Source: an optimization exercise on an open RTL-to-GDS flow (aim: small area, a short achievable clock period and few clock cycles). Production flows keep margins and buffers that such runs may drop.
RTL that was checked went through simulation tests only; none was proved equivalent to the original.
The series may have gaps, and a smaller design here may also do less where the tests do not look.
No functional check of the RTL was part of runs 4, 9 and 18 to 21.

Fig. 1: run 1, signal metal coverage by tile
Scale: 0.5 px per µm. The die is cut into 32 by 32 equal tiles; dark blue is low, red is high, scaled to the fullest tile. Values are wire area over tile area, all layers added.
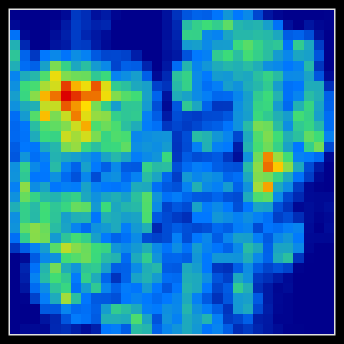
Fig. 2: run 1, clock wiring as the flow saved it
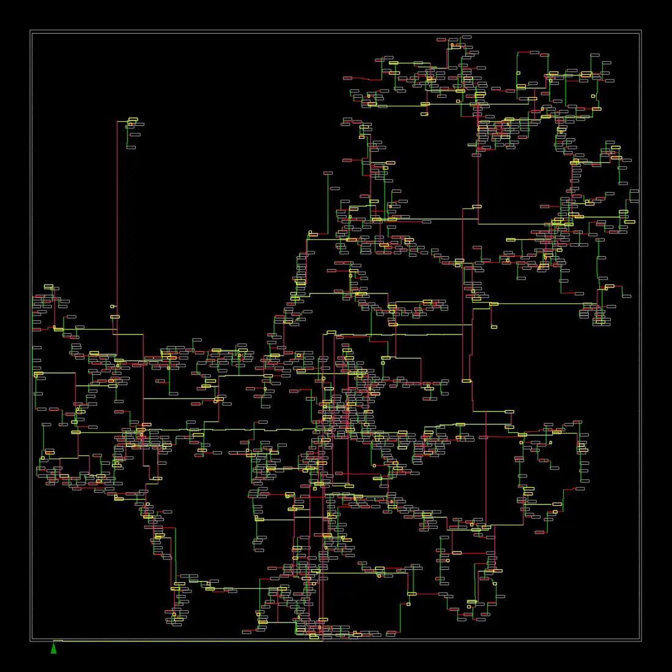
Fig. 3: run 1, clock network drawn from the DEF
Scale: 1 px per µm.
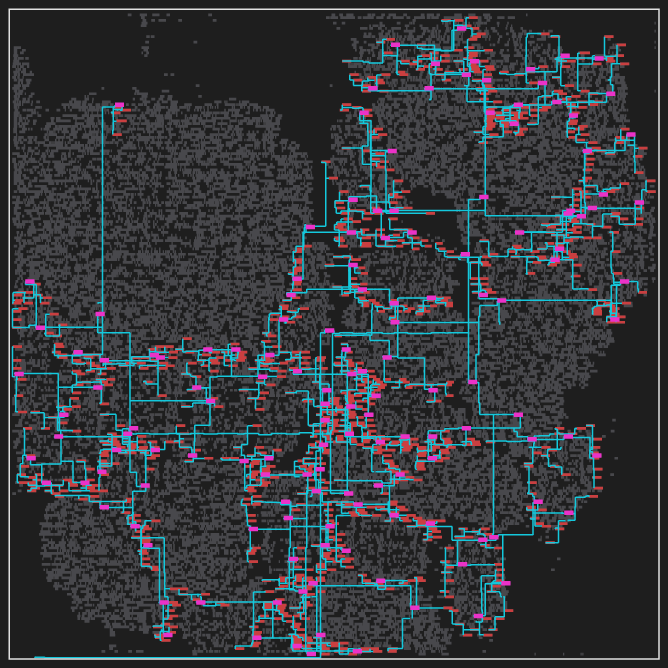
==> design/flow/design.v <==
module fixed_point_add #(parameter BITSIZE = 16) (
    input [BITSIZE-1:0] A,   
    input [BITSIZE-1:0] B,   
    output [BITSIZE-1:0] C   
);
    wire sign_A = A[BITSIZE-1];          
    wire sign_B = B[BITSIZE-1];          
    wire [BITSIZE-2:0] value_A = A[BITSIZE-2:0];  
    wire [BITSIZE-2:0] value_B = B[BITSIZE-2:0];  
    wire [BITSIZE-1:0] sum;
    wire result_sign;
    wire [BITSIZE-2:0] result_value;
    assign sum = (sign_A == sign_B) ? (value_A + value_B) : 
                 (value_A > value_B ? (value_A - value_B) : (value_B - value_A));
    assign result_sign = (sign_A == sign_B) ? sign_A : (value_A > value_B ? sign_A : sign_B);
    wire overflow = (sign_A == sign_B) && ((sum[BITSIZE-1]));
    assign result_value = overflow ? {BITSIZE-1{1'b1}} : sum[BITSIZE-2:0];
    assign C = {result_sign, result_value};
endmodule
module fixed_point_multiply #(parameter BITSIZE = 16, parameter FRAC = 11 ) (
    input  [BITSIZE-1:0] A,   
    input  [BITSIZE-1:0] B,   
    output [BITSIZE-1:0] C    
);
    wire sign_A = A[BITSIZE-1];
    wire sign_B = B[BITSIZE-1];
    wire [BITSIZE-2:0] mag_A = A[BITSIZE-2:0];
    wire [BITSIZE-2:0] mag_B = B[BITSIZE-2:0];
    wire [(2*BITSIZE)-3:0] product_unsigned = mag_A * mag_B;
    wire [BITSIZE-2:0] normalized_product = product_unsigned[25:11];
    wire result_sign = sign_A ^ sign_B;  
    wire [6:0] overflow = 7'b1111111 & product_unsigned[(2*BITSIZE)-3:26];
    assign C = overflow ? {result_sign, 15'b111_1111_1111_1111} : {result_sign, normalized_product[BITSIZE-2:0]};  
endmodule
module compare_8float (
    input wire [15:0] data, x1, x2, x3, x4, x5, x6, x7, x8,  
    input wire [15:0] m1, m2, m3, m4, m5, m6, m7, m8, m9,
    input wire [15:0] c1, c2, c3, c4, c5, c6, c7, c8, c9,
    input wire clk,
    input wire reset,
    output reg [15:0] m, c
);
    reg [7:0] flag;
    wire data_sign = data[15];
    wire [14:0] data_mag = data[14:0];
    wire x1_sign = x1[15];
    wire [14:0] x1_mag = x1[14:0];
    wire x2_sign = x2[15];
    wire [14:0] x2_mag = x2[14:0];
    wire x3_sign = x3[15];
    wire [14:0] x3_mag = x3[14:0];
    wire x4_sign = x4[15];
    wire [14:0] x4_mag = x4[14:0];
    wire x5_sign = x5[15];
    wire [14:0] x5_mag = x5[14:0];
    wire x6_sign = x6[15];
    wire [14:0] x6_mag = x6[14:0];
    wire x7_sign = x7[15];
    wire [14:0] x7_mag = x7[14:0];
    wire x8_sign = x8[15];
    wire [14:0] x8_mag = x8[14:0];
    function compare_sign_mag;
        input sign_a, sign_b;
        input [14:0] mag_a, mag_b;
        begin
            if (sign_a != sign_b) begin
                compare_sign_mag = (sign_a > sign_b);   
            end else begin
                if (sign_a == 1'b1) begin
                    compare_sign_mag = (mag_a > mag_b);
                end else begin
                    compare_sign_mag = (mag_a < mag_b);
                end
            end
        end
    endfunction
    always @(posedge clk or posedge reset) begin
        if (reset) begin
            flag <= 8'b0;
        end else begin
            flag[0] <= compare_sign_mag(data_sign, x1_sign, data_mag, x1_mag);  
            flag[1] <= compare_sign_mag(data_sign, x2_sign, data_mag, x2_mag);  
            flag[2] <= compare_sign_mag(data_sign, x3_sign, data_mag, x3_mag);  
            flag[3] <= compare_sign_mag(data_sign, x4_sign, data_mag, x4_mag);  
            flag[4] <= compare_sign_mag(data_sign, x5_sign, data_mag, x5_mag);  
            flag[5] <= compare_sign_mag(data_sign, x6_sign, data_mag, x6_mag);  
            flag[6] <= compare_sign_mag(data_sign, x7_sign, data_mag, x7_mag);  
            flag[7] <= compare_sign_mag(data_sign, x8_sign, data_mag, x8_mag);  
        end
    end
    always @(posedge clk or posedge reset) begin
        if (reset) begin
            m <= 16'h0000;
            c <= 16'h0000;
        end else begin
            if (flag[3]) begin
                if (flag[1]) begin
                    if (flag[0]) begin
                        m <= m1;
                        c <= c1;
                    end else begin
                        m <= m2;
                        c <= c2;
                    end
                end else begin
                    if (flag[2]) begin
                        m <= m3;
                        c <= c3;
                    end else begin
                        m <= m4;
                        c <= c4;
                    end
                end
            end else begin
                if (flag[5]) begin
                    if(flag[4]) begin
                        m <= m5;
                        c <= c5;
                    end else begin
                        m <= m6;
                        c <= c6;
                    end
                end else begin
                    if(flag[6]) begin
                        m <= m7;
                        c <= c7;
                    end else begin
                        if (flag[7]) begin
                            m <= m8;
                            c <= c8;
                        end else begin
                            m <= m9;
                            c <= c9;
                        end
                    end
                end
            end
        end
    end
endmodule
module enc_1 #(parameter BITSIZE = 16) (
    input wire  clk,
    input wire  reset,
    input wire  [BITSIZE*10-1:0]   x,   
    input wire  [BITSIZE*6*10-1:0] w,   
    input wire  [BITSIZE*6-1:0]    b,   
    output wire [BITSIZE*6-1:0]    y    
);
wire [BITSIZE-1:0] in_mul_1    [5:0];
wire [BITSIZE-1:0] in_mul_2    [5:0];
wire [BITSIZE-1:0] out_mul     [5:0];  
reg  [BITSIZE-1:0] out_mul_reg [5:0];
wire [BITSIZE-1:0] in_add      [5:0];  
reg  [BITSIZE-1:0] in_add_reg  [5:0];
wire [BITSIZE-1:0] out_add     [5:0];  
reg  [3:0] j;                          
reg  done;
always @(posedge clk or posedge reset) begin
    if (reset) begin
        j <= 0;
        done <= 0;
        out_mul_reg[0] <= 0; out_mul_reg[1] <= 0; out_mul_reg[2] <= 0; out_mul_reg[3] <= 0; out_mul_reg[4] <= 0; out_mul_reg[5] <= 0;  
        in_add_reg[0]  <= 0; in_add_reg[1]  <= 0; in_add_reg[2]  <= 0; in_add_reg[3]  <= 0; in_add_reg[4]  <= 0; in_add_reg[5]  <= 0;
    end else begin
        if (!done) begin
            out_mul_reg[0] <= out_mul[0];
            out_mul_reg[1] <= out_mul[1];
            out_mul_reg[2] <= out_mul[2];
            out_mul_reg[3] <= out_mul[3];
            out_mul_reg[4] <= out_mul[4];
            out_mul_reg[5] <= out_mul[5];
            in_add_reg[0] <= in_add[0];
            in_add_reg[1] <= in_add[1];
            in_add_reg[2] <= in_add[2];
            in_add_reg[3] <= in_add[3];
            in_add_reg[4] <= in_add[4];
            in_add_reg[5] <= in_add[5];
            if (j < 10) begin
                j <= j + 1;
            end else begin
                done <= 1;
            end
        end
    end
end
genvar idx;
generate
    for (idx = 0; idx < 6; idx = idx + 1) begin : multiplier
        assign in_mul_1 [idx] = (j == 0) ? x[(BITSIZE*0) +: BITSIZE] :
                                (j == 1) ? x[(BITSIZE*1) +: BITSIZE] :
                                (j == 2) ? x[(BITSIZE*2) +: BITSIZE] :
                                (j == 3) ? x[(BITSIZE*3) +: BITSIZE] :
                                (j == 4) ? x[(BITSIZE*4) +: BITSIZE] :
                                (j == 5) ? x[(BITSIZE*5) +: BITSIZE] :
                                (j == 6) ? x[(BITSIZE*6) +: BITSIZE] :
                                (j == 7) ? x[(BITSIZE*7) +: BITSIZE] :
                                (j == 8) ? x[(BITSIZE*8) +: BITSIZE] : x[(BITSIZE*9) +: BITSIZE];
        assign in_mul_2 [idx] = (j == 0) ? w[(BITSIZE*6*9) + (BITSIZE*idx) +: BITSIZE] :
                                (j == 1) ? w[(BITSIZE*6*8) + (BITSIZE*idx) +: BITSIZE] :
                                (j == 2) ? w[(BITSIZE*6*7) + (BITSIZE*idx) +: BITSIZE] :
                                (j == 3) ? w[(BITSIZE*6*6) + (BITSIZE*idx) +: BITSIZE] :
                                (j == 4) ? w[(BITSIZE*6*5) + (BITSIZE*idx) +: BITSIZE] :
                                (j == 5) ? w[(BITSIZE*6*4) + (BITSIZE*idx) +: BITSIZE] :
                                (j == 6) ? w[(BITSIZE*6*3) + (BITSIZE*idx) +: BITSIZE] :
                                (j == 7) ? w[(BITSIZE*6*2) + (BITSIZE*idx) +: BITSIZE] :
                                (j == 8) ? w[(BITSIZE*6*1) + (BITSIZE*idx) +: BITSIZE] : w[(BITSIZE*6*0) + (BITSIZE*idx) +: BITSIZE];
        fixed_point_multiply mul (
            .A(in_mul_1[idx]),  
            .B(in_mul_2[idx]),  
            .C(out_mul [idx])
        );
    end
endgenerate
generate
    for (idx = 0; idx < 6; idx = idx + 1) begin : adder
        assign in_add[idx] = (j == 0) ? b[BITSIZE*idx +: BITSIZE] : out_add[idx];
        fixed_point_add add (
            .A(out_mul_reg[idx]),
            .B(in_add_reg [idx]),
            .C(out_add    [idx])
        );
        assign y[BITSIZE*idx +: BITSIZE] = in_add_reg[idx];
    end
endgenerate
endmodule
module enc_2 #(parameter BITSIZE = 16) (
    input wire  clk,
    input wire  reset,
    input wire  [BITSIZE*6-1:0]   x,   
    input wire  [BITSIZE*1*6-1:0] w,   
    input wire  [BITSIZE*1-1:0]    b,   
    output wire [BITSIZE*1-1:0]    y    
);
wire [BITSIZE-1:0] in_mul_1;
wire [BITSIZE-1:0] in_mul_2;
wire [BITSIZE-1:0] out_mul;    
reg  [BITSIZE-1:0] out_mul_reg;
wire [BITSIZE-1:0] in_add;     
reg  [BITSIZE-1:0] in_add_reg;
wire [BITSIZE-1:0] out_add;    
reg  [2:0] j;                  
reg  done;                     
assign  in_add =   (j == 0) ? b : out_add;
assign  in_mul_1 = (j == 0) ? x[(BITSIZE*1*0) +: BITSIZE] :
                   (j == 1) ? x[(BITSIZE*1*1) +: BITSIZE] :
                   (j == 2) ? x[(BITSIZE*1*2) +: BITSIZE] :
                   (j == 3) ? x[(BITSIZE*1*3) +: BITSIZE] :
                   (j == 4) ? x[(BITSIZE*1*4) +: BITSIZE] : x[(BITSIZE*1*5) +: BITSIZE];
assign  in_mul_2 = (j == 0) ? w[(BITSIZE*1*0) +: BITSIZE] :
                   (j == 1) ? w[(BITSIZE*1*1) +: BITSIZE] :
                   (j == 2) ? w[(BITSIZE*1*2) +: BITSIZE] :
                   (j == 3) ? w[(BITSIZE*1*3) +: BITSIZE] :
                   (j == 4) ? w[(BITSIZE*1*4) +: BITSIZE] : w[(BITSIZE*1*5) +: BITSIZE];
always @(posedge clk or posedge reset) begin
    if (reset) begin
        j <= 0;
        done <= 0;
        in_add_reg <= 0;
        out_mul_reg <= 0;
    end else begin
        if (!done) begin
            out_mul_reg <= out_mul;
            in_add_reg <= in_add;
            if (j < 6) begin
                j <= j + 1;
            end else begin
                done <= 1;
            end
        end
    end
end
fixed_point_multiply mul (
    .A(in_mul_1),  
    .B(in_mul_2),  
    .C(out_mul)
);
fixed_point_add add (
    .A(out_mul_reg),
    .B(in_add_reg),
    .C(out_add)
);
assign y = in_add_reg;
endmodule
module lambda_layer_v2 (
    input  wire clk,                                   
    input  wire reset,                                 
    input  wire [15:0] mean,                           
    input  wire [15:0] vare,                            
    output wire [15:0] lambda_out                      
);
    wire [15:0] sigma_sqrt;                            
    wire [15:0] prng_out;                              
    wire [15:0] product_var;                           
    wire [15:0] delayed_mean;                          
    wire [15:0] delayed_mean_2;                          
    wire [15:0] softplus_var;                          
    wire [15:0] lambda_result;                         
    wire [4:0] seedprng = 5'b11010;
    delay_3_cycle_v2 delay (
        .clk(clk),
        .in_data(mean),
        .out_data(delayed_mean)
    );
    delay_3_cycle_v2 delay2 (
        .clk(clk),
        .in_data(delayed_mean),
        .out_data(delayed_mean_2)
    );
    softplus_8slice_piped_v2 softplus_lambda (
        .clk(clk),
        .reset(reset),
        .data_in(vare),
        .data_out(softplus_var)
    );
    squareroot_piped_v2 sqrt (
        .clk(clk),
        .reset(reset),
        .data_in(softplus_var),
        .data_out(sigma_sqrt)
    );
    PRNG prng_instance (
        .clk(clk),
        .rst(reset),
        .seed(seedprng),
        .random_out(prng_out),
        .statee()
    );
    reg [15:0] prng_out_reg;
    reg [15:0] sigma_sqrt_reg;
    reg [15:0] delayed_mean_2ke3;
    always @(posedge clk) begin
        if (reset) begin
            prng_out_reg <= 16'b0;
            sigma_sqrt_reg <= 16'b0;
            delayed_mean_2ke3 <= 16'b0;
        end else begin
            prng_out_reg <= prng_out;
            sigma_sqrt_reg <= sigma_sqrt;
            delayed_mean_2ke3 <= delayed_mean_2;        
        end
    end
    fixed_point_multiply mult (
        .A(sigma_sqrt_reg),
        .B(prng_out_reg),
        .C(product_var)
    );
    reg [15:0] product_var_reg;
    reg [15:0] delayed_mean_3;
    always @(posedge clk) begin
        if (reset) begin
            product_var_reg <= 16'b0;
            delayed_mean_3 <= 16'b0;
        end else begin
            product_var_reg <= product_var;
            delayed_mean_3 <= delayed_mean_2ke3;
        end
    end
    fixed_point_add add (
        .A(delayed_mean_3),
        .B(product_var_reg),
        .C(lambda_result)
    );
    reg [15:0] output_reg;
    always @(posedge clk) begin
        if (reset) begin
            output_reg <= 16'b0;
        end else begin
            output_reg <= lambda_result;
        end
    end
    assign lambda_out = output_reg;
endmodule
module delay_3_cycle_v2 (
    input  wire clk,                      
    input  wire [15:0] in_data,           
    output reg  [15:0] out_data           
);
    reg [15:0] shift_reg [0:2];
    always @(posedge clk) begin
        shift_reg[0] <= in_data;
        shift_reg[1] <= shift_reg[0];
        out_data <= shift_reg[1];
    end
endmodule
module squareroot_piped_v2 #(
    parameter BITSIZE = 16         
)(
    input wire clk,                               
    input wire reset,                               
    input wire [BITSIZE-1:0] data_in,             
    output wire [BITSIZE-1:0] data_out            
);
wire [BITSIZE-1:0] m1 = 16'b0101001110001101;  
wire [BITSIZE-1:0] c1 = 16'b0000000000000000;  
wire [BITSIZE-1:0] m2 = 16'b0001001111100011;  
wire [BITSIZE-1:0] c2 = 16'b0000000010010101;  
wire [BITSIZE-1:0] m3 = 16'b0000100011001001;  
wire [BITSIZE-1:0] c3 = 16'b0000000110100000;  
wire [BITSIZE-1:0] m4 = 16'b0000010100110111;  
wire [BITSIZE-1:0] c4 = 16'b0000001011101101;  
wire [BITSIZE-1:0] m5 = 16'b0000001110001101;  
wire [BITSIZE-1:0] c5 = 16'b0000010001011101;  
wire [BITSIZE-1:0] m6 = 16'b0000001010101001;  
wire [BITSIZE-1:0] c6 = 16'b0000010111101101;  
wire [BITSIZE-1:0] m7 = 16'b0000001000011111;  
wire [BITSIZE-1:0] c7 = 16'b0000011101110011;  
wire [BITSIZE-1:0] m8 = 16'b0000000110111111;  
wire [BITSIZE-1:0] c8 = 16'b0000100100010100;  
wire [BITSIZE-1:0] m9 = 16'b0000000110000000;  
wire [BITSIZE-1:0] c9 = 16'b0000101010011011;  
wire [BITSIZE-1:0] x1 = 16'b0000000000010010;  
wire [BITSIZE-1:0] x2 = 16'b0000000011000000;  
wire [BITSIZE-1:0] x3 = 16'b0000001011101011;  
wire [BITSIZE-1:0] x4 = 16'b0000011011100111;  
wire [BITSIZE-1:0] x5 = 16'b0000110111111000;  
wire [BITSIZE-1:0] x6 = 16'b0001011010111001;  
wire [BITSIZE-1:0] x7 = 16'b0010001010110011;  
wire [BITSIZE-1:0] x8 = 16'b0011000111001110;  
wire signed [BITSIZE-1:0] m_out;
wire signed [BITSIZE-1:0] c_out;
compare_8float custom_mux (
    .data  (data_in),
    .x1    (x1),
    .x2    (x2),
    .x3    (x3),
    .x4    (x4),
    .x5    (x5),
    .x6    (x6),
    .x7    (x7),
    .x8    (x8),
    .m1    (m1),
    .m2    (m2),
    .m3    (m3),
    .m4    (m4),
    .m5    (m5),
    .m6    (m6),
    .m7    (m7),
    .m8    (m8),
    .m9    (m9),
    .c1    (c1),
    .c2    (c2),
    .c3    (c3),
    .c4    (c4),
    .c5    (c5),
    .c6    (c6),
    .c7    (c7),
    .c8    (c8),
    .c9    (c9),
    .clk(clk),
    .reset(reset),
    .m     (m_out),
    .c     (c_out)
);
reg [BITSIZE-1:0] data_in_2;
reg [BITSIZE-1:0] data_in_3;
always @(posedge clk or posedge reset) begin
    if (reset) begin
        data_in_2 <= {BITSIZE{1'b0}};   
        data_in_3 <= {BITSIZE{1'b0}};   
    end else begin
        data_in_2 <= data_in;   
        data_in_3 <= data_in_2;   
    end
end
wire signed [BITSIZE-1:0] out_mul;
fixed_point_multiply #(
    .BITSIZE(BITSIZE)   
) custom_mul (
    .A  (data_in_3),  
    .B  (m_out),      
    .C  (out_mul)     
);
 reg [BITSIZE-1:0] c_out2;  
 reg [BITSIZE-1:0] out_mul_reg;  
 always @(posedge clk or posedge reset) begin
     if (reset) begin
         out_mul_reg <= {BITSIZE{1'b0}};   
         c_out2 <= {BITSIZE{1'b0}};        
     end else begin
         out_mul_reg <= out_mul;   
         c_out2 <= c_out;
     end
 end
fixed_point_add #(
    .BITSIZE(BITSIZE)   
) custom_add (
    .A (out_mul_reg),    
    .B (c_out2),         
    .C (data_out)        
);
endmodule
module PRNG
(
    input wire clk,           
    input wire rst,           
    input wire [4:0] seed,   
    output reg [15:0] random_out,  
    output reg [4:0] statee
);
reg [4:0] state;
wire [32*16-1:0] epsilon_LUT;
    assign epsilon_LUT = {
        16'b0000000000000000,  
        16'b0000000000000000,  
        16'b0000000001110001,  
        16'b0000000001110001,  
        16'b0000000011100011,  
        16'b0000000011100011,  
        16'b0000000011100011,  
        16'b0000000101010101,  
        16'b0000000101010101,  
        16'b0000000101010101,  
        16'b0000000101010101,  
        16'b0000000111000111,  
        16'b0000000111000111,  
        16'b0000000111000111,  
        16'b0000000111000111,  
        16'b0000000111000111,  
        16'b0000001000111000,  
        16'b0000001000111000,  
        16'b0000001000111000,  
        16'b0000001000111000,  
        16'b0000001000111000,  
        16'b0000001010101010,  
        16'b0000001010101010,  
        16'b0000001010101010,  
        16'b0000001010101010,  
        16'b0000001100011100,  
        16'b0000001100011100,  
        16'b0000001100011100,  
        16'b0000001110001110,  
        16'b0000001110001110,  
        16'b0000010000000000,  
        16'b0000010000000000   
    };
always @(posedge clk or posedge rst) begin
    if (rst) begin
        random_out <= 0;
    end else begin
        random_out <= epsilon_LUT[state*16 +: 16];
    end
end
always @(posedge clk or posedge rst) begin
    if (rst) begin
        state <= seed;  
    end else begin
        state <= (state ^ (state << 4)) + 3;
    end
end
always @(*) statee = state;
endmodule
module enc_3 #(parameter BITSIZE = 16) (
    input wire  clk,
    input wire  reset,
    input wire  [BITSIZE*1-1:0]    x,   
    input wire  [BITSIZE*6*1-1:0]  w,   
    input wire  [BITSIZE*6-1:0]    b,   
    output wire [BITSIZE*6-1:0]    y    
);
wire [BITSIZE-1:0] in_mul_1    [5:0];
wire [BITSIZE-1:0] in_mul_2    [5:0];
wire [BITSIZE-1:0] out_mul     [5:0];  
reg  [BITSIZE-1:0] out_mul_reg [5:0];
wire [BITSIZE-1:0] in_add      [5:0];  
reg  [BITSIZE-1:0] in_add_reg  [5:0];
wire [BITSIZE-1:0] out_add     [5:0];  
reg  [3:0] j;
reg  done;
always @(posedge clk or posedge reset) begin
    if (reset) begin
        j <= 0;
        done <= 0;
        out_mul_reg[0] <= 0; out_mul_reg[1] <= 0; out_mul_reg[2] <= 0; out_mul_reg[3] <= 0; out_mul_reg[4] <= 0; out_mul_reg[5] <= 0;  
        in_add_reg[0]  <= 0; in_add_reg[1]  <= 0; in_add_reg[2]  <= 0; in_add_reg[3]  <= 0; in_add_reg[4]  <= 0; in_add_reg[5]  <= 0;
    end else begin
        if (!done) begin
            out_mul_reg[0] <= out_mul[0];
            out_mul_reg[1] <= out_mul[1];
            out_mul_reg[2] <= out_mul[2];
            out_mul_reg[3] <= out_mul[3];
            out_mul_reg[4] <= out_mul[4];
            out_mul_reg[5] <= out_mul[5];
            in_add_reg[0] <= in_add[0];
            in_add_reg[1] <= in_add[1];
            in_add_reg[2] <= in_add[2];
            in_add_reg[3] <= in_add[3];
            in_add_reg[4] <= in_add[4];
            in_add_reg[5] <= in_add[5];
            if (j < 1) begin
                j <= j + 1;
            end else begin
                done <= 1;
            end
        end
    end
end
genvar idx;
generate
    for (idx = 0; idx < 6; idx = idx + 1) begin : multiplier
        assign in_mul_1 [idx] = x[(BITSIZE*0) +: BITSIZE];
        assign in_mul_2 [idx] = w[(BITSIZE*idx) +: BITSIZE];
        fixed_point_multiply mul (
            .A(in_mul_1[idx]),
            .B(in_mul_2[idx]),
            .C(out_mul [idx])
        );
    end
endgenerate
generate
    for (idx = 0; idx < 6; idx = idx + 1) begin : adder
        assign in_add[idx] = (j == 0) ? b[BITSIZE*idx +: BITSIZE] : out_add[idx];
        fixed_point_add add (
            .A(out_mul_reg[idx]),
            .B(in_add_reg [idx]),
            .C(out_add    [idx])
        );
        assign y[BITSIZE*idx +: BITSIZE] = in_add_reg[idx];
    end
endgenerate
endmodule
module enc_4 #(parameter BITSIZE = 16) (
    input wire  clk,
    input wire  reset,
    input wire  [BITSIZE*6-1:0]   x,   
    input wire  [BITSIZE*2*6-1:0] w,   
    input wire  [BITSIZE*2-1:0]    b,   
    output wire [BITSIZE*2-1:0]    y    
);
wire [BITSIZE-1:0] in_mul_1    [1:0];
wire [BITSIZE-1:0] in_mul_2    [1:0];
wire [BITSIZE-1:0] out_mul     [1:0];  
reg  [BITSIZE-1:0] out_mul_reg [1:0];
wire [BITSIZE-1:0] in_add      [1:0];  
reg  [BITSIZE-1:0] in_add_reg  [1:0];
wire [BITSIZE-1:0] out_add     [1:0];  
reg  [3:0] j;                          
reg  done;
always @(posedge clk or posedge reset) begin
    if (reset) begin
        j <= 0;
        done <= 0;
        out_mul_reg[0] <= 0; out_mul_reg[1] <= 0;  
        in_add_reg[0]  <= 0; in_add_reg[1]  <= 0;
    end else begin
        if (!done) begin
            out_mul_reg[0] <= out_mul[0];
            out_mul_reg[1] <= out_mul[1];
            in_add_reg[0] <= in_add[0];
            in_add_reg[1] <= in_add[1];
            if (j < 6) begin
                j <= j + 1;
            end else begin
                done <= 1;
            end
        end
    end
end
genvar idx;
generate
    for (idx = 0; idx < 2; idx = idx + 1) begin : multiplier
        assign in_mul_1 [idx] = (j == 0) ? x[(BITSIZE*0) +: BITSIZE] :
                                (j == 1) ? x[(BITSIZE*1) +: BITSIZE] :
                                (j == 2) ? x[(BITSIZE*2) +: BITSIZE] :
                                (j == 3) ? x[(BITSIZE*3) +: BITSIZE] :
                                (j == 4) ? x[(BITSIZE*4) +: BITSIZE] : x[(BITSIZE*5) +: BITSIZE];
        assign in_mul_2 [idx] = (j == 0) ? w[(BITSIZE*2*5) + (BITSIZE*idx) +: BITSIZE] :
                                (j == 1) ? w[(BITSIZE*2*4) + (BITSIZE*idx) +: BITSIZE] :
                                (j == 2) ? w[(BITSIZE*2*3) + (BITSIZE*idx) +: BITSIZE] :
                                (j == 3) ? w[(BITSIZE*2*2) + (BITSIZE*idx) +: BITSIZE] :
                                (j == 4) ? w[(BITSIZE*2*1) + (BITSIZE*idx) +: BITSIZE] : w[(BITSIZE*2*0) + (BITSIZE*idx) +: BITSIZE];
        fixed_point_multiply mul (
            .A(in_mul_1[idx]),
            .B(in_mul_2[idx]),
            .C(out_mul [idx])
        );
    end
endgenerate
generate
    for (idx = 0; idx < 2; idx = idx + 1) begin : adder
        assign in_add[idx] = (j == 0) ? b[BITSIZE*idx +: BITSIZE] : out_add[idx];
        fixed_point_add add (
            .A(out_mul_reg[idx]),
            .B(in_add_reg [idx]),
            .C(out_add    [idx])
        );
        assign y[BITSIZE*idx +: BITSIZE] = in_add_reg[idx];
    end
endgenerate
endmodule
module enc_control (
    input  wire clk,
    input  wire reset,
    output wire [5:0] debug_cc,
    output reg  enc1_start,
    output reg  enc2_start,
    output reg  lambda_start,
    output reg  enc3_start,
    output reg  enc4_start,
    output reg  done_flag
);
    localparam offset    = 2;
    localparam enc1_cc   = 12;
    localparam softplus1 = 3;
    localparam enc2_cc   = 8;
    localparam softplus2 = 3;
    localparam lambda    = 8;
    localparam enc3_cc   = 3;
    localparam softplus3 = 3;
    localparam enc4_cc   = 8;
    localparam sigmoid   = 3;
    reg [6:0] cc;
    assign debug_cc = cc;
    always @(posedge clk or posedge reset) begin
        if (reset) begin
            cc          <= 0;
            enc1_start  <= 1;
            enc2_start  <= 1;
            lambda_start <= 1;
            enc3_start  <= 1;
            enc4_start  <= 1;
            done_flag   <= 0;
        end else begin
            if (!done_flag) begin
                cc <= cc + 1;
                case (cc)
                    offset: 
                        enc1_start <= 0;
                    offset + enc1_cc + softplus1:
                        enc2_start <= 0;
                    offset + enc1_cc + softplus1 + enc2_cc:
                        lambda_start <= 0;
                    offset + enc1_cc + softplus1 + enc2_cc + softplus2 + lambda:
                        enc3_start <= 0;
                    offset + enc1_cc + softplus1 + enc2_cc + softplus2 + lambda + enc3_cc + softplus3:
                        enc4_start <= 0;
                    offset + enc1_cc + softplus1 + enc2_cc + softplus2 + lambda + enc3_cc + softplus3 + enc4_cc + sigmoid:
                        done_flag <= 1;
                    default: begin
                        enc1_start   <= enc1_start;
                        enc2_start   <= enc2_start;
                        lambda_start <= lambda_start;
                        enc3_start   <= enc3_start;
                        enc4_start   <= enc4_start;
                        done_flag    <= done_flag;
                    end
                endcase
            end
        end
    end
endmodule
module sigmoid8_piped 
#(
    parameter BITSIZE = 16  
)
(
    input clk, reset,
    input wire signed [BITSIZE-1:0] data_in,  
    output wire signed [BITSIZE-1:0] data_out
);
wire [15:0] m1 = 16'b0000000000000110;  
wire [15:0] c1 = 16'b0000000000110100;  
wire [15:0] m2 = 16'b0000000000110100;  
wire [15:0] c2 = 16'b0000000100000010;  
wire [15:0] m3 = 16'b0000000010011100;  
wire [15:0] c3 = 16'b0000001000110011;  
wire [15:0] m4 = 16'b0000000100110110;  
wire [15:0] c4 = 16'b0000001101011001;  
wire [15:0] m5 = 16'b0000000111010110;  
wire [15:0] c5 = 16'b0000001111111111;  
wire [15:0] m6 = 16'b0000000100110110;  
wire [15:0] c6 = 16'b0000010010100110;  
wire [15:0] m7 = 16'b0000000010011100;  
wire [15:0] c7 = 16'b0000010111001100;  
wire [15:0] m8 = 16'b0000000000110100;  
wire [15:0] c8 = 16'b0000011011111101;  
wire [15:0] m9 = 16'b0000000000000110;  
wire [15:0] c9 = 16'b0000011111001011;  
wire [15:0] x1 = 16'b1010001110001010;  
wire [15:0] x2 = 16'b1001011101111001;  
wire [15:0] x3 = 16'b1000111101001101;  
wire [15:0] x4 = 16'b1000100001011001;  
wire [15:0] x5 = 16'b0000100001011001;  
wire [15:0] x6 = 16'b0000111101001101;  
wire [15:0] x7 = 16'b0001011101111001;  
wire [15:0] x8 = 16'b0010001110001010;  
wire signed [BITSIZE-1:0] m_out;
wire signed [BITSIZE-1:0] c_out;
compare_8float custom_mux (
    .data  (data_in),
    .x1    (x1),
    .x2    (x2),
    .x3    (x3),
    .x4    (x4),
    .x5    (x5),
    .x6    (x6),
    .x7    (x7),
    .x8    (x8),
    .m1    (m1),
    .m2    (m2),
    .m3    (m3),
    .m4    (m4),
    .m5    (m5),
    .m6    (m6),
    .m7    (m7),
    .m8    (m8),
    .m9    (m9),
    .c1    (c1),
    .c2    (c2),
    .c3    (c3),
    .c4    (c4),
    .c5    (c5),
    .c6    (c6),
    .c7    (c7),
    .c8    (c8),
    .c9    (c9),
    .clk(clk),
    .reset(reset),
    .m     (m_out),
    .c     (c_out)
);
reg [BITSIZE-1:0] data_in_2;
reg [BITSIZE-1:0] data_in_3;
always @(posedge clk or posedge reset) begin
    if (reset) begin
        data_in_2 <= {BITSIZE{1'b0}};   
        data_in_3 <= {BITSIZE{1'b0}};   
    end else begin
        data_in_2 <= data_in;   
        data_in_3 <= data_in_2;   
    end
end
wire signed [BITSIZE-1:0] out_mul;
fixed_point_multiply #(
    .BITSIZE(BITSIZE)   
) custom_mul (
    .A  (data_in_3),  
    .B  (m_out),      
    .C  (out_mul)     
);
 reg [BITSIZE-1:0] c_out2;  
 reg [BITSIZE-1:0] out_mul_reg;  
 always @(posedge clk or posedge reset) begin
     if (reset) begin
         out_mul_reg <= {BITSIZE{1'b0}};   
         c_out2 <= {BITSIZE{1'b0}};        
     end else begin
         out_mul_reg <= out_mul;   
         c_out2 <= c_out;
     end
 end
fixed_point_add #(
    .BITSIZE(BITSIZE)   
) custom_add (
    .A (out_mul_reg),    
    .B (c_out2),         
    .C (data_out)        
);
endmodule
module softplus_8slice_piped_v2
#(parameter BITSIZE = 16)
(
    input clk,
    input reset,
    input wire  [15:0] data_in,
    output wire [15:0] data_out
);
    wire [15:0] m1 = 16'b0000000000000001;
    wire [15:0] m2 = 16'b0000000001100011;
    wire [15:0] m3 = 16'b0000000100111000;
    wire [15:0] m4 = 16'b0000001001111110;
    wire [15:0] m5 = 16'b0000001111111111;
    wire [15:0] m6 = 16'b0000010110000001;
    wire [15:0] m7 = 16'b0000001110001110;
    wire [15:0] m8 = 16'b0000000110101001;
    wire [15:0] m9 = 16'b0000011111110101;
    wire [15:0] c1 = 16'b0000000000011000;
    wire [15:0] c2 = 16'b0000000110101010;
    wire [15:0] c3 = 16'b0000001110001111;
    wire [15:0] c4 = 16'b0000010100011100;
    wire [15:0] c5 = 16'b0000010110110001;
    wire [15:0] c6 = 16'b0000010100011100;
    wire [15:0] c7 = 16'b0000101010100111;
    wire [15:0] c8 = 16'b0000110001111011;
    wire [15:0] c9 = 16'b0000000001010001;
    wire [15:0] x1 = 16'b1001111100000000;
    wire [15:0] x2 = 16'b1001001000101001;
    wire [15:0] x3 = 16'b1000100110111111;
    wire [15:0] x4 = 16'b1000001100011011;
    wire [15:0] x5 = 16'b0000001100010100;
    wire [15:0] x6 = 16'b0000100111000101;
    wire [15:0] x7 = 16'b0001001000110101;
    wire [15:0] x8 = 16'b0001111011111000;
    wire signed [BITSIZE-1:0] m_out;
    wire signed [BITSIZE-1:0] c_out;
compare_8float custom_mux (
    .data  (data_in),
    .x1    (x1),
    .x2    (x2),
    .x3    (x3),
    .x4    (x4),
    .x5    (x5),
    .x6    (x6),
    .x7    (x7),
    .x8    (x8),
    .m1    (m1),
    .m2    (m2),
    .m3    (m3),
    .m4    (m4),
    .m5    (m5),
    .m6    (m6),
    .m7    (m7),
    .m8    (m8),
    .m9    (m9),
    .c1    (c1),
    .c2    (c2),
    .c3    (c3),
    .c4    (c4),
    .c5    (c5),
    .c6    (c6),
    .c7    (c7),
    .c8    (c8),
    .c9    (c9),
    .clk(clk),
    .reset(reset),
    .m     (m_out),
    .c     (c_out)
);
reg [BITSIZE-1:0] data_in_2;
reg [BITSIZE-1:0] data_in_3;
always @(posedge clk or posedge reset) begin
    if (reset) begin
        data_in_2 <= {BITSIZE{1'b0}};   
        data_in_3 <= {BITSIZE{1'b0}};   
    end else begin
        data_in_2 <= data_in;   
        data_in_3 <= data_in_2;   
    end
end
wire signed [BITSIZE-1:0] out_mul;
fixed_point_multiply #(
    .BITSIZE(BITSIZE)   
) custom_mul (
    .A  (data_in_3),  
    .B  (m_out),      
    .C  (out_mul)     
);
 reg [BITSIZE-1:0] c_out2;  
 reg [BITSIZE-1:0] out_mul_reg;  
 always @(posedge clk or posedge reset) begin
     if (reset) begin
         out_mul_reg <= {BITSIZE{1'b0}};   
         c_out2 <= {BITSIZE{1'b0}};        
     end else begin
         out_mul_reg <= out_mul;   
         c_out2 <= c_out;
     end
 end
fixed_point_add #(
    .BITSIZE(BITSIZE)   
) custom_add (
    .A (out_mul_reg),    
    .B (c_out2),         
    .C (data_out)        
);
endmodule
module top_arrhythmia #(parameter BITSIZE = 16) (
    input wire  clk,
    input wire  reset,
    input wire  [BITSIZE*10-1:0]   x,   
    output wire [BITSIZE*6-1:0]    out_intermediate,
    output wire [BITSIZE*1-1:0] out_zvar,
    output wire [BITSIZE*1-1:0] out_zmean,
    output wire [BITSIZE*1-1:0] out_sampling,
    output wire [BITSIZE*6-1:0]    out_hidden_classifier,
    output wire [BITSIZE*2-1:0]    y,    
    output wire done_flag_out
);
    wire signed[BITSIZE*10*6-1:0] w_enc_1;
    wire signed[BITSIZE*6-1:0] b_enc_1;
    wire signed[BITSIZE*6-1:0] w_enc_2_mean;
    wire signed[BITSIZE*1-1:0] b_enc_2_mean;
    wire signed[BITSIZE*6-1:0] w_enc_2_var;
    wire signed[BITSIZE*1-1:0] b_enc_2_var;
    wire signed[BITSIZE*6-1:0] w_enc_3;
    wire signed[BITSIZE*6-1:0] b_enc_3;
    wire signed[BITSIZE*2*6-1:0] w_enc_4;
    wire signed[BITSIZE*2-1:0] b_enc_4;
        assign w_enc_1 = {
16'b1000000101101100,
16'b0000000000000111,
16'b0000000110011111,
16'b0000001110000100,
16'b0000001000001000,
16'b0000011000110101,
16'b0000011100011111,
16'b0000000101111011,
16'b1000010000110101,
16'b0000001100000011,
16'b1000001001011001,
16'b0000001010101000,
16'b1000011011110001,
16'b1000001110100011,
16'b0000011000000111,
16'b0000001000011001,
16'b0000000001010010,
16'b0000010000110011,
16'b0000001110100011,
16'b0000001000011100,
16'b1000010101111011,
16'b0000001110010000,
16'b0000001111000011,
16'b0000000101110000,
16'b0000001001110001,
16'b1000000000000110,
16'b0000010101110111,
16'b1000000000110000,
16'b1000100011000110,
16'b0000000000110100,
16'b1000010100111011,
16'b0000001011000111,
16'b1000010010001000,
16'b0000000110111001,
16'b0000000100011010,
16'b0000011100100101,
16'b0000001110001101,
16'b1000011011011110,
16'b0000001011011010,
16'b0000001101101110,
16'b0000001111101011,
16'b0000001110011111,
16'b1000011001100000,
16'b0000100010001011,
16'b1000000000000010,
16'b0000100001011110,
16'b1000000011001011,
16'b0000001100000100,
16'b0000001001110111,
16'b1000100100111100,
16'b1000000010011110,
16'b1000011001110011,
16'b1000001100011000,
16'b0000011110101000,
16'b0000001101010111,
16'b0000010100001101,
16'b0000000010001000,
16'b0000011001001011,
16'b0000010000001111,
16'b1000001001110110
};
assign b_enc_1 = {
16'b1000001000001011,
16'b1000000001001000,
16'b1000000100111010,
16'b1000000010001011,
16'b1000000001110111,
16'b0000010111100100
};
assign w_enc_2_mean = {
16'b1000101101001101,
16'b1001000101000010,
16'b1001010010010011,
16'b0000011111001111,
16'b1001000000000011,
16'b1000010000100000
};
assign b_enc_2_mean = {
16'b1000000001000101
};
assign w_enc_2_var = {
16'b0000000001100111,
16'b1000100101101101,
16'b1000001110001000,
16'b1001010101110010,
16'b1000110110110110,
16'b1010001101000001
};
assign b_enc_2_var = {
16'b1001100101001010
};
assign w_enc_3 = {
16'b1000011110110001,
16'b1000110000001011,
16'b0000001110011110,
16'b0000101111001101,
16'b0001001100000110,
16'b1000100110011001
};
assign b_enc_3 = {
16'b0000000101001100,
16'b0000001000000101,
16'b1000000111011001,
16'b0000001110110110,
16'b0000010100010001,
16'b0000000110011101
};
assign w_enc_4 = {
16'b0000011011101011,
16'b1000100001010010,
16'b0000000101101011,
16'b1000011100111010,
16'b1000000110001000,
16'b1000010000101101,
16'b1000011110001010,
16'b0000111000010011,
16'b1000001110110000,
16'b0000110111010000,
16'b0000011111001110,
16'b1000001110001010
};
assign b_enc_4 = {
16'b1000010011110011,
16'b0000010011110011
};
    wire  enc1_start;
    wire  enc2_start;
    wire  lambda_start;
    wire  enc3_start;
    wire  enc4_start;
    wire  done_flag;
    assign done_flag_out = done_flag;
    enc_control enc_control_1(
    .clk(clk),
    .reset(reset),
    .debug_cc(),
    .enc1_start(enc1_start),
    .enc2_start(enc2_start),
    .lambda_start(lambda_start),
    .enc3_start(enc3_start),
    .enc4_start(enc4_start),
    .done_flag(done_flag)
    );
    wire [BITSIZE*6-1:0] enc_1_out;
    enc_1 #(.BITSIZE(BITSIZE)) 
    intermediate_layer(
        .clk(clk),
        .reset(enc1_start),
        .x(x),
        .w(w_enc_1),
        .b(b_enc_1),
        .y(enc_1_out)
    );
    wire [BITSIZE*6-1:0] softplus_enc_1_out;
    genvar i;
    generate
        for (i = 0; i < 6; i = i + 1) begin : relu_layer_enc_1
            assign softplus_enc_1_out[BITSIZE*i +: BITSIZE] = enc_1_out[BITSIZE*(i+1)-1] ? {BITSIZE{1'b0}} : enc_1_out[BITSIZE*i +: BITSIZE];
        end
    endgenerate
    assign out_intermediate = softplus_enc_1_out;                    
    reg [BITSIZE*6-1:0] softplus_enc_1_out_reg;
    always @(posedge clk or posedge reset) begin
     if (reset) begin
         softplus_enc_1_out_reg <= {BITSIZE*6{1'b0}};   
     end else begin
         softplus_enc_1_out_reg <= softplus_enc_1_out;   
     end
    end
    wire [BITSIZE*1-1:0] enc_2_mean_out;
    wire [BITSIZE*1-1:0] enc_2_var_out;
    enc_2 #(.BITSIZE(BITSIZE)) 
    mean (
        .clk(clk),
        .reset(enc2_start),
        .x(softplus_enc_1_out_reg),
        .w(w_enc_2_mean),
        .b(b_enc_2_mean),
        .y(enc_2_mean_out)
    );
    assign out_zmean = enc_2_mean_out;                               
    enc_2 #(.BITSIZE(BITSIZE)) 
    ivar (
        .clk(clk),
        .reset(enc2_start),
        .x(softplus_enc_1_out_reg),
        .w(w_enc_2_var),
        .b(b_enc_2_var),
        .y(enc_2_var_out)
    );
    assign out_zvar = enc_2_var_out;                                 
    wire [BITSIZE*1-1:0] lambda_out;
    lambda_layer_v2
    lambda (
    .clk(clk),
    .reset(lambda_start),
    .mean(enc_2_mean_out),
    .vare(enc_2_var_out),
    .lambda_out(lambda_out)
    );
    reg enc3_start_d;
    reg [BITSIZE-1:0] z_sample_reg;
    always @(posedge clk or posedge reset) begin
     if (reset) begin
         enc3_start_d <= 1'b1;
         z_sample_reg <= {BITSIZE{1'b0}};
     end else begin
         enc3_start_d <= enc3_start;
         if (enc3_start_d && !enc3_start)
             z_sample_reg <= lambda_out;
     end
    end
    assign out_sampling = z_sample_reg;                               
    wire [BITSIZE*6-1:0] enc_3_out;
    enc_3 #(.BITSIZE(BITSIZE))
    hidden_classifier(
        .clk(clk),
        .reset(enc3_start),
        .x(lambda_out),
        .w(w_enc_3),
        .b(b_enc_3),
        .y(enc_3_out)
    );
    wire [BITSIZE*6-1:0] softplus_enc_3_out;
    generate
        for (i = 0; i < 6; i = i + 1) begin : relu_layer_enc_3
            assign softplus_enc_3_out[BITSIZE*i +: BITSIZE] = enc_3_out[BITSIZE*(i+1)-1] ? {BITSIZE-1{1'b0}} : enc_3_out[BITSIZE*i +: BITSIZE];
        end
    endgenerate
    assign out_hidden_classifier = softplus_enc_3_out;                                 
    reg [BITSIZE*6-1:0] softplus_enc_3_out_reg;
    always @(posedge clk or posedge reset) begin
     if (reset) begin
         softplus_enc_3_out_reg <= {BITSIZE*6{1'b0}};   
     end else begin
         softplus_enc_3_out_reg [BITSIZE*0 +: BITSIZE] <= softplus_enc_3_out [BITSIZE*5 +: BITSIZE];
         softplus_enc_3_out_reg [BITSIZE*1 +: BITSIZE] <= softplus_enc_3_out [BITSIZE*4 +: BITSIZE];
         softplus_enc_3_out_reg [BITSIZE*2 +: BITSIZE] <= softplus_enc_3_out [BITSIZE*3 +: BITSIZE];
         softplus_enc_3_out_reg [BITSIZE*3 +: BITSIZE] <= softplus_enc_3_out [BITSIZE*2 +: BITSIZE];
         softplus_enc_3_out_reg [BITSIZE*4 +: BITSIZE] <= softplus_enc_3_out [BITSIZE*1 +: BITSIZE];
         softplus_enc_3_out_reg [BITSIZE*5 +: BITSIZE] <= softplus_enc_3_out [BITSIZE*0 +: BITSIZE];
     end
    end
    wire [BITSIZE*2-1:0] enc_4_out;
    enc_4 #(.BITSIZE(BITSIZE))
    classifier_output (
        .clk(clk),
        .reset(enc4_start),
        .x(softplus_enc_3_out_reg),
        .w(w_enc_4),
        .b(b_enc_4),
        .y(enc_4_out)
    );
    wire [BITSIZE*2-1:0] enc_4_out_reverse; 
    assign enc_4_out_reverse[BITSIZE*0 +: BITSIZE] = enc_4_out[BITSIZE*1 +: BITSIZE];
    assign enc_4_out_reverse[BITSIZE*1 +: BITSIZE] = enc_4_out[BITSIZE*0 +: BITSIZE];
    wire [BITSIZE*2-1:0] sigmoid_enc_4_out;
    generate
        for (i = 0; i < 2; i = i + 1) begin : sigmoid_layer_enc_4
            sigmoid8_piped sigmoid_enc_4 (
                .clk(clk),
                .reset(reset),
                .data_in(enc_4_out[BITSIZE*i +: BITSIZE]),
                .data_out(sigmoid_enc_4_out[BITSIZE*i +: BITSIZE])
            );
        end
    endgenerate
    assign y = enc_4_out_reverse;
endmodule
==> design/flow/run.sh <==
#!/bin/bash
# synth_recipe.tcl (not shown) runs the flow's synth.tcl, then flattens the netlist and writes it again
# the make line also repeats each setting of config.mk as NAME=value (left out here)
make -C /OpenROAD-flow-scripts/flow DESIGN_CONFIG=/design/flow/config.mk WORK_HOME=/design/flow/orfs CLKGATE_MAP_FILE= SYNTH_SCRIPT=/design/flow/synth_recipe.tcl finish
==> design/flow/config.mk <==
export PLATFORM = sky130hd
export DESIGN_NAME = top_arrhythmia
export DESIGN_NICKNAME = top_arrhythmia
export VERILOG_FILES = /design/flow/design.v
export SDC_FILE = /design/flow/constraint.sdc
export NUM_CORES = 4
export LEC_CHECK = 0
export CAP_MARGIN = 20
export CORE_MARGIN = 2
export CORE_UTILIZATION = 40
export PLACE_DENSITY = 0.6
export SLEW_MARGIN = 20
==> design/flow/constraint.sdc <==
create_clock -name core_clock -period 12.0 [get_ports {clk}]
set_input_delay 2.4000 -clock core_clock [delete_from_list [all_inputs] [get_ports {clk}]]
set_output_delay 2.4000 -clock core_clock [all_outputs]
set_load 0.01 [all_outputs]
==> results.txt, run 1 <==
multi-input gates=roughly 14000; die area=between 400000 and 500000 µm²; synthesized area=roughly 170000 µm²; share of the synthesized area in the top cell type=0.234; maximum clock path buffer count=4; sequential share of cell area=0.149; warnings from Yosys=27; Cell variety after synth=100; DRC viols=0; slowest cell on the critical path=a21oi_1; crit path launch type=flip-flop; list of most frequent post-synthesis cells=inv_1 (3463), ha_1 (2439), fa_1 (1938); Simple-Gate Fraction of Synth Area=0.135; Logic inverters=3470; most common cell after layout, fill and taps aside=inv_1; tap cells=about 5500; HP Class=flip-flop to asynchronous set/reset pin; MaxCap Viol Count=0; post-DR wirelength/cell=approximately 23 µm; Hold Buf Count CTS=0; multi-input logic area=between 100000 and 150000 µm²; outcome=finished clean; Buffers, non-clock=741; # Post-CTS Setup Buffers=0; met1 Use GR=0.348; XOR/XNOR Fraction of Synth Area=0.0266; Routed met3 length=39.5 mm; H-Tree Depth=4; area fraction in compound gates after synthesis=0.143; Syn Inst Count=approximately 19000; Die W=648 µm; slowest stage delay, CP=roughly 0.86 ns; gr busiest metal=met2; synth top area cells=fa_1 (23%), ha_1 (18%), dfrtp_1 (14%); met2 WL=around 260 mm; row count=236; Finished Layout Cells=between 20000 and 25000; clock latency (worst-skew pair)=slightly below 0.9 ns; CP delay by family, top=adder cells; CP Launch Point=intermediate_layer.j[1]$_DFFE_PP0P_
Testbench counts for the RTL of run 1, summed over its fixed seeds: cycles 66,000.
Back to the opening pictures, Fig. 1:
The fullest tile reaches 0.81. 11% of the tiles are over half the peak. The densest ninth of the die: left middle.

Back to the opening pictures, Fig. 2:
skew final: 0.0812 ns

Back to the opening pictures, Fig. 3:
clock wires: drawn in cyan, length 19900 µm. flip-flops: drawn in red, count 1119. cells driving clock nets: drawn in magenta, count 147.
There are 148 routed clock nets. Position of the flops: widely spread.

--- run 2 (changed files replaced; the others as in run 1) ---
removed: design/flow/run.sh
==> design/flow/design.v <==
module top_arrhythmia #(parameter BITSIZE = 16) (
    input wire  clk,
    input wire  reset,
    input wire  [BITSIZE*10-1:0]   x,
    output wire [BITSIZE*6-1:0]    out_intermediate,
    output wire [BITSIZE*1-1:0] out_zvar,
    output wire [BITSIZE*1-1:0] out_zmean,
    output wire [BITSIZE*1-1:0] out_sampling,
    output wire [BITSIZE*6-1:0]    out_hidden_classifier,
    output wire [BITSIZE*2-1:0]    y,
    output wire done_flag_out
);
    reg [5:0] tr;
    reg       done;
    reg [22:0] osel;
    function [22:0] srcdec(input [5:0] t);
        begin
            srcdec = 23'd0;
            case (t)
                6'd0: srcdec[0] = 1'b1;
                6'd1: srcdec[1] = 1'b1;
                6'd2: srcdec[2] = 1'b1;
                6'd3: srcdec[3] = 1'b1;
                6'd4: srcdec[4] = 1'b1;
                6'd5: srcdec[5] = 1'b1;
                6'd6: srcdec[6] = 1'b1;
                6'd7: srcdec[7] = 1'b1;
                6'd8: srcdec[8] = 1'b1;
                6'd9: srcdec[9] = 1'b1;
                6'd10: srcdec[0] = 1'b1;
                6'd11: srcdec[1] = 1'b1;
                6'd12: srcdec[2] = 1'b1;
                6'd13: srcdec[3] = 1'b1;
                6'd14: srcdec[4] = 1'b1;
                6'd15: srcdec[5] = 1'b1;
                6'd16: srcdec[6] = 1'b1;
                6'd17: srcdec[7] = 1'b1;
                6'd18: srcdec[8] = 1'b1;
                6'd19: srcdec[9] = 1'b1;
                6'd20: srcdec[0] = 1'b1;
                6'd21: srcdec[1] = 1'b1;
                6'd22: srcdec[2] = 1'b1;
                6'd23: srcdec[3] = 1'b1;
                6'd24: srcdec[4] = 1'b1;
                6'd25: srcdec[5] = 1'b1;
                6'd26: srcdec[6] = 1'b1;
                6'd27: srcdec[7] = 1'b1;
                6'd28: srcdec[8] = 1'b1;
                6'd29: srcdec[9] = 1'b1;
                6'd30: srcdec[10] = 1'b1;
                6'd31: srcdec[11] = 1'b1;
                6'd32: srcdec[12] = 1'b1;
                6'd33: srcdec[13] = 1'b1;
                6'd34: srcdec[14] = 1'b1;
                6'd35: srcdec[15] = 1'b1;
                6'd39: srcdec[22] = 1'b1;
                6'd40: srcdec[22] = 1'b1;
                6'd41: srcdec[22] = 1'b1;
                6'd43: srcdec[21] = 1'b1;
                6'd44: srcdec[20] = 1'b1;
                6'd45: srcdec[19] = 1'b1;
                6'd46: srcdec[18] = 1'b1;
                6'd47: srcdec[17] = 1'b1;
                6'd48: srcdec[16] = 1'b1;
                default: ;
            endcase
        end
    endfunction
    reg preload, acc_en, ylast, zwe, h1we0, h1we1, h1we2, h3we0, h3we1, h3we2;
    function [9:0] ctldec(input [5:0] t);
        begin
            ctldec = {t == 6'd2 | t == 6'd12 | t == 6'd22 | t == 6'd32 | t == 6'd41 | t == 6'd42 | t == 6'd43 | t == 6'd45,
                      (t >= 6'd2) && (t <= 6'd51),
                      t == 6'd51, t == 6'd38,
                      t == 6'd12, t == 6'd22, t == 6'd32,
                      t == 6'd42, t == 6'd43, t == 6'd44};
        end
    endfunction
    always @(posedge clk or posedge reset) begin
        if (reset) begin
            tr   <= 6'd0;
            done <= 1'b0;
            osel <= srcdec(6'd0);
            {preload, acc_en, ylast, zwe, h1we0, h1we1, h1we2, h3we0, h3we1, h3we2} <= ctldec(6'd0);
        end else if (!done) begin
            tr   <= tr + 6'd1;
            osel <= srcdec(tr + 6'd1);
            {preload, acc_en, ylast, zwe, h1we0, h1we1, h1we2, h3we0, h3we1, h3we2} <= ctldec(tr + 6'd1);
            if (tr == 6'd51) done <= 1'b1;
        end
    end
    assign done_flag_out = done;
    reg [14:0] h1_0, h1_1, h1_2, h1_3, h1_4, h1_5;
    reg [14:0] h3_0, h3_1, h3_2, h3_3, h3_4, h3_5;
    reg [15:0] zmean_r, zvar_r;
    reg        zsign_r;
    reg [15:0] accA, accB;
    reg        accfA, accfB;
    wire [15:0] opa_n =
        ({16{osel[0]}} & x[0 +: 16]) |
        ({16{osel[1]}} & x[16 +: 16]) |
        ({16{osel[2]}} & x[32 +: 16]) |
        ({16{osel[3]}} & x[48 +: 16]) |
        ({16{osel[4]}} & x[64 +: 16]) |
        ({16{osel[5]}} & x[80 +: 16]) |
        ({16{osel[6]}} & x[96 +: 16]) |
        ({16{osel[7]}} & x[112 +: 16]) |
        ({16{osel[8]}} & x[128 +: 16]) |
        ({16{osel[9]}} & x[144 +: 16]) |
        ({16{osel[10]}} & {1'b0, h1_0}) |
        ({16{osel[11]}} & {1'b0, h1_1}) |
        ({16{osel[12]}} & {1'b0, h1_2}) |
        ({16{osel[13]}} & {1'b0, h1_3}) |
        ({16{osel[14]}} & {1'b0, h1_4}) |
        ({16{osel[15]}} & {1'b0, h1_5}) |
        ({16{osel[16]}} & {1'b0, h3_0}) |
        ({16{osel[17]}} & {1'b0, h3_1}) |
        ({16{osel[18]}} & {1'b0, h3_2}) |
        ({16{osel[19]}} & {1'b0, h3_3}) |
        ({16{osel[20]}} & {1'b0, h3_4}) |
        ({16{osel[21]}} & {1'b0, h3_5}) |
        ({16{osel[22]}} & zmean_r);
    reg [21:0] romA_sel;
    always @(*) begin
        case (tr)
            6'd0: romA_sel = 22'h0507b0;
            6'd1: romA_sel = 22'h071c06;
            6'd2: romA_sel = 22'h015780;
            6'd3: romA_sel = 22'h010a08;
            6'd4: romA_sel = 22'h010700;
            6'd5: romA_sel = 22'h050da4;
            6'd6: romA_sel = 22'h02508c;
            6'd7: romA_sel = 22'h041900;
            6'd8: romA_sel = 22'h030426;
            6'd9: romA_sel = 22'h251319;
            6'd10: romA_sel = 22'h021108;
            6'd11: romA_sel = 22'h045980;
            6'd12: romA_sel = 22'h049096;
            6'd13: romA_sel = 22'h021208;
            6'd14: romA_sel = 22'h210600;
            6'd15: romA_sel = 22'h028492;
            6'd16: romA_sel = 22'h059b09;
            6'd17: romA_sel = 22'h08a525;
            6'd18: romA_sel = 22'h2543b8;
            6'd19: romA_sel = 22'h04c7b0;
            6'd20: romA_sel = 22'h004082;
            6'd21: romA_sel = 22'h00c988;
            6'd22: romA_sel = 22'h235584;
            6'd23: romA_sel = 22'h049114;
            6'd24: romA_sel = 22'h200101;
            6'd25: romA_sel = 22'h065c82;
            6'd26: romA_sel = 22'h268d25;
            6'd27: romA_sel = 22'h0aeba8;
            6'd28: romA_sel = 22'h28ad20;
            6'd29: romA_sel = 22'h009b80;
            6'd30: romA_sel = 22'h201004;
            6'd31: romA_sel = 22'h206180;
            6'd32: romA_sel = 22'h0246a0;
            6'd33: romA_sel = 22'h227b88;
            6'd34: romA_sel = 22'h202c01;
            6'd35: romA_sel = 22'h2cbf80;
            6'd39: romA_sel = 22'h2306a0;
            6'd40: romA_sel = 22'h02910d;
            6'd41: romA_sel = 22'h043901;
            6'd43: romA_sel = 22'h282621;
            6'd44: romA_sel = 22'h248c23;
            6'd45: romA_sel = 22'h219780;
            6'd46: romA_sel = 22'h046390;
            6'd47: romA_sel = 22'h0a3610;
            6'd48: romA_sel = 22'h22920b;
            default: romA_sel = 22'h000000;
        endcase
    end
    reg [21:0] romB_sel;
    always @(*) begin
        case (tr)
            6'd0: romB_sel = 22'h041012;
            6'd1: romB_sel = 22'h249496;
            6'd2: romB_sel = 22'h000601;
            6'd3: romB_sel = 22'h025580;
            6'd4: romB_sel = 22'h2a2d21;
            6'd5: romB_sel = 22'h008807;
            6'd6: romB_sel = 22'h01d380;
            6'd7: romB_sel = 22'h22cf80;
            6'd8: romB_sel = 22'h241a02;
            6'd9: romB_sel = 22'h005280;
            6'd10: romB_sel = 22'h02409c;
            6'd11: romB_sel = 22'h211780;
            6'd12: romB_sel = 22'h0440b2;
            6'd13: romB_sel = 22'h20d988;
            6'd14: romB_sel = 22'h015a8a;
            6'd15: romB_sel = 22'h22180a;
            6'd16: romB_sel = 22'h069c07;
            6'd17: romB_sel = 22'h200001;
            6'd18: romB_sel = 22'h22890d;
            6'd19: romB_sel = 22'h02080a;
            6'd20: romB_sel = 22'h218b08;
            6'd21: romB_sel = 22'h0448a4;
            6'd22: romB_sel = 22'h250aa0;
            6'd23: romB_sel = 22'h035584;
            6'd24: romB_sel = 22'h051298;
            6'd25: romB_sel = 22'h20dd80;
            6'd26: romB_sel = 22'h029388;
            6'd27: romB_sel = 22'h240434;
            6'd28: romB_sel = 22'h05529a;
            6'd29: romB_sel = 22'h045e82;
            6'd30: romB_sel = 22'h241cc0;
            6'd31: romB_sel = 22'h2b3711;
            6'd32: romB_sel = 22'h213a09;
            6'd33: romB_sel = 22'h22100a;
            6'd34: romB_sel = 22'h29aba8;
            6'd35: romB_sel = 22'h01408e;
            6'd39: romB_sel = 22'h28f380;
            6'd40: romB_sel = 22'h0ab780;
            6'd41: romB_sel = 22'h2aa0be;
            6'd43: romB_sel = 22'h05cba0;
            6'd44: romB_sel = 22'h01cb88;
            6'd45: romB_sel = 22'h22001a;
            6'd46: romB_sel = 22'h22822b;
            6'd47: romB_sel = 22'h231600;
            6'd48: romB_sel = 22'h028721;
            default: romB_sel = 22'h000000;
        endcase
    end
    reg [15:0] opa;
    reg [21:0] romA, romB;
    always @(posedge clk) begin
        opa  <= opa_n;
        romA <= romA_sel;
        romB <= romB_sel;
    end
    wire [29:0] svA_n, cvA_n, svB_n, cvB_n;
    booth_pp ppA (.m(opa[14:0]), .r(romA[20:0]), .sv(svA_n), .cv(cvA_n));
    booth_pp ppB (.m(opa[14:0]), .r(romB[20:0]), .sv(svB_n), .cv(cvB_n));
    reg [29:0] svA, cvA, svB, cvB;
    reg        sgA2, sgB2;
    always @(posedge clk) begin
        svA <= svA_n; cvA <= cvA_n;
        svB <= svB_n; cvB <= cvB_n;
        sgA2 <= opa[15] ^ romA[21];
        sgB2 <= opa[15] ^ romB[21];
    end
    wire [15:0] qA_n, qB_n;
    booth_fin finA (.sv(svA), .cv(cvA), .sg(sgA2), .q(qA_n));
    booth_fin finB (.sv(svB), .cv(cvB), .sg(sgB2), .q(qB_n));
    reg [15:0] qA, qB;
    reg        qcA, qcB;
    always @(posedge clk) begin
        qA <= qA_n;
        qB <= qB_n;
        qcA <= sgA2;
        qcB <= sgB2;
    end
    reg [15:0] biasA; reg biasA_s;
    always @(*) begin
        case (tr)
            6'd2: begin biasA = 16'h05e4; biasA_s = 1'b0; end
            6'd12: begin biasA = 16'hff75; biasA_s = 1'b1; end
            6'd22: begin biasA = 16'hffb8; biasA_s = 1'b1; end
            6'd32: begin biasA = 16'hffbb; biasA_s = 1'b1; end
            6'd41: begin biasA = 16'h014c; biasA_s = 1'b0; end
            6'd42: begin biasA = 16'hfe27; biasA_s = 1'b1; end
            6'd43: begin biasA = 16'h0511; biasA_s = 1'b0; end
            6'd45: begin biasA = 16'h04f3; biasA_s = 1'b0; end
            default: begin biasA = 16'h0000; biasA_s = 1'b0; end
        endcase
    end
    reg [15:0] biasB; reg biasB_s;
    always @(*) begin
        case (tr)
            6'd2: begin biasB = 16'hff89; biasB_s = 1'b1; end
            6'd12: begin biasB = 16'hfec6; biasB_s = 1'b1; end
            6'd22: begin biasB = 16'hfdf5; biasB_s = 1'b1; end
            6'd32: begin biasB = 16'he6b6; biasB_s = 1'b1; end
            6'd41: begin biasB = 16'h0205; biasB_s = 1'b0; end
            6'd42: begin biasB = 16'h03b6; biasB_s = 1'b0; end
            6'd43: begin biasB = 16'h019d; biasB_s = 1'b0; end
            6'd45: begin biasB = 16'hfb0d; biasB_s = 1'b1; end
            default: begin biasB = 16'h0000; biasB_s = 1'b0; end
        endcase
    end
    wire [15:0] vA, vB;
    wire        sA, sB;
    wire [14:0] mA, mB, rA, rB;
    sat_acc accuA (.acc(accA), .accf(accfA), .q(qA), .qc(qcA), .v(vA), .s(sA), .mag(mA), .relu(rA));
    sat_acc accuB (.acc(accB), .accf(accfB), .q(qB), .qc(qcB), .v(vB), .s(sB), .mag(mB), .relu(rB));
    always @(posedge clk) begin
        if (acc_en) begin
            accA  <= preload ? biasA : ylast ? {sA, mA} : vA;
            accB  <= preload ? biasB : ylast ? {sB, mB} : vB;
            accfA <= preload ? biasA_s : sA;
            accfB <= preload ? biasB_s : sB;
        end
        if (h1we0) begin h1_0 <= rA; h1_1 <= rB; end
        if (h1we1) begin h1_2 <= rA; h1_3 <= rB; end
        if (h1we2) begin h1_4 <= rA; h1_5 <= rB; end
        if (zwe) begin
            zmean_r <= {sA, mA};
            zsign_r <= vA[15];
            zvar_r  <= {sB, mB};
        end
        if (h3we0) begin h3_5 <= rA; h3_4 <= rB; end
        if (h3we1) begin h3_3 <= rA; h3_2 <= rB; end
        if (h3we2) begin h3_1 <= rA; h3_0 <= rB; end
    end
    assign out_intermediate = {1'b0, h1_5, 1'b0, h1_4, 1'b0, h1_3, 1'b0, h1_2, 1'b0, h1_1, 1'b0, h1_0};
    assign out_hidden_classifier = {1'b0, h3_5, 1'b0, h3_4, 1'b0, h3_3, 1'b0, h3_2, 1'b0, h3_1, 1'b0, h3_0};
    assign out_zmean = zmean_r;
    assign out_zvar = zvar_r;
    assign out_sampling = {zsign_r, zmean_r[14:0]};
    assign y = {accA, accB};
endmodule
module booth_pp (
    input  wire [14:0] m,
    input  wire [20:0] r,
    output wire [29:0] sv,
    output wire [29:0] cv
);
    wire [6:0] ng  = r[20:14];
    wire [6:0] one = r[13:7];
    wire [6:0] two = r[6:0];
    wire [16:0] x0 = (({17{one[0]}} & {2'b00, m}) | ({17{two[0]}} & {1'b0, m, 1'b0})) ^ {17{ng[0]}};
    wire [16:0] x1 = (({17{one[1]}} & {2'b00, m}) | ({17{two[1]}} & {1'b0, m, 1'b0})) ^ {17{ng[1]}};
    wire [16:0] x2 = (({17{one[2]}} & {2'b00, m}) | ({17{two[2]}} & {1'b0, m, 1'b0})) ^ {17{ng[2]}};
    wire [16:0] x3 = (({17{one[3]}} & {2'b00, m}) | ({17{two[3]}} & {1'b0, m, 1'b0})) ^ {17{ng[3]}};
    wire [16:0] x4 = (({17{one[4]}} & {2'b00, m}) | ({17{two[4]}} & {1'b0, m, 1'b0})) ^ {17{ng[4]}};
    wire [16:0] x5 = (({17{one[5]}} & {2'b00, m}) | ({17{two[5]}} & {1'b0, m, 1'b0})) ^ {17{ng[5]}};
    wire [15:0] x6 = ({16{one[6]}} & {1'b0, m}) | ({16{two[6]}} & {m, 1'b0});
    wire w1 = x0[10] ^ x1[8];
    wire w2 = x0[10] & x1[8];
    wire w3 = x0[11] ^ x1[9];
    wire w4 = x0[11] & x1[9];
    wire w5 = x0[12] ^ x1[10] ^ x2[8];
    wire w6 = (x0[12] & x1[10]) | (x0[12] & x2[8]) | (x1[10] & x2[8]);
    wire w7 = x0[13] ^ x1[11] ^ x2[9];
    wire w8 = (x0[13] & x1[11]) | (x0[13] & x2[9]) | (x1[11] & x2[9]);
    wire w9 = x0[14] ^ x1[12] ^ x2[10];
    wire w10 = (x0[14] & x1[12]) | (x0[14] & x2[10]) | (x1[12] & x2[10]);
    wire w11 = x0[15] ^ x1[13] ^ x2[11];
    wire w12 = (x0[15] & x1[13]) | (x0[15] & x2[11]) | (x1[13] & x2[11]);
    wire w13 = ~x0[16] ^ x1[14] ^ x2[12];
    wire w14 = (~x0[16] & x1[14]) | (~x0[16] & x2[12]) | (x1[14] & x2[12]);
    wire w15 = x3[10] ^ x4[8];
    wire w16 = x3[10] & x4[8];
    wire w17 = x1[15] ^ x2[13] ^ x3[11];
    wire w18 = (x1[15] & x2[13]) | (x1[15] & x3[11]) | (x2[13] & x3[11]);
    wire w19 = x4[9] ^ x5[7];
    wire w20 = x4[9] & x5[7];
    wire w21 = ~x1[16] ^ x2[14] ^ x3[12];
    wire w22 = (~x1[16] & x2[14]) | (~x1[16] & x3[12]) | (x2[14] & x3[12]);
    wire w23 = x2[15] ^ x3[13];
    wire w24 = x2[15] & x3[13];
    wire w25 = x0[6] ^ x1[4];
    wire w26 = x0[6] & x1[4];
    wire w27 = x0[7] ^ x1[5];
    wire w28 = x0[7] & x1[5];
    wire w29 = x0[8] ^ x1[6] ^ x2[4];
    wire w30 = (x0[8] & x1[6]) | (x0[8] & x2[4]) | (x1[6] & x2[4]);
    wire w31 = x3[2] ^ x4[0];
    wire w32 = x3[2] & x4[0];
    wire w33 = x0[9] ^ x1[7] ^ x2[5];
    wire w34 = (x0[9] & x1[7]) | (x0[9] & x2[5]) | (x1[7] & x2[5]);
    wire w35 = x3[3] ^ x4[1];
    wire w36 = x3[3] & x4[1];
    wire w37 = w1 ^ x2[6] ^ x3[4];
    wire w38 = (w1 & x2[6]) | (w1 & x3[4]) | (x2[6] & x3[4]);
    wire w39 = x4[2] ^ x5[0] ^ ng[5];
    wire w40 = (x4[2] & x5[0]) | (x4[2] & ng[5]) | (x5[0] & ng[5]);
    wire w41 = w2 ^ w3 ^ x2[7];
    wire w42 = (w2 & w3) | (w2 & x2[7]) | (w3 & x2[7]);
    wire w43 = x3[5] ^ x4[3] ^ x5[1];
    wire w44 = (x3[5] & x4[3]) | (x3[5] & x5[1]) | (x4[3] & x5[1]);
    wire w45 = w4 ^ w5 ^ x3[6];
    wire w46 = (w4 & w5) | (w4 & x3[6]) | (w5 & x3[6]);
    wire w47 = x4[4] ^ x5[2] ^ x6[0];
    wire w48 = (x4[4] & x5[2]) | (x4[4] & x6[0]) | (x5[2] & x6[0]);
    wire w49 = w6 ^ w7 ^ x3[7];
    wire w50 = (w6 & w7) | (w6 & x3[7]) | (w7 & x3[7]);
    wire w51 = x4[5] ^ x5[3] ^ x6[1];
    wire w52 = (x4[5] & x5[3]) | (x4[5] & x6[1]) | (x5[3] & x6[1]);
    wire w53 = w8 ^ w9 ^ x3[8];
    wire w54 = (w8 & w9) | (w8 & x3[8]) | (w9 & x3[8]);
    wire w55 = x4[6] ^ x5[4] ^ x6[2];
    wire w56 = (x4[6] & x5[4]) | (x4[6] & x6[2]) | (x5[4] & x6[2]);
    wire w57 = w10 ^ w11 ^ x3[9];
    wire w58 = (w10 & w11) | (w10 & x3[9]) | (w11 & x3[9]);
    wire w59 = x4[7] ^ x5[5] ^ x6[3];
    wire w60 = (x4[7] & x5[5]) | (x4[7] & x6[3]) | (x5[5] & x6[3]);
    wire w61 = w12 ^ w13 ^ w15;
    wire w62 = (w12 & w13) | (w12 & w15) | (w13 & w15);
    wire w63 = x5[6] ^ x6[4] ^ 1'b1;
    wire w64 = (x5[6] & x6[4]) | (x5[6] & 1'b1) | (x6[4] & 1'b1);
    wire w65 = w14 ^ w16 ^ w17;
    wire w66 = (w14 & w16) | (w14 & w17) | (w16 & w17);
    wire w67 = w19 ^ x6[5] ^ 1'b1;
    wire w68 = (w19 & x6[5]) | (w19 & 1'b1) | (x6[5] & 1'b1);
    wire w69 = w18 ^ w20 ^ w21;
    wire w70 = (w18 & w20) | (w18 & w21) | (w20 & w21);
    wire w71 = x4[10] ^ x5[8] ^ x6[6];
    wire w72 = (x4[10] & x5[8]) | (x4[10] & x6[6]) | (x5[8] & x6[6]);
    wire w73 = w22 ^ w23 ^ x4[11];
    wire w74 = (w22 & w23) | (w22 & x4[11]) | (w23 & x4[11]);
    wire w75 = x5[9] ^ x6[7] ^ 1'b1;
    wire w76 = (x5[9] & x6[7]) | (x5[9] & 1'b1) | (x6[7] & 1'b1);
    wire w77 = w24 ^ ~x2[16] ^ x3[14];
    wire w78 = (w24 & ~x2[16]) | (w24 & x3[14]) | (~x2[16] & x3[14]);
    wire w79 = x4[12] ^ x5[10] ^ x6[8];
    wire w80 = (x4[12] & x5[10]) | (x4[12] & x6[8]) | (x5[10] & x6[8]);
    wire w81 = x3[15] ^ x4[13] ^ x5[11];
    wire w82 = (x3[15] & x4[13]) | (x3[15] & x5[11]) | (x4[13] & x5[11]);
    wire w83 = x6[9] ^ 1'b1;
    wire w84 = x6[9] & 1'b1;
    wire w85 = ~x3[16] ^ x4[14] ^ x5[12];
    wire w86 = (~x3[16] & x4[14]) | (~x3[16] & x5[12]) | (x4[14] & x5[12]);
    wire w87 = x4[15] ^ x5[13];
    wire w88 = x4[15] & x5[13];
    wire w89 = x0[4] ^ x1[2];
    wire w90 = x0[4] & x1[2];
    wire w91 = x0[5] ^ x1[3];
    wire w92 = x0[5] & x1[3];
    wire w93 = w25 ^ x2[2] ^ x3[0];
    wire w94 = (w25 & x2[2]) | (w25 & x3[0]) | (x2[2] & x3[0]);
    wire w95 = w26 ^ w27 ^ x2[3];
    wire w96 = (w26 & w27) | (w26 & x2[3]) | (w27 & x2[3]);
    wire w97 = w28 ^ w29 ^ w31;
    wire w98 = (w28 & w29) | (w28 & w31) | (w29 & w31);
    wire w99 = w30 ^ w32 ^ w33;
    wire w100 = (w30 & w32) | (w30 & w33) | (w32 & w33);
    wire w101 = w34 ^ w36 ^ w37;
    wire w102 = (w34 & w36) | (w34 & w37) | (w36 & w37);
    wire w103 = w38 ^ w40 ^ w41;
    wire w104 = (w38 & w40) | (w38 & w41) | (w40 & w41);
    wire w105 = w42 ^ w44 ^ w45;
    wire w106 = (w42 & w44) | (w42 & w45) | (w44 & w45);
    wire w107 = w46 ^ w48 ^ w49;
    wire w108 = (w46 & w48) | (w46 & w49) | (w48 & w49);
    wire w109 = w50 ^ w52 ^ w53;
    wire w110 = (w50 & w52) | (w50 & w53) | (w52 & w53);
    wire w111 = w54 ^ w56 ^ w57;
    wire w112 = (w54 & w56) | (w54 & w57) | (w56 & w57);
    wire w113 = w58 ^ w60 ^ w61;
    wire w114 = (w58 & w60) | (w58 & w61) | (w60 & w61);
    wire w115 = w62 ^ w64 ^ w65;
    wire w116 = (w62 & w64) | (w62 & w65) | (w64 & w65);
    wire w117 = w66 ^ w68 ^ w69;
    wire w118 = (w66 & w68) | (w66 & w69) | (w68 & w69);
    wire w119 = w70 ^ w72 ^ w73;
    wire w120 = (w70 & w72) | (w70 & w73) | (w72 & w73);
    wire w121 = w74 ^ w76 ^ w77;
    wire w122 = (w74 & w76) | (w74 & w77) | (w76 & w77);
    wire w123 = w78 ^ w80 ^ w81;
    wire w124 = (w78 & w80) | (w78 & w81) | (w80 & w81);
    wire w125 = w82 ^ w84 ^ w85;
    wire w126 = (w82 & w84) | (w82 & w85) | (w84 & w85);
    wire w127 = w86 ^ w87 ^ x6[11];
    wire w128 = (w86 & w87) | (w86 & x6[11]) | (w87 & x6[11]);
    wire w129 = w88 ^ ~x4[16] ^ x5[14];
    wire w130 = (w88 & ~x4[16]) | (w88 & x5[14]) | (~x4[16] & x5[14]);
    wire w131 = x5[15] ^ x6[13];
    wire w132 = x5[15] & x6[13];
    wire w133 = x0[2] ^ x1[0];
    wire w134 = x0[2] & x1[0];
    wire w135 = x0[3] ^ x1[1];
    wire w136 = x0[3] & x1[1];
    wire w137 = w89 ^ x2[0] ^ ng[2];
    wire w138 = (w89 & x2[0]) | (w89 & ng[2]) | (x2[0] & ng[2]);
    wire w139 = w90 ^ w91 ^ x2[1];
    wire w140 = (w90 & w91) | (w90 & x2[1]) | (w91 & x2[1]);
    wire w141 = w92 ^ w93 ^ ng[3];
    wire w142 = (w92 & w93) | (w92 & ng[3]) | (w93 & ng[3]);
    wire w143 = w94 ^ w95 ^ x3[1];
    wire w144 = (w94 & w95) | (w94 & x3[1]) | (w95 & x3[1]);
    wire w145 = w96 ^ w97 ^ ng[4];
    wire w146 = (w96 & w97) | (w96 & ng[4]) | (w97 & ng[4]);
    wire w147 = w98 ^ w99 ^ w35;
    wire w148 = (w98 & w99) | (w98 & w35) | (w99 & w35);
    wire w149 = w100 ^ w101 ^ w39;
    wire w150 = (w100 & w101) | (w100 & w39) | (w101 & w39);
    wire w151 = w102 ^ w103 ^ w43;
    wire w152 = (w102 & w103) | (w102 & w43) | (w103 & w43);
    wire w153 = w104 ^ w105 ^ w47;
    wire w154 = (w104 & w105) | (w104 & w47) | (w105 & w47);
    wire w155 = w106 ^ w107 ^ w51;
    wire w156 = (w106 & w107) | (w106 & w51) | (w107 & w51);
    wire w157 = w108 ^ w109 ^ w55;
    wire w158 = (w108 & w109) | (w108 & w55) | (w109 & w55);
    wire w159 = w110 ^ w111 ^ w59;
    wire w160 = (w110 & w111) | (w110 & w59) | (w111 & w59);
    wire w161 = w112 ^ w113 ^ w63;
    wire w162 = (w112 & w113) | (w112 & w63) | (w113 & w63);
    wire w163 = w114 ^ w115 ^ w67;
    wire w164 = (w114 & w115) | (w114 & w67) | (w115 & w67);
    wire w165 = w116 ^ w117 ^ w71;
    wire w166 = (w116 & w117) | (w116 & w71) | (w117 & w71);
    wire w167 = w118 ^ w119 ^ w75;
    wire w168 = (w118 & w119) | (w118 & w75) | (w119 & w75);
    wire w169 = w120 ^ w121 ^ w79;
    wire w170 = (w120 & w121) | (w120 & w79) | (w121 & w79);
    wire w171 = w122 ^ w123 ^ w83;
    wire w172 = (w122 & w123) | (w122 & w83) | (w123 & w83);
    wire w173 = w124 ^ w125 ^ x6[10];
    wire w174 = (w124 & w125) | (w124 & x6[10]) | (w125 & x6[10]);
    wire w175 = w126 ^ w127 ^ 1'b1;
    wire w176 = (w126 & w127) | (w126 & 1'b1) | (w127 & 1'b1);
    wire w177 = w128 ^ w129 ^ x6[12];
    wire w178 = (w128 & w129) | (w128 & x6[12]) | (w129 & x6[12]);
    wire w179 = w130 ^ w131 ^ 1'b1;
    wire w180 = (w130 & w131) | (w130 & 1'b1) | (w131 & 1'b1);
    wire w181 = w132 ^ ~x5[16] ^ x6[14];
    wire w182 = (w132 & ~x5[16]) | (w132 & x6[14]) | (~x5[16] & x6[14]);
    wire w183 = x6[15] ^ 1'b1;
    wire w184 = x6[15] & 1'b1;
    assign sv[0] = x0[0];
    assign cv[0] = ng[0];
    assign sv[1] = x0[1];
    assign cv[1] = 1'b0;
    assign sv[2] = w133;
    assign cv[2] = ng[1];
    assign sv[3] = w134;
    assign cv[3] = w135;
    assign sv[4] = w136;
    assign cv[4] = w137;
    assign sv[5] = w138;
    assign cv[5] = w139;
    assign sv[6] = w140;
    assign cv[6] = w141;
    assign sv[7] = w142;
    assign cv[7] = w143;
    assign sv[8] = w144;
    assign cv[8] = w145;
    assign sv[9] = w146;
    assign cv[9] = w147;
    assign sv[10] = w148;
    assign cv[10] = w149;
    assign sv[11] = w150;
    assign cv[11] = w151;
    assign sv[12] = w152;
    assign cv[12] = w153;
    assign sv[13] = w154;
    assign cv[13] = w155;
    assign sv[14] = w156;
    assign cv[14] = w157;
    assign sv[15] = w158;
    assign cv[15] = w159;
    assign sv[16] = w160;
    assign cv[16] = w161;
    assign sv[17] = w162;
    assign cv[17] = w163;
    assign sv[18] = w164;
    assign cv[18] = w165;
    assign sv[19] = w166;
    assign cv[19] = w167;
    assign sv[20] = w168;
    assign cv[20] = w169;
    assign sv[21] = w170;
    assign cv[21] = w171;
    assign sv[22] = w172;
    assign cv[22] = w173;
    assign sv[23] = w174;
    assign cv[23] = w175;
    assign sv[24] = w176;
    assign cv[24] = w177;
    assign sv[25] = w178;
    assign cv[25] = w179;
    assign sv[26] = w180;
    assign cv[26] = w181;
    assign sv[27] = w182;
    assign cv[27] = w183;
    assign sv[28] = w184;
    assign cv[28] = 1'b1;
    assign sv[29] = 1'b1;
    assign cv[29] = 1'b0;
endmodule
module booth_fin (
    input  wire [29:0] sv,
    input  wire [29:0] cv,
    input  wire        sg,
    output wire [15:0] q
);
    wire [29:0] p = sv + cv;
    wire [15:0] qs = (|p[29:26]) ? 16'h7fff : {1'b0, p[25:11]};
    assign q = qs ^ {16{sg}};
endmodule
module sat_acc (
    input  wire [15:0] acc,
    input  wire        accf,
    input  wire [15:0] q,
    input  wire        qc,
    output wire [15:0] v,
    output wire        s,
    output wire [14:0] mag,
    output wire [14:0] relu
);
    wire [16:0] a17 = {acc[15], acc};
    wire [16:0] b17 = {q[15], q};
    wire [16:0] sum = a17 + b17 + {16'd0, qc};
    wire [16:0] nsum = ~a17 + ~b17 + {16'd0, ~qc} + 17'd1;
    wire [16:0] ax = a17 ^ b17;
    wire [16:0] ao = {a17[15:0] | b17[15:0], 1'b0};
    wire zero  = qc ? (&ax) : (ax == ao);
    wire zlow  = qc ? (&ax[14:0]) : (ax[14:0] == ao[14:0]);
    wire pos_ovf = ~sum[16] & sum[15];
    wire neg_ovf = sum[16] & (~sum[15] | zlow);
    assign v = pos_ovf ? 16'h7fff : neg_ovf ? 16'h8001 : sum[15:0];
    assign s = zero ? accf : sum[16];
    wire big = sum[16] ? nsum[15] : sum[15];
    assign mag  = big ? 15'h7fff : sum[16] ? nsum[14:0] : sum[14:0];
    assign relu = sum[16] ? 15'd0 : sum[15] ? 15'h7fff : sum[14:0];
endmodule
==> design/flow/flow/run.sh <==
#!/bin/bash
# The standard layout (standard synthesis, floorplan, placement, CTS,
# routing), with ORFS's setup repair aiming at a shorter period than the
# constraint's: repair_timing gets a setup margin of MARGIN ns. The SDC,
# the synthesis and every other step are the standard flow's own.
set -euo pipefail
export SETUP_SLACK_MARGIN=$(cat flow/margin)
bash standard.sh > flow_standard.log 2>&1
==> design/flow/flow/margin <==
8.5
==> design/flow/standard.sh <==
#!/bin/bash
# synth_recipe.tcl (not shown) runs the flow's synth.tcl, then flattens the netlist and writes it again
# the make line also repeats each setting of config.mk as NAME=value (left out here)
make -C /OpenROAD-flow-scripts/flow DESIGN_CONFIG=/design/flow/config.mk WORK_HOME=/design/flow/orfs CLKGATE_MAP_FILE= SYNTH_SCRIPT=/design/flow/synth_recipe.tcl "${@:-finish}"
==> design/flow/config.mk <==
export PLATFORM = sky130hd
export DESIGN_NAME = top_arrhythmia
export DESIGN_NICKNAME = top_arrhythmia
export VERILOG_FILES = /design/flow/design.v
export SDC_FILE = /design/flow/constraint.sdc
export NUM_CORES = 4
export LEC_CHECK = 0
export ABC_CLOCK_PERIOD_IN_PS = 3000
export CAP_MARGIN = 20
export CORE_MARGIN = 2
export CORE_UTILIZATION = 40
export PLACE_DENSITY = 0.6
export SLEW_MARGIN = 20
Fig. 4: run 2, signal metal coverage by tile
Scale: 1 px per µm. The die is cut into 29 by 29 equal tiles; dark blue is low, red is high, scaled to the fullest tile. Values are wire area over tile area, all layers added.
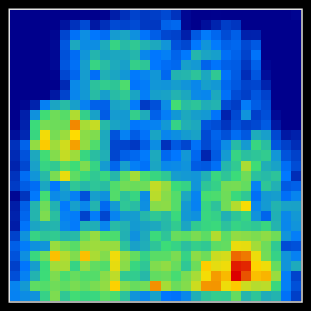
The densest ninth of the die: bottom right. 22% of the tiles are over half the peak. The mean over all tiles is 0.30. The emptiest ninth of the die: top right.

Fig. 5: run 2, metal layers overlaid
Scale: 2 px per µm. Only two layers are drawn.
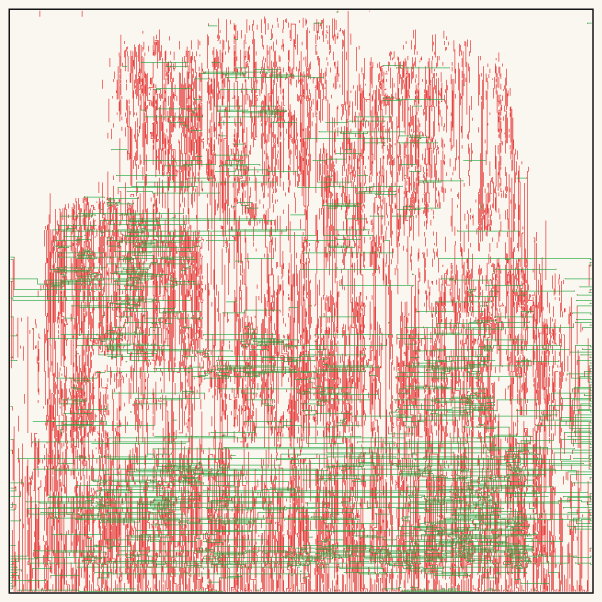
met2: drawn in red, wire length 62.8 mm. met3: drawn in green, wire length 18300 µm.

==> run 2 against run 1 <==
Sequential cell count decreased by 631. Setup slack improved by 7.3 ns. Highest routed layer unchanged. Register-to-register slack improved by 7.5 ns. Largest cell class unchanged. Still clean on timing, DRC and antenna. Die area decreased by 80%.
==> results.txt, run 2 <==
Critical Path End=out_sampling[9]; H-Tree Depth=2; # diodes=2; Die W=291 µm; Simple-Gate Fraction of Synth Area=0.0893; sequential-to-total area share from yosys stat=0.377; Cell variety after synth=between 90 and 100; share of the synthesized area in the top cell type=0.225; outcome=finished clean; tap cells=1070; HP Class=flip-flop to flip-flop; Logic inverters=284; warnings from Yosys=1; Max Clk Rate=262 MHz; Buffers, non-clock=between 700 and 800; GRT met3 Usage=0.0925; slowest cell on the critical path=edfxtp_1; Routed met3 length=~18 mm; largest family of logic cells by synthesized area=compound AO/OA/AOI/OAI gates; Hold Buf Count CTS=0; Crit path buffers/inverters=2; Initial Util=0.403; multi-input logic area=~19000 µm²; Syn Inst Count=3382; sequential share of cell area=0.294; multi-input gates=roughly 2300; post-DR wirelength/cell=around 29 µm; synth top area cells=edfxtp_1 (22%), dfxtp_1 (12%), fa_1 (8.3%); crit path launch type=flip-flop; Most Frequent Cell on Critical Path=buf_6; Finished Layout Cells=a little over 5000; slowest stage delay, CP=0.49 ns; die area=roughly 85000 µm²; Min-Delay Startpoint=romB[21]$_DFF_P_; list of most frequent post-synthesis cells=a22oi_1 (310), inv_1 (271), xnor2_1 (258); fin nets=between 4000 and 5000; MaxCap Viol Count=0; met1 Use GR=0.465; CP delay by family, top=flip-flops; synthesized area=between 30000 and 40000 µm²; gr busiest metal=met2; most common cell after layout, fill and taps aside=a22oi_1; XOR/XNOR Fraction of Synth Area=0.0854; DRC viols=0
Testbench counts for the RTL of run 2, summed over its fixed seeds: cycles 63,600.
Fig. 6: run 2, clock wiring as the flow saved it
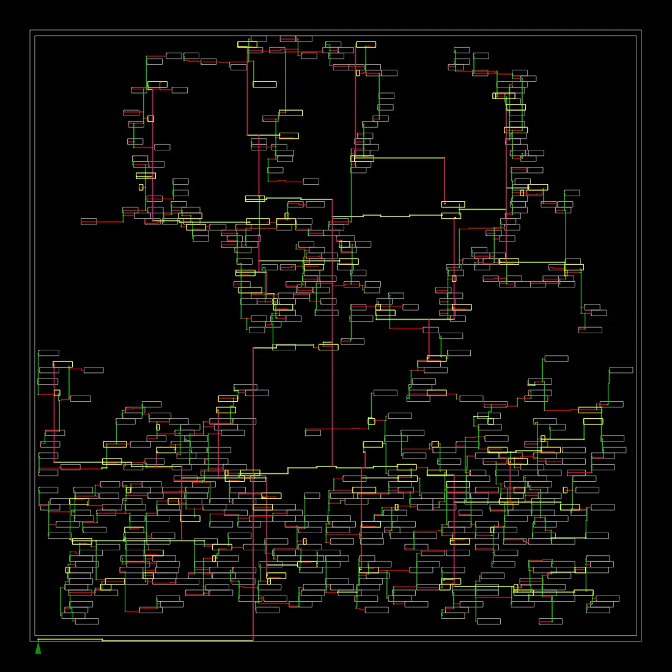
Seq cells: 488
skew final: 0.0297 ns
clock latency (worst-skew pair): 0.64 ns
CTS Buf Count: 55

## Run 3: what changed since run 2
==> design/flow/run.sh (new file) <==
#!/bin/bash
# synth_recipe.tcl (not shown) runs the flow's synth.tcl, then flattens the netlist and writes it again
# the make line also repeats each setting of config.mk as NAME=value (left out here)
make -C /OpenROAD-flow-scripts/flow DESIGN_CONFIG=/design/flow/config.mk WORK_HOME=/design/flow/orfs CLKGATE_MAP_FILE= SYNTH_SCRIPT=/design/flow/synth_recipe.tcl finish
--- a/design/flow/config.mk
+++ b/design/flow/config.mk
@@ -10,4 +10,5 @@
 export CORE_MARGIN = 2
 export CORE_UTILIZATION = 40
 export PLACE_DENSITY = 0.6
+export SETUP_SLACK_MARGIN = 5
 export SLEW_MARGIN = 20
removed: design/flow/flow/run.sh
removed: design/flow/flow/margin
removed: design/flow/standard.sh
Fig. 7: run 3, zoomed window
Region (63, 208) to (83, 228) µm. Cells in gray, sequential cells in the stronger gray; small squares are vias.
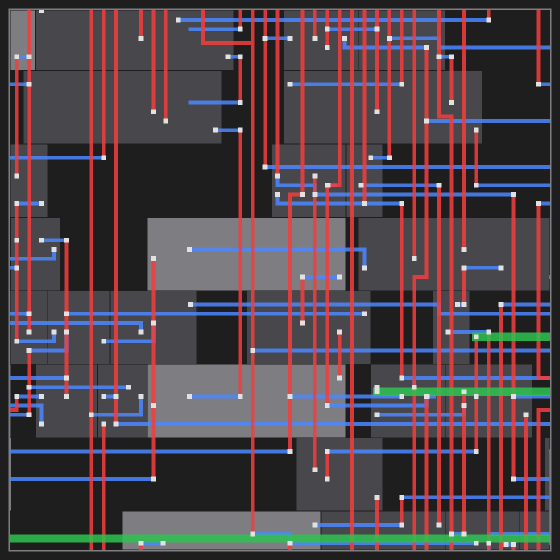
met1: drawn in blue. met2: drawn in red. met3: drawn in green.
23 logic cells have their middle in the window. Sequential cells in the window: 3. Most frequent: a22oi_1 (4), fa_1 (4).

Fig. 8: run 3, clock network drawn from the DEF
Scale: 2 px per µm.
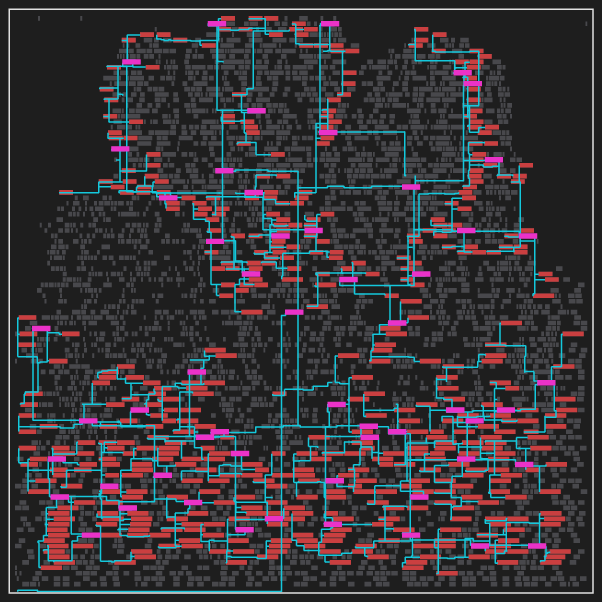
flip-flops: drawn in red, count 488. clock wires: drawn in cyan, length 6820 µm. cells driving clock nets: drawn in magenta, count 55.
There are 56 routed clock nets.

==> run 3 against run 2 <==
Sequential share of layout area increased by 1.8 points. Still clean. Global-route usage down 0.55 points.
==> results.txt, run 3 <==
CP Launch Point=done$_DFF_PP0_; area of placed instances=roughly 38000 µm²; CP delay by family, top=flip-flops; crit path launch type=flip-flop; list of most frequent post-synthesis cells=a22oi_1 (310), inv_1 (271), xnor2_1 (258); CTS resizes=0; warnings from Yosys=1; clock latency (worst-skew pair)=0.64 ns; Initial Util=0.403; share of the synthesized area in the top cell type=0.225; Critical Path End=done_flag_out; sequential share of cell area=0.312; MaxCap Viol Count=0; Critical Path AT=between 2 and 2.5 ns; CTS Buf Count=55; slowest cell on the critical path=dfrtp_2; HP Class=flip-flop to flip-flop; Simple-Gate Fraction of Synth Area=0.0893; row count=roughly 110; met1 Use GR=0.460; Logic inverters=283; largest family of logic cells by synthesized area=compound AO/OA/AOI/OAI gates; skew final=0.0283 ns; Buffers, non-clock=488; first-pass GRT wire length=about 200 mm; gr busiest metal=met2; # Post-CTS Setup Buffers=0; period utilization=0.395; maximum clock path buffer count=3; Cell variety after synth=93; multi-input logic area=18300 µm²; post-DR wirelength/cell=between 20 and 30 µm; Routed met3 length=17.3 mm; multi-input gates=2342; most common cell after layout, fill and taps aside=clkdlybuf4s50_1; met2 WL=around 61 mm; die height=between 200 and 300 µm; Layout clock area frac=0.0505; # diodes=2; die area=between 80000 and 90000 µm²; outcome=finished clean; GRT Util Overall=0.323; synth top area cells=edfxtp_1 (22%), dfxtp_1 (12%), fa_1 (8.3%); Max Clk Rate=approximately 210 MHz; fin nets=between 4000 and 5000; GRT met3 Usage=0.0935; first-pass iteration count of the detailed router=7; H-Tree Depth=2; Crit path buffers/inverters=1; area fraction in compound gates after synthesis=0.211; slowest stage delay, CP=between 0.9 and 1 ns
Fig. 9: run 3, signal metal coverage by tile
Scale: 1 px per µm. The die is cut into 29 by 29 equal tiles; dark blue is low, red is high, scaled to the fullest tile. Values are wire area over tile area, all layers added.
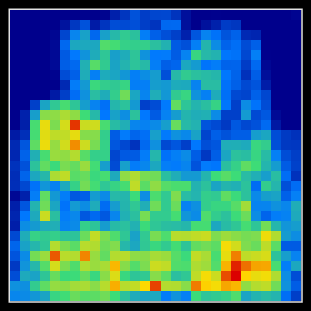
12% of the tiles are nearly empty. The mean over all tiles is 0.28. 25% of the tiles are over half the peak. The emptiest ninth of the die: top right. The fullest tile reaches 0.82.

## Run 4: what changed since run 3
--- a/design/flow/design.v
+++ b/design/flow/design.v
@@ -12,10 +12,10 @@
 );
     reg [5:0] tr;
     reg       done;
-    reg [22:0] osel;
-    function [22:0] srcdec(input [5:0] t);
+    reg [24:0] osel;
+    function [24:0] srcdec(input [5:0] t);
         begin
-            srcdec = 23'd0;
+            srcdec = 25'd0;
             case (t)
                 6'd0: srcdec[0] = 1'b1;
                 6'd1: srcdec[1] = 1'b1;
@@ -53,15 +53,15 @@
                 6'd33: srcdec[13] = 1'b1;
                 6'd34: srcdec[14] = 1'b1;
                 6'd35: srcdec[15] = 1'b1;
+                6'd38: srcdec[23] = 1'b1;
                 6'd39: srcdec[22] = 1'b1;
                 6'd40: srcdec[22] = 1'b1;
-                6'd41: srcdec[22] = 1'b1;
-                6'd43: srcdec[21] = 1'b1;
-                6'd44: srcdec[20] = 1'b1;
-                6'd45: srcdec[19] = 1'b1;
-                6'd46: srcdec[18] = 1'b1;
-                6'd47: srcdec[17] = 1'b1;
-                6'd48: srcdec[16] = 1'b1;
+                6'd41: srcdec[24] = 1'b1;
+                6'd42: srcdec[20] = 1'b1;
+                6'd43: srcdec[19] = 1'b1;
+                6'd44: srcdec[18] = 1'b1;
+                6'd45: srcdec[17] = 1'b1;
+                6'd46: srcdec[16] = 1'b1;
                 default: ;
             endcase
         end
@@ -69,11 +69,11 @@
     reg preload, acc_en, ylast, zwe, h1we0, h1we1, h1we2, h3we0, h3we1, h3we2;
     function [9:0] ctldec(input [5:0] t);
         begin
-            ctldec = {t == 6'd2 | t == 6'd12 | t == 6'd22 | t == 6'd32 | t == 6'd41 | t == 6'd42 | t == 6'd43 | t == 6'd45,
-                      (t >= 6'd2) && (t <= 6'd51),
-                      t == 6'd51, t == 6'd38,
+            ctldec = {t == 6'd2 | t == 6'd12 | t == 6'd22 | t == 6'd32 | t == 6'd40 | t == 6'd41 | t == 6'd42 | t == 6'd43,
+                      (t >= 6'd2) && (t <= 6'd49),
+                      t == 6'd49, t == 6'd38,
                       t == 6'd12, t == 6'd22, t == 6'd32,
-                      t == 6'd42, t == 6'd43, t == 6'd44};
+                      t == 6'd41, t == 6'd42, t == 6'd43};
         end
     endfunction
     always @(posedge clk or posedge reset) begin
@@ -86,7 +86,7 @@
             tr   <= tr + 6'd1;
             osel <= srcdec(tr + 6'd1);
             {preload, acc_en, ylast, zwe, h1we0, h1we1, h1we2, h3we0, h3we1, h3we2} <= ctldec(tr + 6'd1);
-            if (tr == 6'd51) done <= 1'b1;
+            if (tr == 6'd49) done <= 1'b1;
         end
     end
     assign done_flag_out = done;
@@ -96,6 +96,9 @@
     reg        zsign_r;
     reg [15:0] accA, accB;
     reg        accfA, accfB;
+    wire [15:0] vA, vB;
+    wire        sA, sB;
+    wire [14:0] mA, mB, rA, rB;
     wire [15:0] opa_n =
         ({16{osel[0]}} & x[0 +: 16]) |
         ({16{osel[1]}} & x[16 +: 16]) |
@@ -119,7 +122,9 @@
         ({16{osel[19]}} & {1'b0, h3_3}) |
         ({16{osel[20]}} & {1'b0, h3_4}) |
         ({16{osel[21]}} & {1'b0, h3_5}) |
-        ({16{osel[22]}} & zmean_r);
+        ({16{osel[22]}} & zmean_r) |
+        ({16{osel[23]}} & {sA, mA}) |
+        ({16{osel[24]}} & {1'b0, rA});
     reg [21:0] romA_sel;
     always @(*) begin
         case (tr)
@@ -159,15 +164,15 @@
             6'd33: romA_sel = 22'h227b88;
             6'd34: romA_sel = 22'h202c01;
             6'd35: romA_sel = 22'h2cbf80;
-            6'd39: romA_sel = 22'h2306a0;
-            6'd40: romA_sel = 22'h02910d;
-            6'd41: romA_sel = 22'h043901;
-            6'd43: romA_sel = 22'h282621;
-            6'd44: romA_sel = 22'h248c23;
-            6'd45: romA_sel = 22'h219780;
-            6'd46: romA_sel = 22'h046390;
-            6'd47: romA_sel = 22'h0a3610;
-            6'd48: romA_sel = 22'h22920b;
+            6'd38: romA_sel = 22'h2306a0;
+            6'd39: romA_sel = 22'h02910d;
+            6'd40: romA_sel = 22'h043901;
+            6'd41: romA_sel = 22'h282621;
+            6'd42: romA_sel = 22'h248c23;
+            6'd43: romA_sel = 22'h219780;
+            6'd44: romA_sel = 22'h046390;
+            6'd45: romA_sel = 22'h0a3610;
+            6'd46: romA_sel = 22'h22920b;
             default: romA_sel = 22'h000000;
         endcase
     end
@@ -210,15 +215,15 @@
             6'd33: romB_sel = 22'h22100a;
             6'd34: romB_sel = 22'h29aba8;
             6'd35: romB_sel = 22'h01408e;
-            6'd39: romB_sel = 22'h28f380;
-            6'd40: romB_sel = 22'h0ab780;
-            6'd41: romB_sel = 22'h2aa0be;
-            6'd43: romB_sel = 22'h05cba0;
-            6'd44: romB_sel = 22'h01cb88;
-            6'd45: romB_sel = 22'h22001a;
-            6'd46: romB_sel = 22'h22822b;
-            6'd47: romB_sel = 22'h231600;
-            6'd48: romB_sel = 22'h028721;
+            6'd38: romB_sel = 22'h28f380;
+            6'd39: romB_sel = 22'h0ab780;
+            6'd40: romB_sel = 22'h2aa0be;
+            6'd41: romB_sel = 22'h05cba0;
+            6'd42: romB_sel = 22'h01cb88;
+            6'd43: romB_sel = 22'h22001a;
+            6'd44: romB_sel = 22'h22822b;
+            6'd45: romB_sel = 22'h231600;
+            6'd46: romB_sel = 22'h028721;
             default: romB_sel = 22'h000000;
         endcase
     end
@@ -258,10 +263,10 @@
             6'd12: begin biasA = 16'hff75; biasA_s = 1'b1; end
             6'd22: begin biasA = 16'hffb8; biasA_s = 1'b1; end
             6'd32: begin biasA = 16'hffbb; biasA_s = 1'b1; end
-            6'd41: begin biasA = 16'h014c; biasA_s = 1'b0; end
-            6'd42: begin biasA = 16'hfe27; biasA_s = 1'b1; end
-            6'd43: begin biasA = 16'h0511; biasA_s = 1'b0; end
-            6'd45: begin biasA = 16'h04f3; biasA_s = 1'b0; end
+            6'd40: begin biasA = 16'h014c; biasA_s = 1'b0; end
+            6'd41: begin biasA = 16'hfe27; biasA_s = 1'b1; end
+            6'd42: begin biasA = 16'h0511; biasA_s = 1'b0; end
+            6'd43: begin biasA = 16'h04f3; biasA_s = 1'b0; end
             default: begin biasA = 16'h0000; biasA_s = 1'b0; end
         endcase
     end
@@ -272,16 +277,13 @@
             6'd12: begin biasB = 16'hfec6; biasB_s = 1'b1; end
             6'd22: begin biasB = 16'hfdf5; biasB_s = 1'b1; end
             6'd32: begin biasB = 16'he6b6; biasB_s = 1'b1; end
-            6'd41: begin biasB = 16'h0205; biasB_s = 1'b0; end
-            6'd42: begin biasB = 16'h03b6; biasB_s = 1'b0; end
-            6'd43: begin biasB = 16'h019d; biasB_s = 1'b0; end
-            6'd45: begin biasB = 16'hfb0d; biasB_s = 1'b1; end
+            6'd40: begin biasB = 16'h0205; biasB_s = 1'b0; end
+            6'd41: begin biasB = 16'h03b6; biasB_s = 1'b0; end
+            6'd42: begin biasB = 16'h019d; biasB_s = 1'b0; end
+            6'd43: begin biasB = 16'hfb0d; biasB_s = 1'b1; end
             default: begin biasB = 16'h0000; biasB_s = 1'b0; end
         endcase
     end
-    wire [15:0] vA, vB;
-    wire        sA, sB;
-    wire [14:0] mA, mB, rA, rB;
     sat_acc accuA (.acc(accA), .accf(accfA), .q(qA), .qc(qcA), .v(vA), .s(sA), .mag(mA), .relu(rA));
     sat_acc accuB (.acc(accB), .accf(accfB), .q(qB), .qc(qcB), .v(vB), .s(sB), .mag(mB), .relu(rB));
     always @(posedge clk) begin
==> design/flow/flow/run.sh (new file) <==
#!/bin/bash
# The standard layout (standard synthesis, floorplan, placement, CTS,
# routing), with ORFS's setup repair aiming at a shorter period than the
# constraint's: repair_timing gets a setup margin of MARGIN ns. The SDC,
# the synthesis and every other step are the standard flow's own.
set -euo pipefail
export SETUP_SLACK_MARGIN=$(cat flow/margin)
bash standard.sh > flow_standard.log 2>&1
==> design/flow/flow/margin (new file) <==
8.7
==> design/flow/standard.sh (new file) <==
#!/bin/bash
# synth_recipe.tcl (not shown) runs the flow's synth.tcl, then flattens the netlist and writes it again
# the make line also repeats each setting of config.mk as NAME=value (left out here)
make -C /OpenROAD-flow-scripts/flow DESIGN_CONFIG=/design/flow/config.mk WORK_HOME=/design/flow/orfs CLKGATE_MAP_FILE= SYNTH_SCRIPT=/design/flow/synth_recipe.tcl "${@:-finish}"
--- a/design/flow/config.mk
+++ b/design/flow/config.mk
@@ -10,5 +10,4 @@
 export CORE_MARGIN = 2
 export CORE_UTILIZATION = 40
 export PLACE_DENSITY = 0.6
-export SETUP_SLACK_MARGIN = 5
 export SLEW_MARGIN = 20
removed: design/flow/run.sh
Fig. 10: run 4, clock network drawn from the DEF
Scale: 2 px per µm.
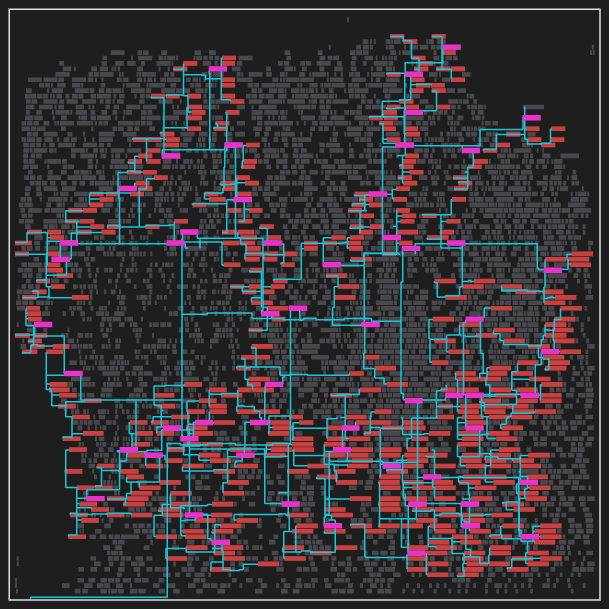
flip-flops: drawn in red, count 489. clock wires: drawn in cyan, length 6740 µm. cells driving clock nets: drawn in magenta, count 57.
Position of the flops: widely spread.

Fig. 11: run 4, signal metal coverage by tile
Scale: 1 px per µm. The die is cut into 29 by 29 equal tiles; dark blue is low, red is high, scaled to the fullest tile. Values are wire area over tile area, all layers added.
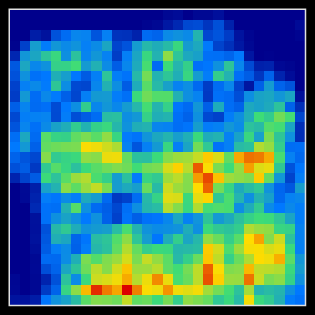
The fullest tile reaches 0.85. The emptiest ninth of the die: top right. 12% of the tiles are nearly empty.

==> run 4 against run 3 <==
Still clean on timing, DRC and antenna. Design area up 13%. First-iteration DRC count up 3.6%. Global-route usage up 1.0 points. Non-clock buffer count up 309. Area after synthesis up 2.5%. Sequential cell count up 1. Critical path depth up 1. Critical path type unchanged. Critical endpoint is now out_sampling[5]. Largest cell class unchanged. Highest routed layer is now met5.
==> results.txt, run 4 <==
share of the synthesized area in the top cell type=0.220; CTS Buf Count=57; Crit path buffers/inverters=2; Min-Delay Startpoint=romA[21]$_DFF_P_; Seq cells=between 400 and 500; DRC viols=0; fin nets=about 4600; post-DR wirelength/cell=around 29 µm; tap cells=around 1100; period utilization=0.321; Syn Inst Count=3524; sequential share of cell area=0.278; Cell variety after synth=between 90 and 100; row count=106; synthesized area=about 34000 µm²; die area=around 87000 µm²; Buffers, non-clock=797; MaxCap Viol Count=0; multi-input gates=2486; Initial Util=0.404; H-Tree Depth=2; Max Clk Rate=around 260 MHz; skew final=just under 0.06 ns; sequential-to-total area share from yosys stat=0.369; Layout clock area frac=0.0450; warnings from Yosys=1; outcome=finished clean; # Post-CTS Setup Buffers=between 200 and 250; first-pass iteration count of the detailed router=6; list of most frequent post-synthesis cells=a22oi_1 (315), inv_1 (273), xnor2_1 (253); slowest stage delay, CP=0.51 ns; most common cell after layout, fill and taps aside=a22oi_1; Simple-Gate Fraction of Synth Area=0.104; area fraction in compound gates after synthesis=0.216; Hold Buf Count CTS=0; Finished Layout Cells=5310; maximum clock path buffer count=3; CP delay by family, top=flip-flops; Routed met3 length=16.6 mm; Most Frequent Cell on Critical Path=buf_6; clock latency (worst-skew pair)=between 0.6 and 0.7 ns; met1 Use GR=0.456; gr busiest metal=met2; XOR/XNOR Fraction of Synth Area=0.0783; # diodes=8
Fig. 12: run 4, zoomed window
Region (64, 211) to (84, 231) µm. Cells in gray, sequential cells in the stronger gray; small squares are vias.
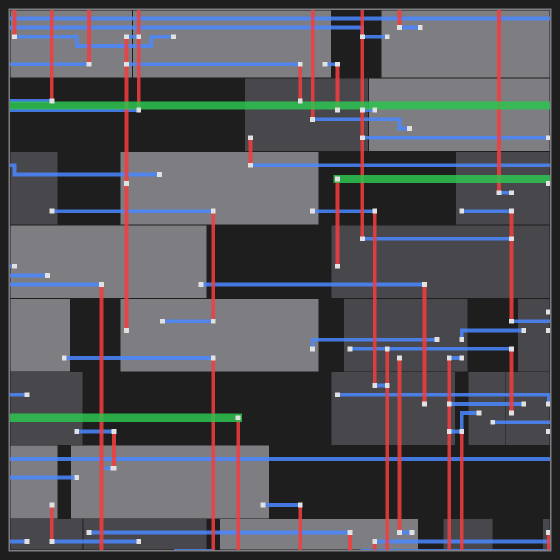
met2: drawn in red. met3: drawn in green. met1: drawn in blue.
Most frequent: dfxtp_1 (8), ha_1 (4). 16 logic cells have their middle in the window. Sequential cells in the window: 8. Netlist names of flops here include cvA (5), svA (3).

## Run 5: what changed since run 4
--- a/design/flow/design.v
+++ b/design/flow/design.v
@@ -287,23 +287,30 @@
     sat_acc accuA (.acc(accA), .accf(accfA), .q(qA), .qc(qcA), .v(vA), .s(sA), .mag(mA), .relu(rA));
     sat_acc accuB (.acc(accB), .accf(accfB), .q(qB), .qc(qcB), .v(vB), .s(sB), .mag(mB), .relu(rB));
     always @(posedge clk) begin
-        if (acc_en) begin
-            accA  <= preload ? biasA : ylast ? {sA, mA} : vA;
-            accB  <= preload ? biasB : ylast ? {sB, mB} : vB;
-            accfA <= preload ? biasA_s : sA;
-            accfB <= preload ? biasB_s : sB;
+        if (reset) begin
+            accA <= 16'h0000; accB <= 16'h0000; accfA <= 1'b0; accfB <= 1'b0;
+            zmean_r <= 16'h0000; zvar_r <= 16'h0000; zsign_r <= 1'b0;
+            h1_0 <= 15'd0; h1_1 <= 15'd0; h1_2 <= 15'd0; h1_3 <= 15'd0; h1_4 <= 15'd0; h1_5 <= 15'd0;
+            h3_0 <= 15'd0; h3_1 <= 15'd0; h3_2 <= 15'd0; h3_3 <= 15'd0; h3_4 <= 15'd0; h3_5 <= 15'd0;
+        end else begin
+            if (acc_en) begin
+                accA  <= preload ? biasA : ylast ? {sA, mA} : vA;
+                accB  <= preload ? biasB : ylast ? {sB, mB} : vB;
+                accfA <= preload ? biasA_s : sA;
+                accfB <= preload ? biasB_s : sB;
+            end
+            if (h1we0) begin h1_0 <= rA; h1_1 <= rB; end
+            if (h1we1) begin h1_2 <= rA; h1_3 <= rB; end
+            if (h1we2) begin h1_4 <= rA; h1_5 <= rB; end
+            if (zwe) begin
+                zmean_r <= {sA, mA};
+                zsign_r <= vA[15];
+                zvar_r  <= {sB, mB};
+            end
+            if (h3we0) begin h3_5 <= rA; h3_4 <= rB; end
+            if (h3we1) begin h3_3 <= rA; h3_2 <= rB; end
+            if (h3we2) begin h3_1 <= rA; h3_0 <= rB; end
         end
-        if (h1we0) begin h1_0 <= rA; h1_1 <= rB; end
-        if (h1we1) begin h1_2 <= rA; h1_3 <= rB; end
-        if (h1we2) begin h1_4 <= rA; h1_5 <= rB; end
-        if (zwe) begin
-            zmean_r <= {sA, mA};
-            zsign_r <= vA[15];
-            zvar_r  <= {sB, mB};
-        end
-        if (h3we0) begin h3_5 <= rA; h3_4 <= rB; end
-        if (h3we1) begin h3_3 <= rA; h3_2 <= rB; end
-        if (h3we2) begin h3_1 <= rA; h3_0 <= rB; end
     end
     assign out_intermediate = {1'b0, h1_5, 1'b0, h1_4, 1'b0, h1_3, 1'b0, h1_2, 1'b0, h1_1, 1'b0, h1_0};
     assign out_hidden_classifier = {1'b0, h3_5, 1'b0, h3_4, 1'b0, h3_3, 1'b0, h3_2, 1'b0, h3_1, 1'b0, h3_0};
Fig. 13: run 5, clock wiring as the flow saved it
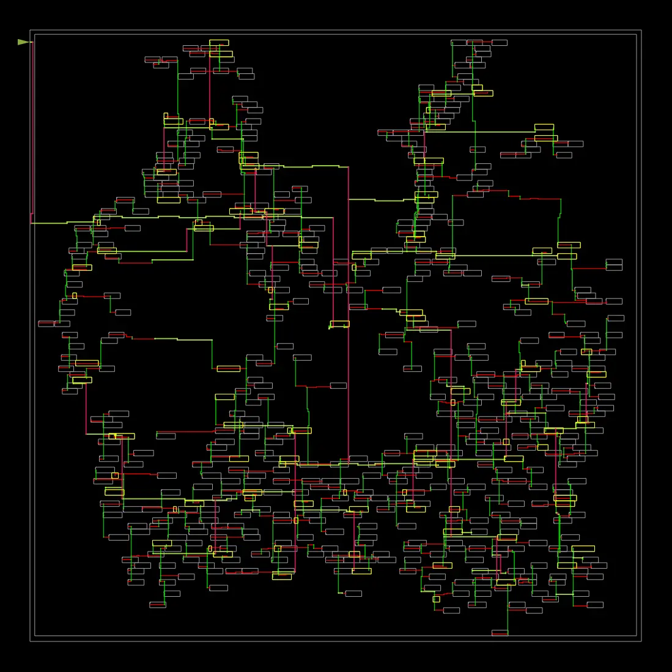
clkbuf count: 71
CTS Sinks: 489

Fig. 14: run 5, signal metal coverage by tile
Scale: 1 px per µm. The die is cut into 30 by 30 equal tiles; dark blue is low, red is high, scaled to the fullest tile. Values are wire area over tile area, all layers added.
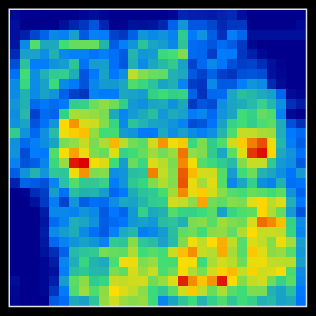
The mean over all tiles is 0.33. 10% of the tiles are nearly empty. 32% of the tiles are over half the peak. The emptiest ninth of the die: top right. The fullest tile reaches 0.89.

==> run 5 against run 4 <==
Still clean on timing, DRC and antenna. Fmax increased by 4.6%. Setup slack better by 0.17 ns. Synthesized cell count increased by 12%. Critical path depth unchanged. Cell count grew 8.4%. Sequential cell count did not move. Clock skew increased by 0.014 ns. Largest cell class unchanged. Highest routed layer unchanged.
==> results.txt, run 5 <==
HP Class=flip-flop to flip-flop; multi-input gates=between 2000 and 3000; row count=~110; CP delay by family, top=flip-flops; Initial Util=0.402; first-pass GRT wire length=230 mm; Layout clock area frac=0.0436; Critical Path AT=approximately 1.3 ns; GRT met3 Usage=0.0937; Buffers, non-clock=just under 900; H-Tree Depth=2; Cell variety after synth=95; Max Clk Rate=roughly 270 MHz; outcome=finished clean; Crit path buffers/inverters=2; post-DR wirelength/cell=around 29 µm; die area=87500 µm²; synth top area cells=dfxtp_1 (26%), fa_1 (8.0%), ha_1 (7.5%); Syn Inst Count=3944; CTS resizes=approximately 2000; CTS Buf Count=between 50 and 60; # diodes=7; period utilization=0.307; CP Launch Point=zmean_r[1]$_SDFFE_PP0P_; crit path launch type=flip-flop; Finished Layout Cells=about 5800; synthesized area=roughly 34000 µm²; largest family of logic cells by synthesized area=compound AO/OA/AOI/OAI gates; sequential-to-total area share from yosys stat=0.293; sequential share of cell area=0.224; Die W=roughly 300 µm; met2 WL=around 70 mm; multi-input logic area=23800 µm²
Testbench counts for the RTL of run 5, summed over its fixed seeds: cycles 61,200.
Fig. 15: run 5, clock network drawn from the DEF
Scale: 2 px per µm.
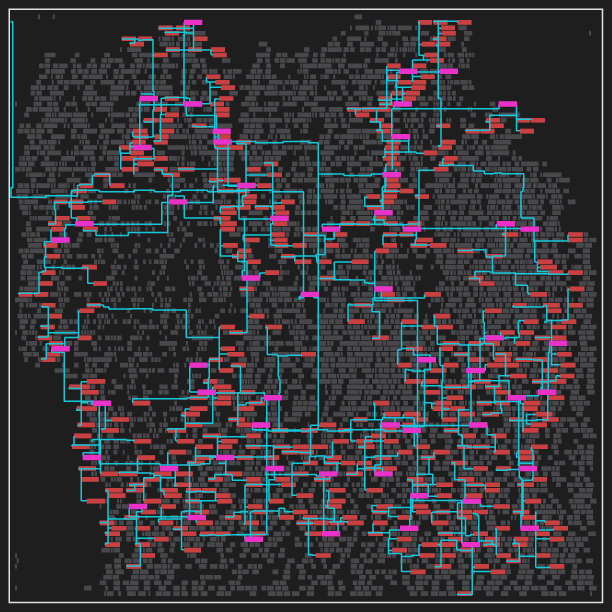
flip-flops: drawn in red, count 489. cells driving clock nets: drawn in magenta, count 56. clock wires: drawn in cyan, length 7160 µm.
There are 57 routed clock nets.

## Run 6: what changed since run 5
==> design/flow/flow/margin (replaced) <==
8.3
Fig. 16: run 6, signal metal coverage by tile
Scale: 1 px per µm. The die is cut into 30 by 30 equal tiles; dark blue is low, red is high, scaled to the fullest tile. Values are wire area over tile area, all layers added.
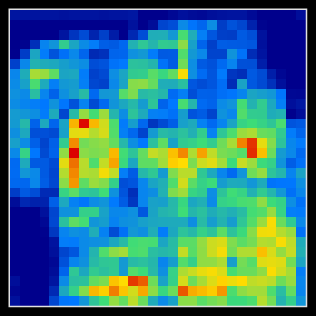
11% of the tiles are nearly empty. The fullest tile reaches 0.83. 26% of the tiles are over half the peak.

Fig. 17: run 6, clock wiring as the flow saved it
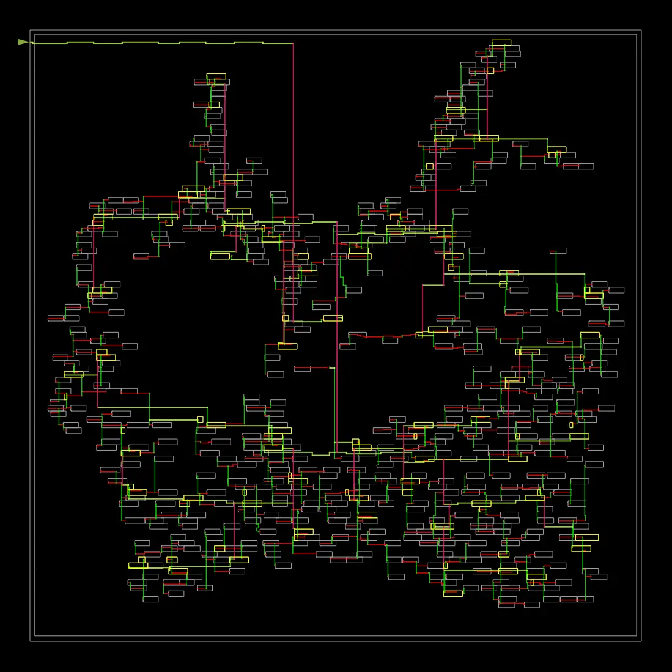
CTS Buf Count: 57
skew final: 0.0756 ns
Seq cells: 489
clock latency (worst-skew pair): 0.67 ns

==> run 6 against run 5 <==
Sequential cell count did not move. Design area fell by 13%. Setup slack worse by 0.022 ns. Critical endpoint is now accA[7]$_SDFFE_PP0P_. Hold slack improved by 0.012 ns. Still clean. Largest cell class unchanged. Highest routed layer unchanged.
==> results.txt, run 6 <==
Critical Path End=accA[7]$_SDFFE_PP0P_; CP Launch Point=tr[0]$_DFFE_PP0N_; share of the synthesized area in the top cell type=0.263; die height=296 µm; outcome=finished clean; synth top area cells=dfxtp_1 (26%), fa_1 (8.0%), ha_1 (7.5%); # Post-CTS Setup Buffers=34; slowest cell on the critical path=nor3_1; row count=~110; Max Clk Rate=270 MHz; DRC viols=0; # diodes=3; first-pass GRT wire length=around 210 mm; Finished Layout Cells=5419; sequential-to-total area share from yosys stat=0.293; crit path launch type=flip-flop; Crit path buffers/inverters=1; list of most frequent post-synthesis cells=dfxtp_1 (448), nor2_1 (401), a22oi_1 (337); most common cell after layout, fill and taps aside=nor2_1; multi-input gates=between 2000 and 3000; CTS resizes=about 1100; post-DR wirelength/cell=around 27 µm; slowest stage delay, CP=around 0.76 ns; Die W=about 300 µm; maximum clock path buffer count=3
Fig. 18: run 6, clock network drawn from the DEF
Scale: 2 px per µm.
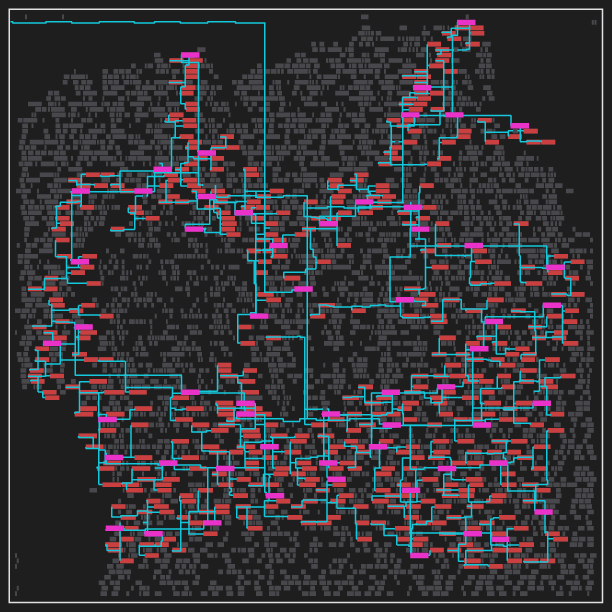
flip-flops: drawn in red, count 489. cells driving clock nets: drawn in magenta, count 57. clock wires: drawn in cyan, length 6750 µm.
Position of the flops: widely spread. There are 58 routed clock nets.

## Run 7: what changed since run 6
--- a/design/flow/design.v
+++ b/design/flow/design.v
@@ -67,6 +67,12 @@
         end
     endfunction
     reg preload, acc_en, ylast, zwe, h1we0, h1we1, h1we2, h3we0, h3we1, h3we2;
+    reg [7:0] bsel;    
+    function [7:0] bdec(input [5:0] t);
+        begin
+            bdec = {t == 6'd43, t == 6'd42, t == 6'd41, t == 6'd40, t == 6'd32, t == 6'd22, t == 6'd12, t == 6'd2};
+        end
+    endfunction
     function [9:0] ctldec(input [5:0] t);
         begin
             ctldec = {t == 6'd2 | t == 6'd12 | t == 6'd22 | t == 6'd32 | t == 6'd40 | t == 6'd41 | t == 6'd42 | t == 6'd43,
@@ -82,10 +88,12 @@
             done <= 1'b0;
             osel <= srcdec(6'd0);
             {preload, acc_en, ylast, zwe, h1we0, h1we1, h1we2, h3we0, h3we1, h3we2} <= ctldec(6'd0);
+            bsel <= bdec(6'd0);
         end else if (!done) begin
             tr   <= tr + 6'd1;
             osel <= srcdec(tr + 6'd1);
             {preload, acc_en, ylast, zwe, h1we0, h1we1, h1we2, h3we0, h3we1, h3we2} <= ctldec(tr + 6'd1);
+            bsel <= bdec(tr + 6'd1);
             if (tr == 6'd49) done <= 1'b1;
         end
     end
@@ -256,34 +264,24 @@
         qcA <= sgA2;
         qcB <= sgB2;
     end
-    reg [15:0] biasA; reg biasA_s;
-    always @(*) begin
-        case (tr)
-            6'd2: begin biasA = 16'h05e4; biasA_s = 1'b0; end
-            6'd12: begin biasA = 16'hff75; biasA_s = 1'b1; end
-            6'd22: begin biasA = 16'hffb8; biasA_s = 1'b1; end
-            6'd32: begin biasA = 16'hffbb; biasA_s = 1'b1; end
-            6'd40: begin biasA = 16'h014c; biasA_s = 1'b0; end
-            6'd41: begin biasA = 16'hfe27; biasA_s = 1'b1; end
-            6'd42: begin biasA = 16'h0511; biasA_s = 1'b0; end
-            6'd43: begin biasA = 16'h04f3; biasA_s = 1'b0; end
-            default: begin biasA = 16'h0000; biasA_s = 1'b0; end
-        endcase
-    end
-    reg [15:0] biasB; reg biasB_s;
-    always @(*) begin
-        case (tr)
-            6'd2: begin biasB = 16'hff89; biasB_s = 1'b1; end
-            6'd12: begin biasB = 16'hfec6; biasB_s = 1'b1; end
-            6'd22: begin biasB = 16'hfdf5; biasB_s = 1'b1; end
-            6'd32: begin biasB = 16'he6b6; biasB_s = 1'b1; end
-            6'd40: begin biasB = 16'h0205; biasB_s = 1'b0; end
-            6'd41: begin biasB = 16'h03b6; biasB_s = 1'b0; end
-            6'd42: begin biasB = 16'h019d; biasB_s = 1'b0; end
-            6'd43: begin biasB = 16'hfb0d; biasB_s = 1'b1; end
-            default: begin biasB = 16'h0000; biasB_s = 1'b0; end
-        endcase
-    end
+    wire [15:0] biasA = ({16{bsel[0]}} & 16'h05e4) |
+        ({16{bsel[1]}} & 16'hff75) |
+        ({16{bsel[2]}} & 16'hffb8) |
+        ({16{bsel[3]}} & 16'hffbb) |
+        ({16{bsel[4]}} & 16'h014c) |
+        ({16{bsel[5]}} & 16'hfe27) |
+        ({16{bsel[6]}} & 16'h0511) |
+        ({16{bsel[7]}} & 16'h04f3);
+    wire biasA_s = bsel[1] | bsel[2] | bsel[3] | bsel[5];
+    wire [15:0] biasB = ({16{bsel[0]}} & 16'hff89) |
+        ({16{bsel[1]}} & 16'hfec6) |
+        ({16{bsel[2]}} & 16'hfdf5) |
+        ({16{bsel[3]}} & 16'he6b6) |
+        ({16{bsel[4]}} & 16'h0205) |
+        ({16{bsel[5]}} & 16'h03b6) |
+        ({16{bsel[6]}} & 16'h019d) |
+        ({16{bsel[7]}} & 16'hfb0d);
+    wire biasB_s = bsel[0] | bsel[1] | bsel[2] | bsel[3] | bsel[7];
     sat_acc accuA (.acc(accA), .accf(accfA), .q(qA), .qc(qcA), .v(vA), .s(sA), .mag(mA), .relu(rA));
     sat_acc accuB (.acc(accB), .accf(accfB), .q(qB), .qc(qcB), .v(vB), .s(sB), .mag(mB), .relu(rB));
     always @(posedge clk) begin
==> design/flow/flow/run.sh (replaced) <==
#!/bin/bash
# The standard layout (standard synthesis, floorplan, placement, CTS,
# routing) with two changes to how it is made; the SDC, the synthesis and
# every other step are the standard flow's own:
#  - ORFS's setup repair aims at a shorter period than the constraint's:
#    repair_timing gets a setup margin of flow/margin ns;
#  - the port buffers that buffer_ports inserts on every input and output
#    are sky130_fd_sc_hd__buf_1 (resized later as timing needs).
set -euo pipefail
export SETUP_SLACK_MARGIN=$(cat flow/margin)
export BUFFER_PORTS_ARGS="-buffer_cell sky130_fd_sc_hd__buf_1"
bash standard.sh > flow_standard.log 2>&1
--- a/design/flow/config.mk
+++ b/design/flow/config.mk
@@ -9,5 +9,7 @@
 export CAP_MARGIN = 20
 export CORE_MARGIN = 2
 export CORE_UTILIZATION = 40
+export CTS_CLUSTER_DIAMETER = 60
+export CTS_CLUSTER_SIZE = 30
 export PLACE_DENSITY = 0.6
 export SLEW_MARGIN = 20
Fig. 19: run 7, signal metal coverage by tile
Scale: 1 px per µm. The die is cut into 30 by 30 equal tiles; dark blue is low, red is high, scaled to the fullest tile. Values are wire area over tile area, all layers added.
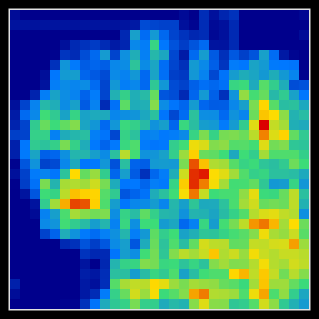
27% of the tiles are over half the peak. The densest ninth of the die: bottom right. 16% of the tiles are nearly empty. The mean over all tiles is 0.27. The fullest tile reaches 0.82.

Fig. 20: run 7, zoomed window
Region (65, 214) to (85, 234) µm. Cells in gray, sequential cells in the stronger gray; small squares are vias.
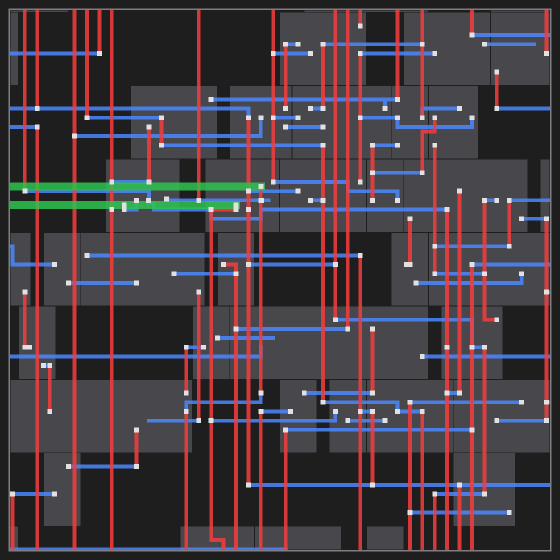
met2: drawn in red. met3: drawn in green. met1: drawn in blue.
28 logic cells have their middle in the window. Sequential cells in the window: 0. Most frequent: inv_1 (6).

==> run 7 against run 6 <==
Hold slack lost 0.020 ns. Fmax shrank 0.41%. Synthesized cell count grew 2.3%. Clock skew grew 0.0031 ns. Area after synthesis grew 2.2%. Count of clock-buffer cells in the layout shrank 26. Die area grew 2.2%. Highest routed layer unchanged.
==> results.txt, run 7 <==
Die W=around 300 µm; CTS resizes=180; die height=about 300 µm; clock latency (worst-skew pair)=~0.68 ns; GRT Util Overall=0.307; CTS Sinks=491; sequential share of cell area=0.256; HP Class=flip-flop to flip-flop; # diodes=4; largest family of logic cells by synthesized area=compound AO/OA/AOI/OAI gates; Critical Path AT=approximately 4.3 ns; area of placed instances=37000 µm²; first-pass iteration count of the detailed router=8; Seq cells=491; CP delay by family, top=compound AO/OA/AOI/OAI gates; synthesized area=34800 µm²; met1 Use GR=0.413; multi-input gates=2926; fin nets=4772; area fraction in compound gates after synthesis=0.227; DRC viols=0; H-Tree Depth=2; crit path launch type=flip-flop; Syn Inst Count=slightly above 4000; skew final=between 0.07 and 0.08 ns; outcome=finished clean; synth top area cells=dfxtp_1 (26%), fa_1 (7.8%), ha_1 (7.3%); XOR/XNOR Fraction of Synth Area=0.0761; row count=about 110; slowest cell on the critical path=fa_1; Cell variety after synth=98; maximum clock path buffer count=3; die area=between 80000 and 90000 µm²; gr busiest metal=met2; post-DR wirelength/cell=between 20 and 30 µm
Testbench counts for the RTL of run 7, summed over its fixed seeds: cycles 61,200.
Fig. 21: run 7, metal layers overlaid
Scale: 2 px per µm. Only two layers are drawn.
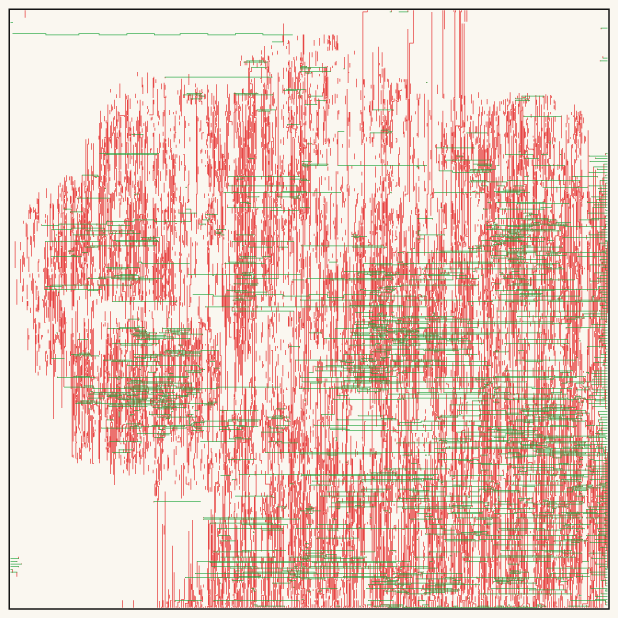
met2: drawn in red, wire length 64.3 mm. met3: drawn in green, wire length 14700 µm.

## Run 8: what changed since run 7
--- a/design/flow/config.mk
+++ b/design/flow/config.mk
@@ -9,7 +9,5 @@
 export CAP_MARGIN = 20
 export CORE_MARGIN = 2
 export CORE_UTILIZATION = 40
-export CTS_CLUSTER_DIAMETER = 60
-export CTS_CLUSTER_SIZE = 30
 export PLACE_DENSITY = 0.6
 export SLEW_MARGIN = 20
Fig. 22: run 8, signal metal coverage by tile
Scale: 1 px per µm. The die is cut into 30 by 30 equal tiles; dark blue is low, red is high, scaled to the fullest tile. Values are wire area over tile area, all layers added.
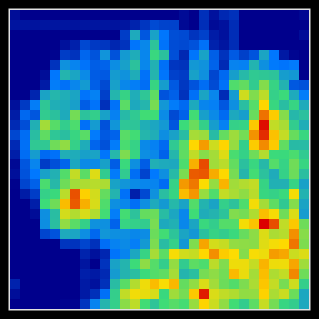
The mean over all tiles is 0.27. The densest ninth of the die: bottom right. 16% of the tiles are nearly empty. The fullest tile reaches 0.77. 30% of the tiles are over half the peak.

Fig. 23: run 8, metal layers overlaid
Scale: 2 px per µm. Only two layers are drawn.
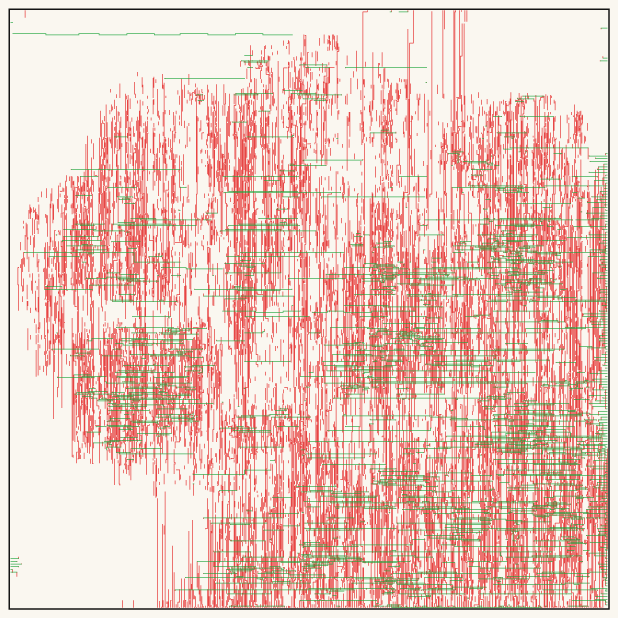
met2: drawn in red, wire length 63.9 mm. met3: drawn in green, wire length 13600 µm.

==> run 8 against run 7 <==
Still clean. Critical path depth fell by 13. Register-to-register slack better by 0.09 ns. First-iteration DRC count decreased by 3.0%. Global-route usage is essentially flat. Non-clock buffer count is 3 lower. Wire length decreased by 0.47%. Sequential share of layout area decreased by 0.095 points. Area after synthesis unchanged. Cell count grew 0.16%. Synthesized cell count unchanged. Hold slack improved by 0.00071 ns. Critical endpoint is now y[0].
==> results.txt, run 8 <==
outcome=finished clean; XOR/XNOR Fraction of Synth Area=0.0761; synth top area cells=dfxtp_1 (26%), fa_1 (7.8%), ha_1 (7.3%); HP Class=flip-flop to flip-flop; Logic inverters=about 280; Routed met3 length=13.6 mm; Layout clock area frac=0.0481; Hold Buf Count CTS=0; skew final=between 0.09 and 0.1 ns; share of the synthesized area in the top cell type=0.257; synthesized area=34800 µm²; # diodes=5; Cell variety after synth=about 100; multi-input gates=a little under 3000; MaxCap Viol Count=0; first-pass iteration count of the detailed router=7; Crit path buffers/inverters=1; sequential share of cell area=0.256; Syn Inst Count=just over 4000; slowest stage delay, CP=about 0.4 ns; Critical Path End=y[0]; H-Tree Depth=2; fin nets=around 4800; slowest cell on the critical path=dfxtp_1; CP delay by family, top=flip-flops; Max Clk Rate=271 MHz; Min-Delay Startpoint=romA[21]$_DFF_P_; sequential-to-total area share from yosys stat=0.288; most common cell after layout, fill and taps aside=nor2_1
Fig. 24: run 8, zoomed window
Region (65, 214) to (85, 234) µm. Cells in gray, sequential cells in the stronger gray; small squares are vias.
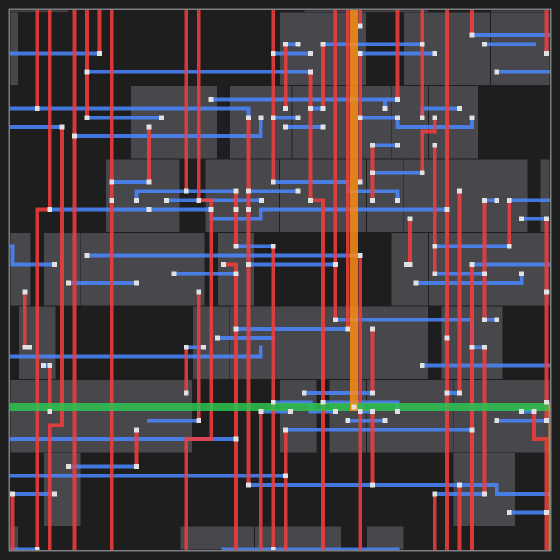
met2: drawn in red. met4: drawn in orange. met3: drawn in green. met1: drawn in blue.
Most frequent: inv_1 (6). 28 logic cells have their middle in the window. Sequential cells in the window: 0.

## Run 9: what changed since run 8
--- a/design/flow/design.v
+++ b/design/flow/design.v
@@ -84,11 +84,11 @@
     endfunction
     always @(posedge clk or posedge reset) begin
         if (reset) begin
-            tr   <= 6'd0;
+            tr   <= 6'd1;
             done <= 1'b0;
-            osel <= srcdec(6'd0);
-            {preload, acc_en, ylast, zwe, h1we0, h1we1, h1we2, h3we0, h3we1, h3we2} <= ctldec(6'd0);
-            bsel <= bdec(6'd0);
+            osel <= srcdec(6'd1);
+            {preload, acc_en, ylast, zwe, h1we0, h1we1, h1we2, h3we0, h3we1, h3we2} <= ctldec(6'd1);
+            bsel <= bdec(6'd1);
         end else if (!done) begin
             tr   <= tr + 6'd1;
             osel <= srcdec(tr + 6'd1);
@@ -238,9 +238,9 @@
     reg [15:0] opa;
     reg [21:0] romA, romB;
     always @(posedge clk) begin
-        opa  <= opa_n;
-        romA <= romA_sel;
-        romB <= romB_sel;
+        opa  <= reset ? x[15:0] : opa_n;
+        romA <= reset ? 22'h0507b0 : romA_sel;
+        romB <= reset ? 22'h041012 : romB_sel;
     end
     wire [29:0] svA_n, cvA_n, svB_n, cvB_n;
     booth_pp ppA (.m(opa[14:0]), .r(romA[20:0]), .sv(svA_n), .cv(cvA_n));
Fig. 25: run 9, metal layers overlaid
Scale: 2 px per µm. Only two layers are drawn.
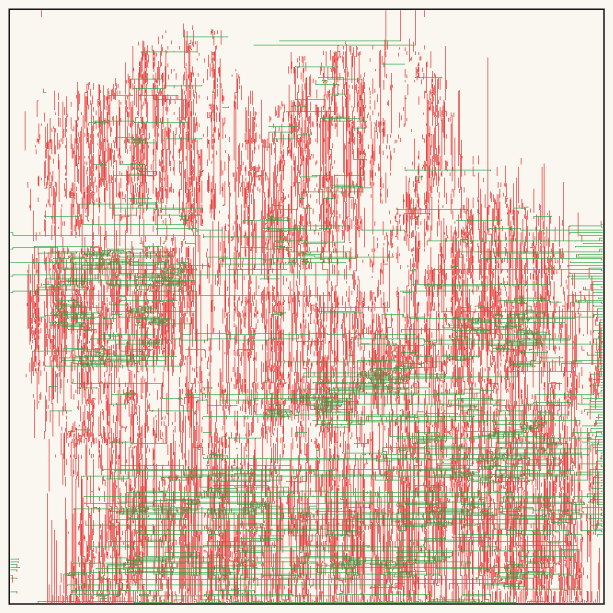
met3: drawn in green, wire length 17900 µm. met2: drawn in red, wire length 61.7 mm.

Fig. 26: run 9, clock wiring as the flow saved it
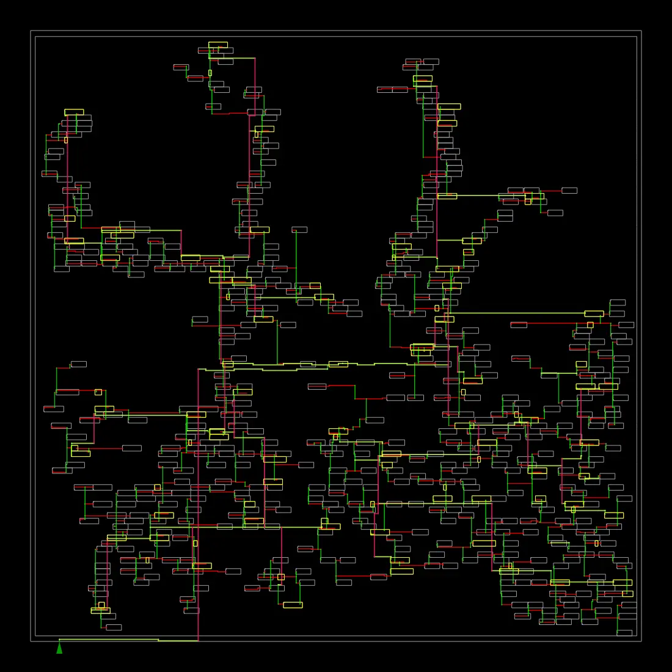
CTS Sinks: 491
CTS Buf Count: 56
skew final: 0.0688 ns
clkbuf count: 76

==> run 9 against run 8 <==
Sequential cell count stayed put. Via count is 1.2% lower. Highest routed layer unchanged.
==> results.txt, run 9 <==
outcome=finished clean; Max Clk Rate=266 MHz; HP Class=flip-flop to flip-flop; Logic inverters=283; die area=a little under 90000 µm²; largest family of logic cells by synthesized area=compound AO/OA/AOI/OAI gates; # diodes=6; Min-Delay Startpoint=romA[21]$_SDFF_PP0_; CP Launch Point=qA[15]$_DFF_P_; Routed met3 length=approximately 18 mm; MaxCap Viol Count=0; sequential-to-total area share from yosys stat=0.293; met1 Use GR=0.460; Finished Layout Cells=between 5000 and 6000; DRC viols=0; Die W=297 µm; gr busiest metal=met2; met2 WL=about 62 mm; Initial Util=0.403; synthesized area=approximately 34000 µm²; most common cell after layout, fill and taps aside=nor2_1; Critical Path AT=4.26 ns; H-Tree Depth=2; area of placed instances=36500 µm²; post-DR wirelength/cell=27.4 µm; share of the synthesized area in the top cell type=0.262; GRT Util Overall=0.328; period utilization=0.314; sequential share of cell area=0.257; first-pass iteration count of the detailed router=7; synth top area cells=dfxtp_1 (26%), fa_1 (7.9%), ha_1 (7.5%); CTS resizes=208; slowest stage delay, CP=0.43 ns; multi-input gates=roughly 2900; CP delay by family, top=compound AO/OA/AOI/OAI gates; GRT met3 Usage=0.0978; Buffers, non-clock=approximately 530; Crit path buffers/inverters=3; fin nets=around 4700; Hold Buf Count CTS=0; clock latency (worst-skew pair)=roughly 0.67 ns; # Post-CTS Setup Buffers=15; Cell variety after synth=86; Syn Inst Count=3983; slowest cell on the critical path=a311o_2; die height=between 200 and 300 µm; tap cells=approximately 1100; first-pass GRT wire length=roughly 210 mm; XOR/XNOR Fraction of Synth Area=0.0833
Fig. 27: run 9, clock network drawn from the DEF
Scale: 2 px per µm.
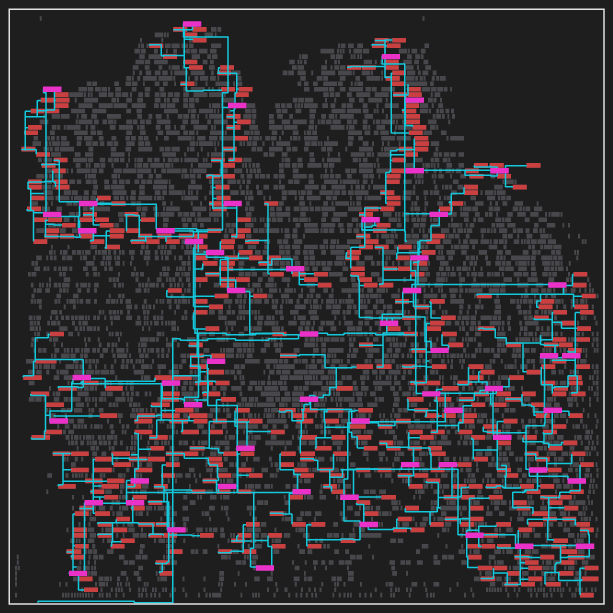
clock wires: drawn in cyan, length 6750 µm. flip-flops: drawn in red, count 491. cells driving clock nets: drawn in magenta, count 56.
Position of the flops: widely spread. There are 57 routed clock nets.

## Run 10: what changed since run 9
--- a/design/flow/design.v
+++ b/design/flow/design.v
@@ -242,20 +242,22 @@
         romA <= reset ? 22'h0507b0 : romA_sel;
         romB <= reset ? 22'h041012 : romB_sel;
     end
-    wire [29:0] svA_n, cvA_n, svB_n, cvB_n;
-    booth_pp ppA (.m(opa[14:0]), .r(romA[20:0]), .sv(svA_n), .cv(cvA_n));
-    booth_pp ppB (.m(opa[14:0]), .r(romB[20:0]), .sv(svB_n), .cv(cvB_n));
-    reg [29:0] svA, cvA, svB, cvB;
+    wire [29:11] svA_n, cvA_n, svB_n, cvB_n;
+    wire        clA_n, clB_n;
+    booth_pp ppA (.m(opa[14:0]), .r(romA[20:0]), .sv(svA_n), .cv(cvA_n), .cl(clA_n));
+    booth_pp ppB (.m(opa[14:0]), .r(romB[20:0]), .sv(svB_n), .cv(cvB_n), .cl(clB_n));
+    reg [29:11] svA, cvA, svB, cvB;
+    reg         clA, clB;
     reg        sgA2, sgB2;
     always @(posedge clk) begin
-        svA <= svA_n; cvA <= cvA_n;
-        svB <= svB_n; cvB <= cvB_n;
+        svA <= svA_n; cvA <= cvA_n; clA <= clA_n;
+        svB <= svB_n; cvB <= cvB_n; clB <= clB_n;
         sgA2 <= opa[15] ^ romA[21];
         sgB2 <= opa[15] ^ romB[21];
     end
     wire [15:0] qA_n, qB_n;
-    booth_fin finA (.sv(svA), .cv(cvA), .sg(sgA2), .q(qA_n));
-    booth_fin finB (.sv(svB), .cv(cvB), .sg(sgB2), .q(qB_n));
+    booth_fin finA (.sv(svA), .cv(cvA), .cl(clA), .sg(sgA2), .q(qA_n));
+    booth_fin finB (.sv(svB), .cv(cvB), .cl(clB), .sg(sgB2), .q(qB_n));
     reg [15:0] qA, qB;
     reg        qcA, qcB;
     always @(posedge clk) begin
@@ -320,8 +322,9 @@
 module booth_pp (
     input  wire [14:0] m,
     input  wire [20:0] r,
-    output wire [29:0] sv,
-    output wire [29:0] cv
+    output wire [29:11] sv,
+    output wire [29:11] cv,
+    output wire        cl
 );
     wire [6:0] ng  = r[20:14];
     wire [6:0] one = r[13:7];
@@ -517,28 +520,29 @@
     wire w182 = (w132 & ~x5[16]) | (w132 & x6[14]) | (~x5[16] & x6[14]);
     wire w183 = x6[15] ^ 1'b1;
     wire w184 = x6[15] & 1'b1;
-    assign sv[0] = x0[0];
-    assign cv[0] = ng[0];
-    assign sv[1] = x0[1];
-    assign cv[1] = 1'b0;
-    assign sv[2] = w133;
-    assign cv[2] = ng[1];
-    assign sv[3] = w134;
-    assign cv[3] = w135;
-    assign sv[4] = w136;
-    assign cv[4] = w137;
-    assign sv[5] = w138;
-    assign cv[5] = w139;
-    assign sv[6] = w140;
-    assign cv[6] = w141;
-    assign sv[7] = w142;
-    assign cv[7] = w143;
-    assign sv[8] = w144;
-    assign cv[8] = w145;
-    assign sv[9] = w146;
-    assign cv[9] = w147;
-    assign sv[10] = w148;
-    assign cv[10] = w149;
+    wire [10:0] sl, cvl;
+    assign sl[0] = x0[0];
+    assign cvl[0] = ng[0];
+    assign sl[1] = x0[1];
+    assign cvl[1] = 1'b0;
+    assign sl[2] = w133;
+    assign cvl[2] = ng[1];
+    assign sl[3] = w134;
+    assign cvl[3] = w135;
+    assign sl[4] = w136;
+    assign cvl[4] = w137;
+    assign sl[5] = w138;
+    assign cvl[5] = w139;
+    assign sl[6] = w140;
+    assign cvl[6] = w141;
+    assign sl[7] = w142;
+    assign cvl[7] = w143;
+    assign sl[8] = w144;
+    assign cvl[8] = w145;
+    assign sl[9] = w146;
+    assign cvl[9] = w147;
+    assign sl[10] = w148;
+    assign cvl[10] = w149;
     assign sv[11] = w150;
     assign cv[11] = w151;
     assign sv[12] = w152;
@@ -577,14 +581,110 @@
     assign cv[28] = 1'b1;
     assign sv[29] = 1'b1;
     assign cv[29] = 1'b0;
+    wire [10:0] g0 = sl & cvl;
+    wire [10:0] p0 = sl | cvl;
+    wire [10:0] g1, p1;
+    assign g1[0] = g0[0];
+    assign p1[0] = p0[0];
+    assign g1[1] = g0[1] | (p0[1] & g0[0]);
+    assign p1[1] = p0[1] & p0[0];
+    assign g1[2] = g0[2] | (p0[2] & g0[1]);
+    assign p1[2] = p0[2] & p0[1];
+    assign g1[3] = g0[3] | (p0[3] & g0[2]);
+    assign p1[3] = p0[3] & p0[2];
+    assign g1[4] = g0[4] | (p0[4] & g0[3]);
+    assign p1[4] = p0[4] & p0[3];
+    assign g1[5] = g0[5] | (p0[5] & g0[4]);
+    assign p1[5] = p0[5] & p0[4];
+    assign g1[6] = g0[6] | (p0[6] & g0[5]);
+    assign p1[6] = p0[6] & p0[5];
+    assign g1[7] = g0[7] | (p0[7] & g0[6]);
+    assign p1[7] = p0[7] & p0[6];
+    assign g1[8] = g0[8] | (p0[8] & g0[7]);
+    assign p1[8] = p0[8] & p0[7];
+    assign g1[9] = g0[9] | (p0[9] & g0[8]);
+    assign p1[9] = p0[9] & p0[8];
+    assign g1[10] = g0[10] | (p0[10] & g0[9]);
+    assign p1[10] = p0[10] & p0[9];
+    wire [10:0] g2, p2;
+    assign g2[0] = g1[0];
+    assign p2[0] = p1[0];
+    assign g2[1] = g1[1];
+    assign p2[1] = p1[1];
+    assign g2[2] = g1[2] | (p1[2] & g1[0]);
+    assign p2[2] = p1[2] & p1[0];
+    assign g2[3] = g1[3] | (p1[3] & g1[1]);
+    assign p2[3] = p1[3] & p1[1];
+    assign g2[4] = g1[4] | (p1[4] & g1[2]);
+    assign p2[4] = p1[4] & p1[2];
+    assign g2[5] = g1[5] | (p1[5] & g1[3]);
+    assign p2[5] = p1[5] & p1[3];
+    assign g2[6] = g1[6] | (p1[6] & g1[4]);
+    assign p2[6] = p1[6] & p1[4];
+    assign g2[7] = g1[7] | (p1[7] & g1[5]);
+    assign p2[7] = p1[7] & p1[5];
+    assign g2[8] = g1[8] | (p1[8] & g1[6]);
+    assign p2[8] = p1[8] & p1[6];
+    assign g2[9] = g1[9] | (p1[9] & g1[7]);
+    assign p2[9] = p1[9] & p1[7];
+    assign g2[10] = g1[10] | (p1[10] & g1[8]);
+    assign p2[10] = p1[10] & p1[8];
+    wire [10:0] g3, p3;
+    assign g3[0] = g2[0];
+    assign p3[0] = p2[0];
+    assign g3[1] = g2[1];
+    assign p3[1] = p2[1];
+    assign g3[2] = g2[2];
+    assign p3[2] = p2[2];
+    assign g3[3] = g2[3];
+    assign p3[3] = p2[3];
+    assign g3[4] = g2[4] | (p2[4] & g2[0]);
+    assign p3[4] = p2[4] & p2[0];
+    assign g3[5] = g2[5] | (p2[5] & g2[1]);
+    assign p3[5] = p2[5] & p2[1];
+    assign g3[6] = g2[6] | (p2[6] & g2[2]);
+    assign p3[6] = p2[6] & p2[2];
+    assign g3[7] = g2[7] | (p2[7] & g2[3]);
+    assign p3[7] = p2[7] & p2[3];
+    assign g3[8] = g2[8] | (p2[8] & g2[4]);
+    assign p3[8] = p2[8] & p2[4];
+    assign g3[9] = g2[9] | (p2[9] & g2[5]);
+    assign p3[9] = p2[9] & p2[5];
+    assign g3[10] = g2[10] | (p2[10] & g2[6]);
+    assign p3[10] = p2[10] & p2[6];
+    wire [10:0] g4, p4;
+    assign g4[0] = g3[0];
+    assign p4[0] = p3[0];
+    assign g4[1] = g3[1];
+    assign p4[1] = p3[1];
+    assign g4[2] = g3[2];
+    assign p4[2] = p3[2];
+    assign g4[3] = g3[3];
+    assign p4[3] = p3[3];
+    assign g4[4] = g3[4];
+    assign p4[4] = p3[4];
+    assign g4[5] = g3[5];
+    assign p4[5] = p3[5];
+    assign g4[6] = g3[6];
+    assign p4[6] = p3[6];
+    assign g4[7] = g3[7];
+    assign p4[7] = p3[7];
+    assign g4[8] = g3[8] | (p3[8] & g3[0]);
+    assign p4[8] = p3[8] & p3[0];
+    assign g4[9] = g3[9] | (p3[9] & g3[1]);
+    assign p4[9] = p3[9] & p3[1];
+    assign g4[10] = g3[10] | (p3[10] & g3[2]);
+    assign p4[10] = p3[10] & p3[2];
+    assign cl = g4[10];
 endmodule
 module booth_fin (
-    input  wire [29:0] sv,
-    input  wire [29:0] cv,
+    input  wire [29:11] sv,
+    input  wire [29:11] cv,
+    input  wire        cl,
     input  wire        sg,
     output wire [15:0] q
 );
-    wire [29:0] p = sv + cv;
+    wire [29:11] p = sv + cv + {18'd0, cl};
     wire [15:0] qs = (|p[29:26]) ? 16'h7fff : {1'b0, p[25:11]};
     assign q = qs ^ {16{sg}};
 endmodule
--- a/design/flow/config.mk
+++ b/design/flow/config.mk
@@ -5,7 +5,7 @@
 export SDC_FILE = /design/flow/constraint.sdc
 export NUM_CORES = 4
 export LEC_CHECK = 0
-export ABC_CLOCK_PERIOD_IN_PS = 3000
+export ABC_CLOCK_PERIOD_IN_PS = 4500
 export CAP_MARGIN = 20
 export CORE_MARGIN = 2
 export CORE_UTILIZATION = 40
Fig. 28: run 10, clock network drawn from the DEF
Scale: 2 px per µm.
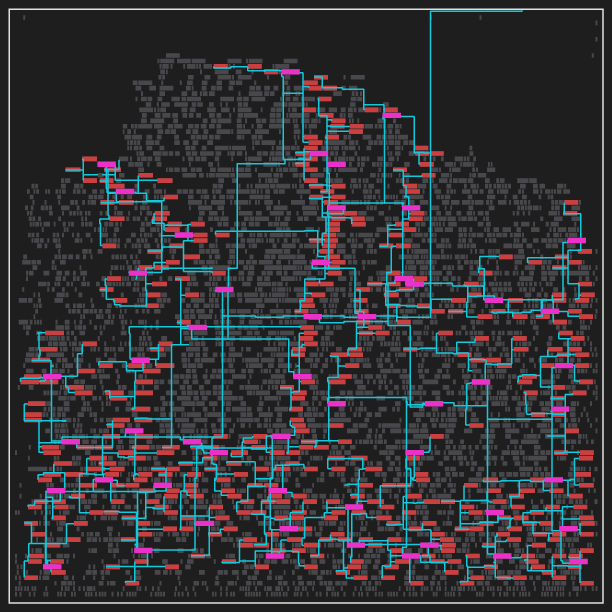
flip-flops: drawn in red, count 451. cells driving clock nets: drawn in magenta, count 52. clock wires: drawn in cyan, length 6700 µm.
There are 53 routed clock nets.

Fig. 29: run 10, clock wiring as the flow saved it
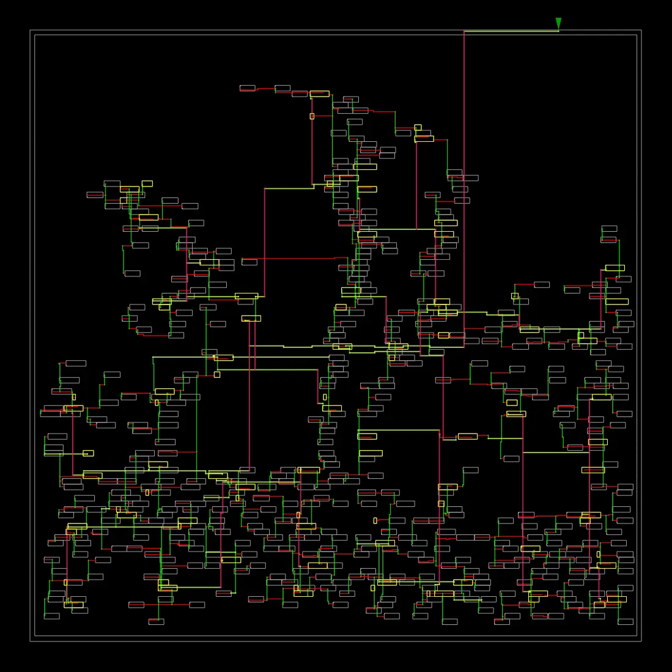
Seq cells: 451
skew final: 0.0411 ns

==> run 10 against run 9 <==
Clock skew fell by 0.028 ns. Die area fell by 0.36%. Critical path type is now flip-flop to output pin. Highest routed layer unchanged.
==> results.txt, run 10 <==
outcome=finished clean; CTS Sinks=451; MaxCap Viol Count=0; HP Class=flip-flop to flip-flop; largest family of logic cells by synthesized area=compound AO/OA/AOI/OAI gates; clkbuf count=75; Critical Path End=out_intermediate[70]; multi-input gates=slightly below 3000; Initial Util=0.402; Layout clock area frac=0.0455; slowest stage delay, CP=between 0.4 and 0.5 ns; share of the synthesized area in the top cell type=0.239; row count=around 110; Syn Inst Count=4034; sequential-to-total area share from yosys stat=0.271; most common cell after layout, fill and taps aside=buf_1; synth top area cells=dfxtp_1 (24%), fa_1 (8.2%), ha_1 (6.7%); GRT met3 Usage=0.115; GRT Util Overall=0.329; first-pass GRT wire length=approximately 210 mm; Logic inverters=around 300; Finished Layout Cells=5489; die height=about 300 µm; Critical Path AT=1.33 ns; Cell variety after synth=approximately 110; die area=about 88000 µm²; met1 Use GR=0.449; synthesized area=approximately 34000 µm²; DRC viols=0; # diodes=10; gr busiest metal=met2; period utilization=0.311; # Post-CTS Setup Buffers=9; crit path launch type=flip-flop; fin nets=between 4000 and 5000; clock latency (worst-skew pair)=around 0.64 ns; XOR/XNOR Fraction of Synth Area=0.0787; post-DR wirelength/cell=about 28 µm; area fraction in compound gates after synthesis=0.237; sequential share of cell area=0.240; Min-Delay Startpoint=zvar_r[10]$_SDFFE_PP0P_; CP delay by family, top=flip-flops; WL final=152 mm; CTS Buf Count=52; area of placed instances=about 36000 µm²; met2 WL=62.3 mm; slowest cell on the critical path=dfxtp_1; warnings from Yosys=1; maximum clock path buffer count=3; first-pass iteration count of the detailed router=7
Testbench counts for the RTL of run 10, summed over its fixed seeds: cycles 60,000.
Fig. 30: run 10, zoomed window
Region (64, 212) to (84, 232) µm. Cells in gray, sequential cells in the stronger gray; small squares are vias.
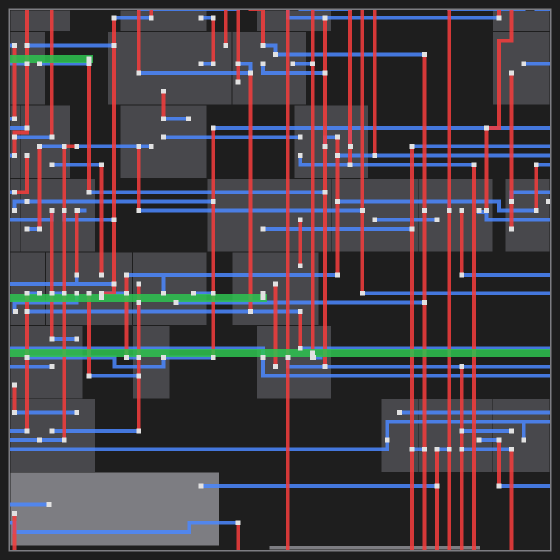
met1: drawn in blue. met2: drawn in red. met3: drawn in green.
Netlist names of flops here include romB (1). Sequential cells in the window: 1. 24 logic cells have their middle in the window. Most frequent: a22oi_1 (8), xnor2_1 (6).

## Run 11: what changed since run 10
--- a/design/flow/config.mk
+++ b/design/flow/config.mk
@@ -5,7 +5,7 @@
 export SDC_FILE = /design/flow/constraint.sdc
 export NUM_CORES = 4
 export LEC_CHECK = 0
-export ABC_CLOCK_PERIOD_IN_PS = 4500
+export ABC_AREA = 1
 export CAP_MARGIN = 20
 export CORE_MARGIN = 2
 export CORE_UTILIZATION = 40
Fig. 31: run 11, signal metal coverage by tile
Scale: 1 px per µm. The die is cut into 30 by 30 equal tiles; dark blue is low, red is high, scaled to the fullest tile. Values are wire area over tile area, all layers added.
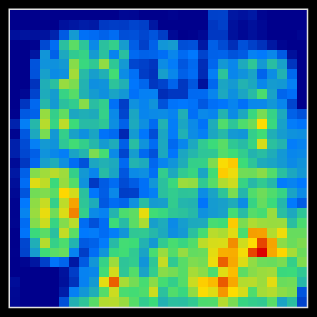
12% of the tiles are nearly empty. The fullest tile reaches 0.86. 24% of the tiles are over half the peak. The mean over all tiles is 0.30. The densest ninth of the die: bottom right.

Fig. 32: run 11, clock wiring as the flow saved it
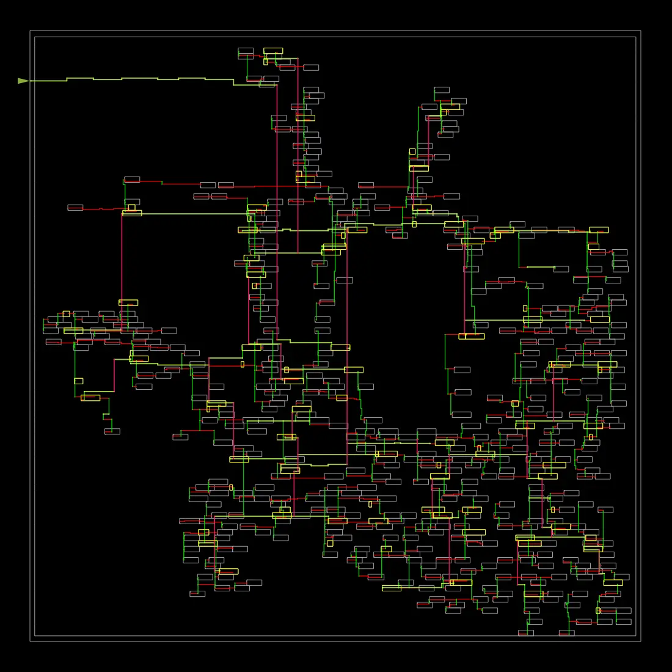
clock latency (worst-skew pair): 0.65 ns
skew final: 0.0720 ns
clkbuf count: 72

==> run 11 against run 10 <==
Design area down 0.87%. Synthesized cell count grew 19%. Register-to-register slack improved by 0.08 ns. First-iteration DRC count fell by 20%. Sequential share of layout area is 0.078 points higher. Count of clock-buffer cells in the layout fell by 3. Sequential cell count stayed put. Cell count increased by 14%. Hold slack better by 0.014 ns. Die area is 0.46% higher. Critical endpoint is now out_hidden_classifier[4]. Highest routed layer is now met4.
==> results.txt, run 11 <==
outcome=finished clean; Simple-Gate Fraction of Synth Area=0.207; first-pass iteration count of the detailed router=6; Max Clk Rate=approximately 270 MHz; Critical Path End=out_hidden_classifier[4]; GRT Util Overall=0.332; DRC viols=0; worst r2r src=opa[14]$_DFF_P_; WL final=152 mm; sequential-to-total area share from yosys stat=0.270; share of the synthesized area in the top cell type=0.238; crit path launch type=flip-flop; Seq cells=451; die area=between 80000 and 90000 µm²; Finished Layout Cells=approximately 6300; # Post-CTS Setup Buffers=8; Min-Delay Startpoint=zvar_r[14]$_SDFFE_PP0P_; multi-input gates=roughly 3400; synthesized area=between 30000 and 40000 µm²; tap cells=between 1000 and 1500; Hold Buf Count CTS=0; first-pass GRT wire length=222 mm; warnings from Yosys=1; maximum clock path buffer count=3; Buffers, non-clock=510; Syn Inst Count=approximately 4800; fin nets=between 5000 and 6000; Crit path buffers/inverters=1; CTS Sinks=around 450; slowest cell on the critical path=dfxtp_1; sequential share of cell area=0.240; Layout clock area frac=0.0467; met2 WL=approximately 66 mm; Critical Path AT=1.31 ns; area of placed instances=between 30000 and 40000 µm²; synth top area cells=dfxtp_1 (24%), nand2_1 (11%), fa_1 (8.2%); XOR/XNOR Fraction of Synth Area=0.0662; post-DR wirelength/cell=approximately 24 µm; CTS resizes=just over 80; slowest stage delay, CP=about 0.36 ns; period utilization=0.309; CP delay by family, top=flip-flops; met2 Track Usage GR=0.512; gr busiest metal=met2; # diodes=4; multi-input logic area=21300 µm²; area fraction in compound gates after synthesis=0.196; CP Launch Point=h3_0[4]$_SDFFE_PP0P_; HP Class=flip-flop to flip-flop; minimum clock period=~3.7 ns; list of most frequent post-synthesis cells=nand2_1 (970), inv_1 (605), dfxtp_1 (408); Logic inverters=639
Fig. 33: run 11, metal layers overlaid
Scale: 2 px per µm. Only two layers are drawn.
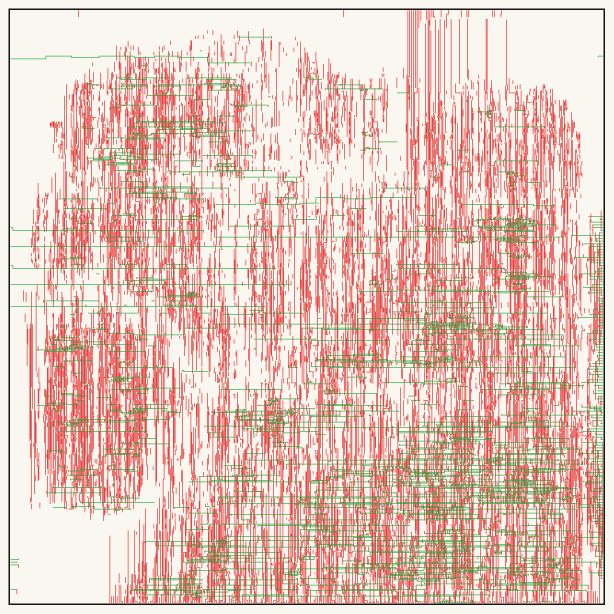
met3: drawn in green, wire length 14900 µm. met2: drawn in red, wire length 66.2 mm.

## Run 12: what changed since run 11
==> design/flow/flow/margin (replaced) <==
8.4
Fig. 34: run 12, clock wiring as the flow saved it
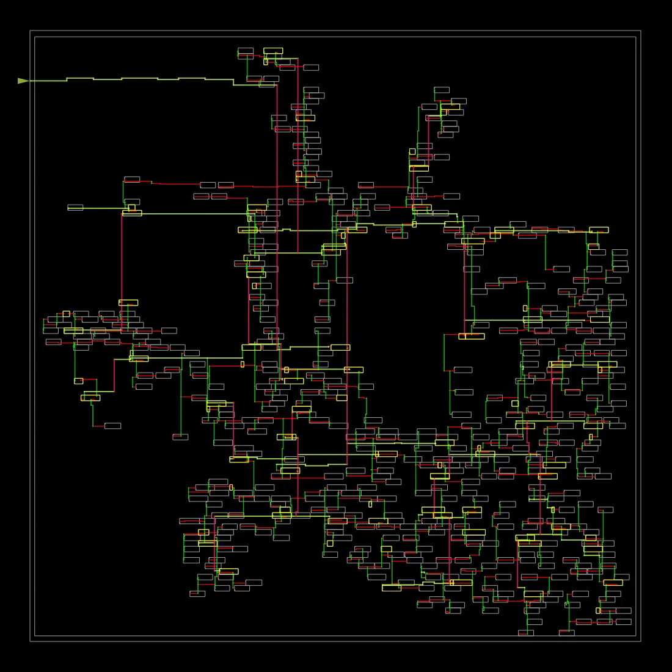
CTS Sinks: 451
skew final: 0.0750 ns
CTS Buf Count: 53

Fig. 35: run 12, clock network drawn from the DEF
Scale: 2 px per µm.
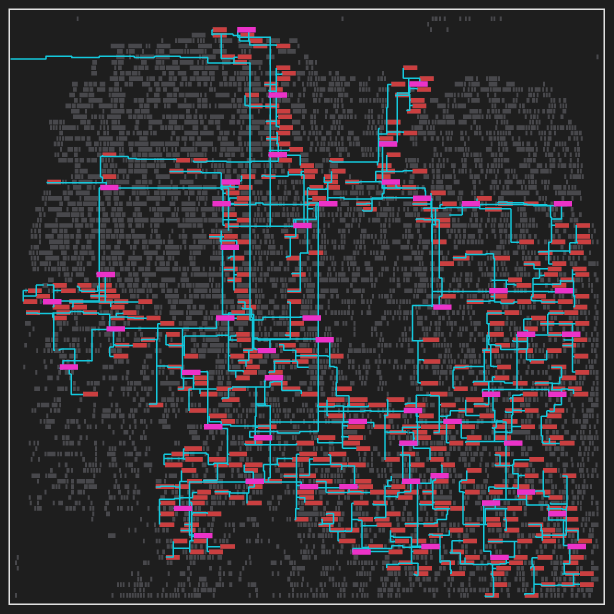
flip-flops: drawn in red, count 451. clock wires: drawn in cyan, length 6580 µm. cells driving clock nets: drawn in magenta, count 53.
There are 54 routed clock nets. Position of the flops: widely spread.

==> run 12 against run 11 <==
Synthesized cell count stayed put. Non-clock buffer count grew 19. First-iteration DRC count is 5.4% higher. Setup slack better by 0.00083 ns. Utilization increased by 1.0 points. Still clean on timing, DRC and antenna. Sequential share of layout area about the same. Global-route usage increased by 0.13 points.
==> results.txt, run 12 <==
CP Launch Point=done$_DFF_PP0_; GRT Util Overall=0.334; share of the synthesized area in the top cell type=0.238; synth top area cells=dfxtp_1 (24%), nand2_1 (11%), fa_1 (8.2%); Hold Buf Count CTS=0; clkbuf count=72; MaxCap Viol Count=0; sequential share of cell area=0.240; multi-input gates=3423; most common cell after layout, fill and taps aside=nand2_1; Die W=297 µm; Initial Util=0.403; Finished Layout Cells=~6300; warnings from Yosys=1; sequential-to-total area share from yosys stat=0.270; fin nets=roughly 5600; H-Tree Depth=2; GRT met3 Usage=0.0713; crit path launch type=flip-flop; met2 Track Usage GR=0.514; multi-input logic area=roughly 21000 µm²; CP delay by family, top=flip-flops; Routed met3 length=~14 mm; Seq cells=451; met2 WL=67.0 mm; DRC viols=0; tap cells=1144; synthesized area=between 30000 and 40000 µm²; slowest stage delay, CP=0.41 ns; Syn Inst Count=about 4800; CTS resizes=386; period utilization=0.309; Simple-Gate Fraction of Synth Area=0.207; met1 Use GR=0.444; clock latency (worst-skew pair)=around 0.65 ns; row count=around 110; Cell variety after synth=70; post-DR wirelength/cell=~24 µm; gr busiest metal=met2; Buffers, non-clock=about 530; first-pass GRT wire length=223 mm; HP Class=flip-flop to flip-flop; WL final=153 mm; worst r2r src=tr[0]$_DFFE_PP1N_; outcome=finished clean; largest family of logic cells by synthesized area=simple AND/OR/NAND/NOR gates; minimum clock period=3.71 ns; Critical Path AT=between 1 and 1.5 ns; first-pass iteration count of the detailed router=8; Max Clk Rate=~270 MHz; Min-Delay Startpoint=zvar_r[14]$_SDFFE_PP0P_; area of placed instances=about 36000 µm²; XOR/XNOR Fraction of Synth Area=0.0662; die area=88100 µm²; Crit path buffers/inverters=2
Fig. 36: run 12, zoomed window
Region (64, 213) to (84, 233) µm. Cells in gray, sequential cells in the stronger gray; small squares are vias.
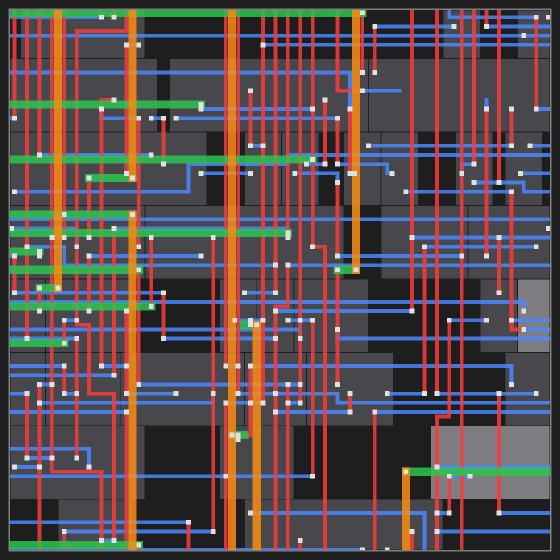
met3: drawn in green. met4: drawn in orange. met1: drawn in blue. met2: drawn in red.
Most frequent: inv_1 (6), fa_1 (5). Netlist names of flops here include cvA (1). Sequential cells in the window: 1. 33 logic cells have their middle in the window.

## Run 13: what changed since run 12
==> design/flow/flow/margin (replaced) <==
8.1
--- a/design/flow/config.mk
+++ b/design/flow/config.mk
@@ -5,7 +5,7 @@
 export SDC_FILE = /design/flow/constraint.sdc
 export NUM_CORES = 4
 export LEC_CHECK = 0
-export ABC_AREA = 1
+export ABC_CLOCK_PERIOD_IN_PS = 3000
 export CAP_MARGIN = 20
 export CORE_MARGIN = 2
 export CORE_UTILIZATION = 40
Fig. 37: run 13, zoomed window
Region (64, 212) to (84, 232) µm. Cells in gray, sequential cells in the stronger gray; small squares are vias.
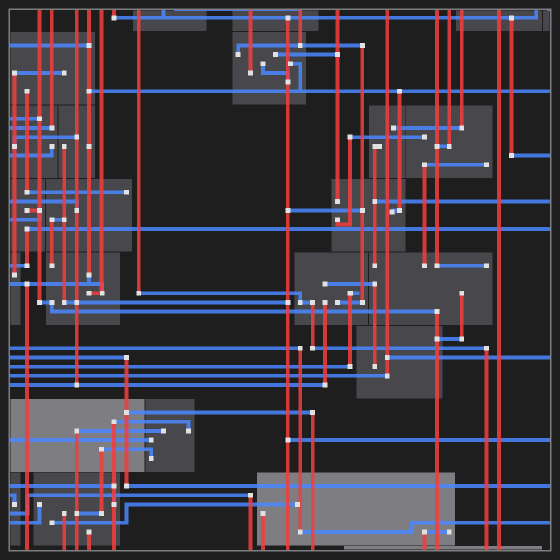
met2: drawn in red. met1: drawn in blue.
Sequential cells in the window: 2. Netlist names of flops here include romA (1), romB (1). Most frequent: a22oi_1 (4), xnor2_1 (3), ha_1 (2). 17 logic cells have their middle in the window.

Fig. 38: run 13, metal layers overlaid
Scale: 2 px per µm. Only two layers are drawn.
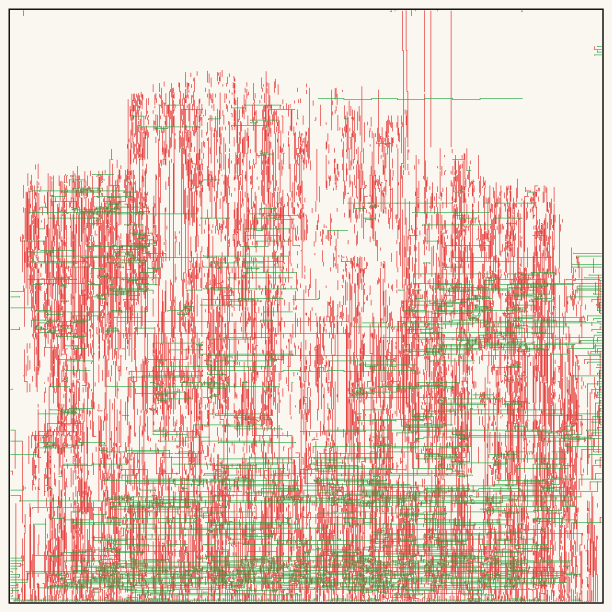
met2: drawn in red, wire length 60.2 mm. met3: drawn in green, wire length 18300 µm.

==> run 13 against run 12 <==
Hold slack got worse by 0.015 ns. Count of clock-buffer cells in the layout rose by 5. Non-clock buffer count fell by 12. Global-route usage decreased by 0.90 points. Clock skew shrank 0.040 ns. Die area shrank 0.45%. Highest routed layer unchanged. Critical endpoint is now out_sampling[10].
==> results.txt, run 13 <==
die height=around 300 µm; first-pass iteration count of the detailed router=9; Crit path buffers/inverters=1; Routed met3 length=approximately 18 mm; Die W=roughly 300 µm; multi-input gates=2951; outcome=finished clean; CP Launch Point=zmean_r[10]$_SDFFE_PP0P_; met1 Use GR=0.456; list of most frequent post-synthesis cells=dfxtp_1 (408), nor2_1 (373), inv_1 (291); crit path launch type=flip-flop; Cell variety after synth=around 110; Logic inverters=around 300; Simple-Gate Fraction of Synth Area=0.128; sequential-to-total area share from yosys stat=0.271; area of placed instances=roughly 36000 µm²; GRT Util Overall=0.325; Finished Layout Cells=roughly 5500; CP delay by family, top=flip-flops; met2 Track Usage GR=0.465; clock latency (worst-skew pair)=around 0.65 ns; HP Class=flip-flop to flip-flop; worst r2r src=accA[14]$_SDFFE_PP0P_; maximum clock path buffer count=3; Hold Buf Count CTS=0; tap cells=1144; area fraction in compound gates after synthesis=0.237; row count=between 100 and 150; Critical Path AT=roughly 1.6 ns; Syn Inst Count=4034; largest family of logic cells by synthesized area=compound AO/OA/AOI/OAI gates; minimum clock period=between 3 and 4 ns; met2 WL=between 60 and 70 mm; H-Tree Depth=2; warnings from Yosys=1; MaxCap Viol Count=0; # Post-CTS Setup Buffers=4; period utilization=0.330; # diodes=6; XOR/XNOR Fraction of Synth Area=0.0787; first-pass GRT wire length=212 mm; Min-Delay Startpoint=zvar_r[13]$_SDFFE_PP0P_; gr busiest metal=met2; most common cell after layout, fill and taps aside=buf_1; Layout clock area frac=0.0477; Critical Path End=out_sampling[10]; fin nets=between 4000 and 5000; WL final=between 100 and 150 mm
Fig. 39: run 13, clock wiring as the flow saved it
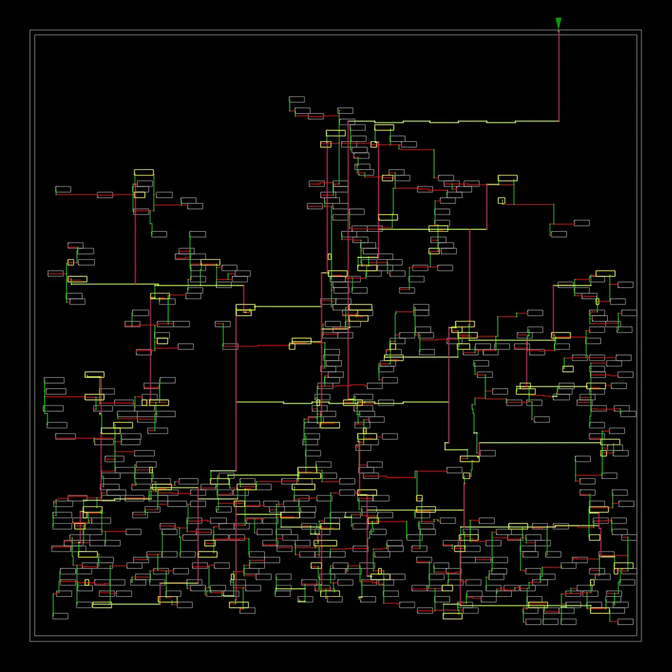
skew final: 0.0349 ns
CTS Buf Count: 52
clkbuf count: 77

## Run 14: what changed since run 13
==> design/flow/flow/margin (replaced) <==
8.3
Fig. 40: run 14, signal metal coverage by tile
Scale: 1 px per µm. The die is cut into 30 by 30 equal tiles; dark blue is low, red is high, scaled to the fullest tile. Values are wire area over tile area, all layers added.
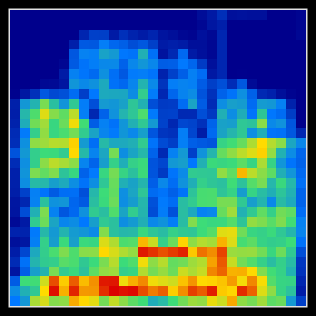
The fullest tile reaches 0.92. 16% of the tiles are nearly empty. The mean over all tiles is 0.31. 26% of the tiles are over half the peak. The densest ninth of the die: bottom middle. The emptiest ninth of the die: top right.

==> run 14 against run 13 <==
Critical path type unchanged. Fmax grew 6.4%. Cell count grew 0.42%. Utilization grew 0.60 points. Setup slack gained 0.24 ns. Sequential cell count is the same. Hold slack lost 0.0012 ns. Via count grew 0.95%. Die area is the same.
==> results.txt, run 14 <==
outcome=finished clean; CTS Sinks=roughly 450; skew final=0.0411 ns; Buffers, non-clock=between 500 and 600; synth top area cells=dfxtp_1 (24%), fa_1 (8.2%), ha_1 (6.7%); H-Tree Depth=2; # diodes=10; area fraction in compound gates after synthesis=0.237; sequential-to-total area share from yosys stat=0.271; met2 Track Usage GR=0.475; HP Class=flip-flop to flip-flop; CP Launch Point=h1_4[6]$_SDFFE_PP0P_; CTS resizes=120; list of most frequent post-synthesis cells=dfxtp_1 (408), nor2_1 (373), inv_1 (291); Initial Util=0.402; clock latency (worst-skew pair)=0.64 ns; warnings from Yosys=1; slowest stage delay, CP=0.48 ns; clkbuf count=75; Min-Delay Startpoint=zvar_r[10]$_SDFFE_PP0P_; Finished Layout Cells=between 5000 and 6000; multi-input gates=2950; sequential share of cell area=0.240; most common cell after layout, fill and taps aside=buf_1; Hold Buf Count CTS=0; die height=~300 µm; crit path launch type=flip-flop; Critical Path AT=1.33 ns; gr busiest metal=met2; period utilization=0.311; Logic inverters=301; GRT met3 Usage=0.115; share of the synthesized area in the top cell type=0.239; DRC viols=0; first-pass iteration count of the detailed router=7; multi-input logic area=approximately 23000 µm²; minimum clock period=about 3.7 ns
Fig. 41: run 14, metal layers overlaid
Scale: 2 px per µm. Only two layers are drawn.
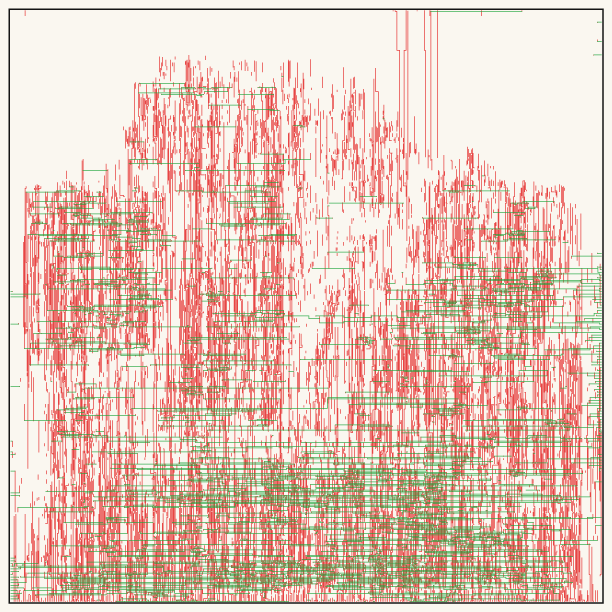
met3: drawn in green, wire length 20.6 mm. met2: drawn in red, wire length 62.3 mm.

## Run 15: what changed since run 14
==> design/flow/config.mk (replaced) <==
export PLATFORM = sky130hd
export DESIGN_NAME = top_arrhythmia
export DESIGN_NICKNAME = top_arrhythmia
export VERILOG_FILES = /design/flow/design.v
export SDC_FILE = /design/flow/constraint.sdc
export NUM_CORES = 4
export LEC_CHECK = 0
export ABC_AREA = 1
export CAP_MARGIN = 20
export CORE_MARGIN = 2
export CORE_UTILIZATION = 60
export PLACE_DENSITY = 0.8
export SLEW_MARGIN = 20
Fig. 42: run 15, clock wiring as the flow saved it
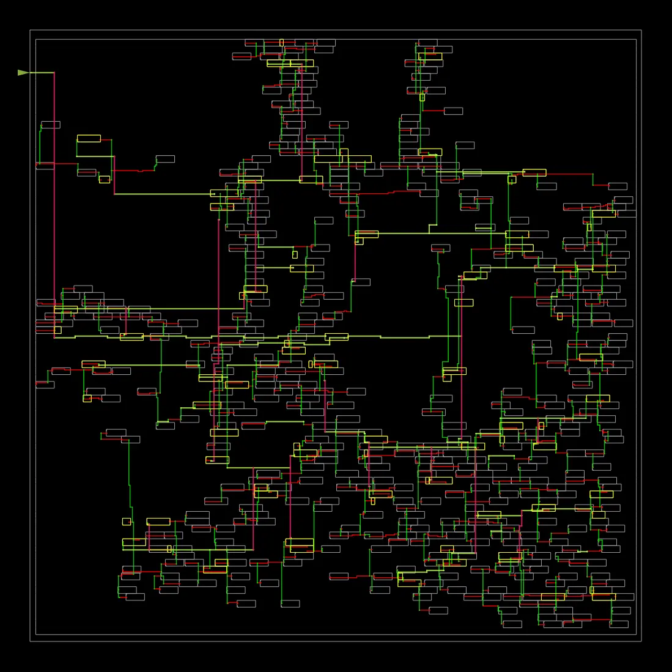
CTS Buf Count: 50
skew final: 0.0414 ns
clkbuf count: 62
clock latency (worst-skew pair): 0.64 ns

Fig. 43: run 15, signal metal coverage by tile
Scale: 1.5 px per µm. The die is cut into 24 by 24 equal tiles; dark blue is low, red is high, scaled to the fullest tile. Values are wire area over tile area, all layers added.
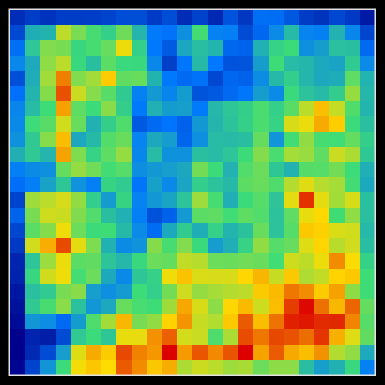
49% of the tiles are over half the peak. The emptiest ninth of the die: top middle. The fullest tile reaches 0.93.

==> run 15 against run 14 <==
First-iteration DRC count grew 16%. Synthesized cell count is 19% higher. Wire length decreased by 3.3%. Setup slack worse by 0.052 ns. Sequential share of layout area is 0.52 points higher. Utilization increased by 21 points. Cell count grew 6.8%. Non-clock buffer count decreased by 47.
==> results.txt, run 15 <==
outcome=finished clean; period utilization=0.315; Layout clock area frac=0.0434; Critical Path End=out_hidden_classifier[33]; MaxCap Viol Count=0; Syn Inst Count=roughly 4800; die area=slightly below 60000 µm²; first-pass iteration count of the detailed router=10; XOR/XNOR Fraction of Synth Area=0.0662; multi-input gates=roughly 3400; share of the synthesized area in the top cell type=0.238; post-DR wirelength/cell=25.1 µm; sequential-to-total area share from yosys stat=0.270; synth top area cells=dfxtp_1 (24%), nand2_1 (11%), fa_1 (8.2%); fin nets=5547; crit path launch type=flip-flop; Die W=roughly 240 µm; Finished Layout Cells=slightly below 6000; WL final=147 mm; Cell variety after synth=70; GRT Util Overall=0.478; Initial Util=0.607; Buffers, non-clock=about 490; Routed met3 length=~22 mm; list of most frequent post-synthesis cells=nand2_1 (970), inv_1 (605), dfxtp_1 (408); # Post-CTS Setup Buffers=5; maximum clock path buffer count=3; Crit path buffers/inverters=1; HP Class=flip-flop to flip-flop; Hold Buf Count CTS=0; warnings from Yosys=1; Simple-Gate Fraction of Synth Area=0.207; minimum clock period=about 3.8 ns; row count=87; Critical Path AT=roughly 1.4 ns; met2 Track Usage GR=0.701; CTS Sinks=approximately 450; multi-input logic area=about 21000 µm²; gr busiest metal=met2; CP delay by family, top=buffers and inverters; H-Tree Depth=2; sequential share of cell area=0.245; Min-Delay Startpoint=zvar_r[13]$_SDFFE_PP0P_; CP Launch Point=h3_2[1]$_SDFFE_PP0P_; slowest cell on the critical path=buf_1; CTS resizes=79; GRT met3 Usage=0.173; worst r2r src=qB[15]$_DFF_P_; largest family of logic cells by synthesized area=simple AND/OR/NAND/NOR gates; area of placed instances=35800 µm²; DRC viols=0
Fig. 44: run 15, zoomed window
Region (51, 172) to (71, 192) µm. Cells in gray, sequential cells in the stronger gray; small squares are vias.
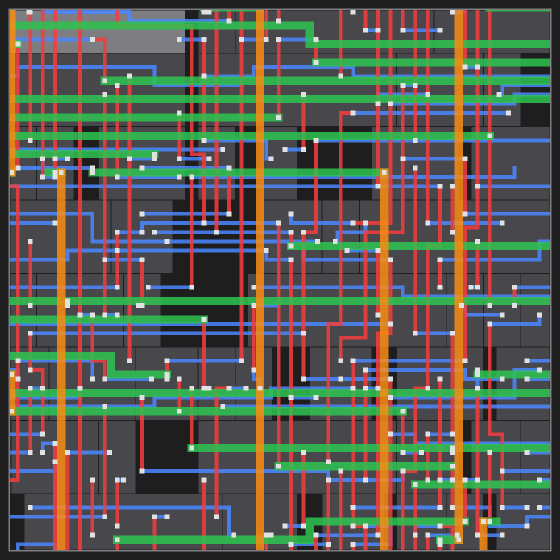
met4: drawn in orange. met1: drawn in blue. met2: drawn in red. met3: drawn in green.
Netlist names of flops here include cvA (1). Most frequent: inv_1 (13), o22ai_1 (9), fa_1 (9). Sequential cells in the window: 1. 44 logic cells have their middle in the window.

## Run 16: what changed since run 15
--- a/design/flow/config.mk
+++ b/design/flow/config.mk
@@ -8,6 +8,6 @@
 export ABC_AREA = 1
 export CAP_MARGIN = 20
 export CORE_MARGIN = 2
-export CORE_UTILIZATION = 60
-export PLACE_DENSITY = 0.8
+export CORE_UTILIZATION = 50
+export PLACE_DENSITY = 0.7
 export SLEW_MARGIN = 20
Fig. 45: run 16, clock wiring as the flow saved it
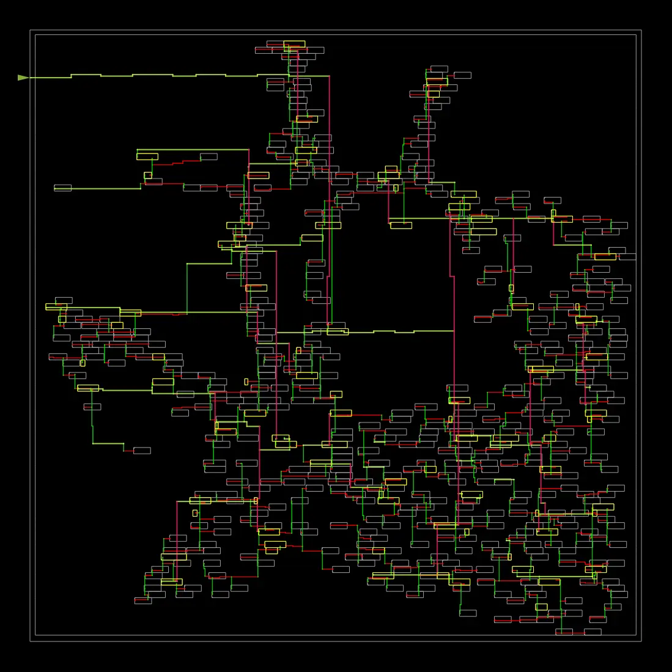
clkbuf count: 70
clock latency (worst-skew pair): 0.65 ns
skew final: 0.0872 ns

Fig. 46: run 16, zoomed window
Region (56, 189) to (76, 209) µm. Cells in gray, sequential cells in the stronger gray; small squares are vias.
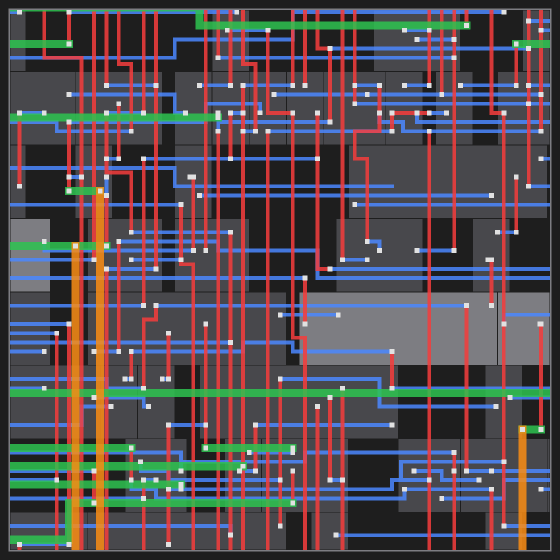
met3: drawn in green. met4: drawn in orange. met2: drawn in red. met1: drawn in blue.
Netlist names of flops here include cvA (1). Sequential cells in the window: 1. Most frequent: inv_1 (12), xor2_1 (5). 34 logic cells have their middle in the window.

==> run 16 against run 15 <==
Cell count up 2.4%. Register-to-register slack improved by 0.13 ns. Critical endpoint is now out_hidden_classifier[27].
==> results.txt, run 16 <==
slowest cell on the critical path=dfxtp_1; Max Clk Rate=269 MHz; MaxCap Viol Count=0; most common cell after layout, fill and taps aside=nand2_1; Buffers, non-clock=between 400 and 500; XOR/XNOR Fraction of Synth Area=0.0662; Hold Buf Count CTS=0; outcome=finished clean; synthesized area=between 30000 and 40000 µm²; Crit path buffers/inverters=1; share of the synthesized area in the top cell type=0.238; # Post-CTS Setup Buffers=5; Syn Inst Count=4812; Min-Delay Startpoint=zvar_r[11]$_SDFFE_PP0P_; sequential share of cell area=0.242; CTS Buf Count=50; # diodes=10; crit path launch type=flip-flop; DRC viols=0; WL final=between 100 and 150 mm; post-DR wirelength/cell=between 20 and 25 µm; met1 Use GR=0.523; met2 Track Usage GR=0.599; CTS resizes=73; H-Tree Depth=2; largest family of logic cells by synthesized area=simple AND/OR/NAND/NOR gates; synth top area cells=dfxtp_1 (24%), nand2_1 (11%), fa_1 (8.2%); Simple-Gate Fraction of Synth Area=0.207; multi-input logic area=between 20000 and 25000 µm²; area of placed instances=around 36000 µm²; GRT met3 Usage=0.111; Finished Layout Cells=roughly 6000
Fig. 47: run 16, signal metal coverage by tile
Scale: 1.5 px per µm. The die is cut into 27 by 27 equal tiles; dark blue is low, red is high, scaled to the fullest tile. Values are wire area over tile area, all layers added.
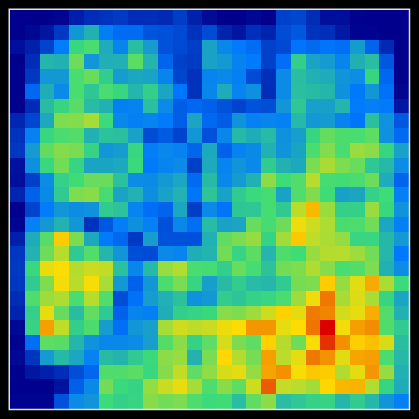
The fullest tile reaches 0.93. The mean over all tiles is 0.37. The emptiest ninth of the die: top middle. 33% of the tiles are over half the peak. 5.2% of the tiles are nearly empty. The densest ninth of the die: bottom right.

## Run 17: what changed since run 16
==> design/flow/flow/run.sh (replaced) <==
#!/bin/bash
# The standard layout (standard synthesis, floorplan, placement, CTS,
# routing) with two changes to how it is made; the SDC, the synthesis and
# every other step are the standard flow's own:
#  - ORFS's setup repair aims at a shorter period than the constraint's:
#    repair_timing gets a setup margin of flow/margin ns;
#  - the port buffers that buffer_ports inserts on every input and output
#    are sky130_fd_sc_hd__buf_2 (resized later as timing needs).
set -euo pipefail
export SETUP_SLACK_MARGIN=$(cat flow/margin)
export BUFFER_PORTS_ARGS="-buffer_cell sky130_fd_sc_hd__buf_2"
bash standard.sh > flow_standard.log 2>&1
Fig. 48: run 17, metal layers overlaid
Scale: 2 px per µm. Only two layers are drawn.
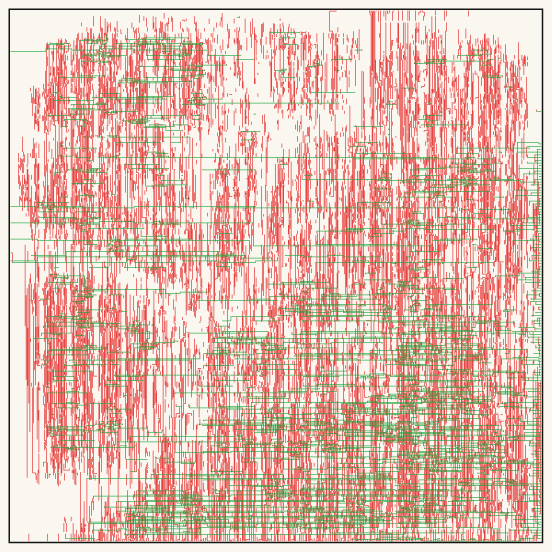
met3: drawn in green, wire length 17100 µm. met2: drawn in red, wire length 63.7 mm.

Fig. 49: run 17, zoomed window
Region (56, 189) to (76, 209) µm. Cells in gray, sequential cells in the stronger gray; small squares are vias.
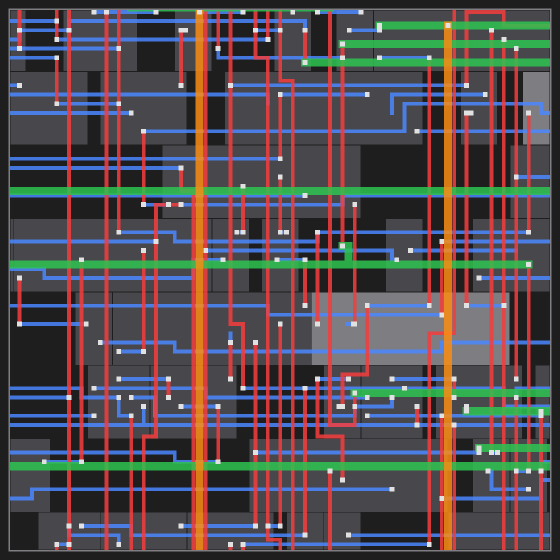
met2: drawn in red. met4: drawn in orange. met1: drawn in blue. met3: drawn in green.
Most frequent: inv_1 (11), fa_1 (7), xor2_1 (5). 30 logic cells have their middle in the window. Netlist names of flops here include cvA (1). Sequential cells in the window: 1.

==> run 17 against run 16 <==
Still clean on timing, DRC and antenna. First-iteration DRC count shrank 10%. Register-to-register slack lost 0.03 ns. Fmax shrank 0.22%. Via count is essentially flat. Wire length grew 1.5%. Critical path depth is the same. Setup slack lost 0.0083 ns. Area after synthesis is the same. Sequential cell count is the same. Critical path type unchanged. Highest routed layer unchanged.
==> results.txt, run 17 <==
area fraction in compound gates after synthesis=0.196; met2 Track Usage GR=0.619; Die W=between 200 and 300 µm; tap cells=a little under 900; skew final=about 0.047 ns; Layout clock area frac=0.0433; outcome=finished clean; Max Clk Rate=between 200 and 300 MHz; # diodes=9; Finished Layout Cells=5988; sequential share of cell area=0.240; Hold Buf Count CTS=0; maximum clock path buffer count=3; area of placed instances=roughly 37000 µm²; share of the synthesized area in the top cell type=0.238; die height=266 µm; list of most frequent post-synthesis cells=nand2_1 (970), inv_1 (605), dfxtp_1 (408); Logic inverters=between 600 and 700; fin nets=about 5500; Cell variety after synth=70; slowest cell on the critical path=dfxtp_1; CTS resizes=60; Initial Util=0.503; MaxCap Viol Count=0; Simple-Gate Fraction of Synth Area=0.207
Fig. 50: run 17, signal metal coverage by tile
Scale: 1.5 px per µm. The die is cut into 27 by 27 equal tiles; dark blue is low, red is high, scaled to the fullest tile. Values are wire area over tile area, all layers added.
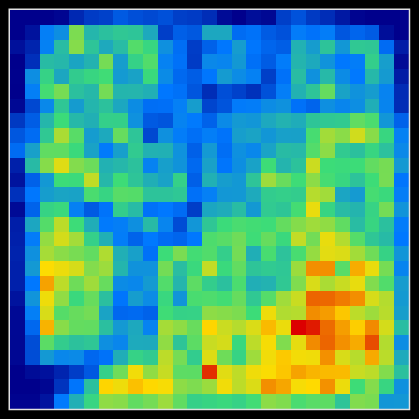
35% of the tiles are over half the peak. 3.6% of the tiles are nearly empty. The mean over all tiles is 0.37. The emptiest ninth of the die: top middle.

## Run 18: what changed since run 17
--- a/design/flow/design.v
+++ b/design/flow/design.v
@@ -12,7 +12,7 @@
 );
     reg [5:0] tr;
     reg       done;
-    reg [24:0] osel;
+    wire [24:0] osel = srcdec(tr);
     function [24:0] srcdec(input [5:0] t);
         begin
             srcdec = 25'd0;
@@ -66,8 +66,8 @@
             endcase
         end
     endfunction
-    reg preload, acc_en, ylast, zwe, h1we0, h1we1, h1we2, h3we0, h3we1, h3we2;
-    reg [7:0] bsel;    
+    wire preload, acc_en, ylast, zwe, h1we0, h1we1, h1we2, h3we0, h3we1, h3we2;
+    wire [7:0] bsel;    
     function [7:0] bdec(input [5:0] t);
         begin
             bdec = {t == 6'd43, t == 6'd42, t == 6'd41, t == 6'd40, t == 6'd32, t == 6'd22, t == 6'd12, t == 6'd2};
@@ -86,18 +86,14 @@
         if (reset) begin
             tr   <= 6'd1;
             done <= 1'b0;
-            osel <= srcdec(6'd1);
-            {preload, acc_en, ylast, zwe, h1we0, h1we1, h1we2, h3we0, h3we1, h3we2} <= ctldec(6'd1);
-            bsel <= bdec(6'd1);
         end else if (!done) begin
             tr   <= tr + 6'd1;
-            osel <= srcdec(tr + 6'd1);
-            {preload, acc_en, ylast, zwe, h1we0, h1we1, h1we2, h3we0, h3we1, h3we2} <= ctldec(tr + 6'd1);
-            bsel <= bdec(tr + 6'd1);
             if (tr == 6'd49) done <= 1'b1;
         end
     end
     assign done_flag_out = done;
+    assign {preload, acc_en, ylast, zwe, h1we0, h1we1, h1we2, h3we0, h3we1, h3we2} = ctldec(tr);
+    assign bsel = bdec(tr);
     reg [14:0] h1_0, h1_1, h1_2, h1_3, h1_4, h1_5;
     reg [14:0] h3_0, h3_1, h3_2, h3_3, h3_4, h3_5;
     reg [15:0] zmean_r, zvar_r;
Fig. 51: run 18, metal layers overlaid
Scale: 2 px per µm. Only two layers are drawn.
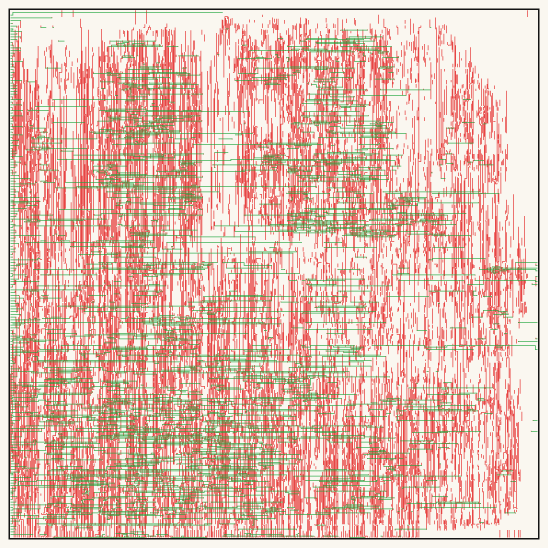
met2: drawn in red, wire length 61.3 mm. met3: drawn in green, wire length 18100 µm.

Fig. 52: run 18, clock network drawn from the DEF
Scale: 2 px per µm.
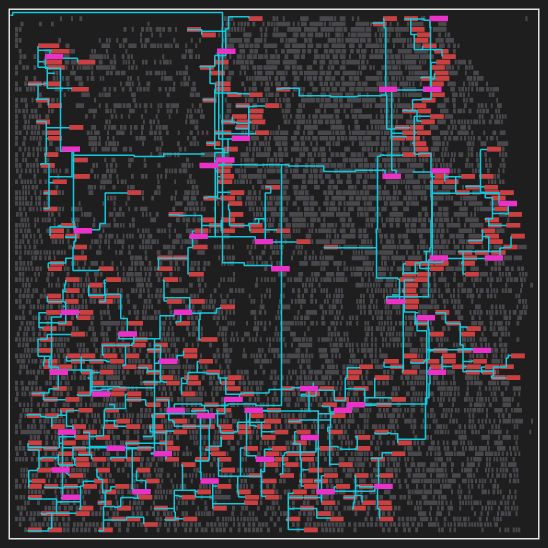
cells driving clock nets: drawn in magenta, count 46. flip-flops: drawn in red, count 415. clock wires: drawn in cyan, length 5740 µm.
Position of the flops: widely spread.

==> run 18 against run 17 <==
Non-clock buffer count fell by 6. Critical path depth rose by 5. Die area fell by 1.4%. Sequential cell count fell by 36. Critical path type is now input pin to flip-flop. Highest routed layer unchanged.
==> results.txt, run 18 <==
GRT met3 Usage=0.0925; Crit path buffers/inverters=4; DRC viols=0; gr busiest metal=met2; row count=95; GRT Util Overall=0.407; Finished Layout Cells=6110; Syn Inst Count=around 4900; H-Tree Depth=2; sequential-to-total area share from yosys stat=0.247; Max Clk Rate=268 MHz; CTS resizes=between 60 and 70; Routed met3 length=between 15 and 20 mm; tap cells=between 800 and 900; clkbuf count=between 50 and 60; Critical Path AT=about 4.3 ns; CP delay by family, top=buffers and inverters; minimum clock period=about 3.7 ns; CTS Sinks=415; XOR/XNOR Fraction of Synth Area=0.0660; die height=between 200 and 300 µm; maximum clock path buffer count=3; area fraction in compound gates after synthesis=0.170; Seq cells=about 420; crit path launch type=input pin; die area=roughly 70000 µm²; worst r2r src=tr[0]$_DFFE_PP1N_; multi-input gates=approximately 3500; WL final=around 150 mm; post-DR wirelength/cell=~24 µm; fin nets=roughly 5700; clock latency (worst-skew pair)=~0.64 ns; # Post-CTS Setup Buffers=17; Buffers, non-clock=roughly 490; period utilization=0.311; synthesized area=33800 µm²; CTS Buf Count=between 40 and 50; Simple-Gate Fraction of Synth Area=0.249; multi-input logic area=roughly 22000 µm²; slowest stage delay, CP=0.63 ns; first-pass GRT wire length=between 200 and 250 mm; share of the synthesized area in the top cell type=0.242; Layout clock area frac=0.0407; Initial Util=0.504; first-pass iteration count of the detailed router=8; Cell variety after synth=around 70; list of most frequent post-synthesis cells=nand2_1 (1165), inv_1 (645), dfxtp_1 (408); HP Class=flip-flop to flip-flop; synth top area cells=dfxtp_1 (24%), nand2_1 (13%), fa_1 (8.3%); outcome=finished clean; Hold Buf Count CTS=0; slowest cell on the critical path=nor2_1
Fig. 53: run 18, signal metal coverage by tile
Scale: 1.5 px per µm. The die is cut into 26 by 26 equal tiles; dark blue is low, red is high, scaled to the fullest tile. Values are wire area over tile area, all layers added.
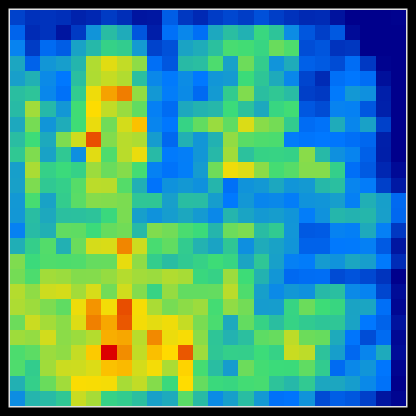
3.6% of the tiles are nearly empty. The densest ninth of the die: bottom left. The mean over all tiles is 0.38. The emptiest ninth of the die: top right. 34% of the tiles are over half the peak. The fullest tile reaches 0.93.

## Run 19: what changed since run 18
==> design/flow/flow/margin (replaced) <==
8.35
Fig. 54: run 19, signal metal coverage by tile
Scale: 1.5 px per µm. The die is cut into 26 by 26 equal tiles; dark blue is low, red is high, scaled to the fullest tile. Values are wire area over tile area, all layers added.
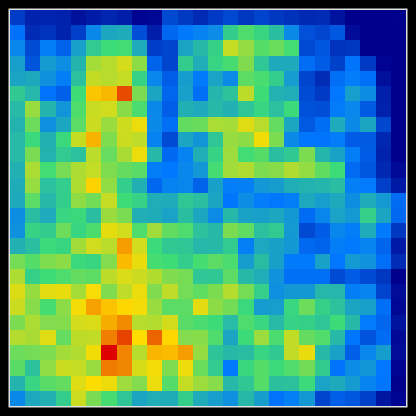
The densest ninth of the die: bottom left. 36% of the tiles are over half the peak. 3.8% of the tiles are nearly empty. The emptiest ninth of the die: top right.

Fig. 55: run 19, zoomed window
Region (56, 188) to (76, 208) µm. Cells in gray, sequential cells in the stronger gray; small squares are vias.
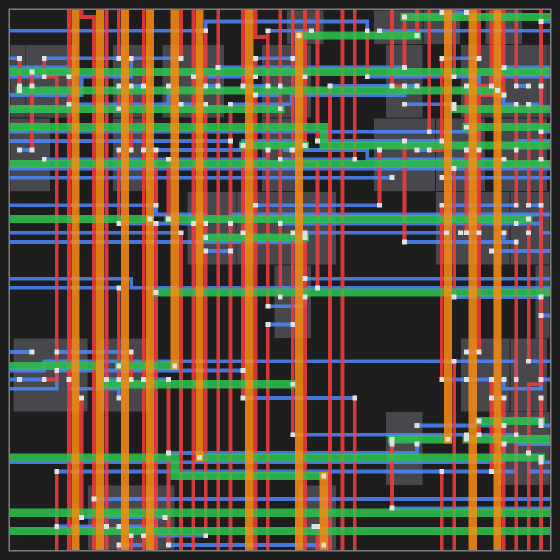
met2: drawn in red. met4: drawn in orange. met3: drawn in green. met1: drawn in blue.
Sequential cells in the window: 0. 26 logic cells have their middle in the window. Most frequent: nand2_1 (5), o21ai_0 (5), nor2_1 (4).

==> run 19 against run 18 <==
Fmax is 1.7% higher. Sequential share of layout area barely moved. Still clean. Global-route usage grew 0.090 points. Via count rose by 0.33%. Critical endpoint is now opa[5]$_DFF_P_. Critical path depth grew 9. Setup slack better by 0.062 ns. Sequential cell count did not move.
==> results.txt, run 19 <==
# diodes=14; CP Launch Point=tr[0]$_DFFE_PP1N_; period utilization=0.306; row count=between 90 and 100; WL final=~150 mm; HP Class=flip-flop to flip-flop; list of most frequent post-synthesis cells=nand2_1 (1165), inv_1 (645), dfxtp_1 (408); crit path launch type=flip-flop; GRT Util Overall=0.408; CP delay by family, top=simple AND/OR/NAND/NOR gates; Finished Layout Cells=approximately 6000; sequential-to-total area share from yosys stat=0.247; post-DR wirelength/cell=24.3 µm; multi-input gates=3547; CTS Sinks=between 400 and 500; worst r2r src=tr[0]$_DFFE_PP1N_; XOR/XNOR Fraction of Synth Area=0.0660; GRT met3 Usage=0.0963; warnings from Yosys=1; MaxCap Viol Count=0; Crit path buffers/inverters=4; clock latency (worst-skew pair)=around 0.64 ns; Die W=approximately 260 µm; area of placed instances=36000 µm²; maximum clock path buffer count=3; Critical Path AT=4.13 ns; tap cells=between 800 and 900; die area=approximately 70000 µm²; slowest stage delay, CP=roughly 0.75 ns; die height=~260 µm; first-pass GRT wire length=between 200 and 250 mm; Buffers, non-clock=slightly below 500; CTS Buf Count=46; Initial Util=0.504; fin nets=roughly 5700; share of the synthesized area in the top cell type=0.242; Min-Delay Startpoint=romA[21]$_SDFF_PP0_; outcome=finished clean; multi-input logic area=approximately 22000 µm²; Syn Inst Count=approximately 4900; sequential share of cell area=0.221; Critical Path End=opa[5]$_DFF_P_; slowest cell on the critical path=dfstp_4; met2 WL=about 60 mm; met1 Use GR=0.542; Most Frequent Cell on Critical Path=nand2_1; Seq cells=415; CTS resizes=~110; Routed met3 length=18.4 mm; most common cell after layout, fill and taps aside=nand2_1; Simple-Gate Fraction of Synth Area=0.249; Logic inverters=roughly 700; first-pass iteration count of the detailed router=7; H-Tree Depth=2; DRC viols=0
Fig. 56: run 19, clock network drawn from the DEF
Scale: 2 px per µm.
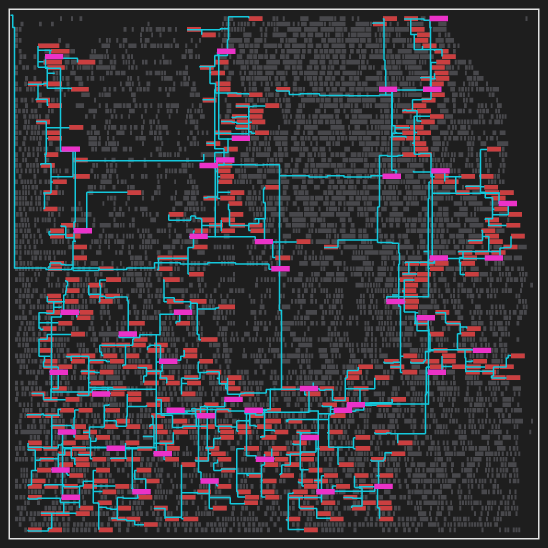
flip-flops: drawn in red, count 415. cells driving clock nets: drawn in magenta, count 46. clock wires: drawn in cyan, length 5750 µm.
Position of the flops: widely spread.

## Run 20: what changed since run 19
==> design/flow/flow/run.sh (replaced) <==
#!/bin/bash
# The standard layout (standard synthesis, floorplan, placement, CTS,
# routing) with two changes to how it is made; the SDC, the synthesis and
# every other step are the standard flow's own:
#  - ORFS's setup repair aims at a shorter period than the constraint's:
#    repair_timing gets a setup margin of flow/margin ns;
#  - the port buffers that buffer_ports inserts on every input and output
#    are sky130_fd_sc_hd__buf_1 (resized later as timing needs).
set -euo pipefail
export SETUP_SLACK_MARGIN=$(cat flow/margin)
export BUFFER_PORTS_ARGS="-buffer_cell sky130_fd_sc_hd__buf_1"
bash standard.sh > flow_standard.log 2>&1
==> design/flow/flow/margin (replaced) <==
8.3
Fig. 57: run 20, metal layers overlaid
Scale: 2 px per µm. Only two layers are drawn.
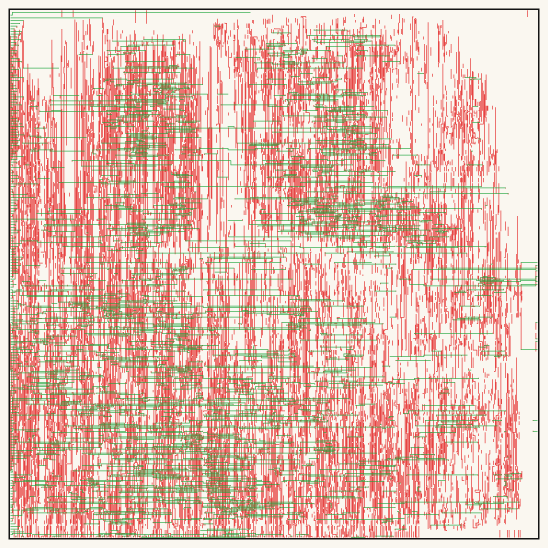
met3: drawn in green, wire length 18300 µm. met2: drawn in red, wire length 61.6 mm.

Fig. 58: run 20, signal metal coverage by tile
Scale: 1.5 px per µm. The die is cut into 26 by 26 equal tiles; dark blue is low, red is high, scaled to the fullest tile. Values are wire area over tile area, all layers added.
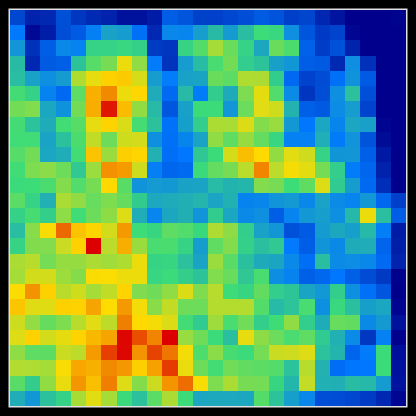
The mean over all tiles is 0.38. The densest ninth of the die: bottom left. 43% of the tiles are over half the peak. 4.6% of the tiles are nearly empty. The fullest tile reaches 0.85. The emptiest ninth of the die: top right.

==> run 20 against run 19 <==
Die area unchanged. Setup slack got worse by 0.049 ns. Design area down 2.0%. Register-to-register slack worse by 0.02 ns.
==> results.txt, run 20 <==
outcome=finished clean; Hold Buf Count CTS=0; # diodes=12; slowest cell on the critical path=dfxtp_1; first-pass iteration count of the detailed router=7; CTS resizes=between 100 and 150; area fraction in compound gates after synthesis=0.170; Layout clock area frac=0.0401; Initial Util=0.504; most common cell after layout, fill and taps aside=nand2_1; Max Clk Rate=about 270 MHz; multi-input logic area=21700 µm²; Finished Layout Cells=roughly 6100; met2 Track Usage GR=0.598; die area=roughly 70000 µm²; Logic inverters=approximately 700; minimum clock period=between 3 and 4 ns; crit path launch type=flip-flop; sequential share of cell area=0.224; Critical Path End=out_hidden_classifier[12]; WL final=about 150 mm; CP delay by family, top=flip-flops
Fig. 59: run 20, zoomed window
Region (56, 188) to (76, 208) µm. Cells in gray, sequential cells in the stronger gray; small squares are vias.
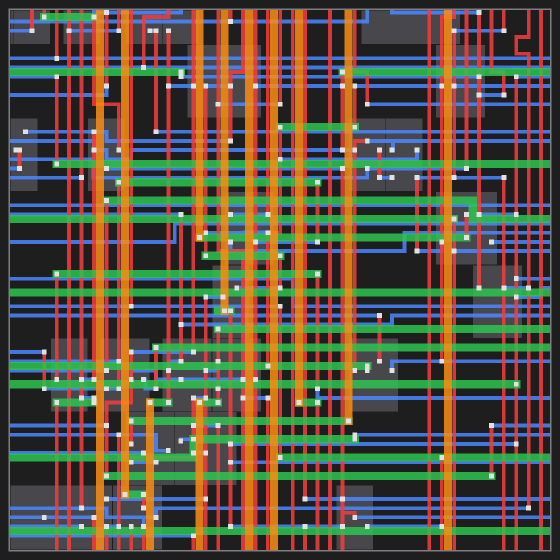
met1: drawn in blue. met3: drawn in green. met4: drawn in orange. met2: drawn in red.
Most frequent: o21ai_0 (5), nand2_1 (3). 20 logic cells have their middle in the window. Sequential cells in the window: 0.

## Run 21: what changed since run 20
==> design/flow/flow/margin (replaced) <==
8.4
Fig. 60: run 21, zoomed window
Region (56, 188) to (76, 208) µm. Cells in gray, sequential cells in the stronger gray; small squares are vias.
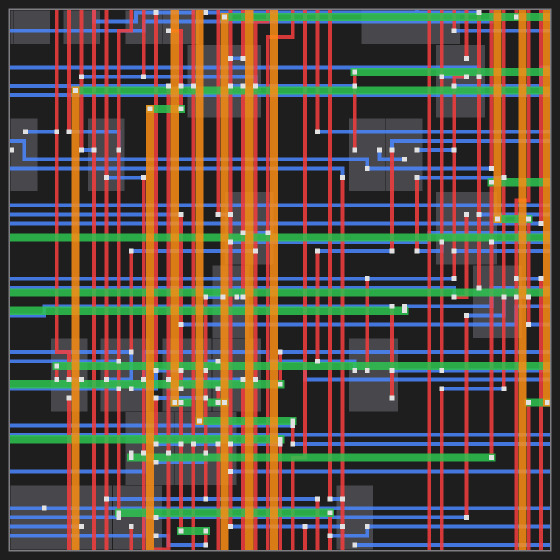
met4: drawn in orange. met2: drawn in red. met3: drawn in green. met1: drawn in blue.
Most frequent: o21ai_0 (5), nand2_1 (3). 20 logic cells have their middle in the window. Sequential cells in the window: 0.

Fig. 61: run 21, metal layers overlaid
Scale: 2 px per µm. Only two layers are drawn.
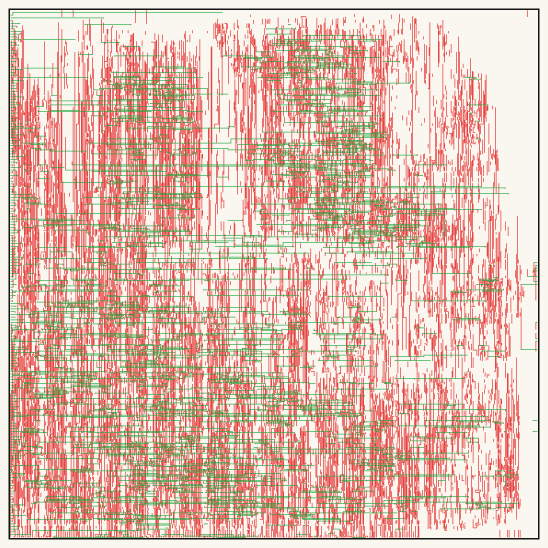
met2: drawn in red, wire length 62.3 mm. met3: drawn in green, wire length 18900 µm.

==> run 21 against run 20 <==
Still clean. Critical path depth increased by 10. Count of clock-buffer cells in the layout did not move. Critical path type is now flip-flop to flip-flop.
==> results.txt, run 21 <==
outcome=finished clean; gr busiest metal=met2; Max Clk Rate=~270 MHz; Cell variety after synth=a little under 70; crit path launch type=flip-flop; Crit path buffers/inverters=1; met2 Track Usage GR=0.604; Buffers, non-clock=534; Die W=approximately 260 µm; Most Frequent Cell on Critical Path=nor2_1; Initial Util=0.504; Critical Path End=opa[11]$_DFF_P_; CP delay by family, top=simple AND/OR/NAND/NOR gates; # diodes=10; area fraction in compound gates after synthesis=0.170; CTS Buf Count=between 40 and 50; XOR/XNOR Fraction of Synth Area=0.0660; Layout clock area frac=0.0389; Hold Buf Count CTS=0; met2 WL=62.3 mm; DRC viols=0; GRT met3 Usage=0.0923; CP Launch Point=tr[0]$_DFFE_PP1N_; minimum clock period=between 3 and 4 ns; post-DR wirelength/cell=24.4 µm; met1 Use GR=0.542; slowest cell on the critical path=dfstp_4; CTS resizes=367; row count=between 90 and 100; sequential-to-total area share from yosys stat=0.247; Min-Delay Startpoint=romA[21]$_SDFF_PP0_; clock latency (worst-skew pair)=roughly 0.65 ns; tap cells=roughly 870; slowest stage delay, CP=0.55 ns; die height=~260 µm; first-pass iteration count of the detailed router=7; period utilization=0.305; Finished Layout Cells=6166; synthesized area=between 30000 and 40000 µm²; die area=~70000 µm²; first-pass GRT wire length=approximately 220 mm; most common cell after layout, fill and taps aside=nand2_1; fin nets=~5700; HP Class=flip-flop to flip-flop; synth top area cells=dfxtp_1 (24%), nand2_1 (13%), fa_1 (8.3%); Critical Path AT=4.17 ns
Fig. 62: run 21, clock wiring as the flow saved it
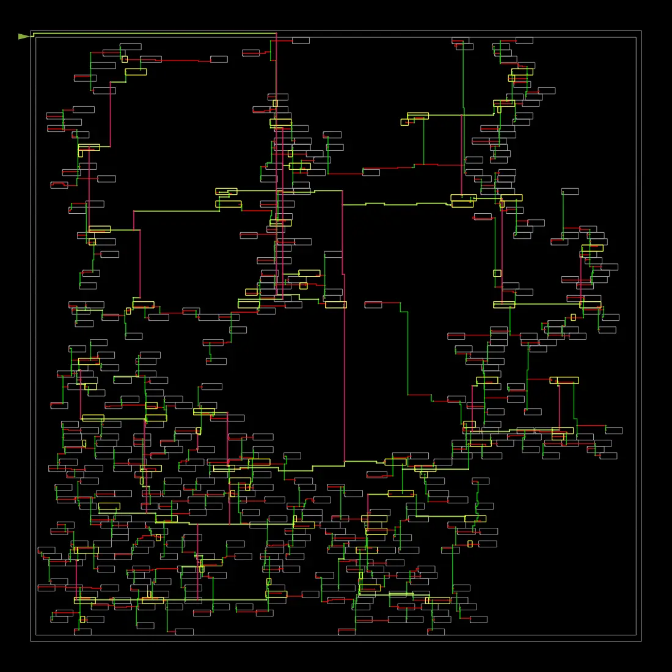
CTS Sinks: 415
Seq cells: 415
clkbuf count: 59
skew final: 0.0775 ns


==> gallery <==
Clock network drawn from the DEF.
Scale: 2 px per µm.
Plate I
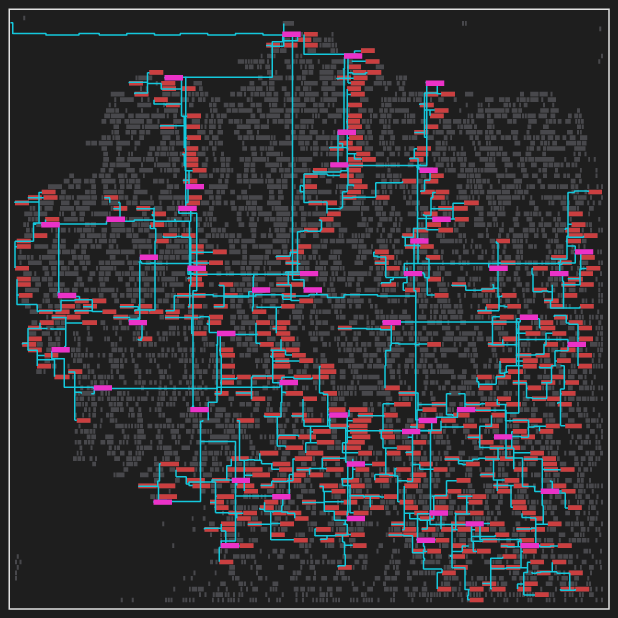
Plate II
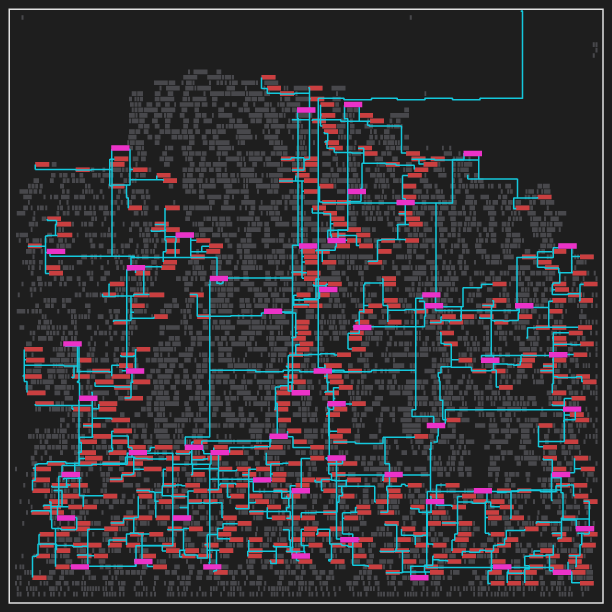
Plate III
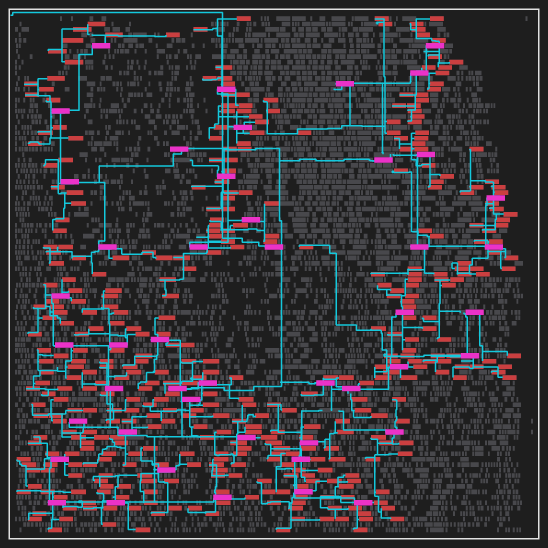
Plate IV
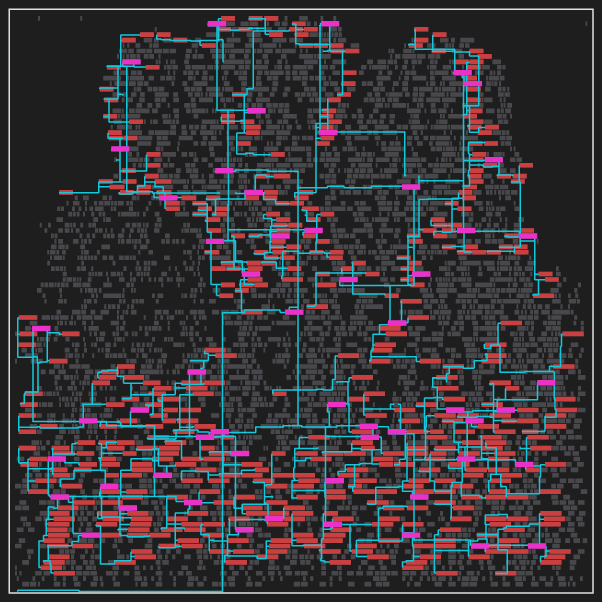
Plate V
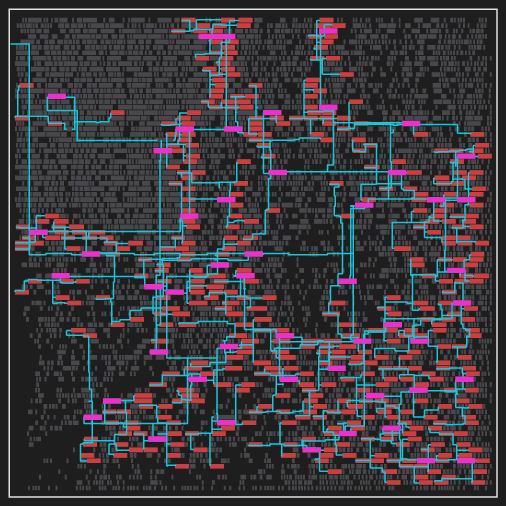
- smallest die: Plate V
Plate IV comes from run 2.
Plate V comes from run 15.
Plate III comes from run 21.
Plate II comes from run 13.
Plate I comes from run 7.


## Gallery

Zoomed window.
picture 1
Region (64, 212) to (84, 232) µm. Cells in gray, sequential cells in the stronger gray; small squares are vias.
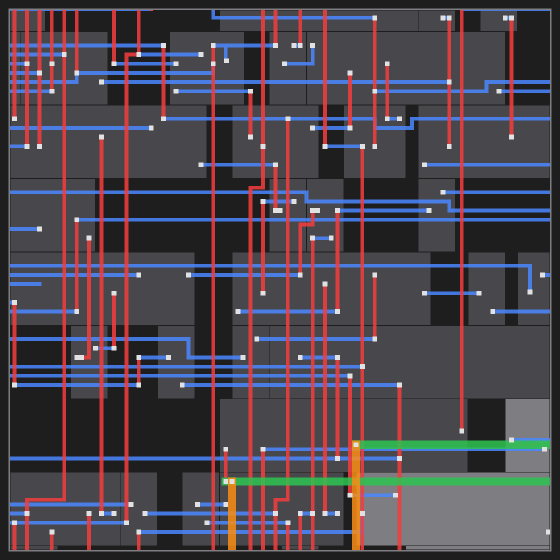
picture 2
Region (152, 476) to (172, 496) µm. Cells in gray, sequential cells in the stronger gray; small squares are vias.
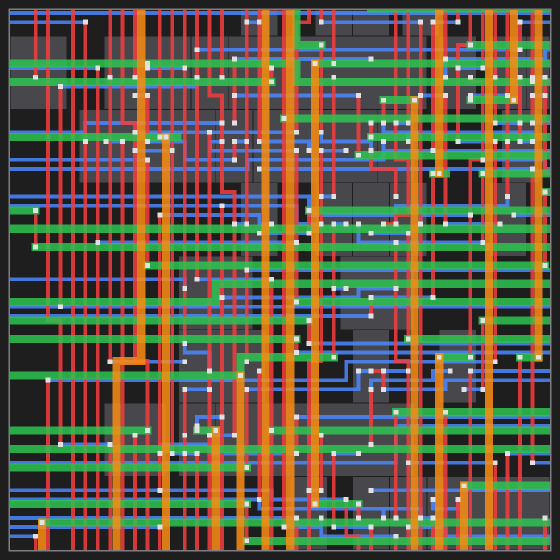
picture 3
Region (64, 212) to (84, 232) µm. Cells in gray, sequential cells in the stronger gray; small squares are vias.
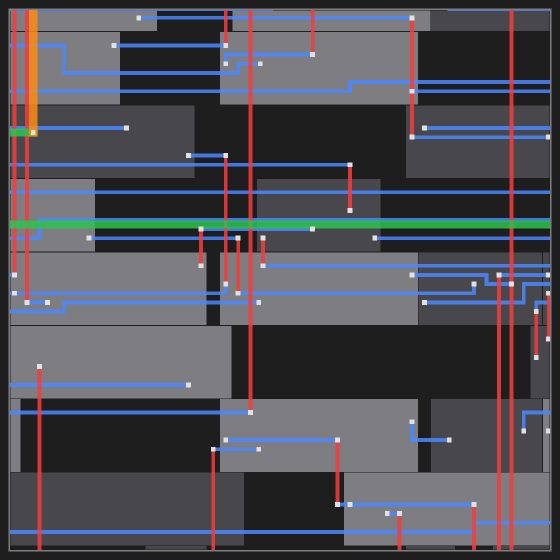
picture 4
Region (56, 188) to (76, 208) µm. Cells in gray, sequential cells in the stronger gray; small squares are vias.
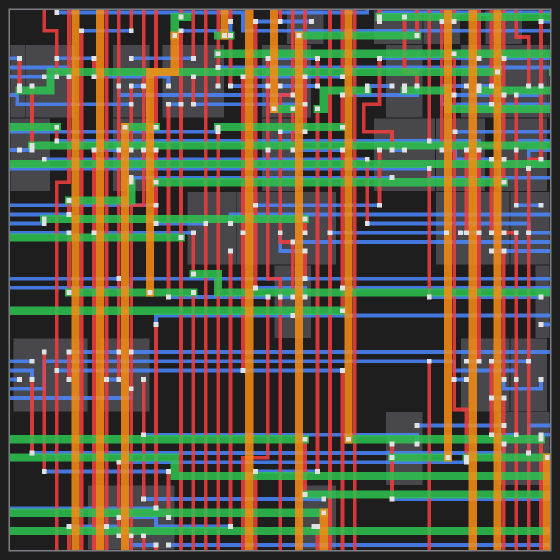
picture 5
Region (64, 212) to (84, 232) µm. Cells in gray, sequential cells in the stronger gray; small squares are vias.
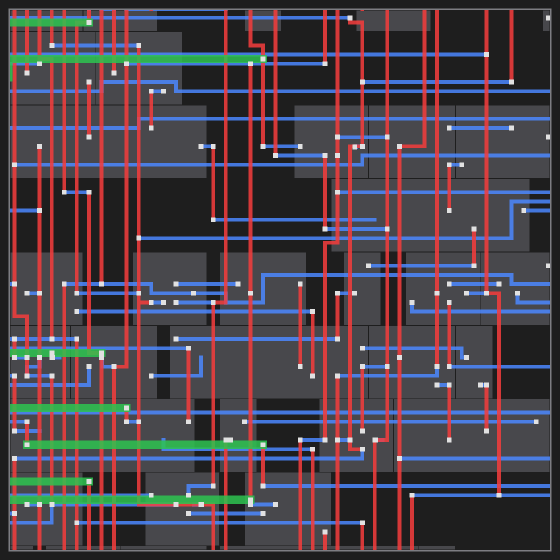
picture 6
Region (64, 213) to (84, 233) µm. Cells in gray, sequential cells in the stronger gray; small squares are vias.
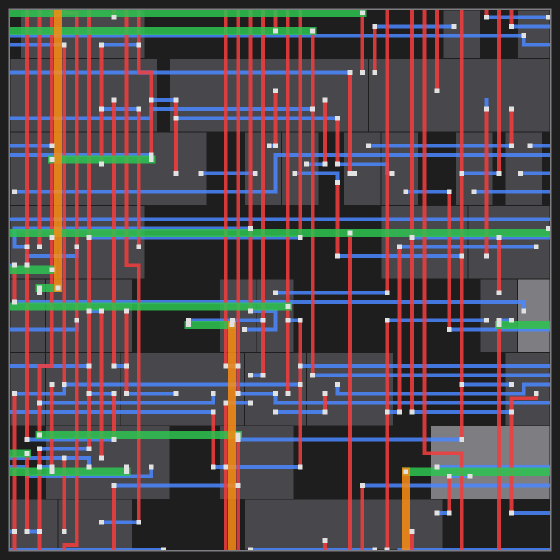
Run 6 is picture 1.
Run 18 is picture 4.
Run 9 is picture 5.
Run 1 is picture 2.
Run 11 is picture 6.
Run 5 is picture 3.

Key to picture 5:
met3: drawn in green. met2: drawn in red. met1: drawn in blue.
Sequential cells in the window: 0. Most frequent: xnor2_1 (8), a22oi_1 (6), fa_1 (5). 25 logic cells have their middle in the window.

==> port drivers added, routing unchanged <==
Ports are ideal in the flow. The routed layouts listed here were re-timed in OpenROAD. Step 1, drivers: a clkbuf_16 drives clk and a buf_2 each remaining input, both assumed. Step 2 moves the port delays by t, midway between the first and last clock arrival at a register: inputs arrive t later, outputs are due t later. That takes back most of the time a late clock gives input paths. Slacks: ideal ports / drivers / drivers and shift; pairs: ideal ports / drivers.
run | t, ns | slack for setup (ns) | latest minus earliest clock arrival (ns)
run 1 | 0.932 | 0.888 / 0.888 / 0.458 | 0.087 / 0.086
run 2 | 0.698 | 8.184 / 8.114 / 7.925 | 0.030 / 0.030
run 3 | 0.690 | 7.260 / 7.191 / 7.314 | 0.031 / 0.031
run 4 | 0.711 | 8.144 / 8.072 / 7.861 | 0.059 / 0.058
run 5 | 0.698 | 8.314 / 8.246 / 7.786 | 0.072 / 0.072
run 6 | 0.699 | 8.292 / 8.236 / 7.705 | 0.077 / 0.076
run 7 | 0.708 | 8.276 / 8.234 / 7.876 | 0.079 / 0.079
run 8 | 0.698 | 8.306 / 8.238 / 7.907 | 0.096 / 0.096
run 9 | 0.701 | 8.238 / 8.206 / 7.689 | 0.071 / 0.071
run 10 | 0.687 | 8.274 / 8.206 / 7.739 | 0.042 / 0.042
run 11 | 0.681 | 8.293 / 8.226 / 7.698 | 0.074 / 0.073
run 12 | 0.684 | 8.293 / 8.226 / 7.804 | 0.076 / 0.076
run 13 | 0.695 | 8.035 / 7.970 / 7.512 | 0.035 / 0.035
run 14 | 0.687 | 8.274 / 8.206 / 7.739 | 0.042 / 0.042
run 15 | 0.687 | 8.222 / 8.157 / 7.727 | 0.041 / 0.042
run 16 | 0.675 | 8.284 / 8.219 / 7.695 | 0.087 / 0.087
run 17 | 0.693 | 8.276 / 8.210 / 7.656 | 0.048 / 0.048
run 18 | 0.671 | 8.263 / 8.221 / 7.624 | 0.065 / 0.065
run 19 | 0.681 | 8.324 / 8.261 / 7.810 | 0.065 / 0.064
run 20 | 0.673 | 8.275 / 8.214 / 7.696 | 0.079 / 0.079
run 21 | 0.667 | 8.341 / 8.315 / 7.818 | 0.078 / 0.078
After both steps setup and hold are still met in every run listed. The setup slack of run 18, which loses most, moves by -0.042 ns with the drivers and by -0.639 ns with both steps.
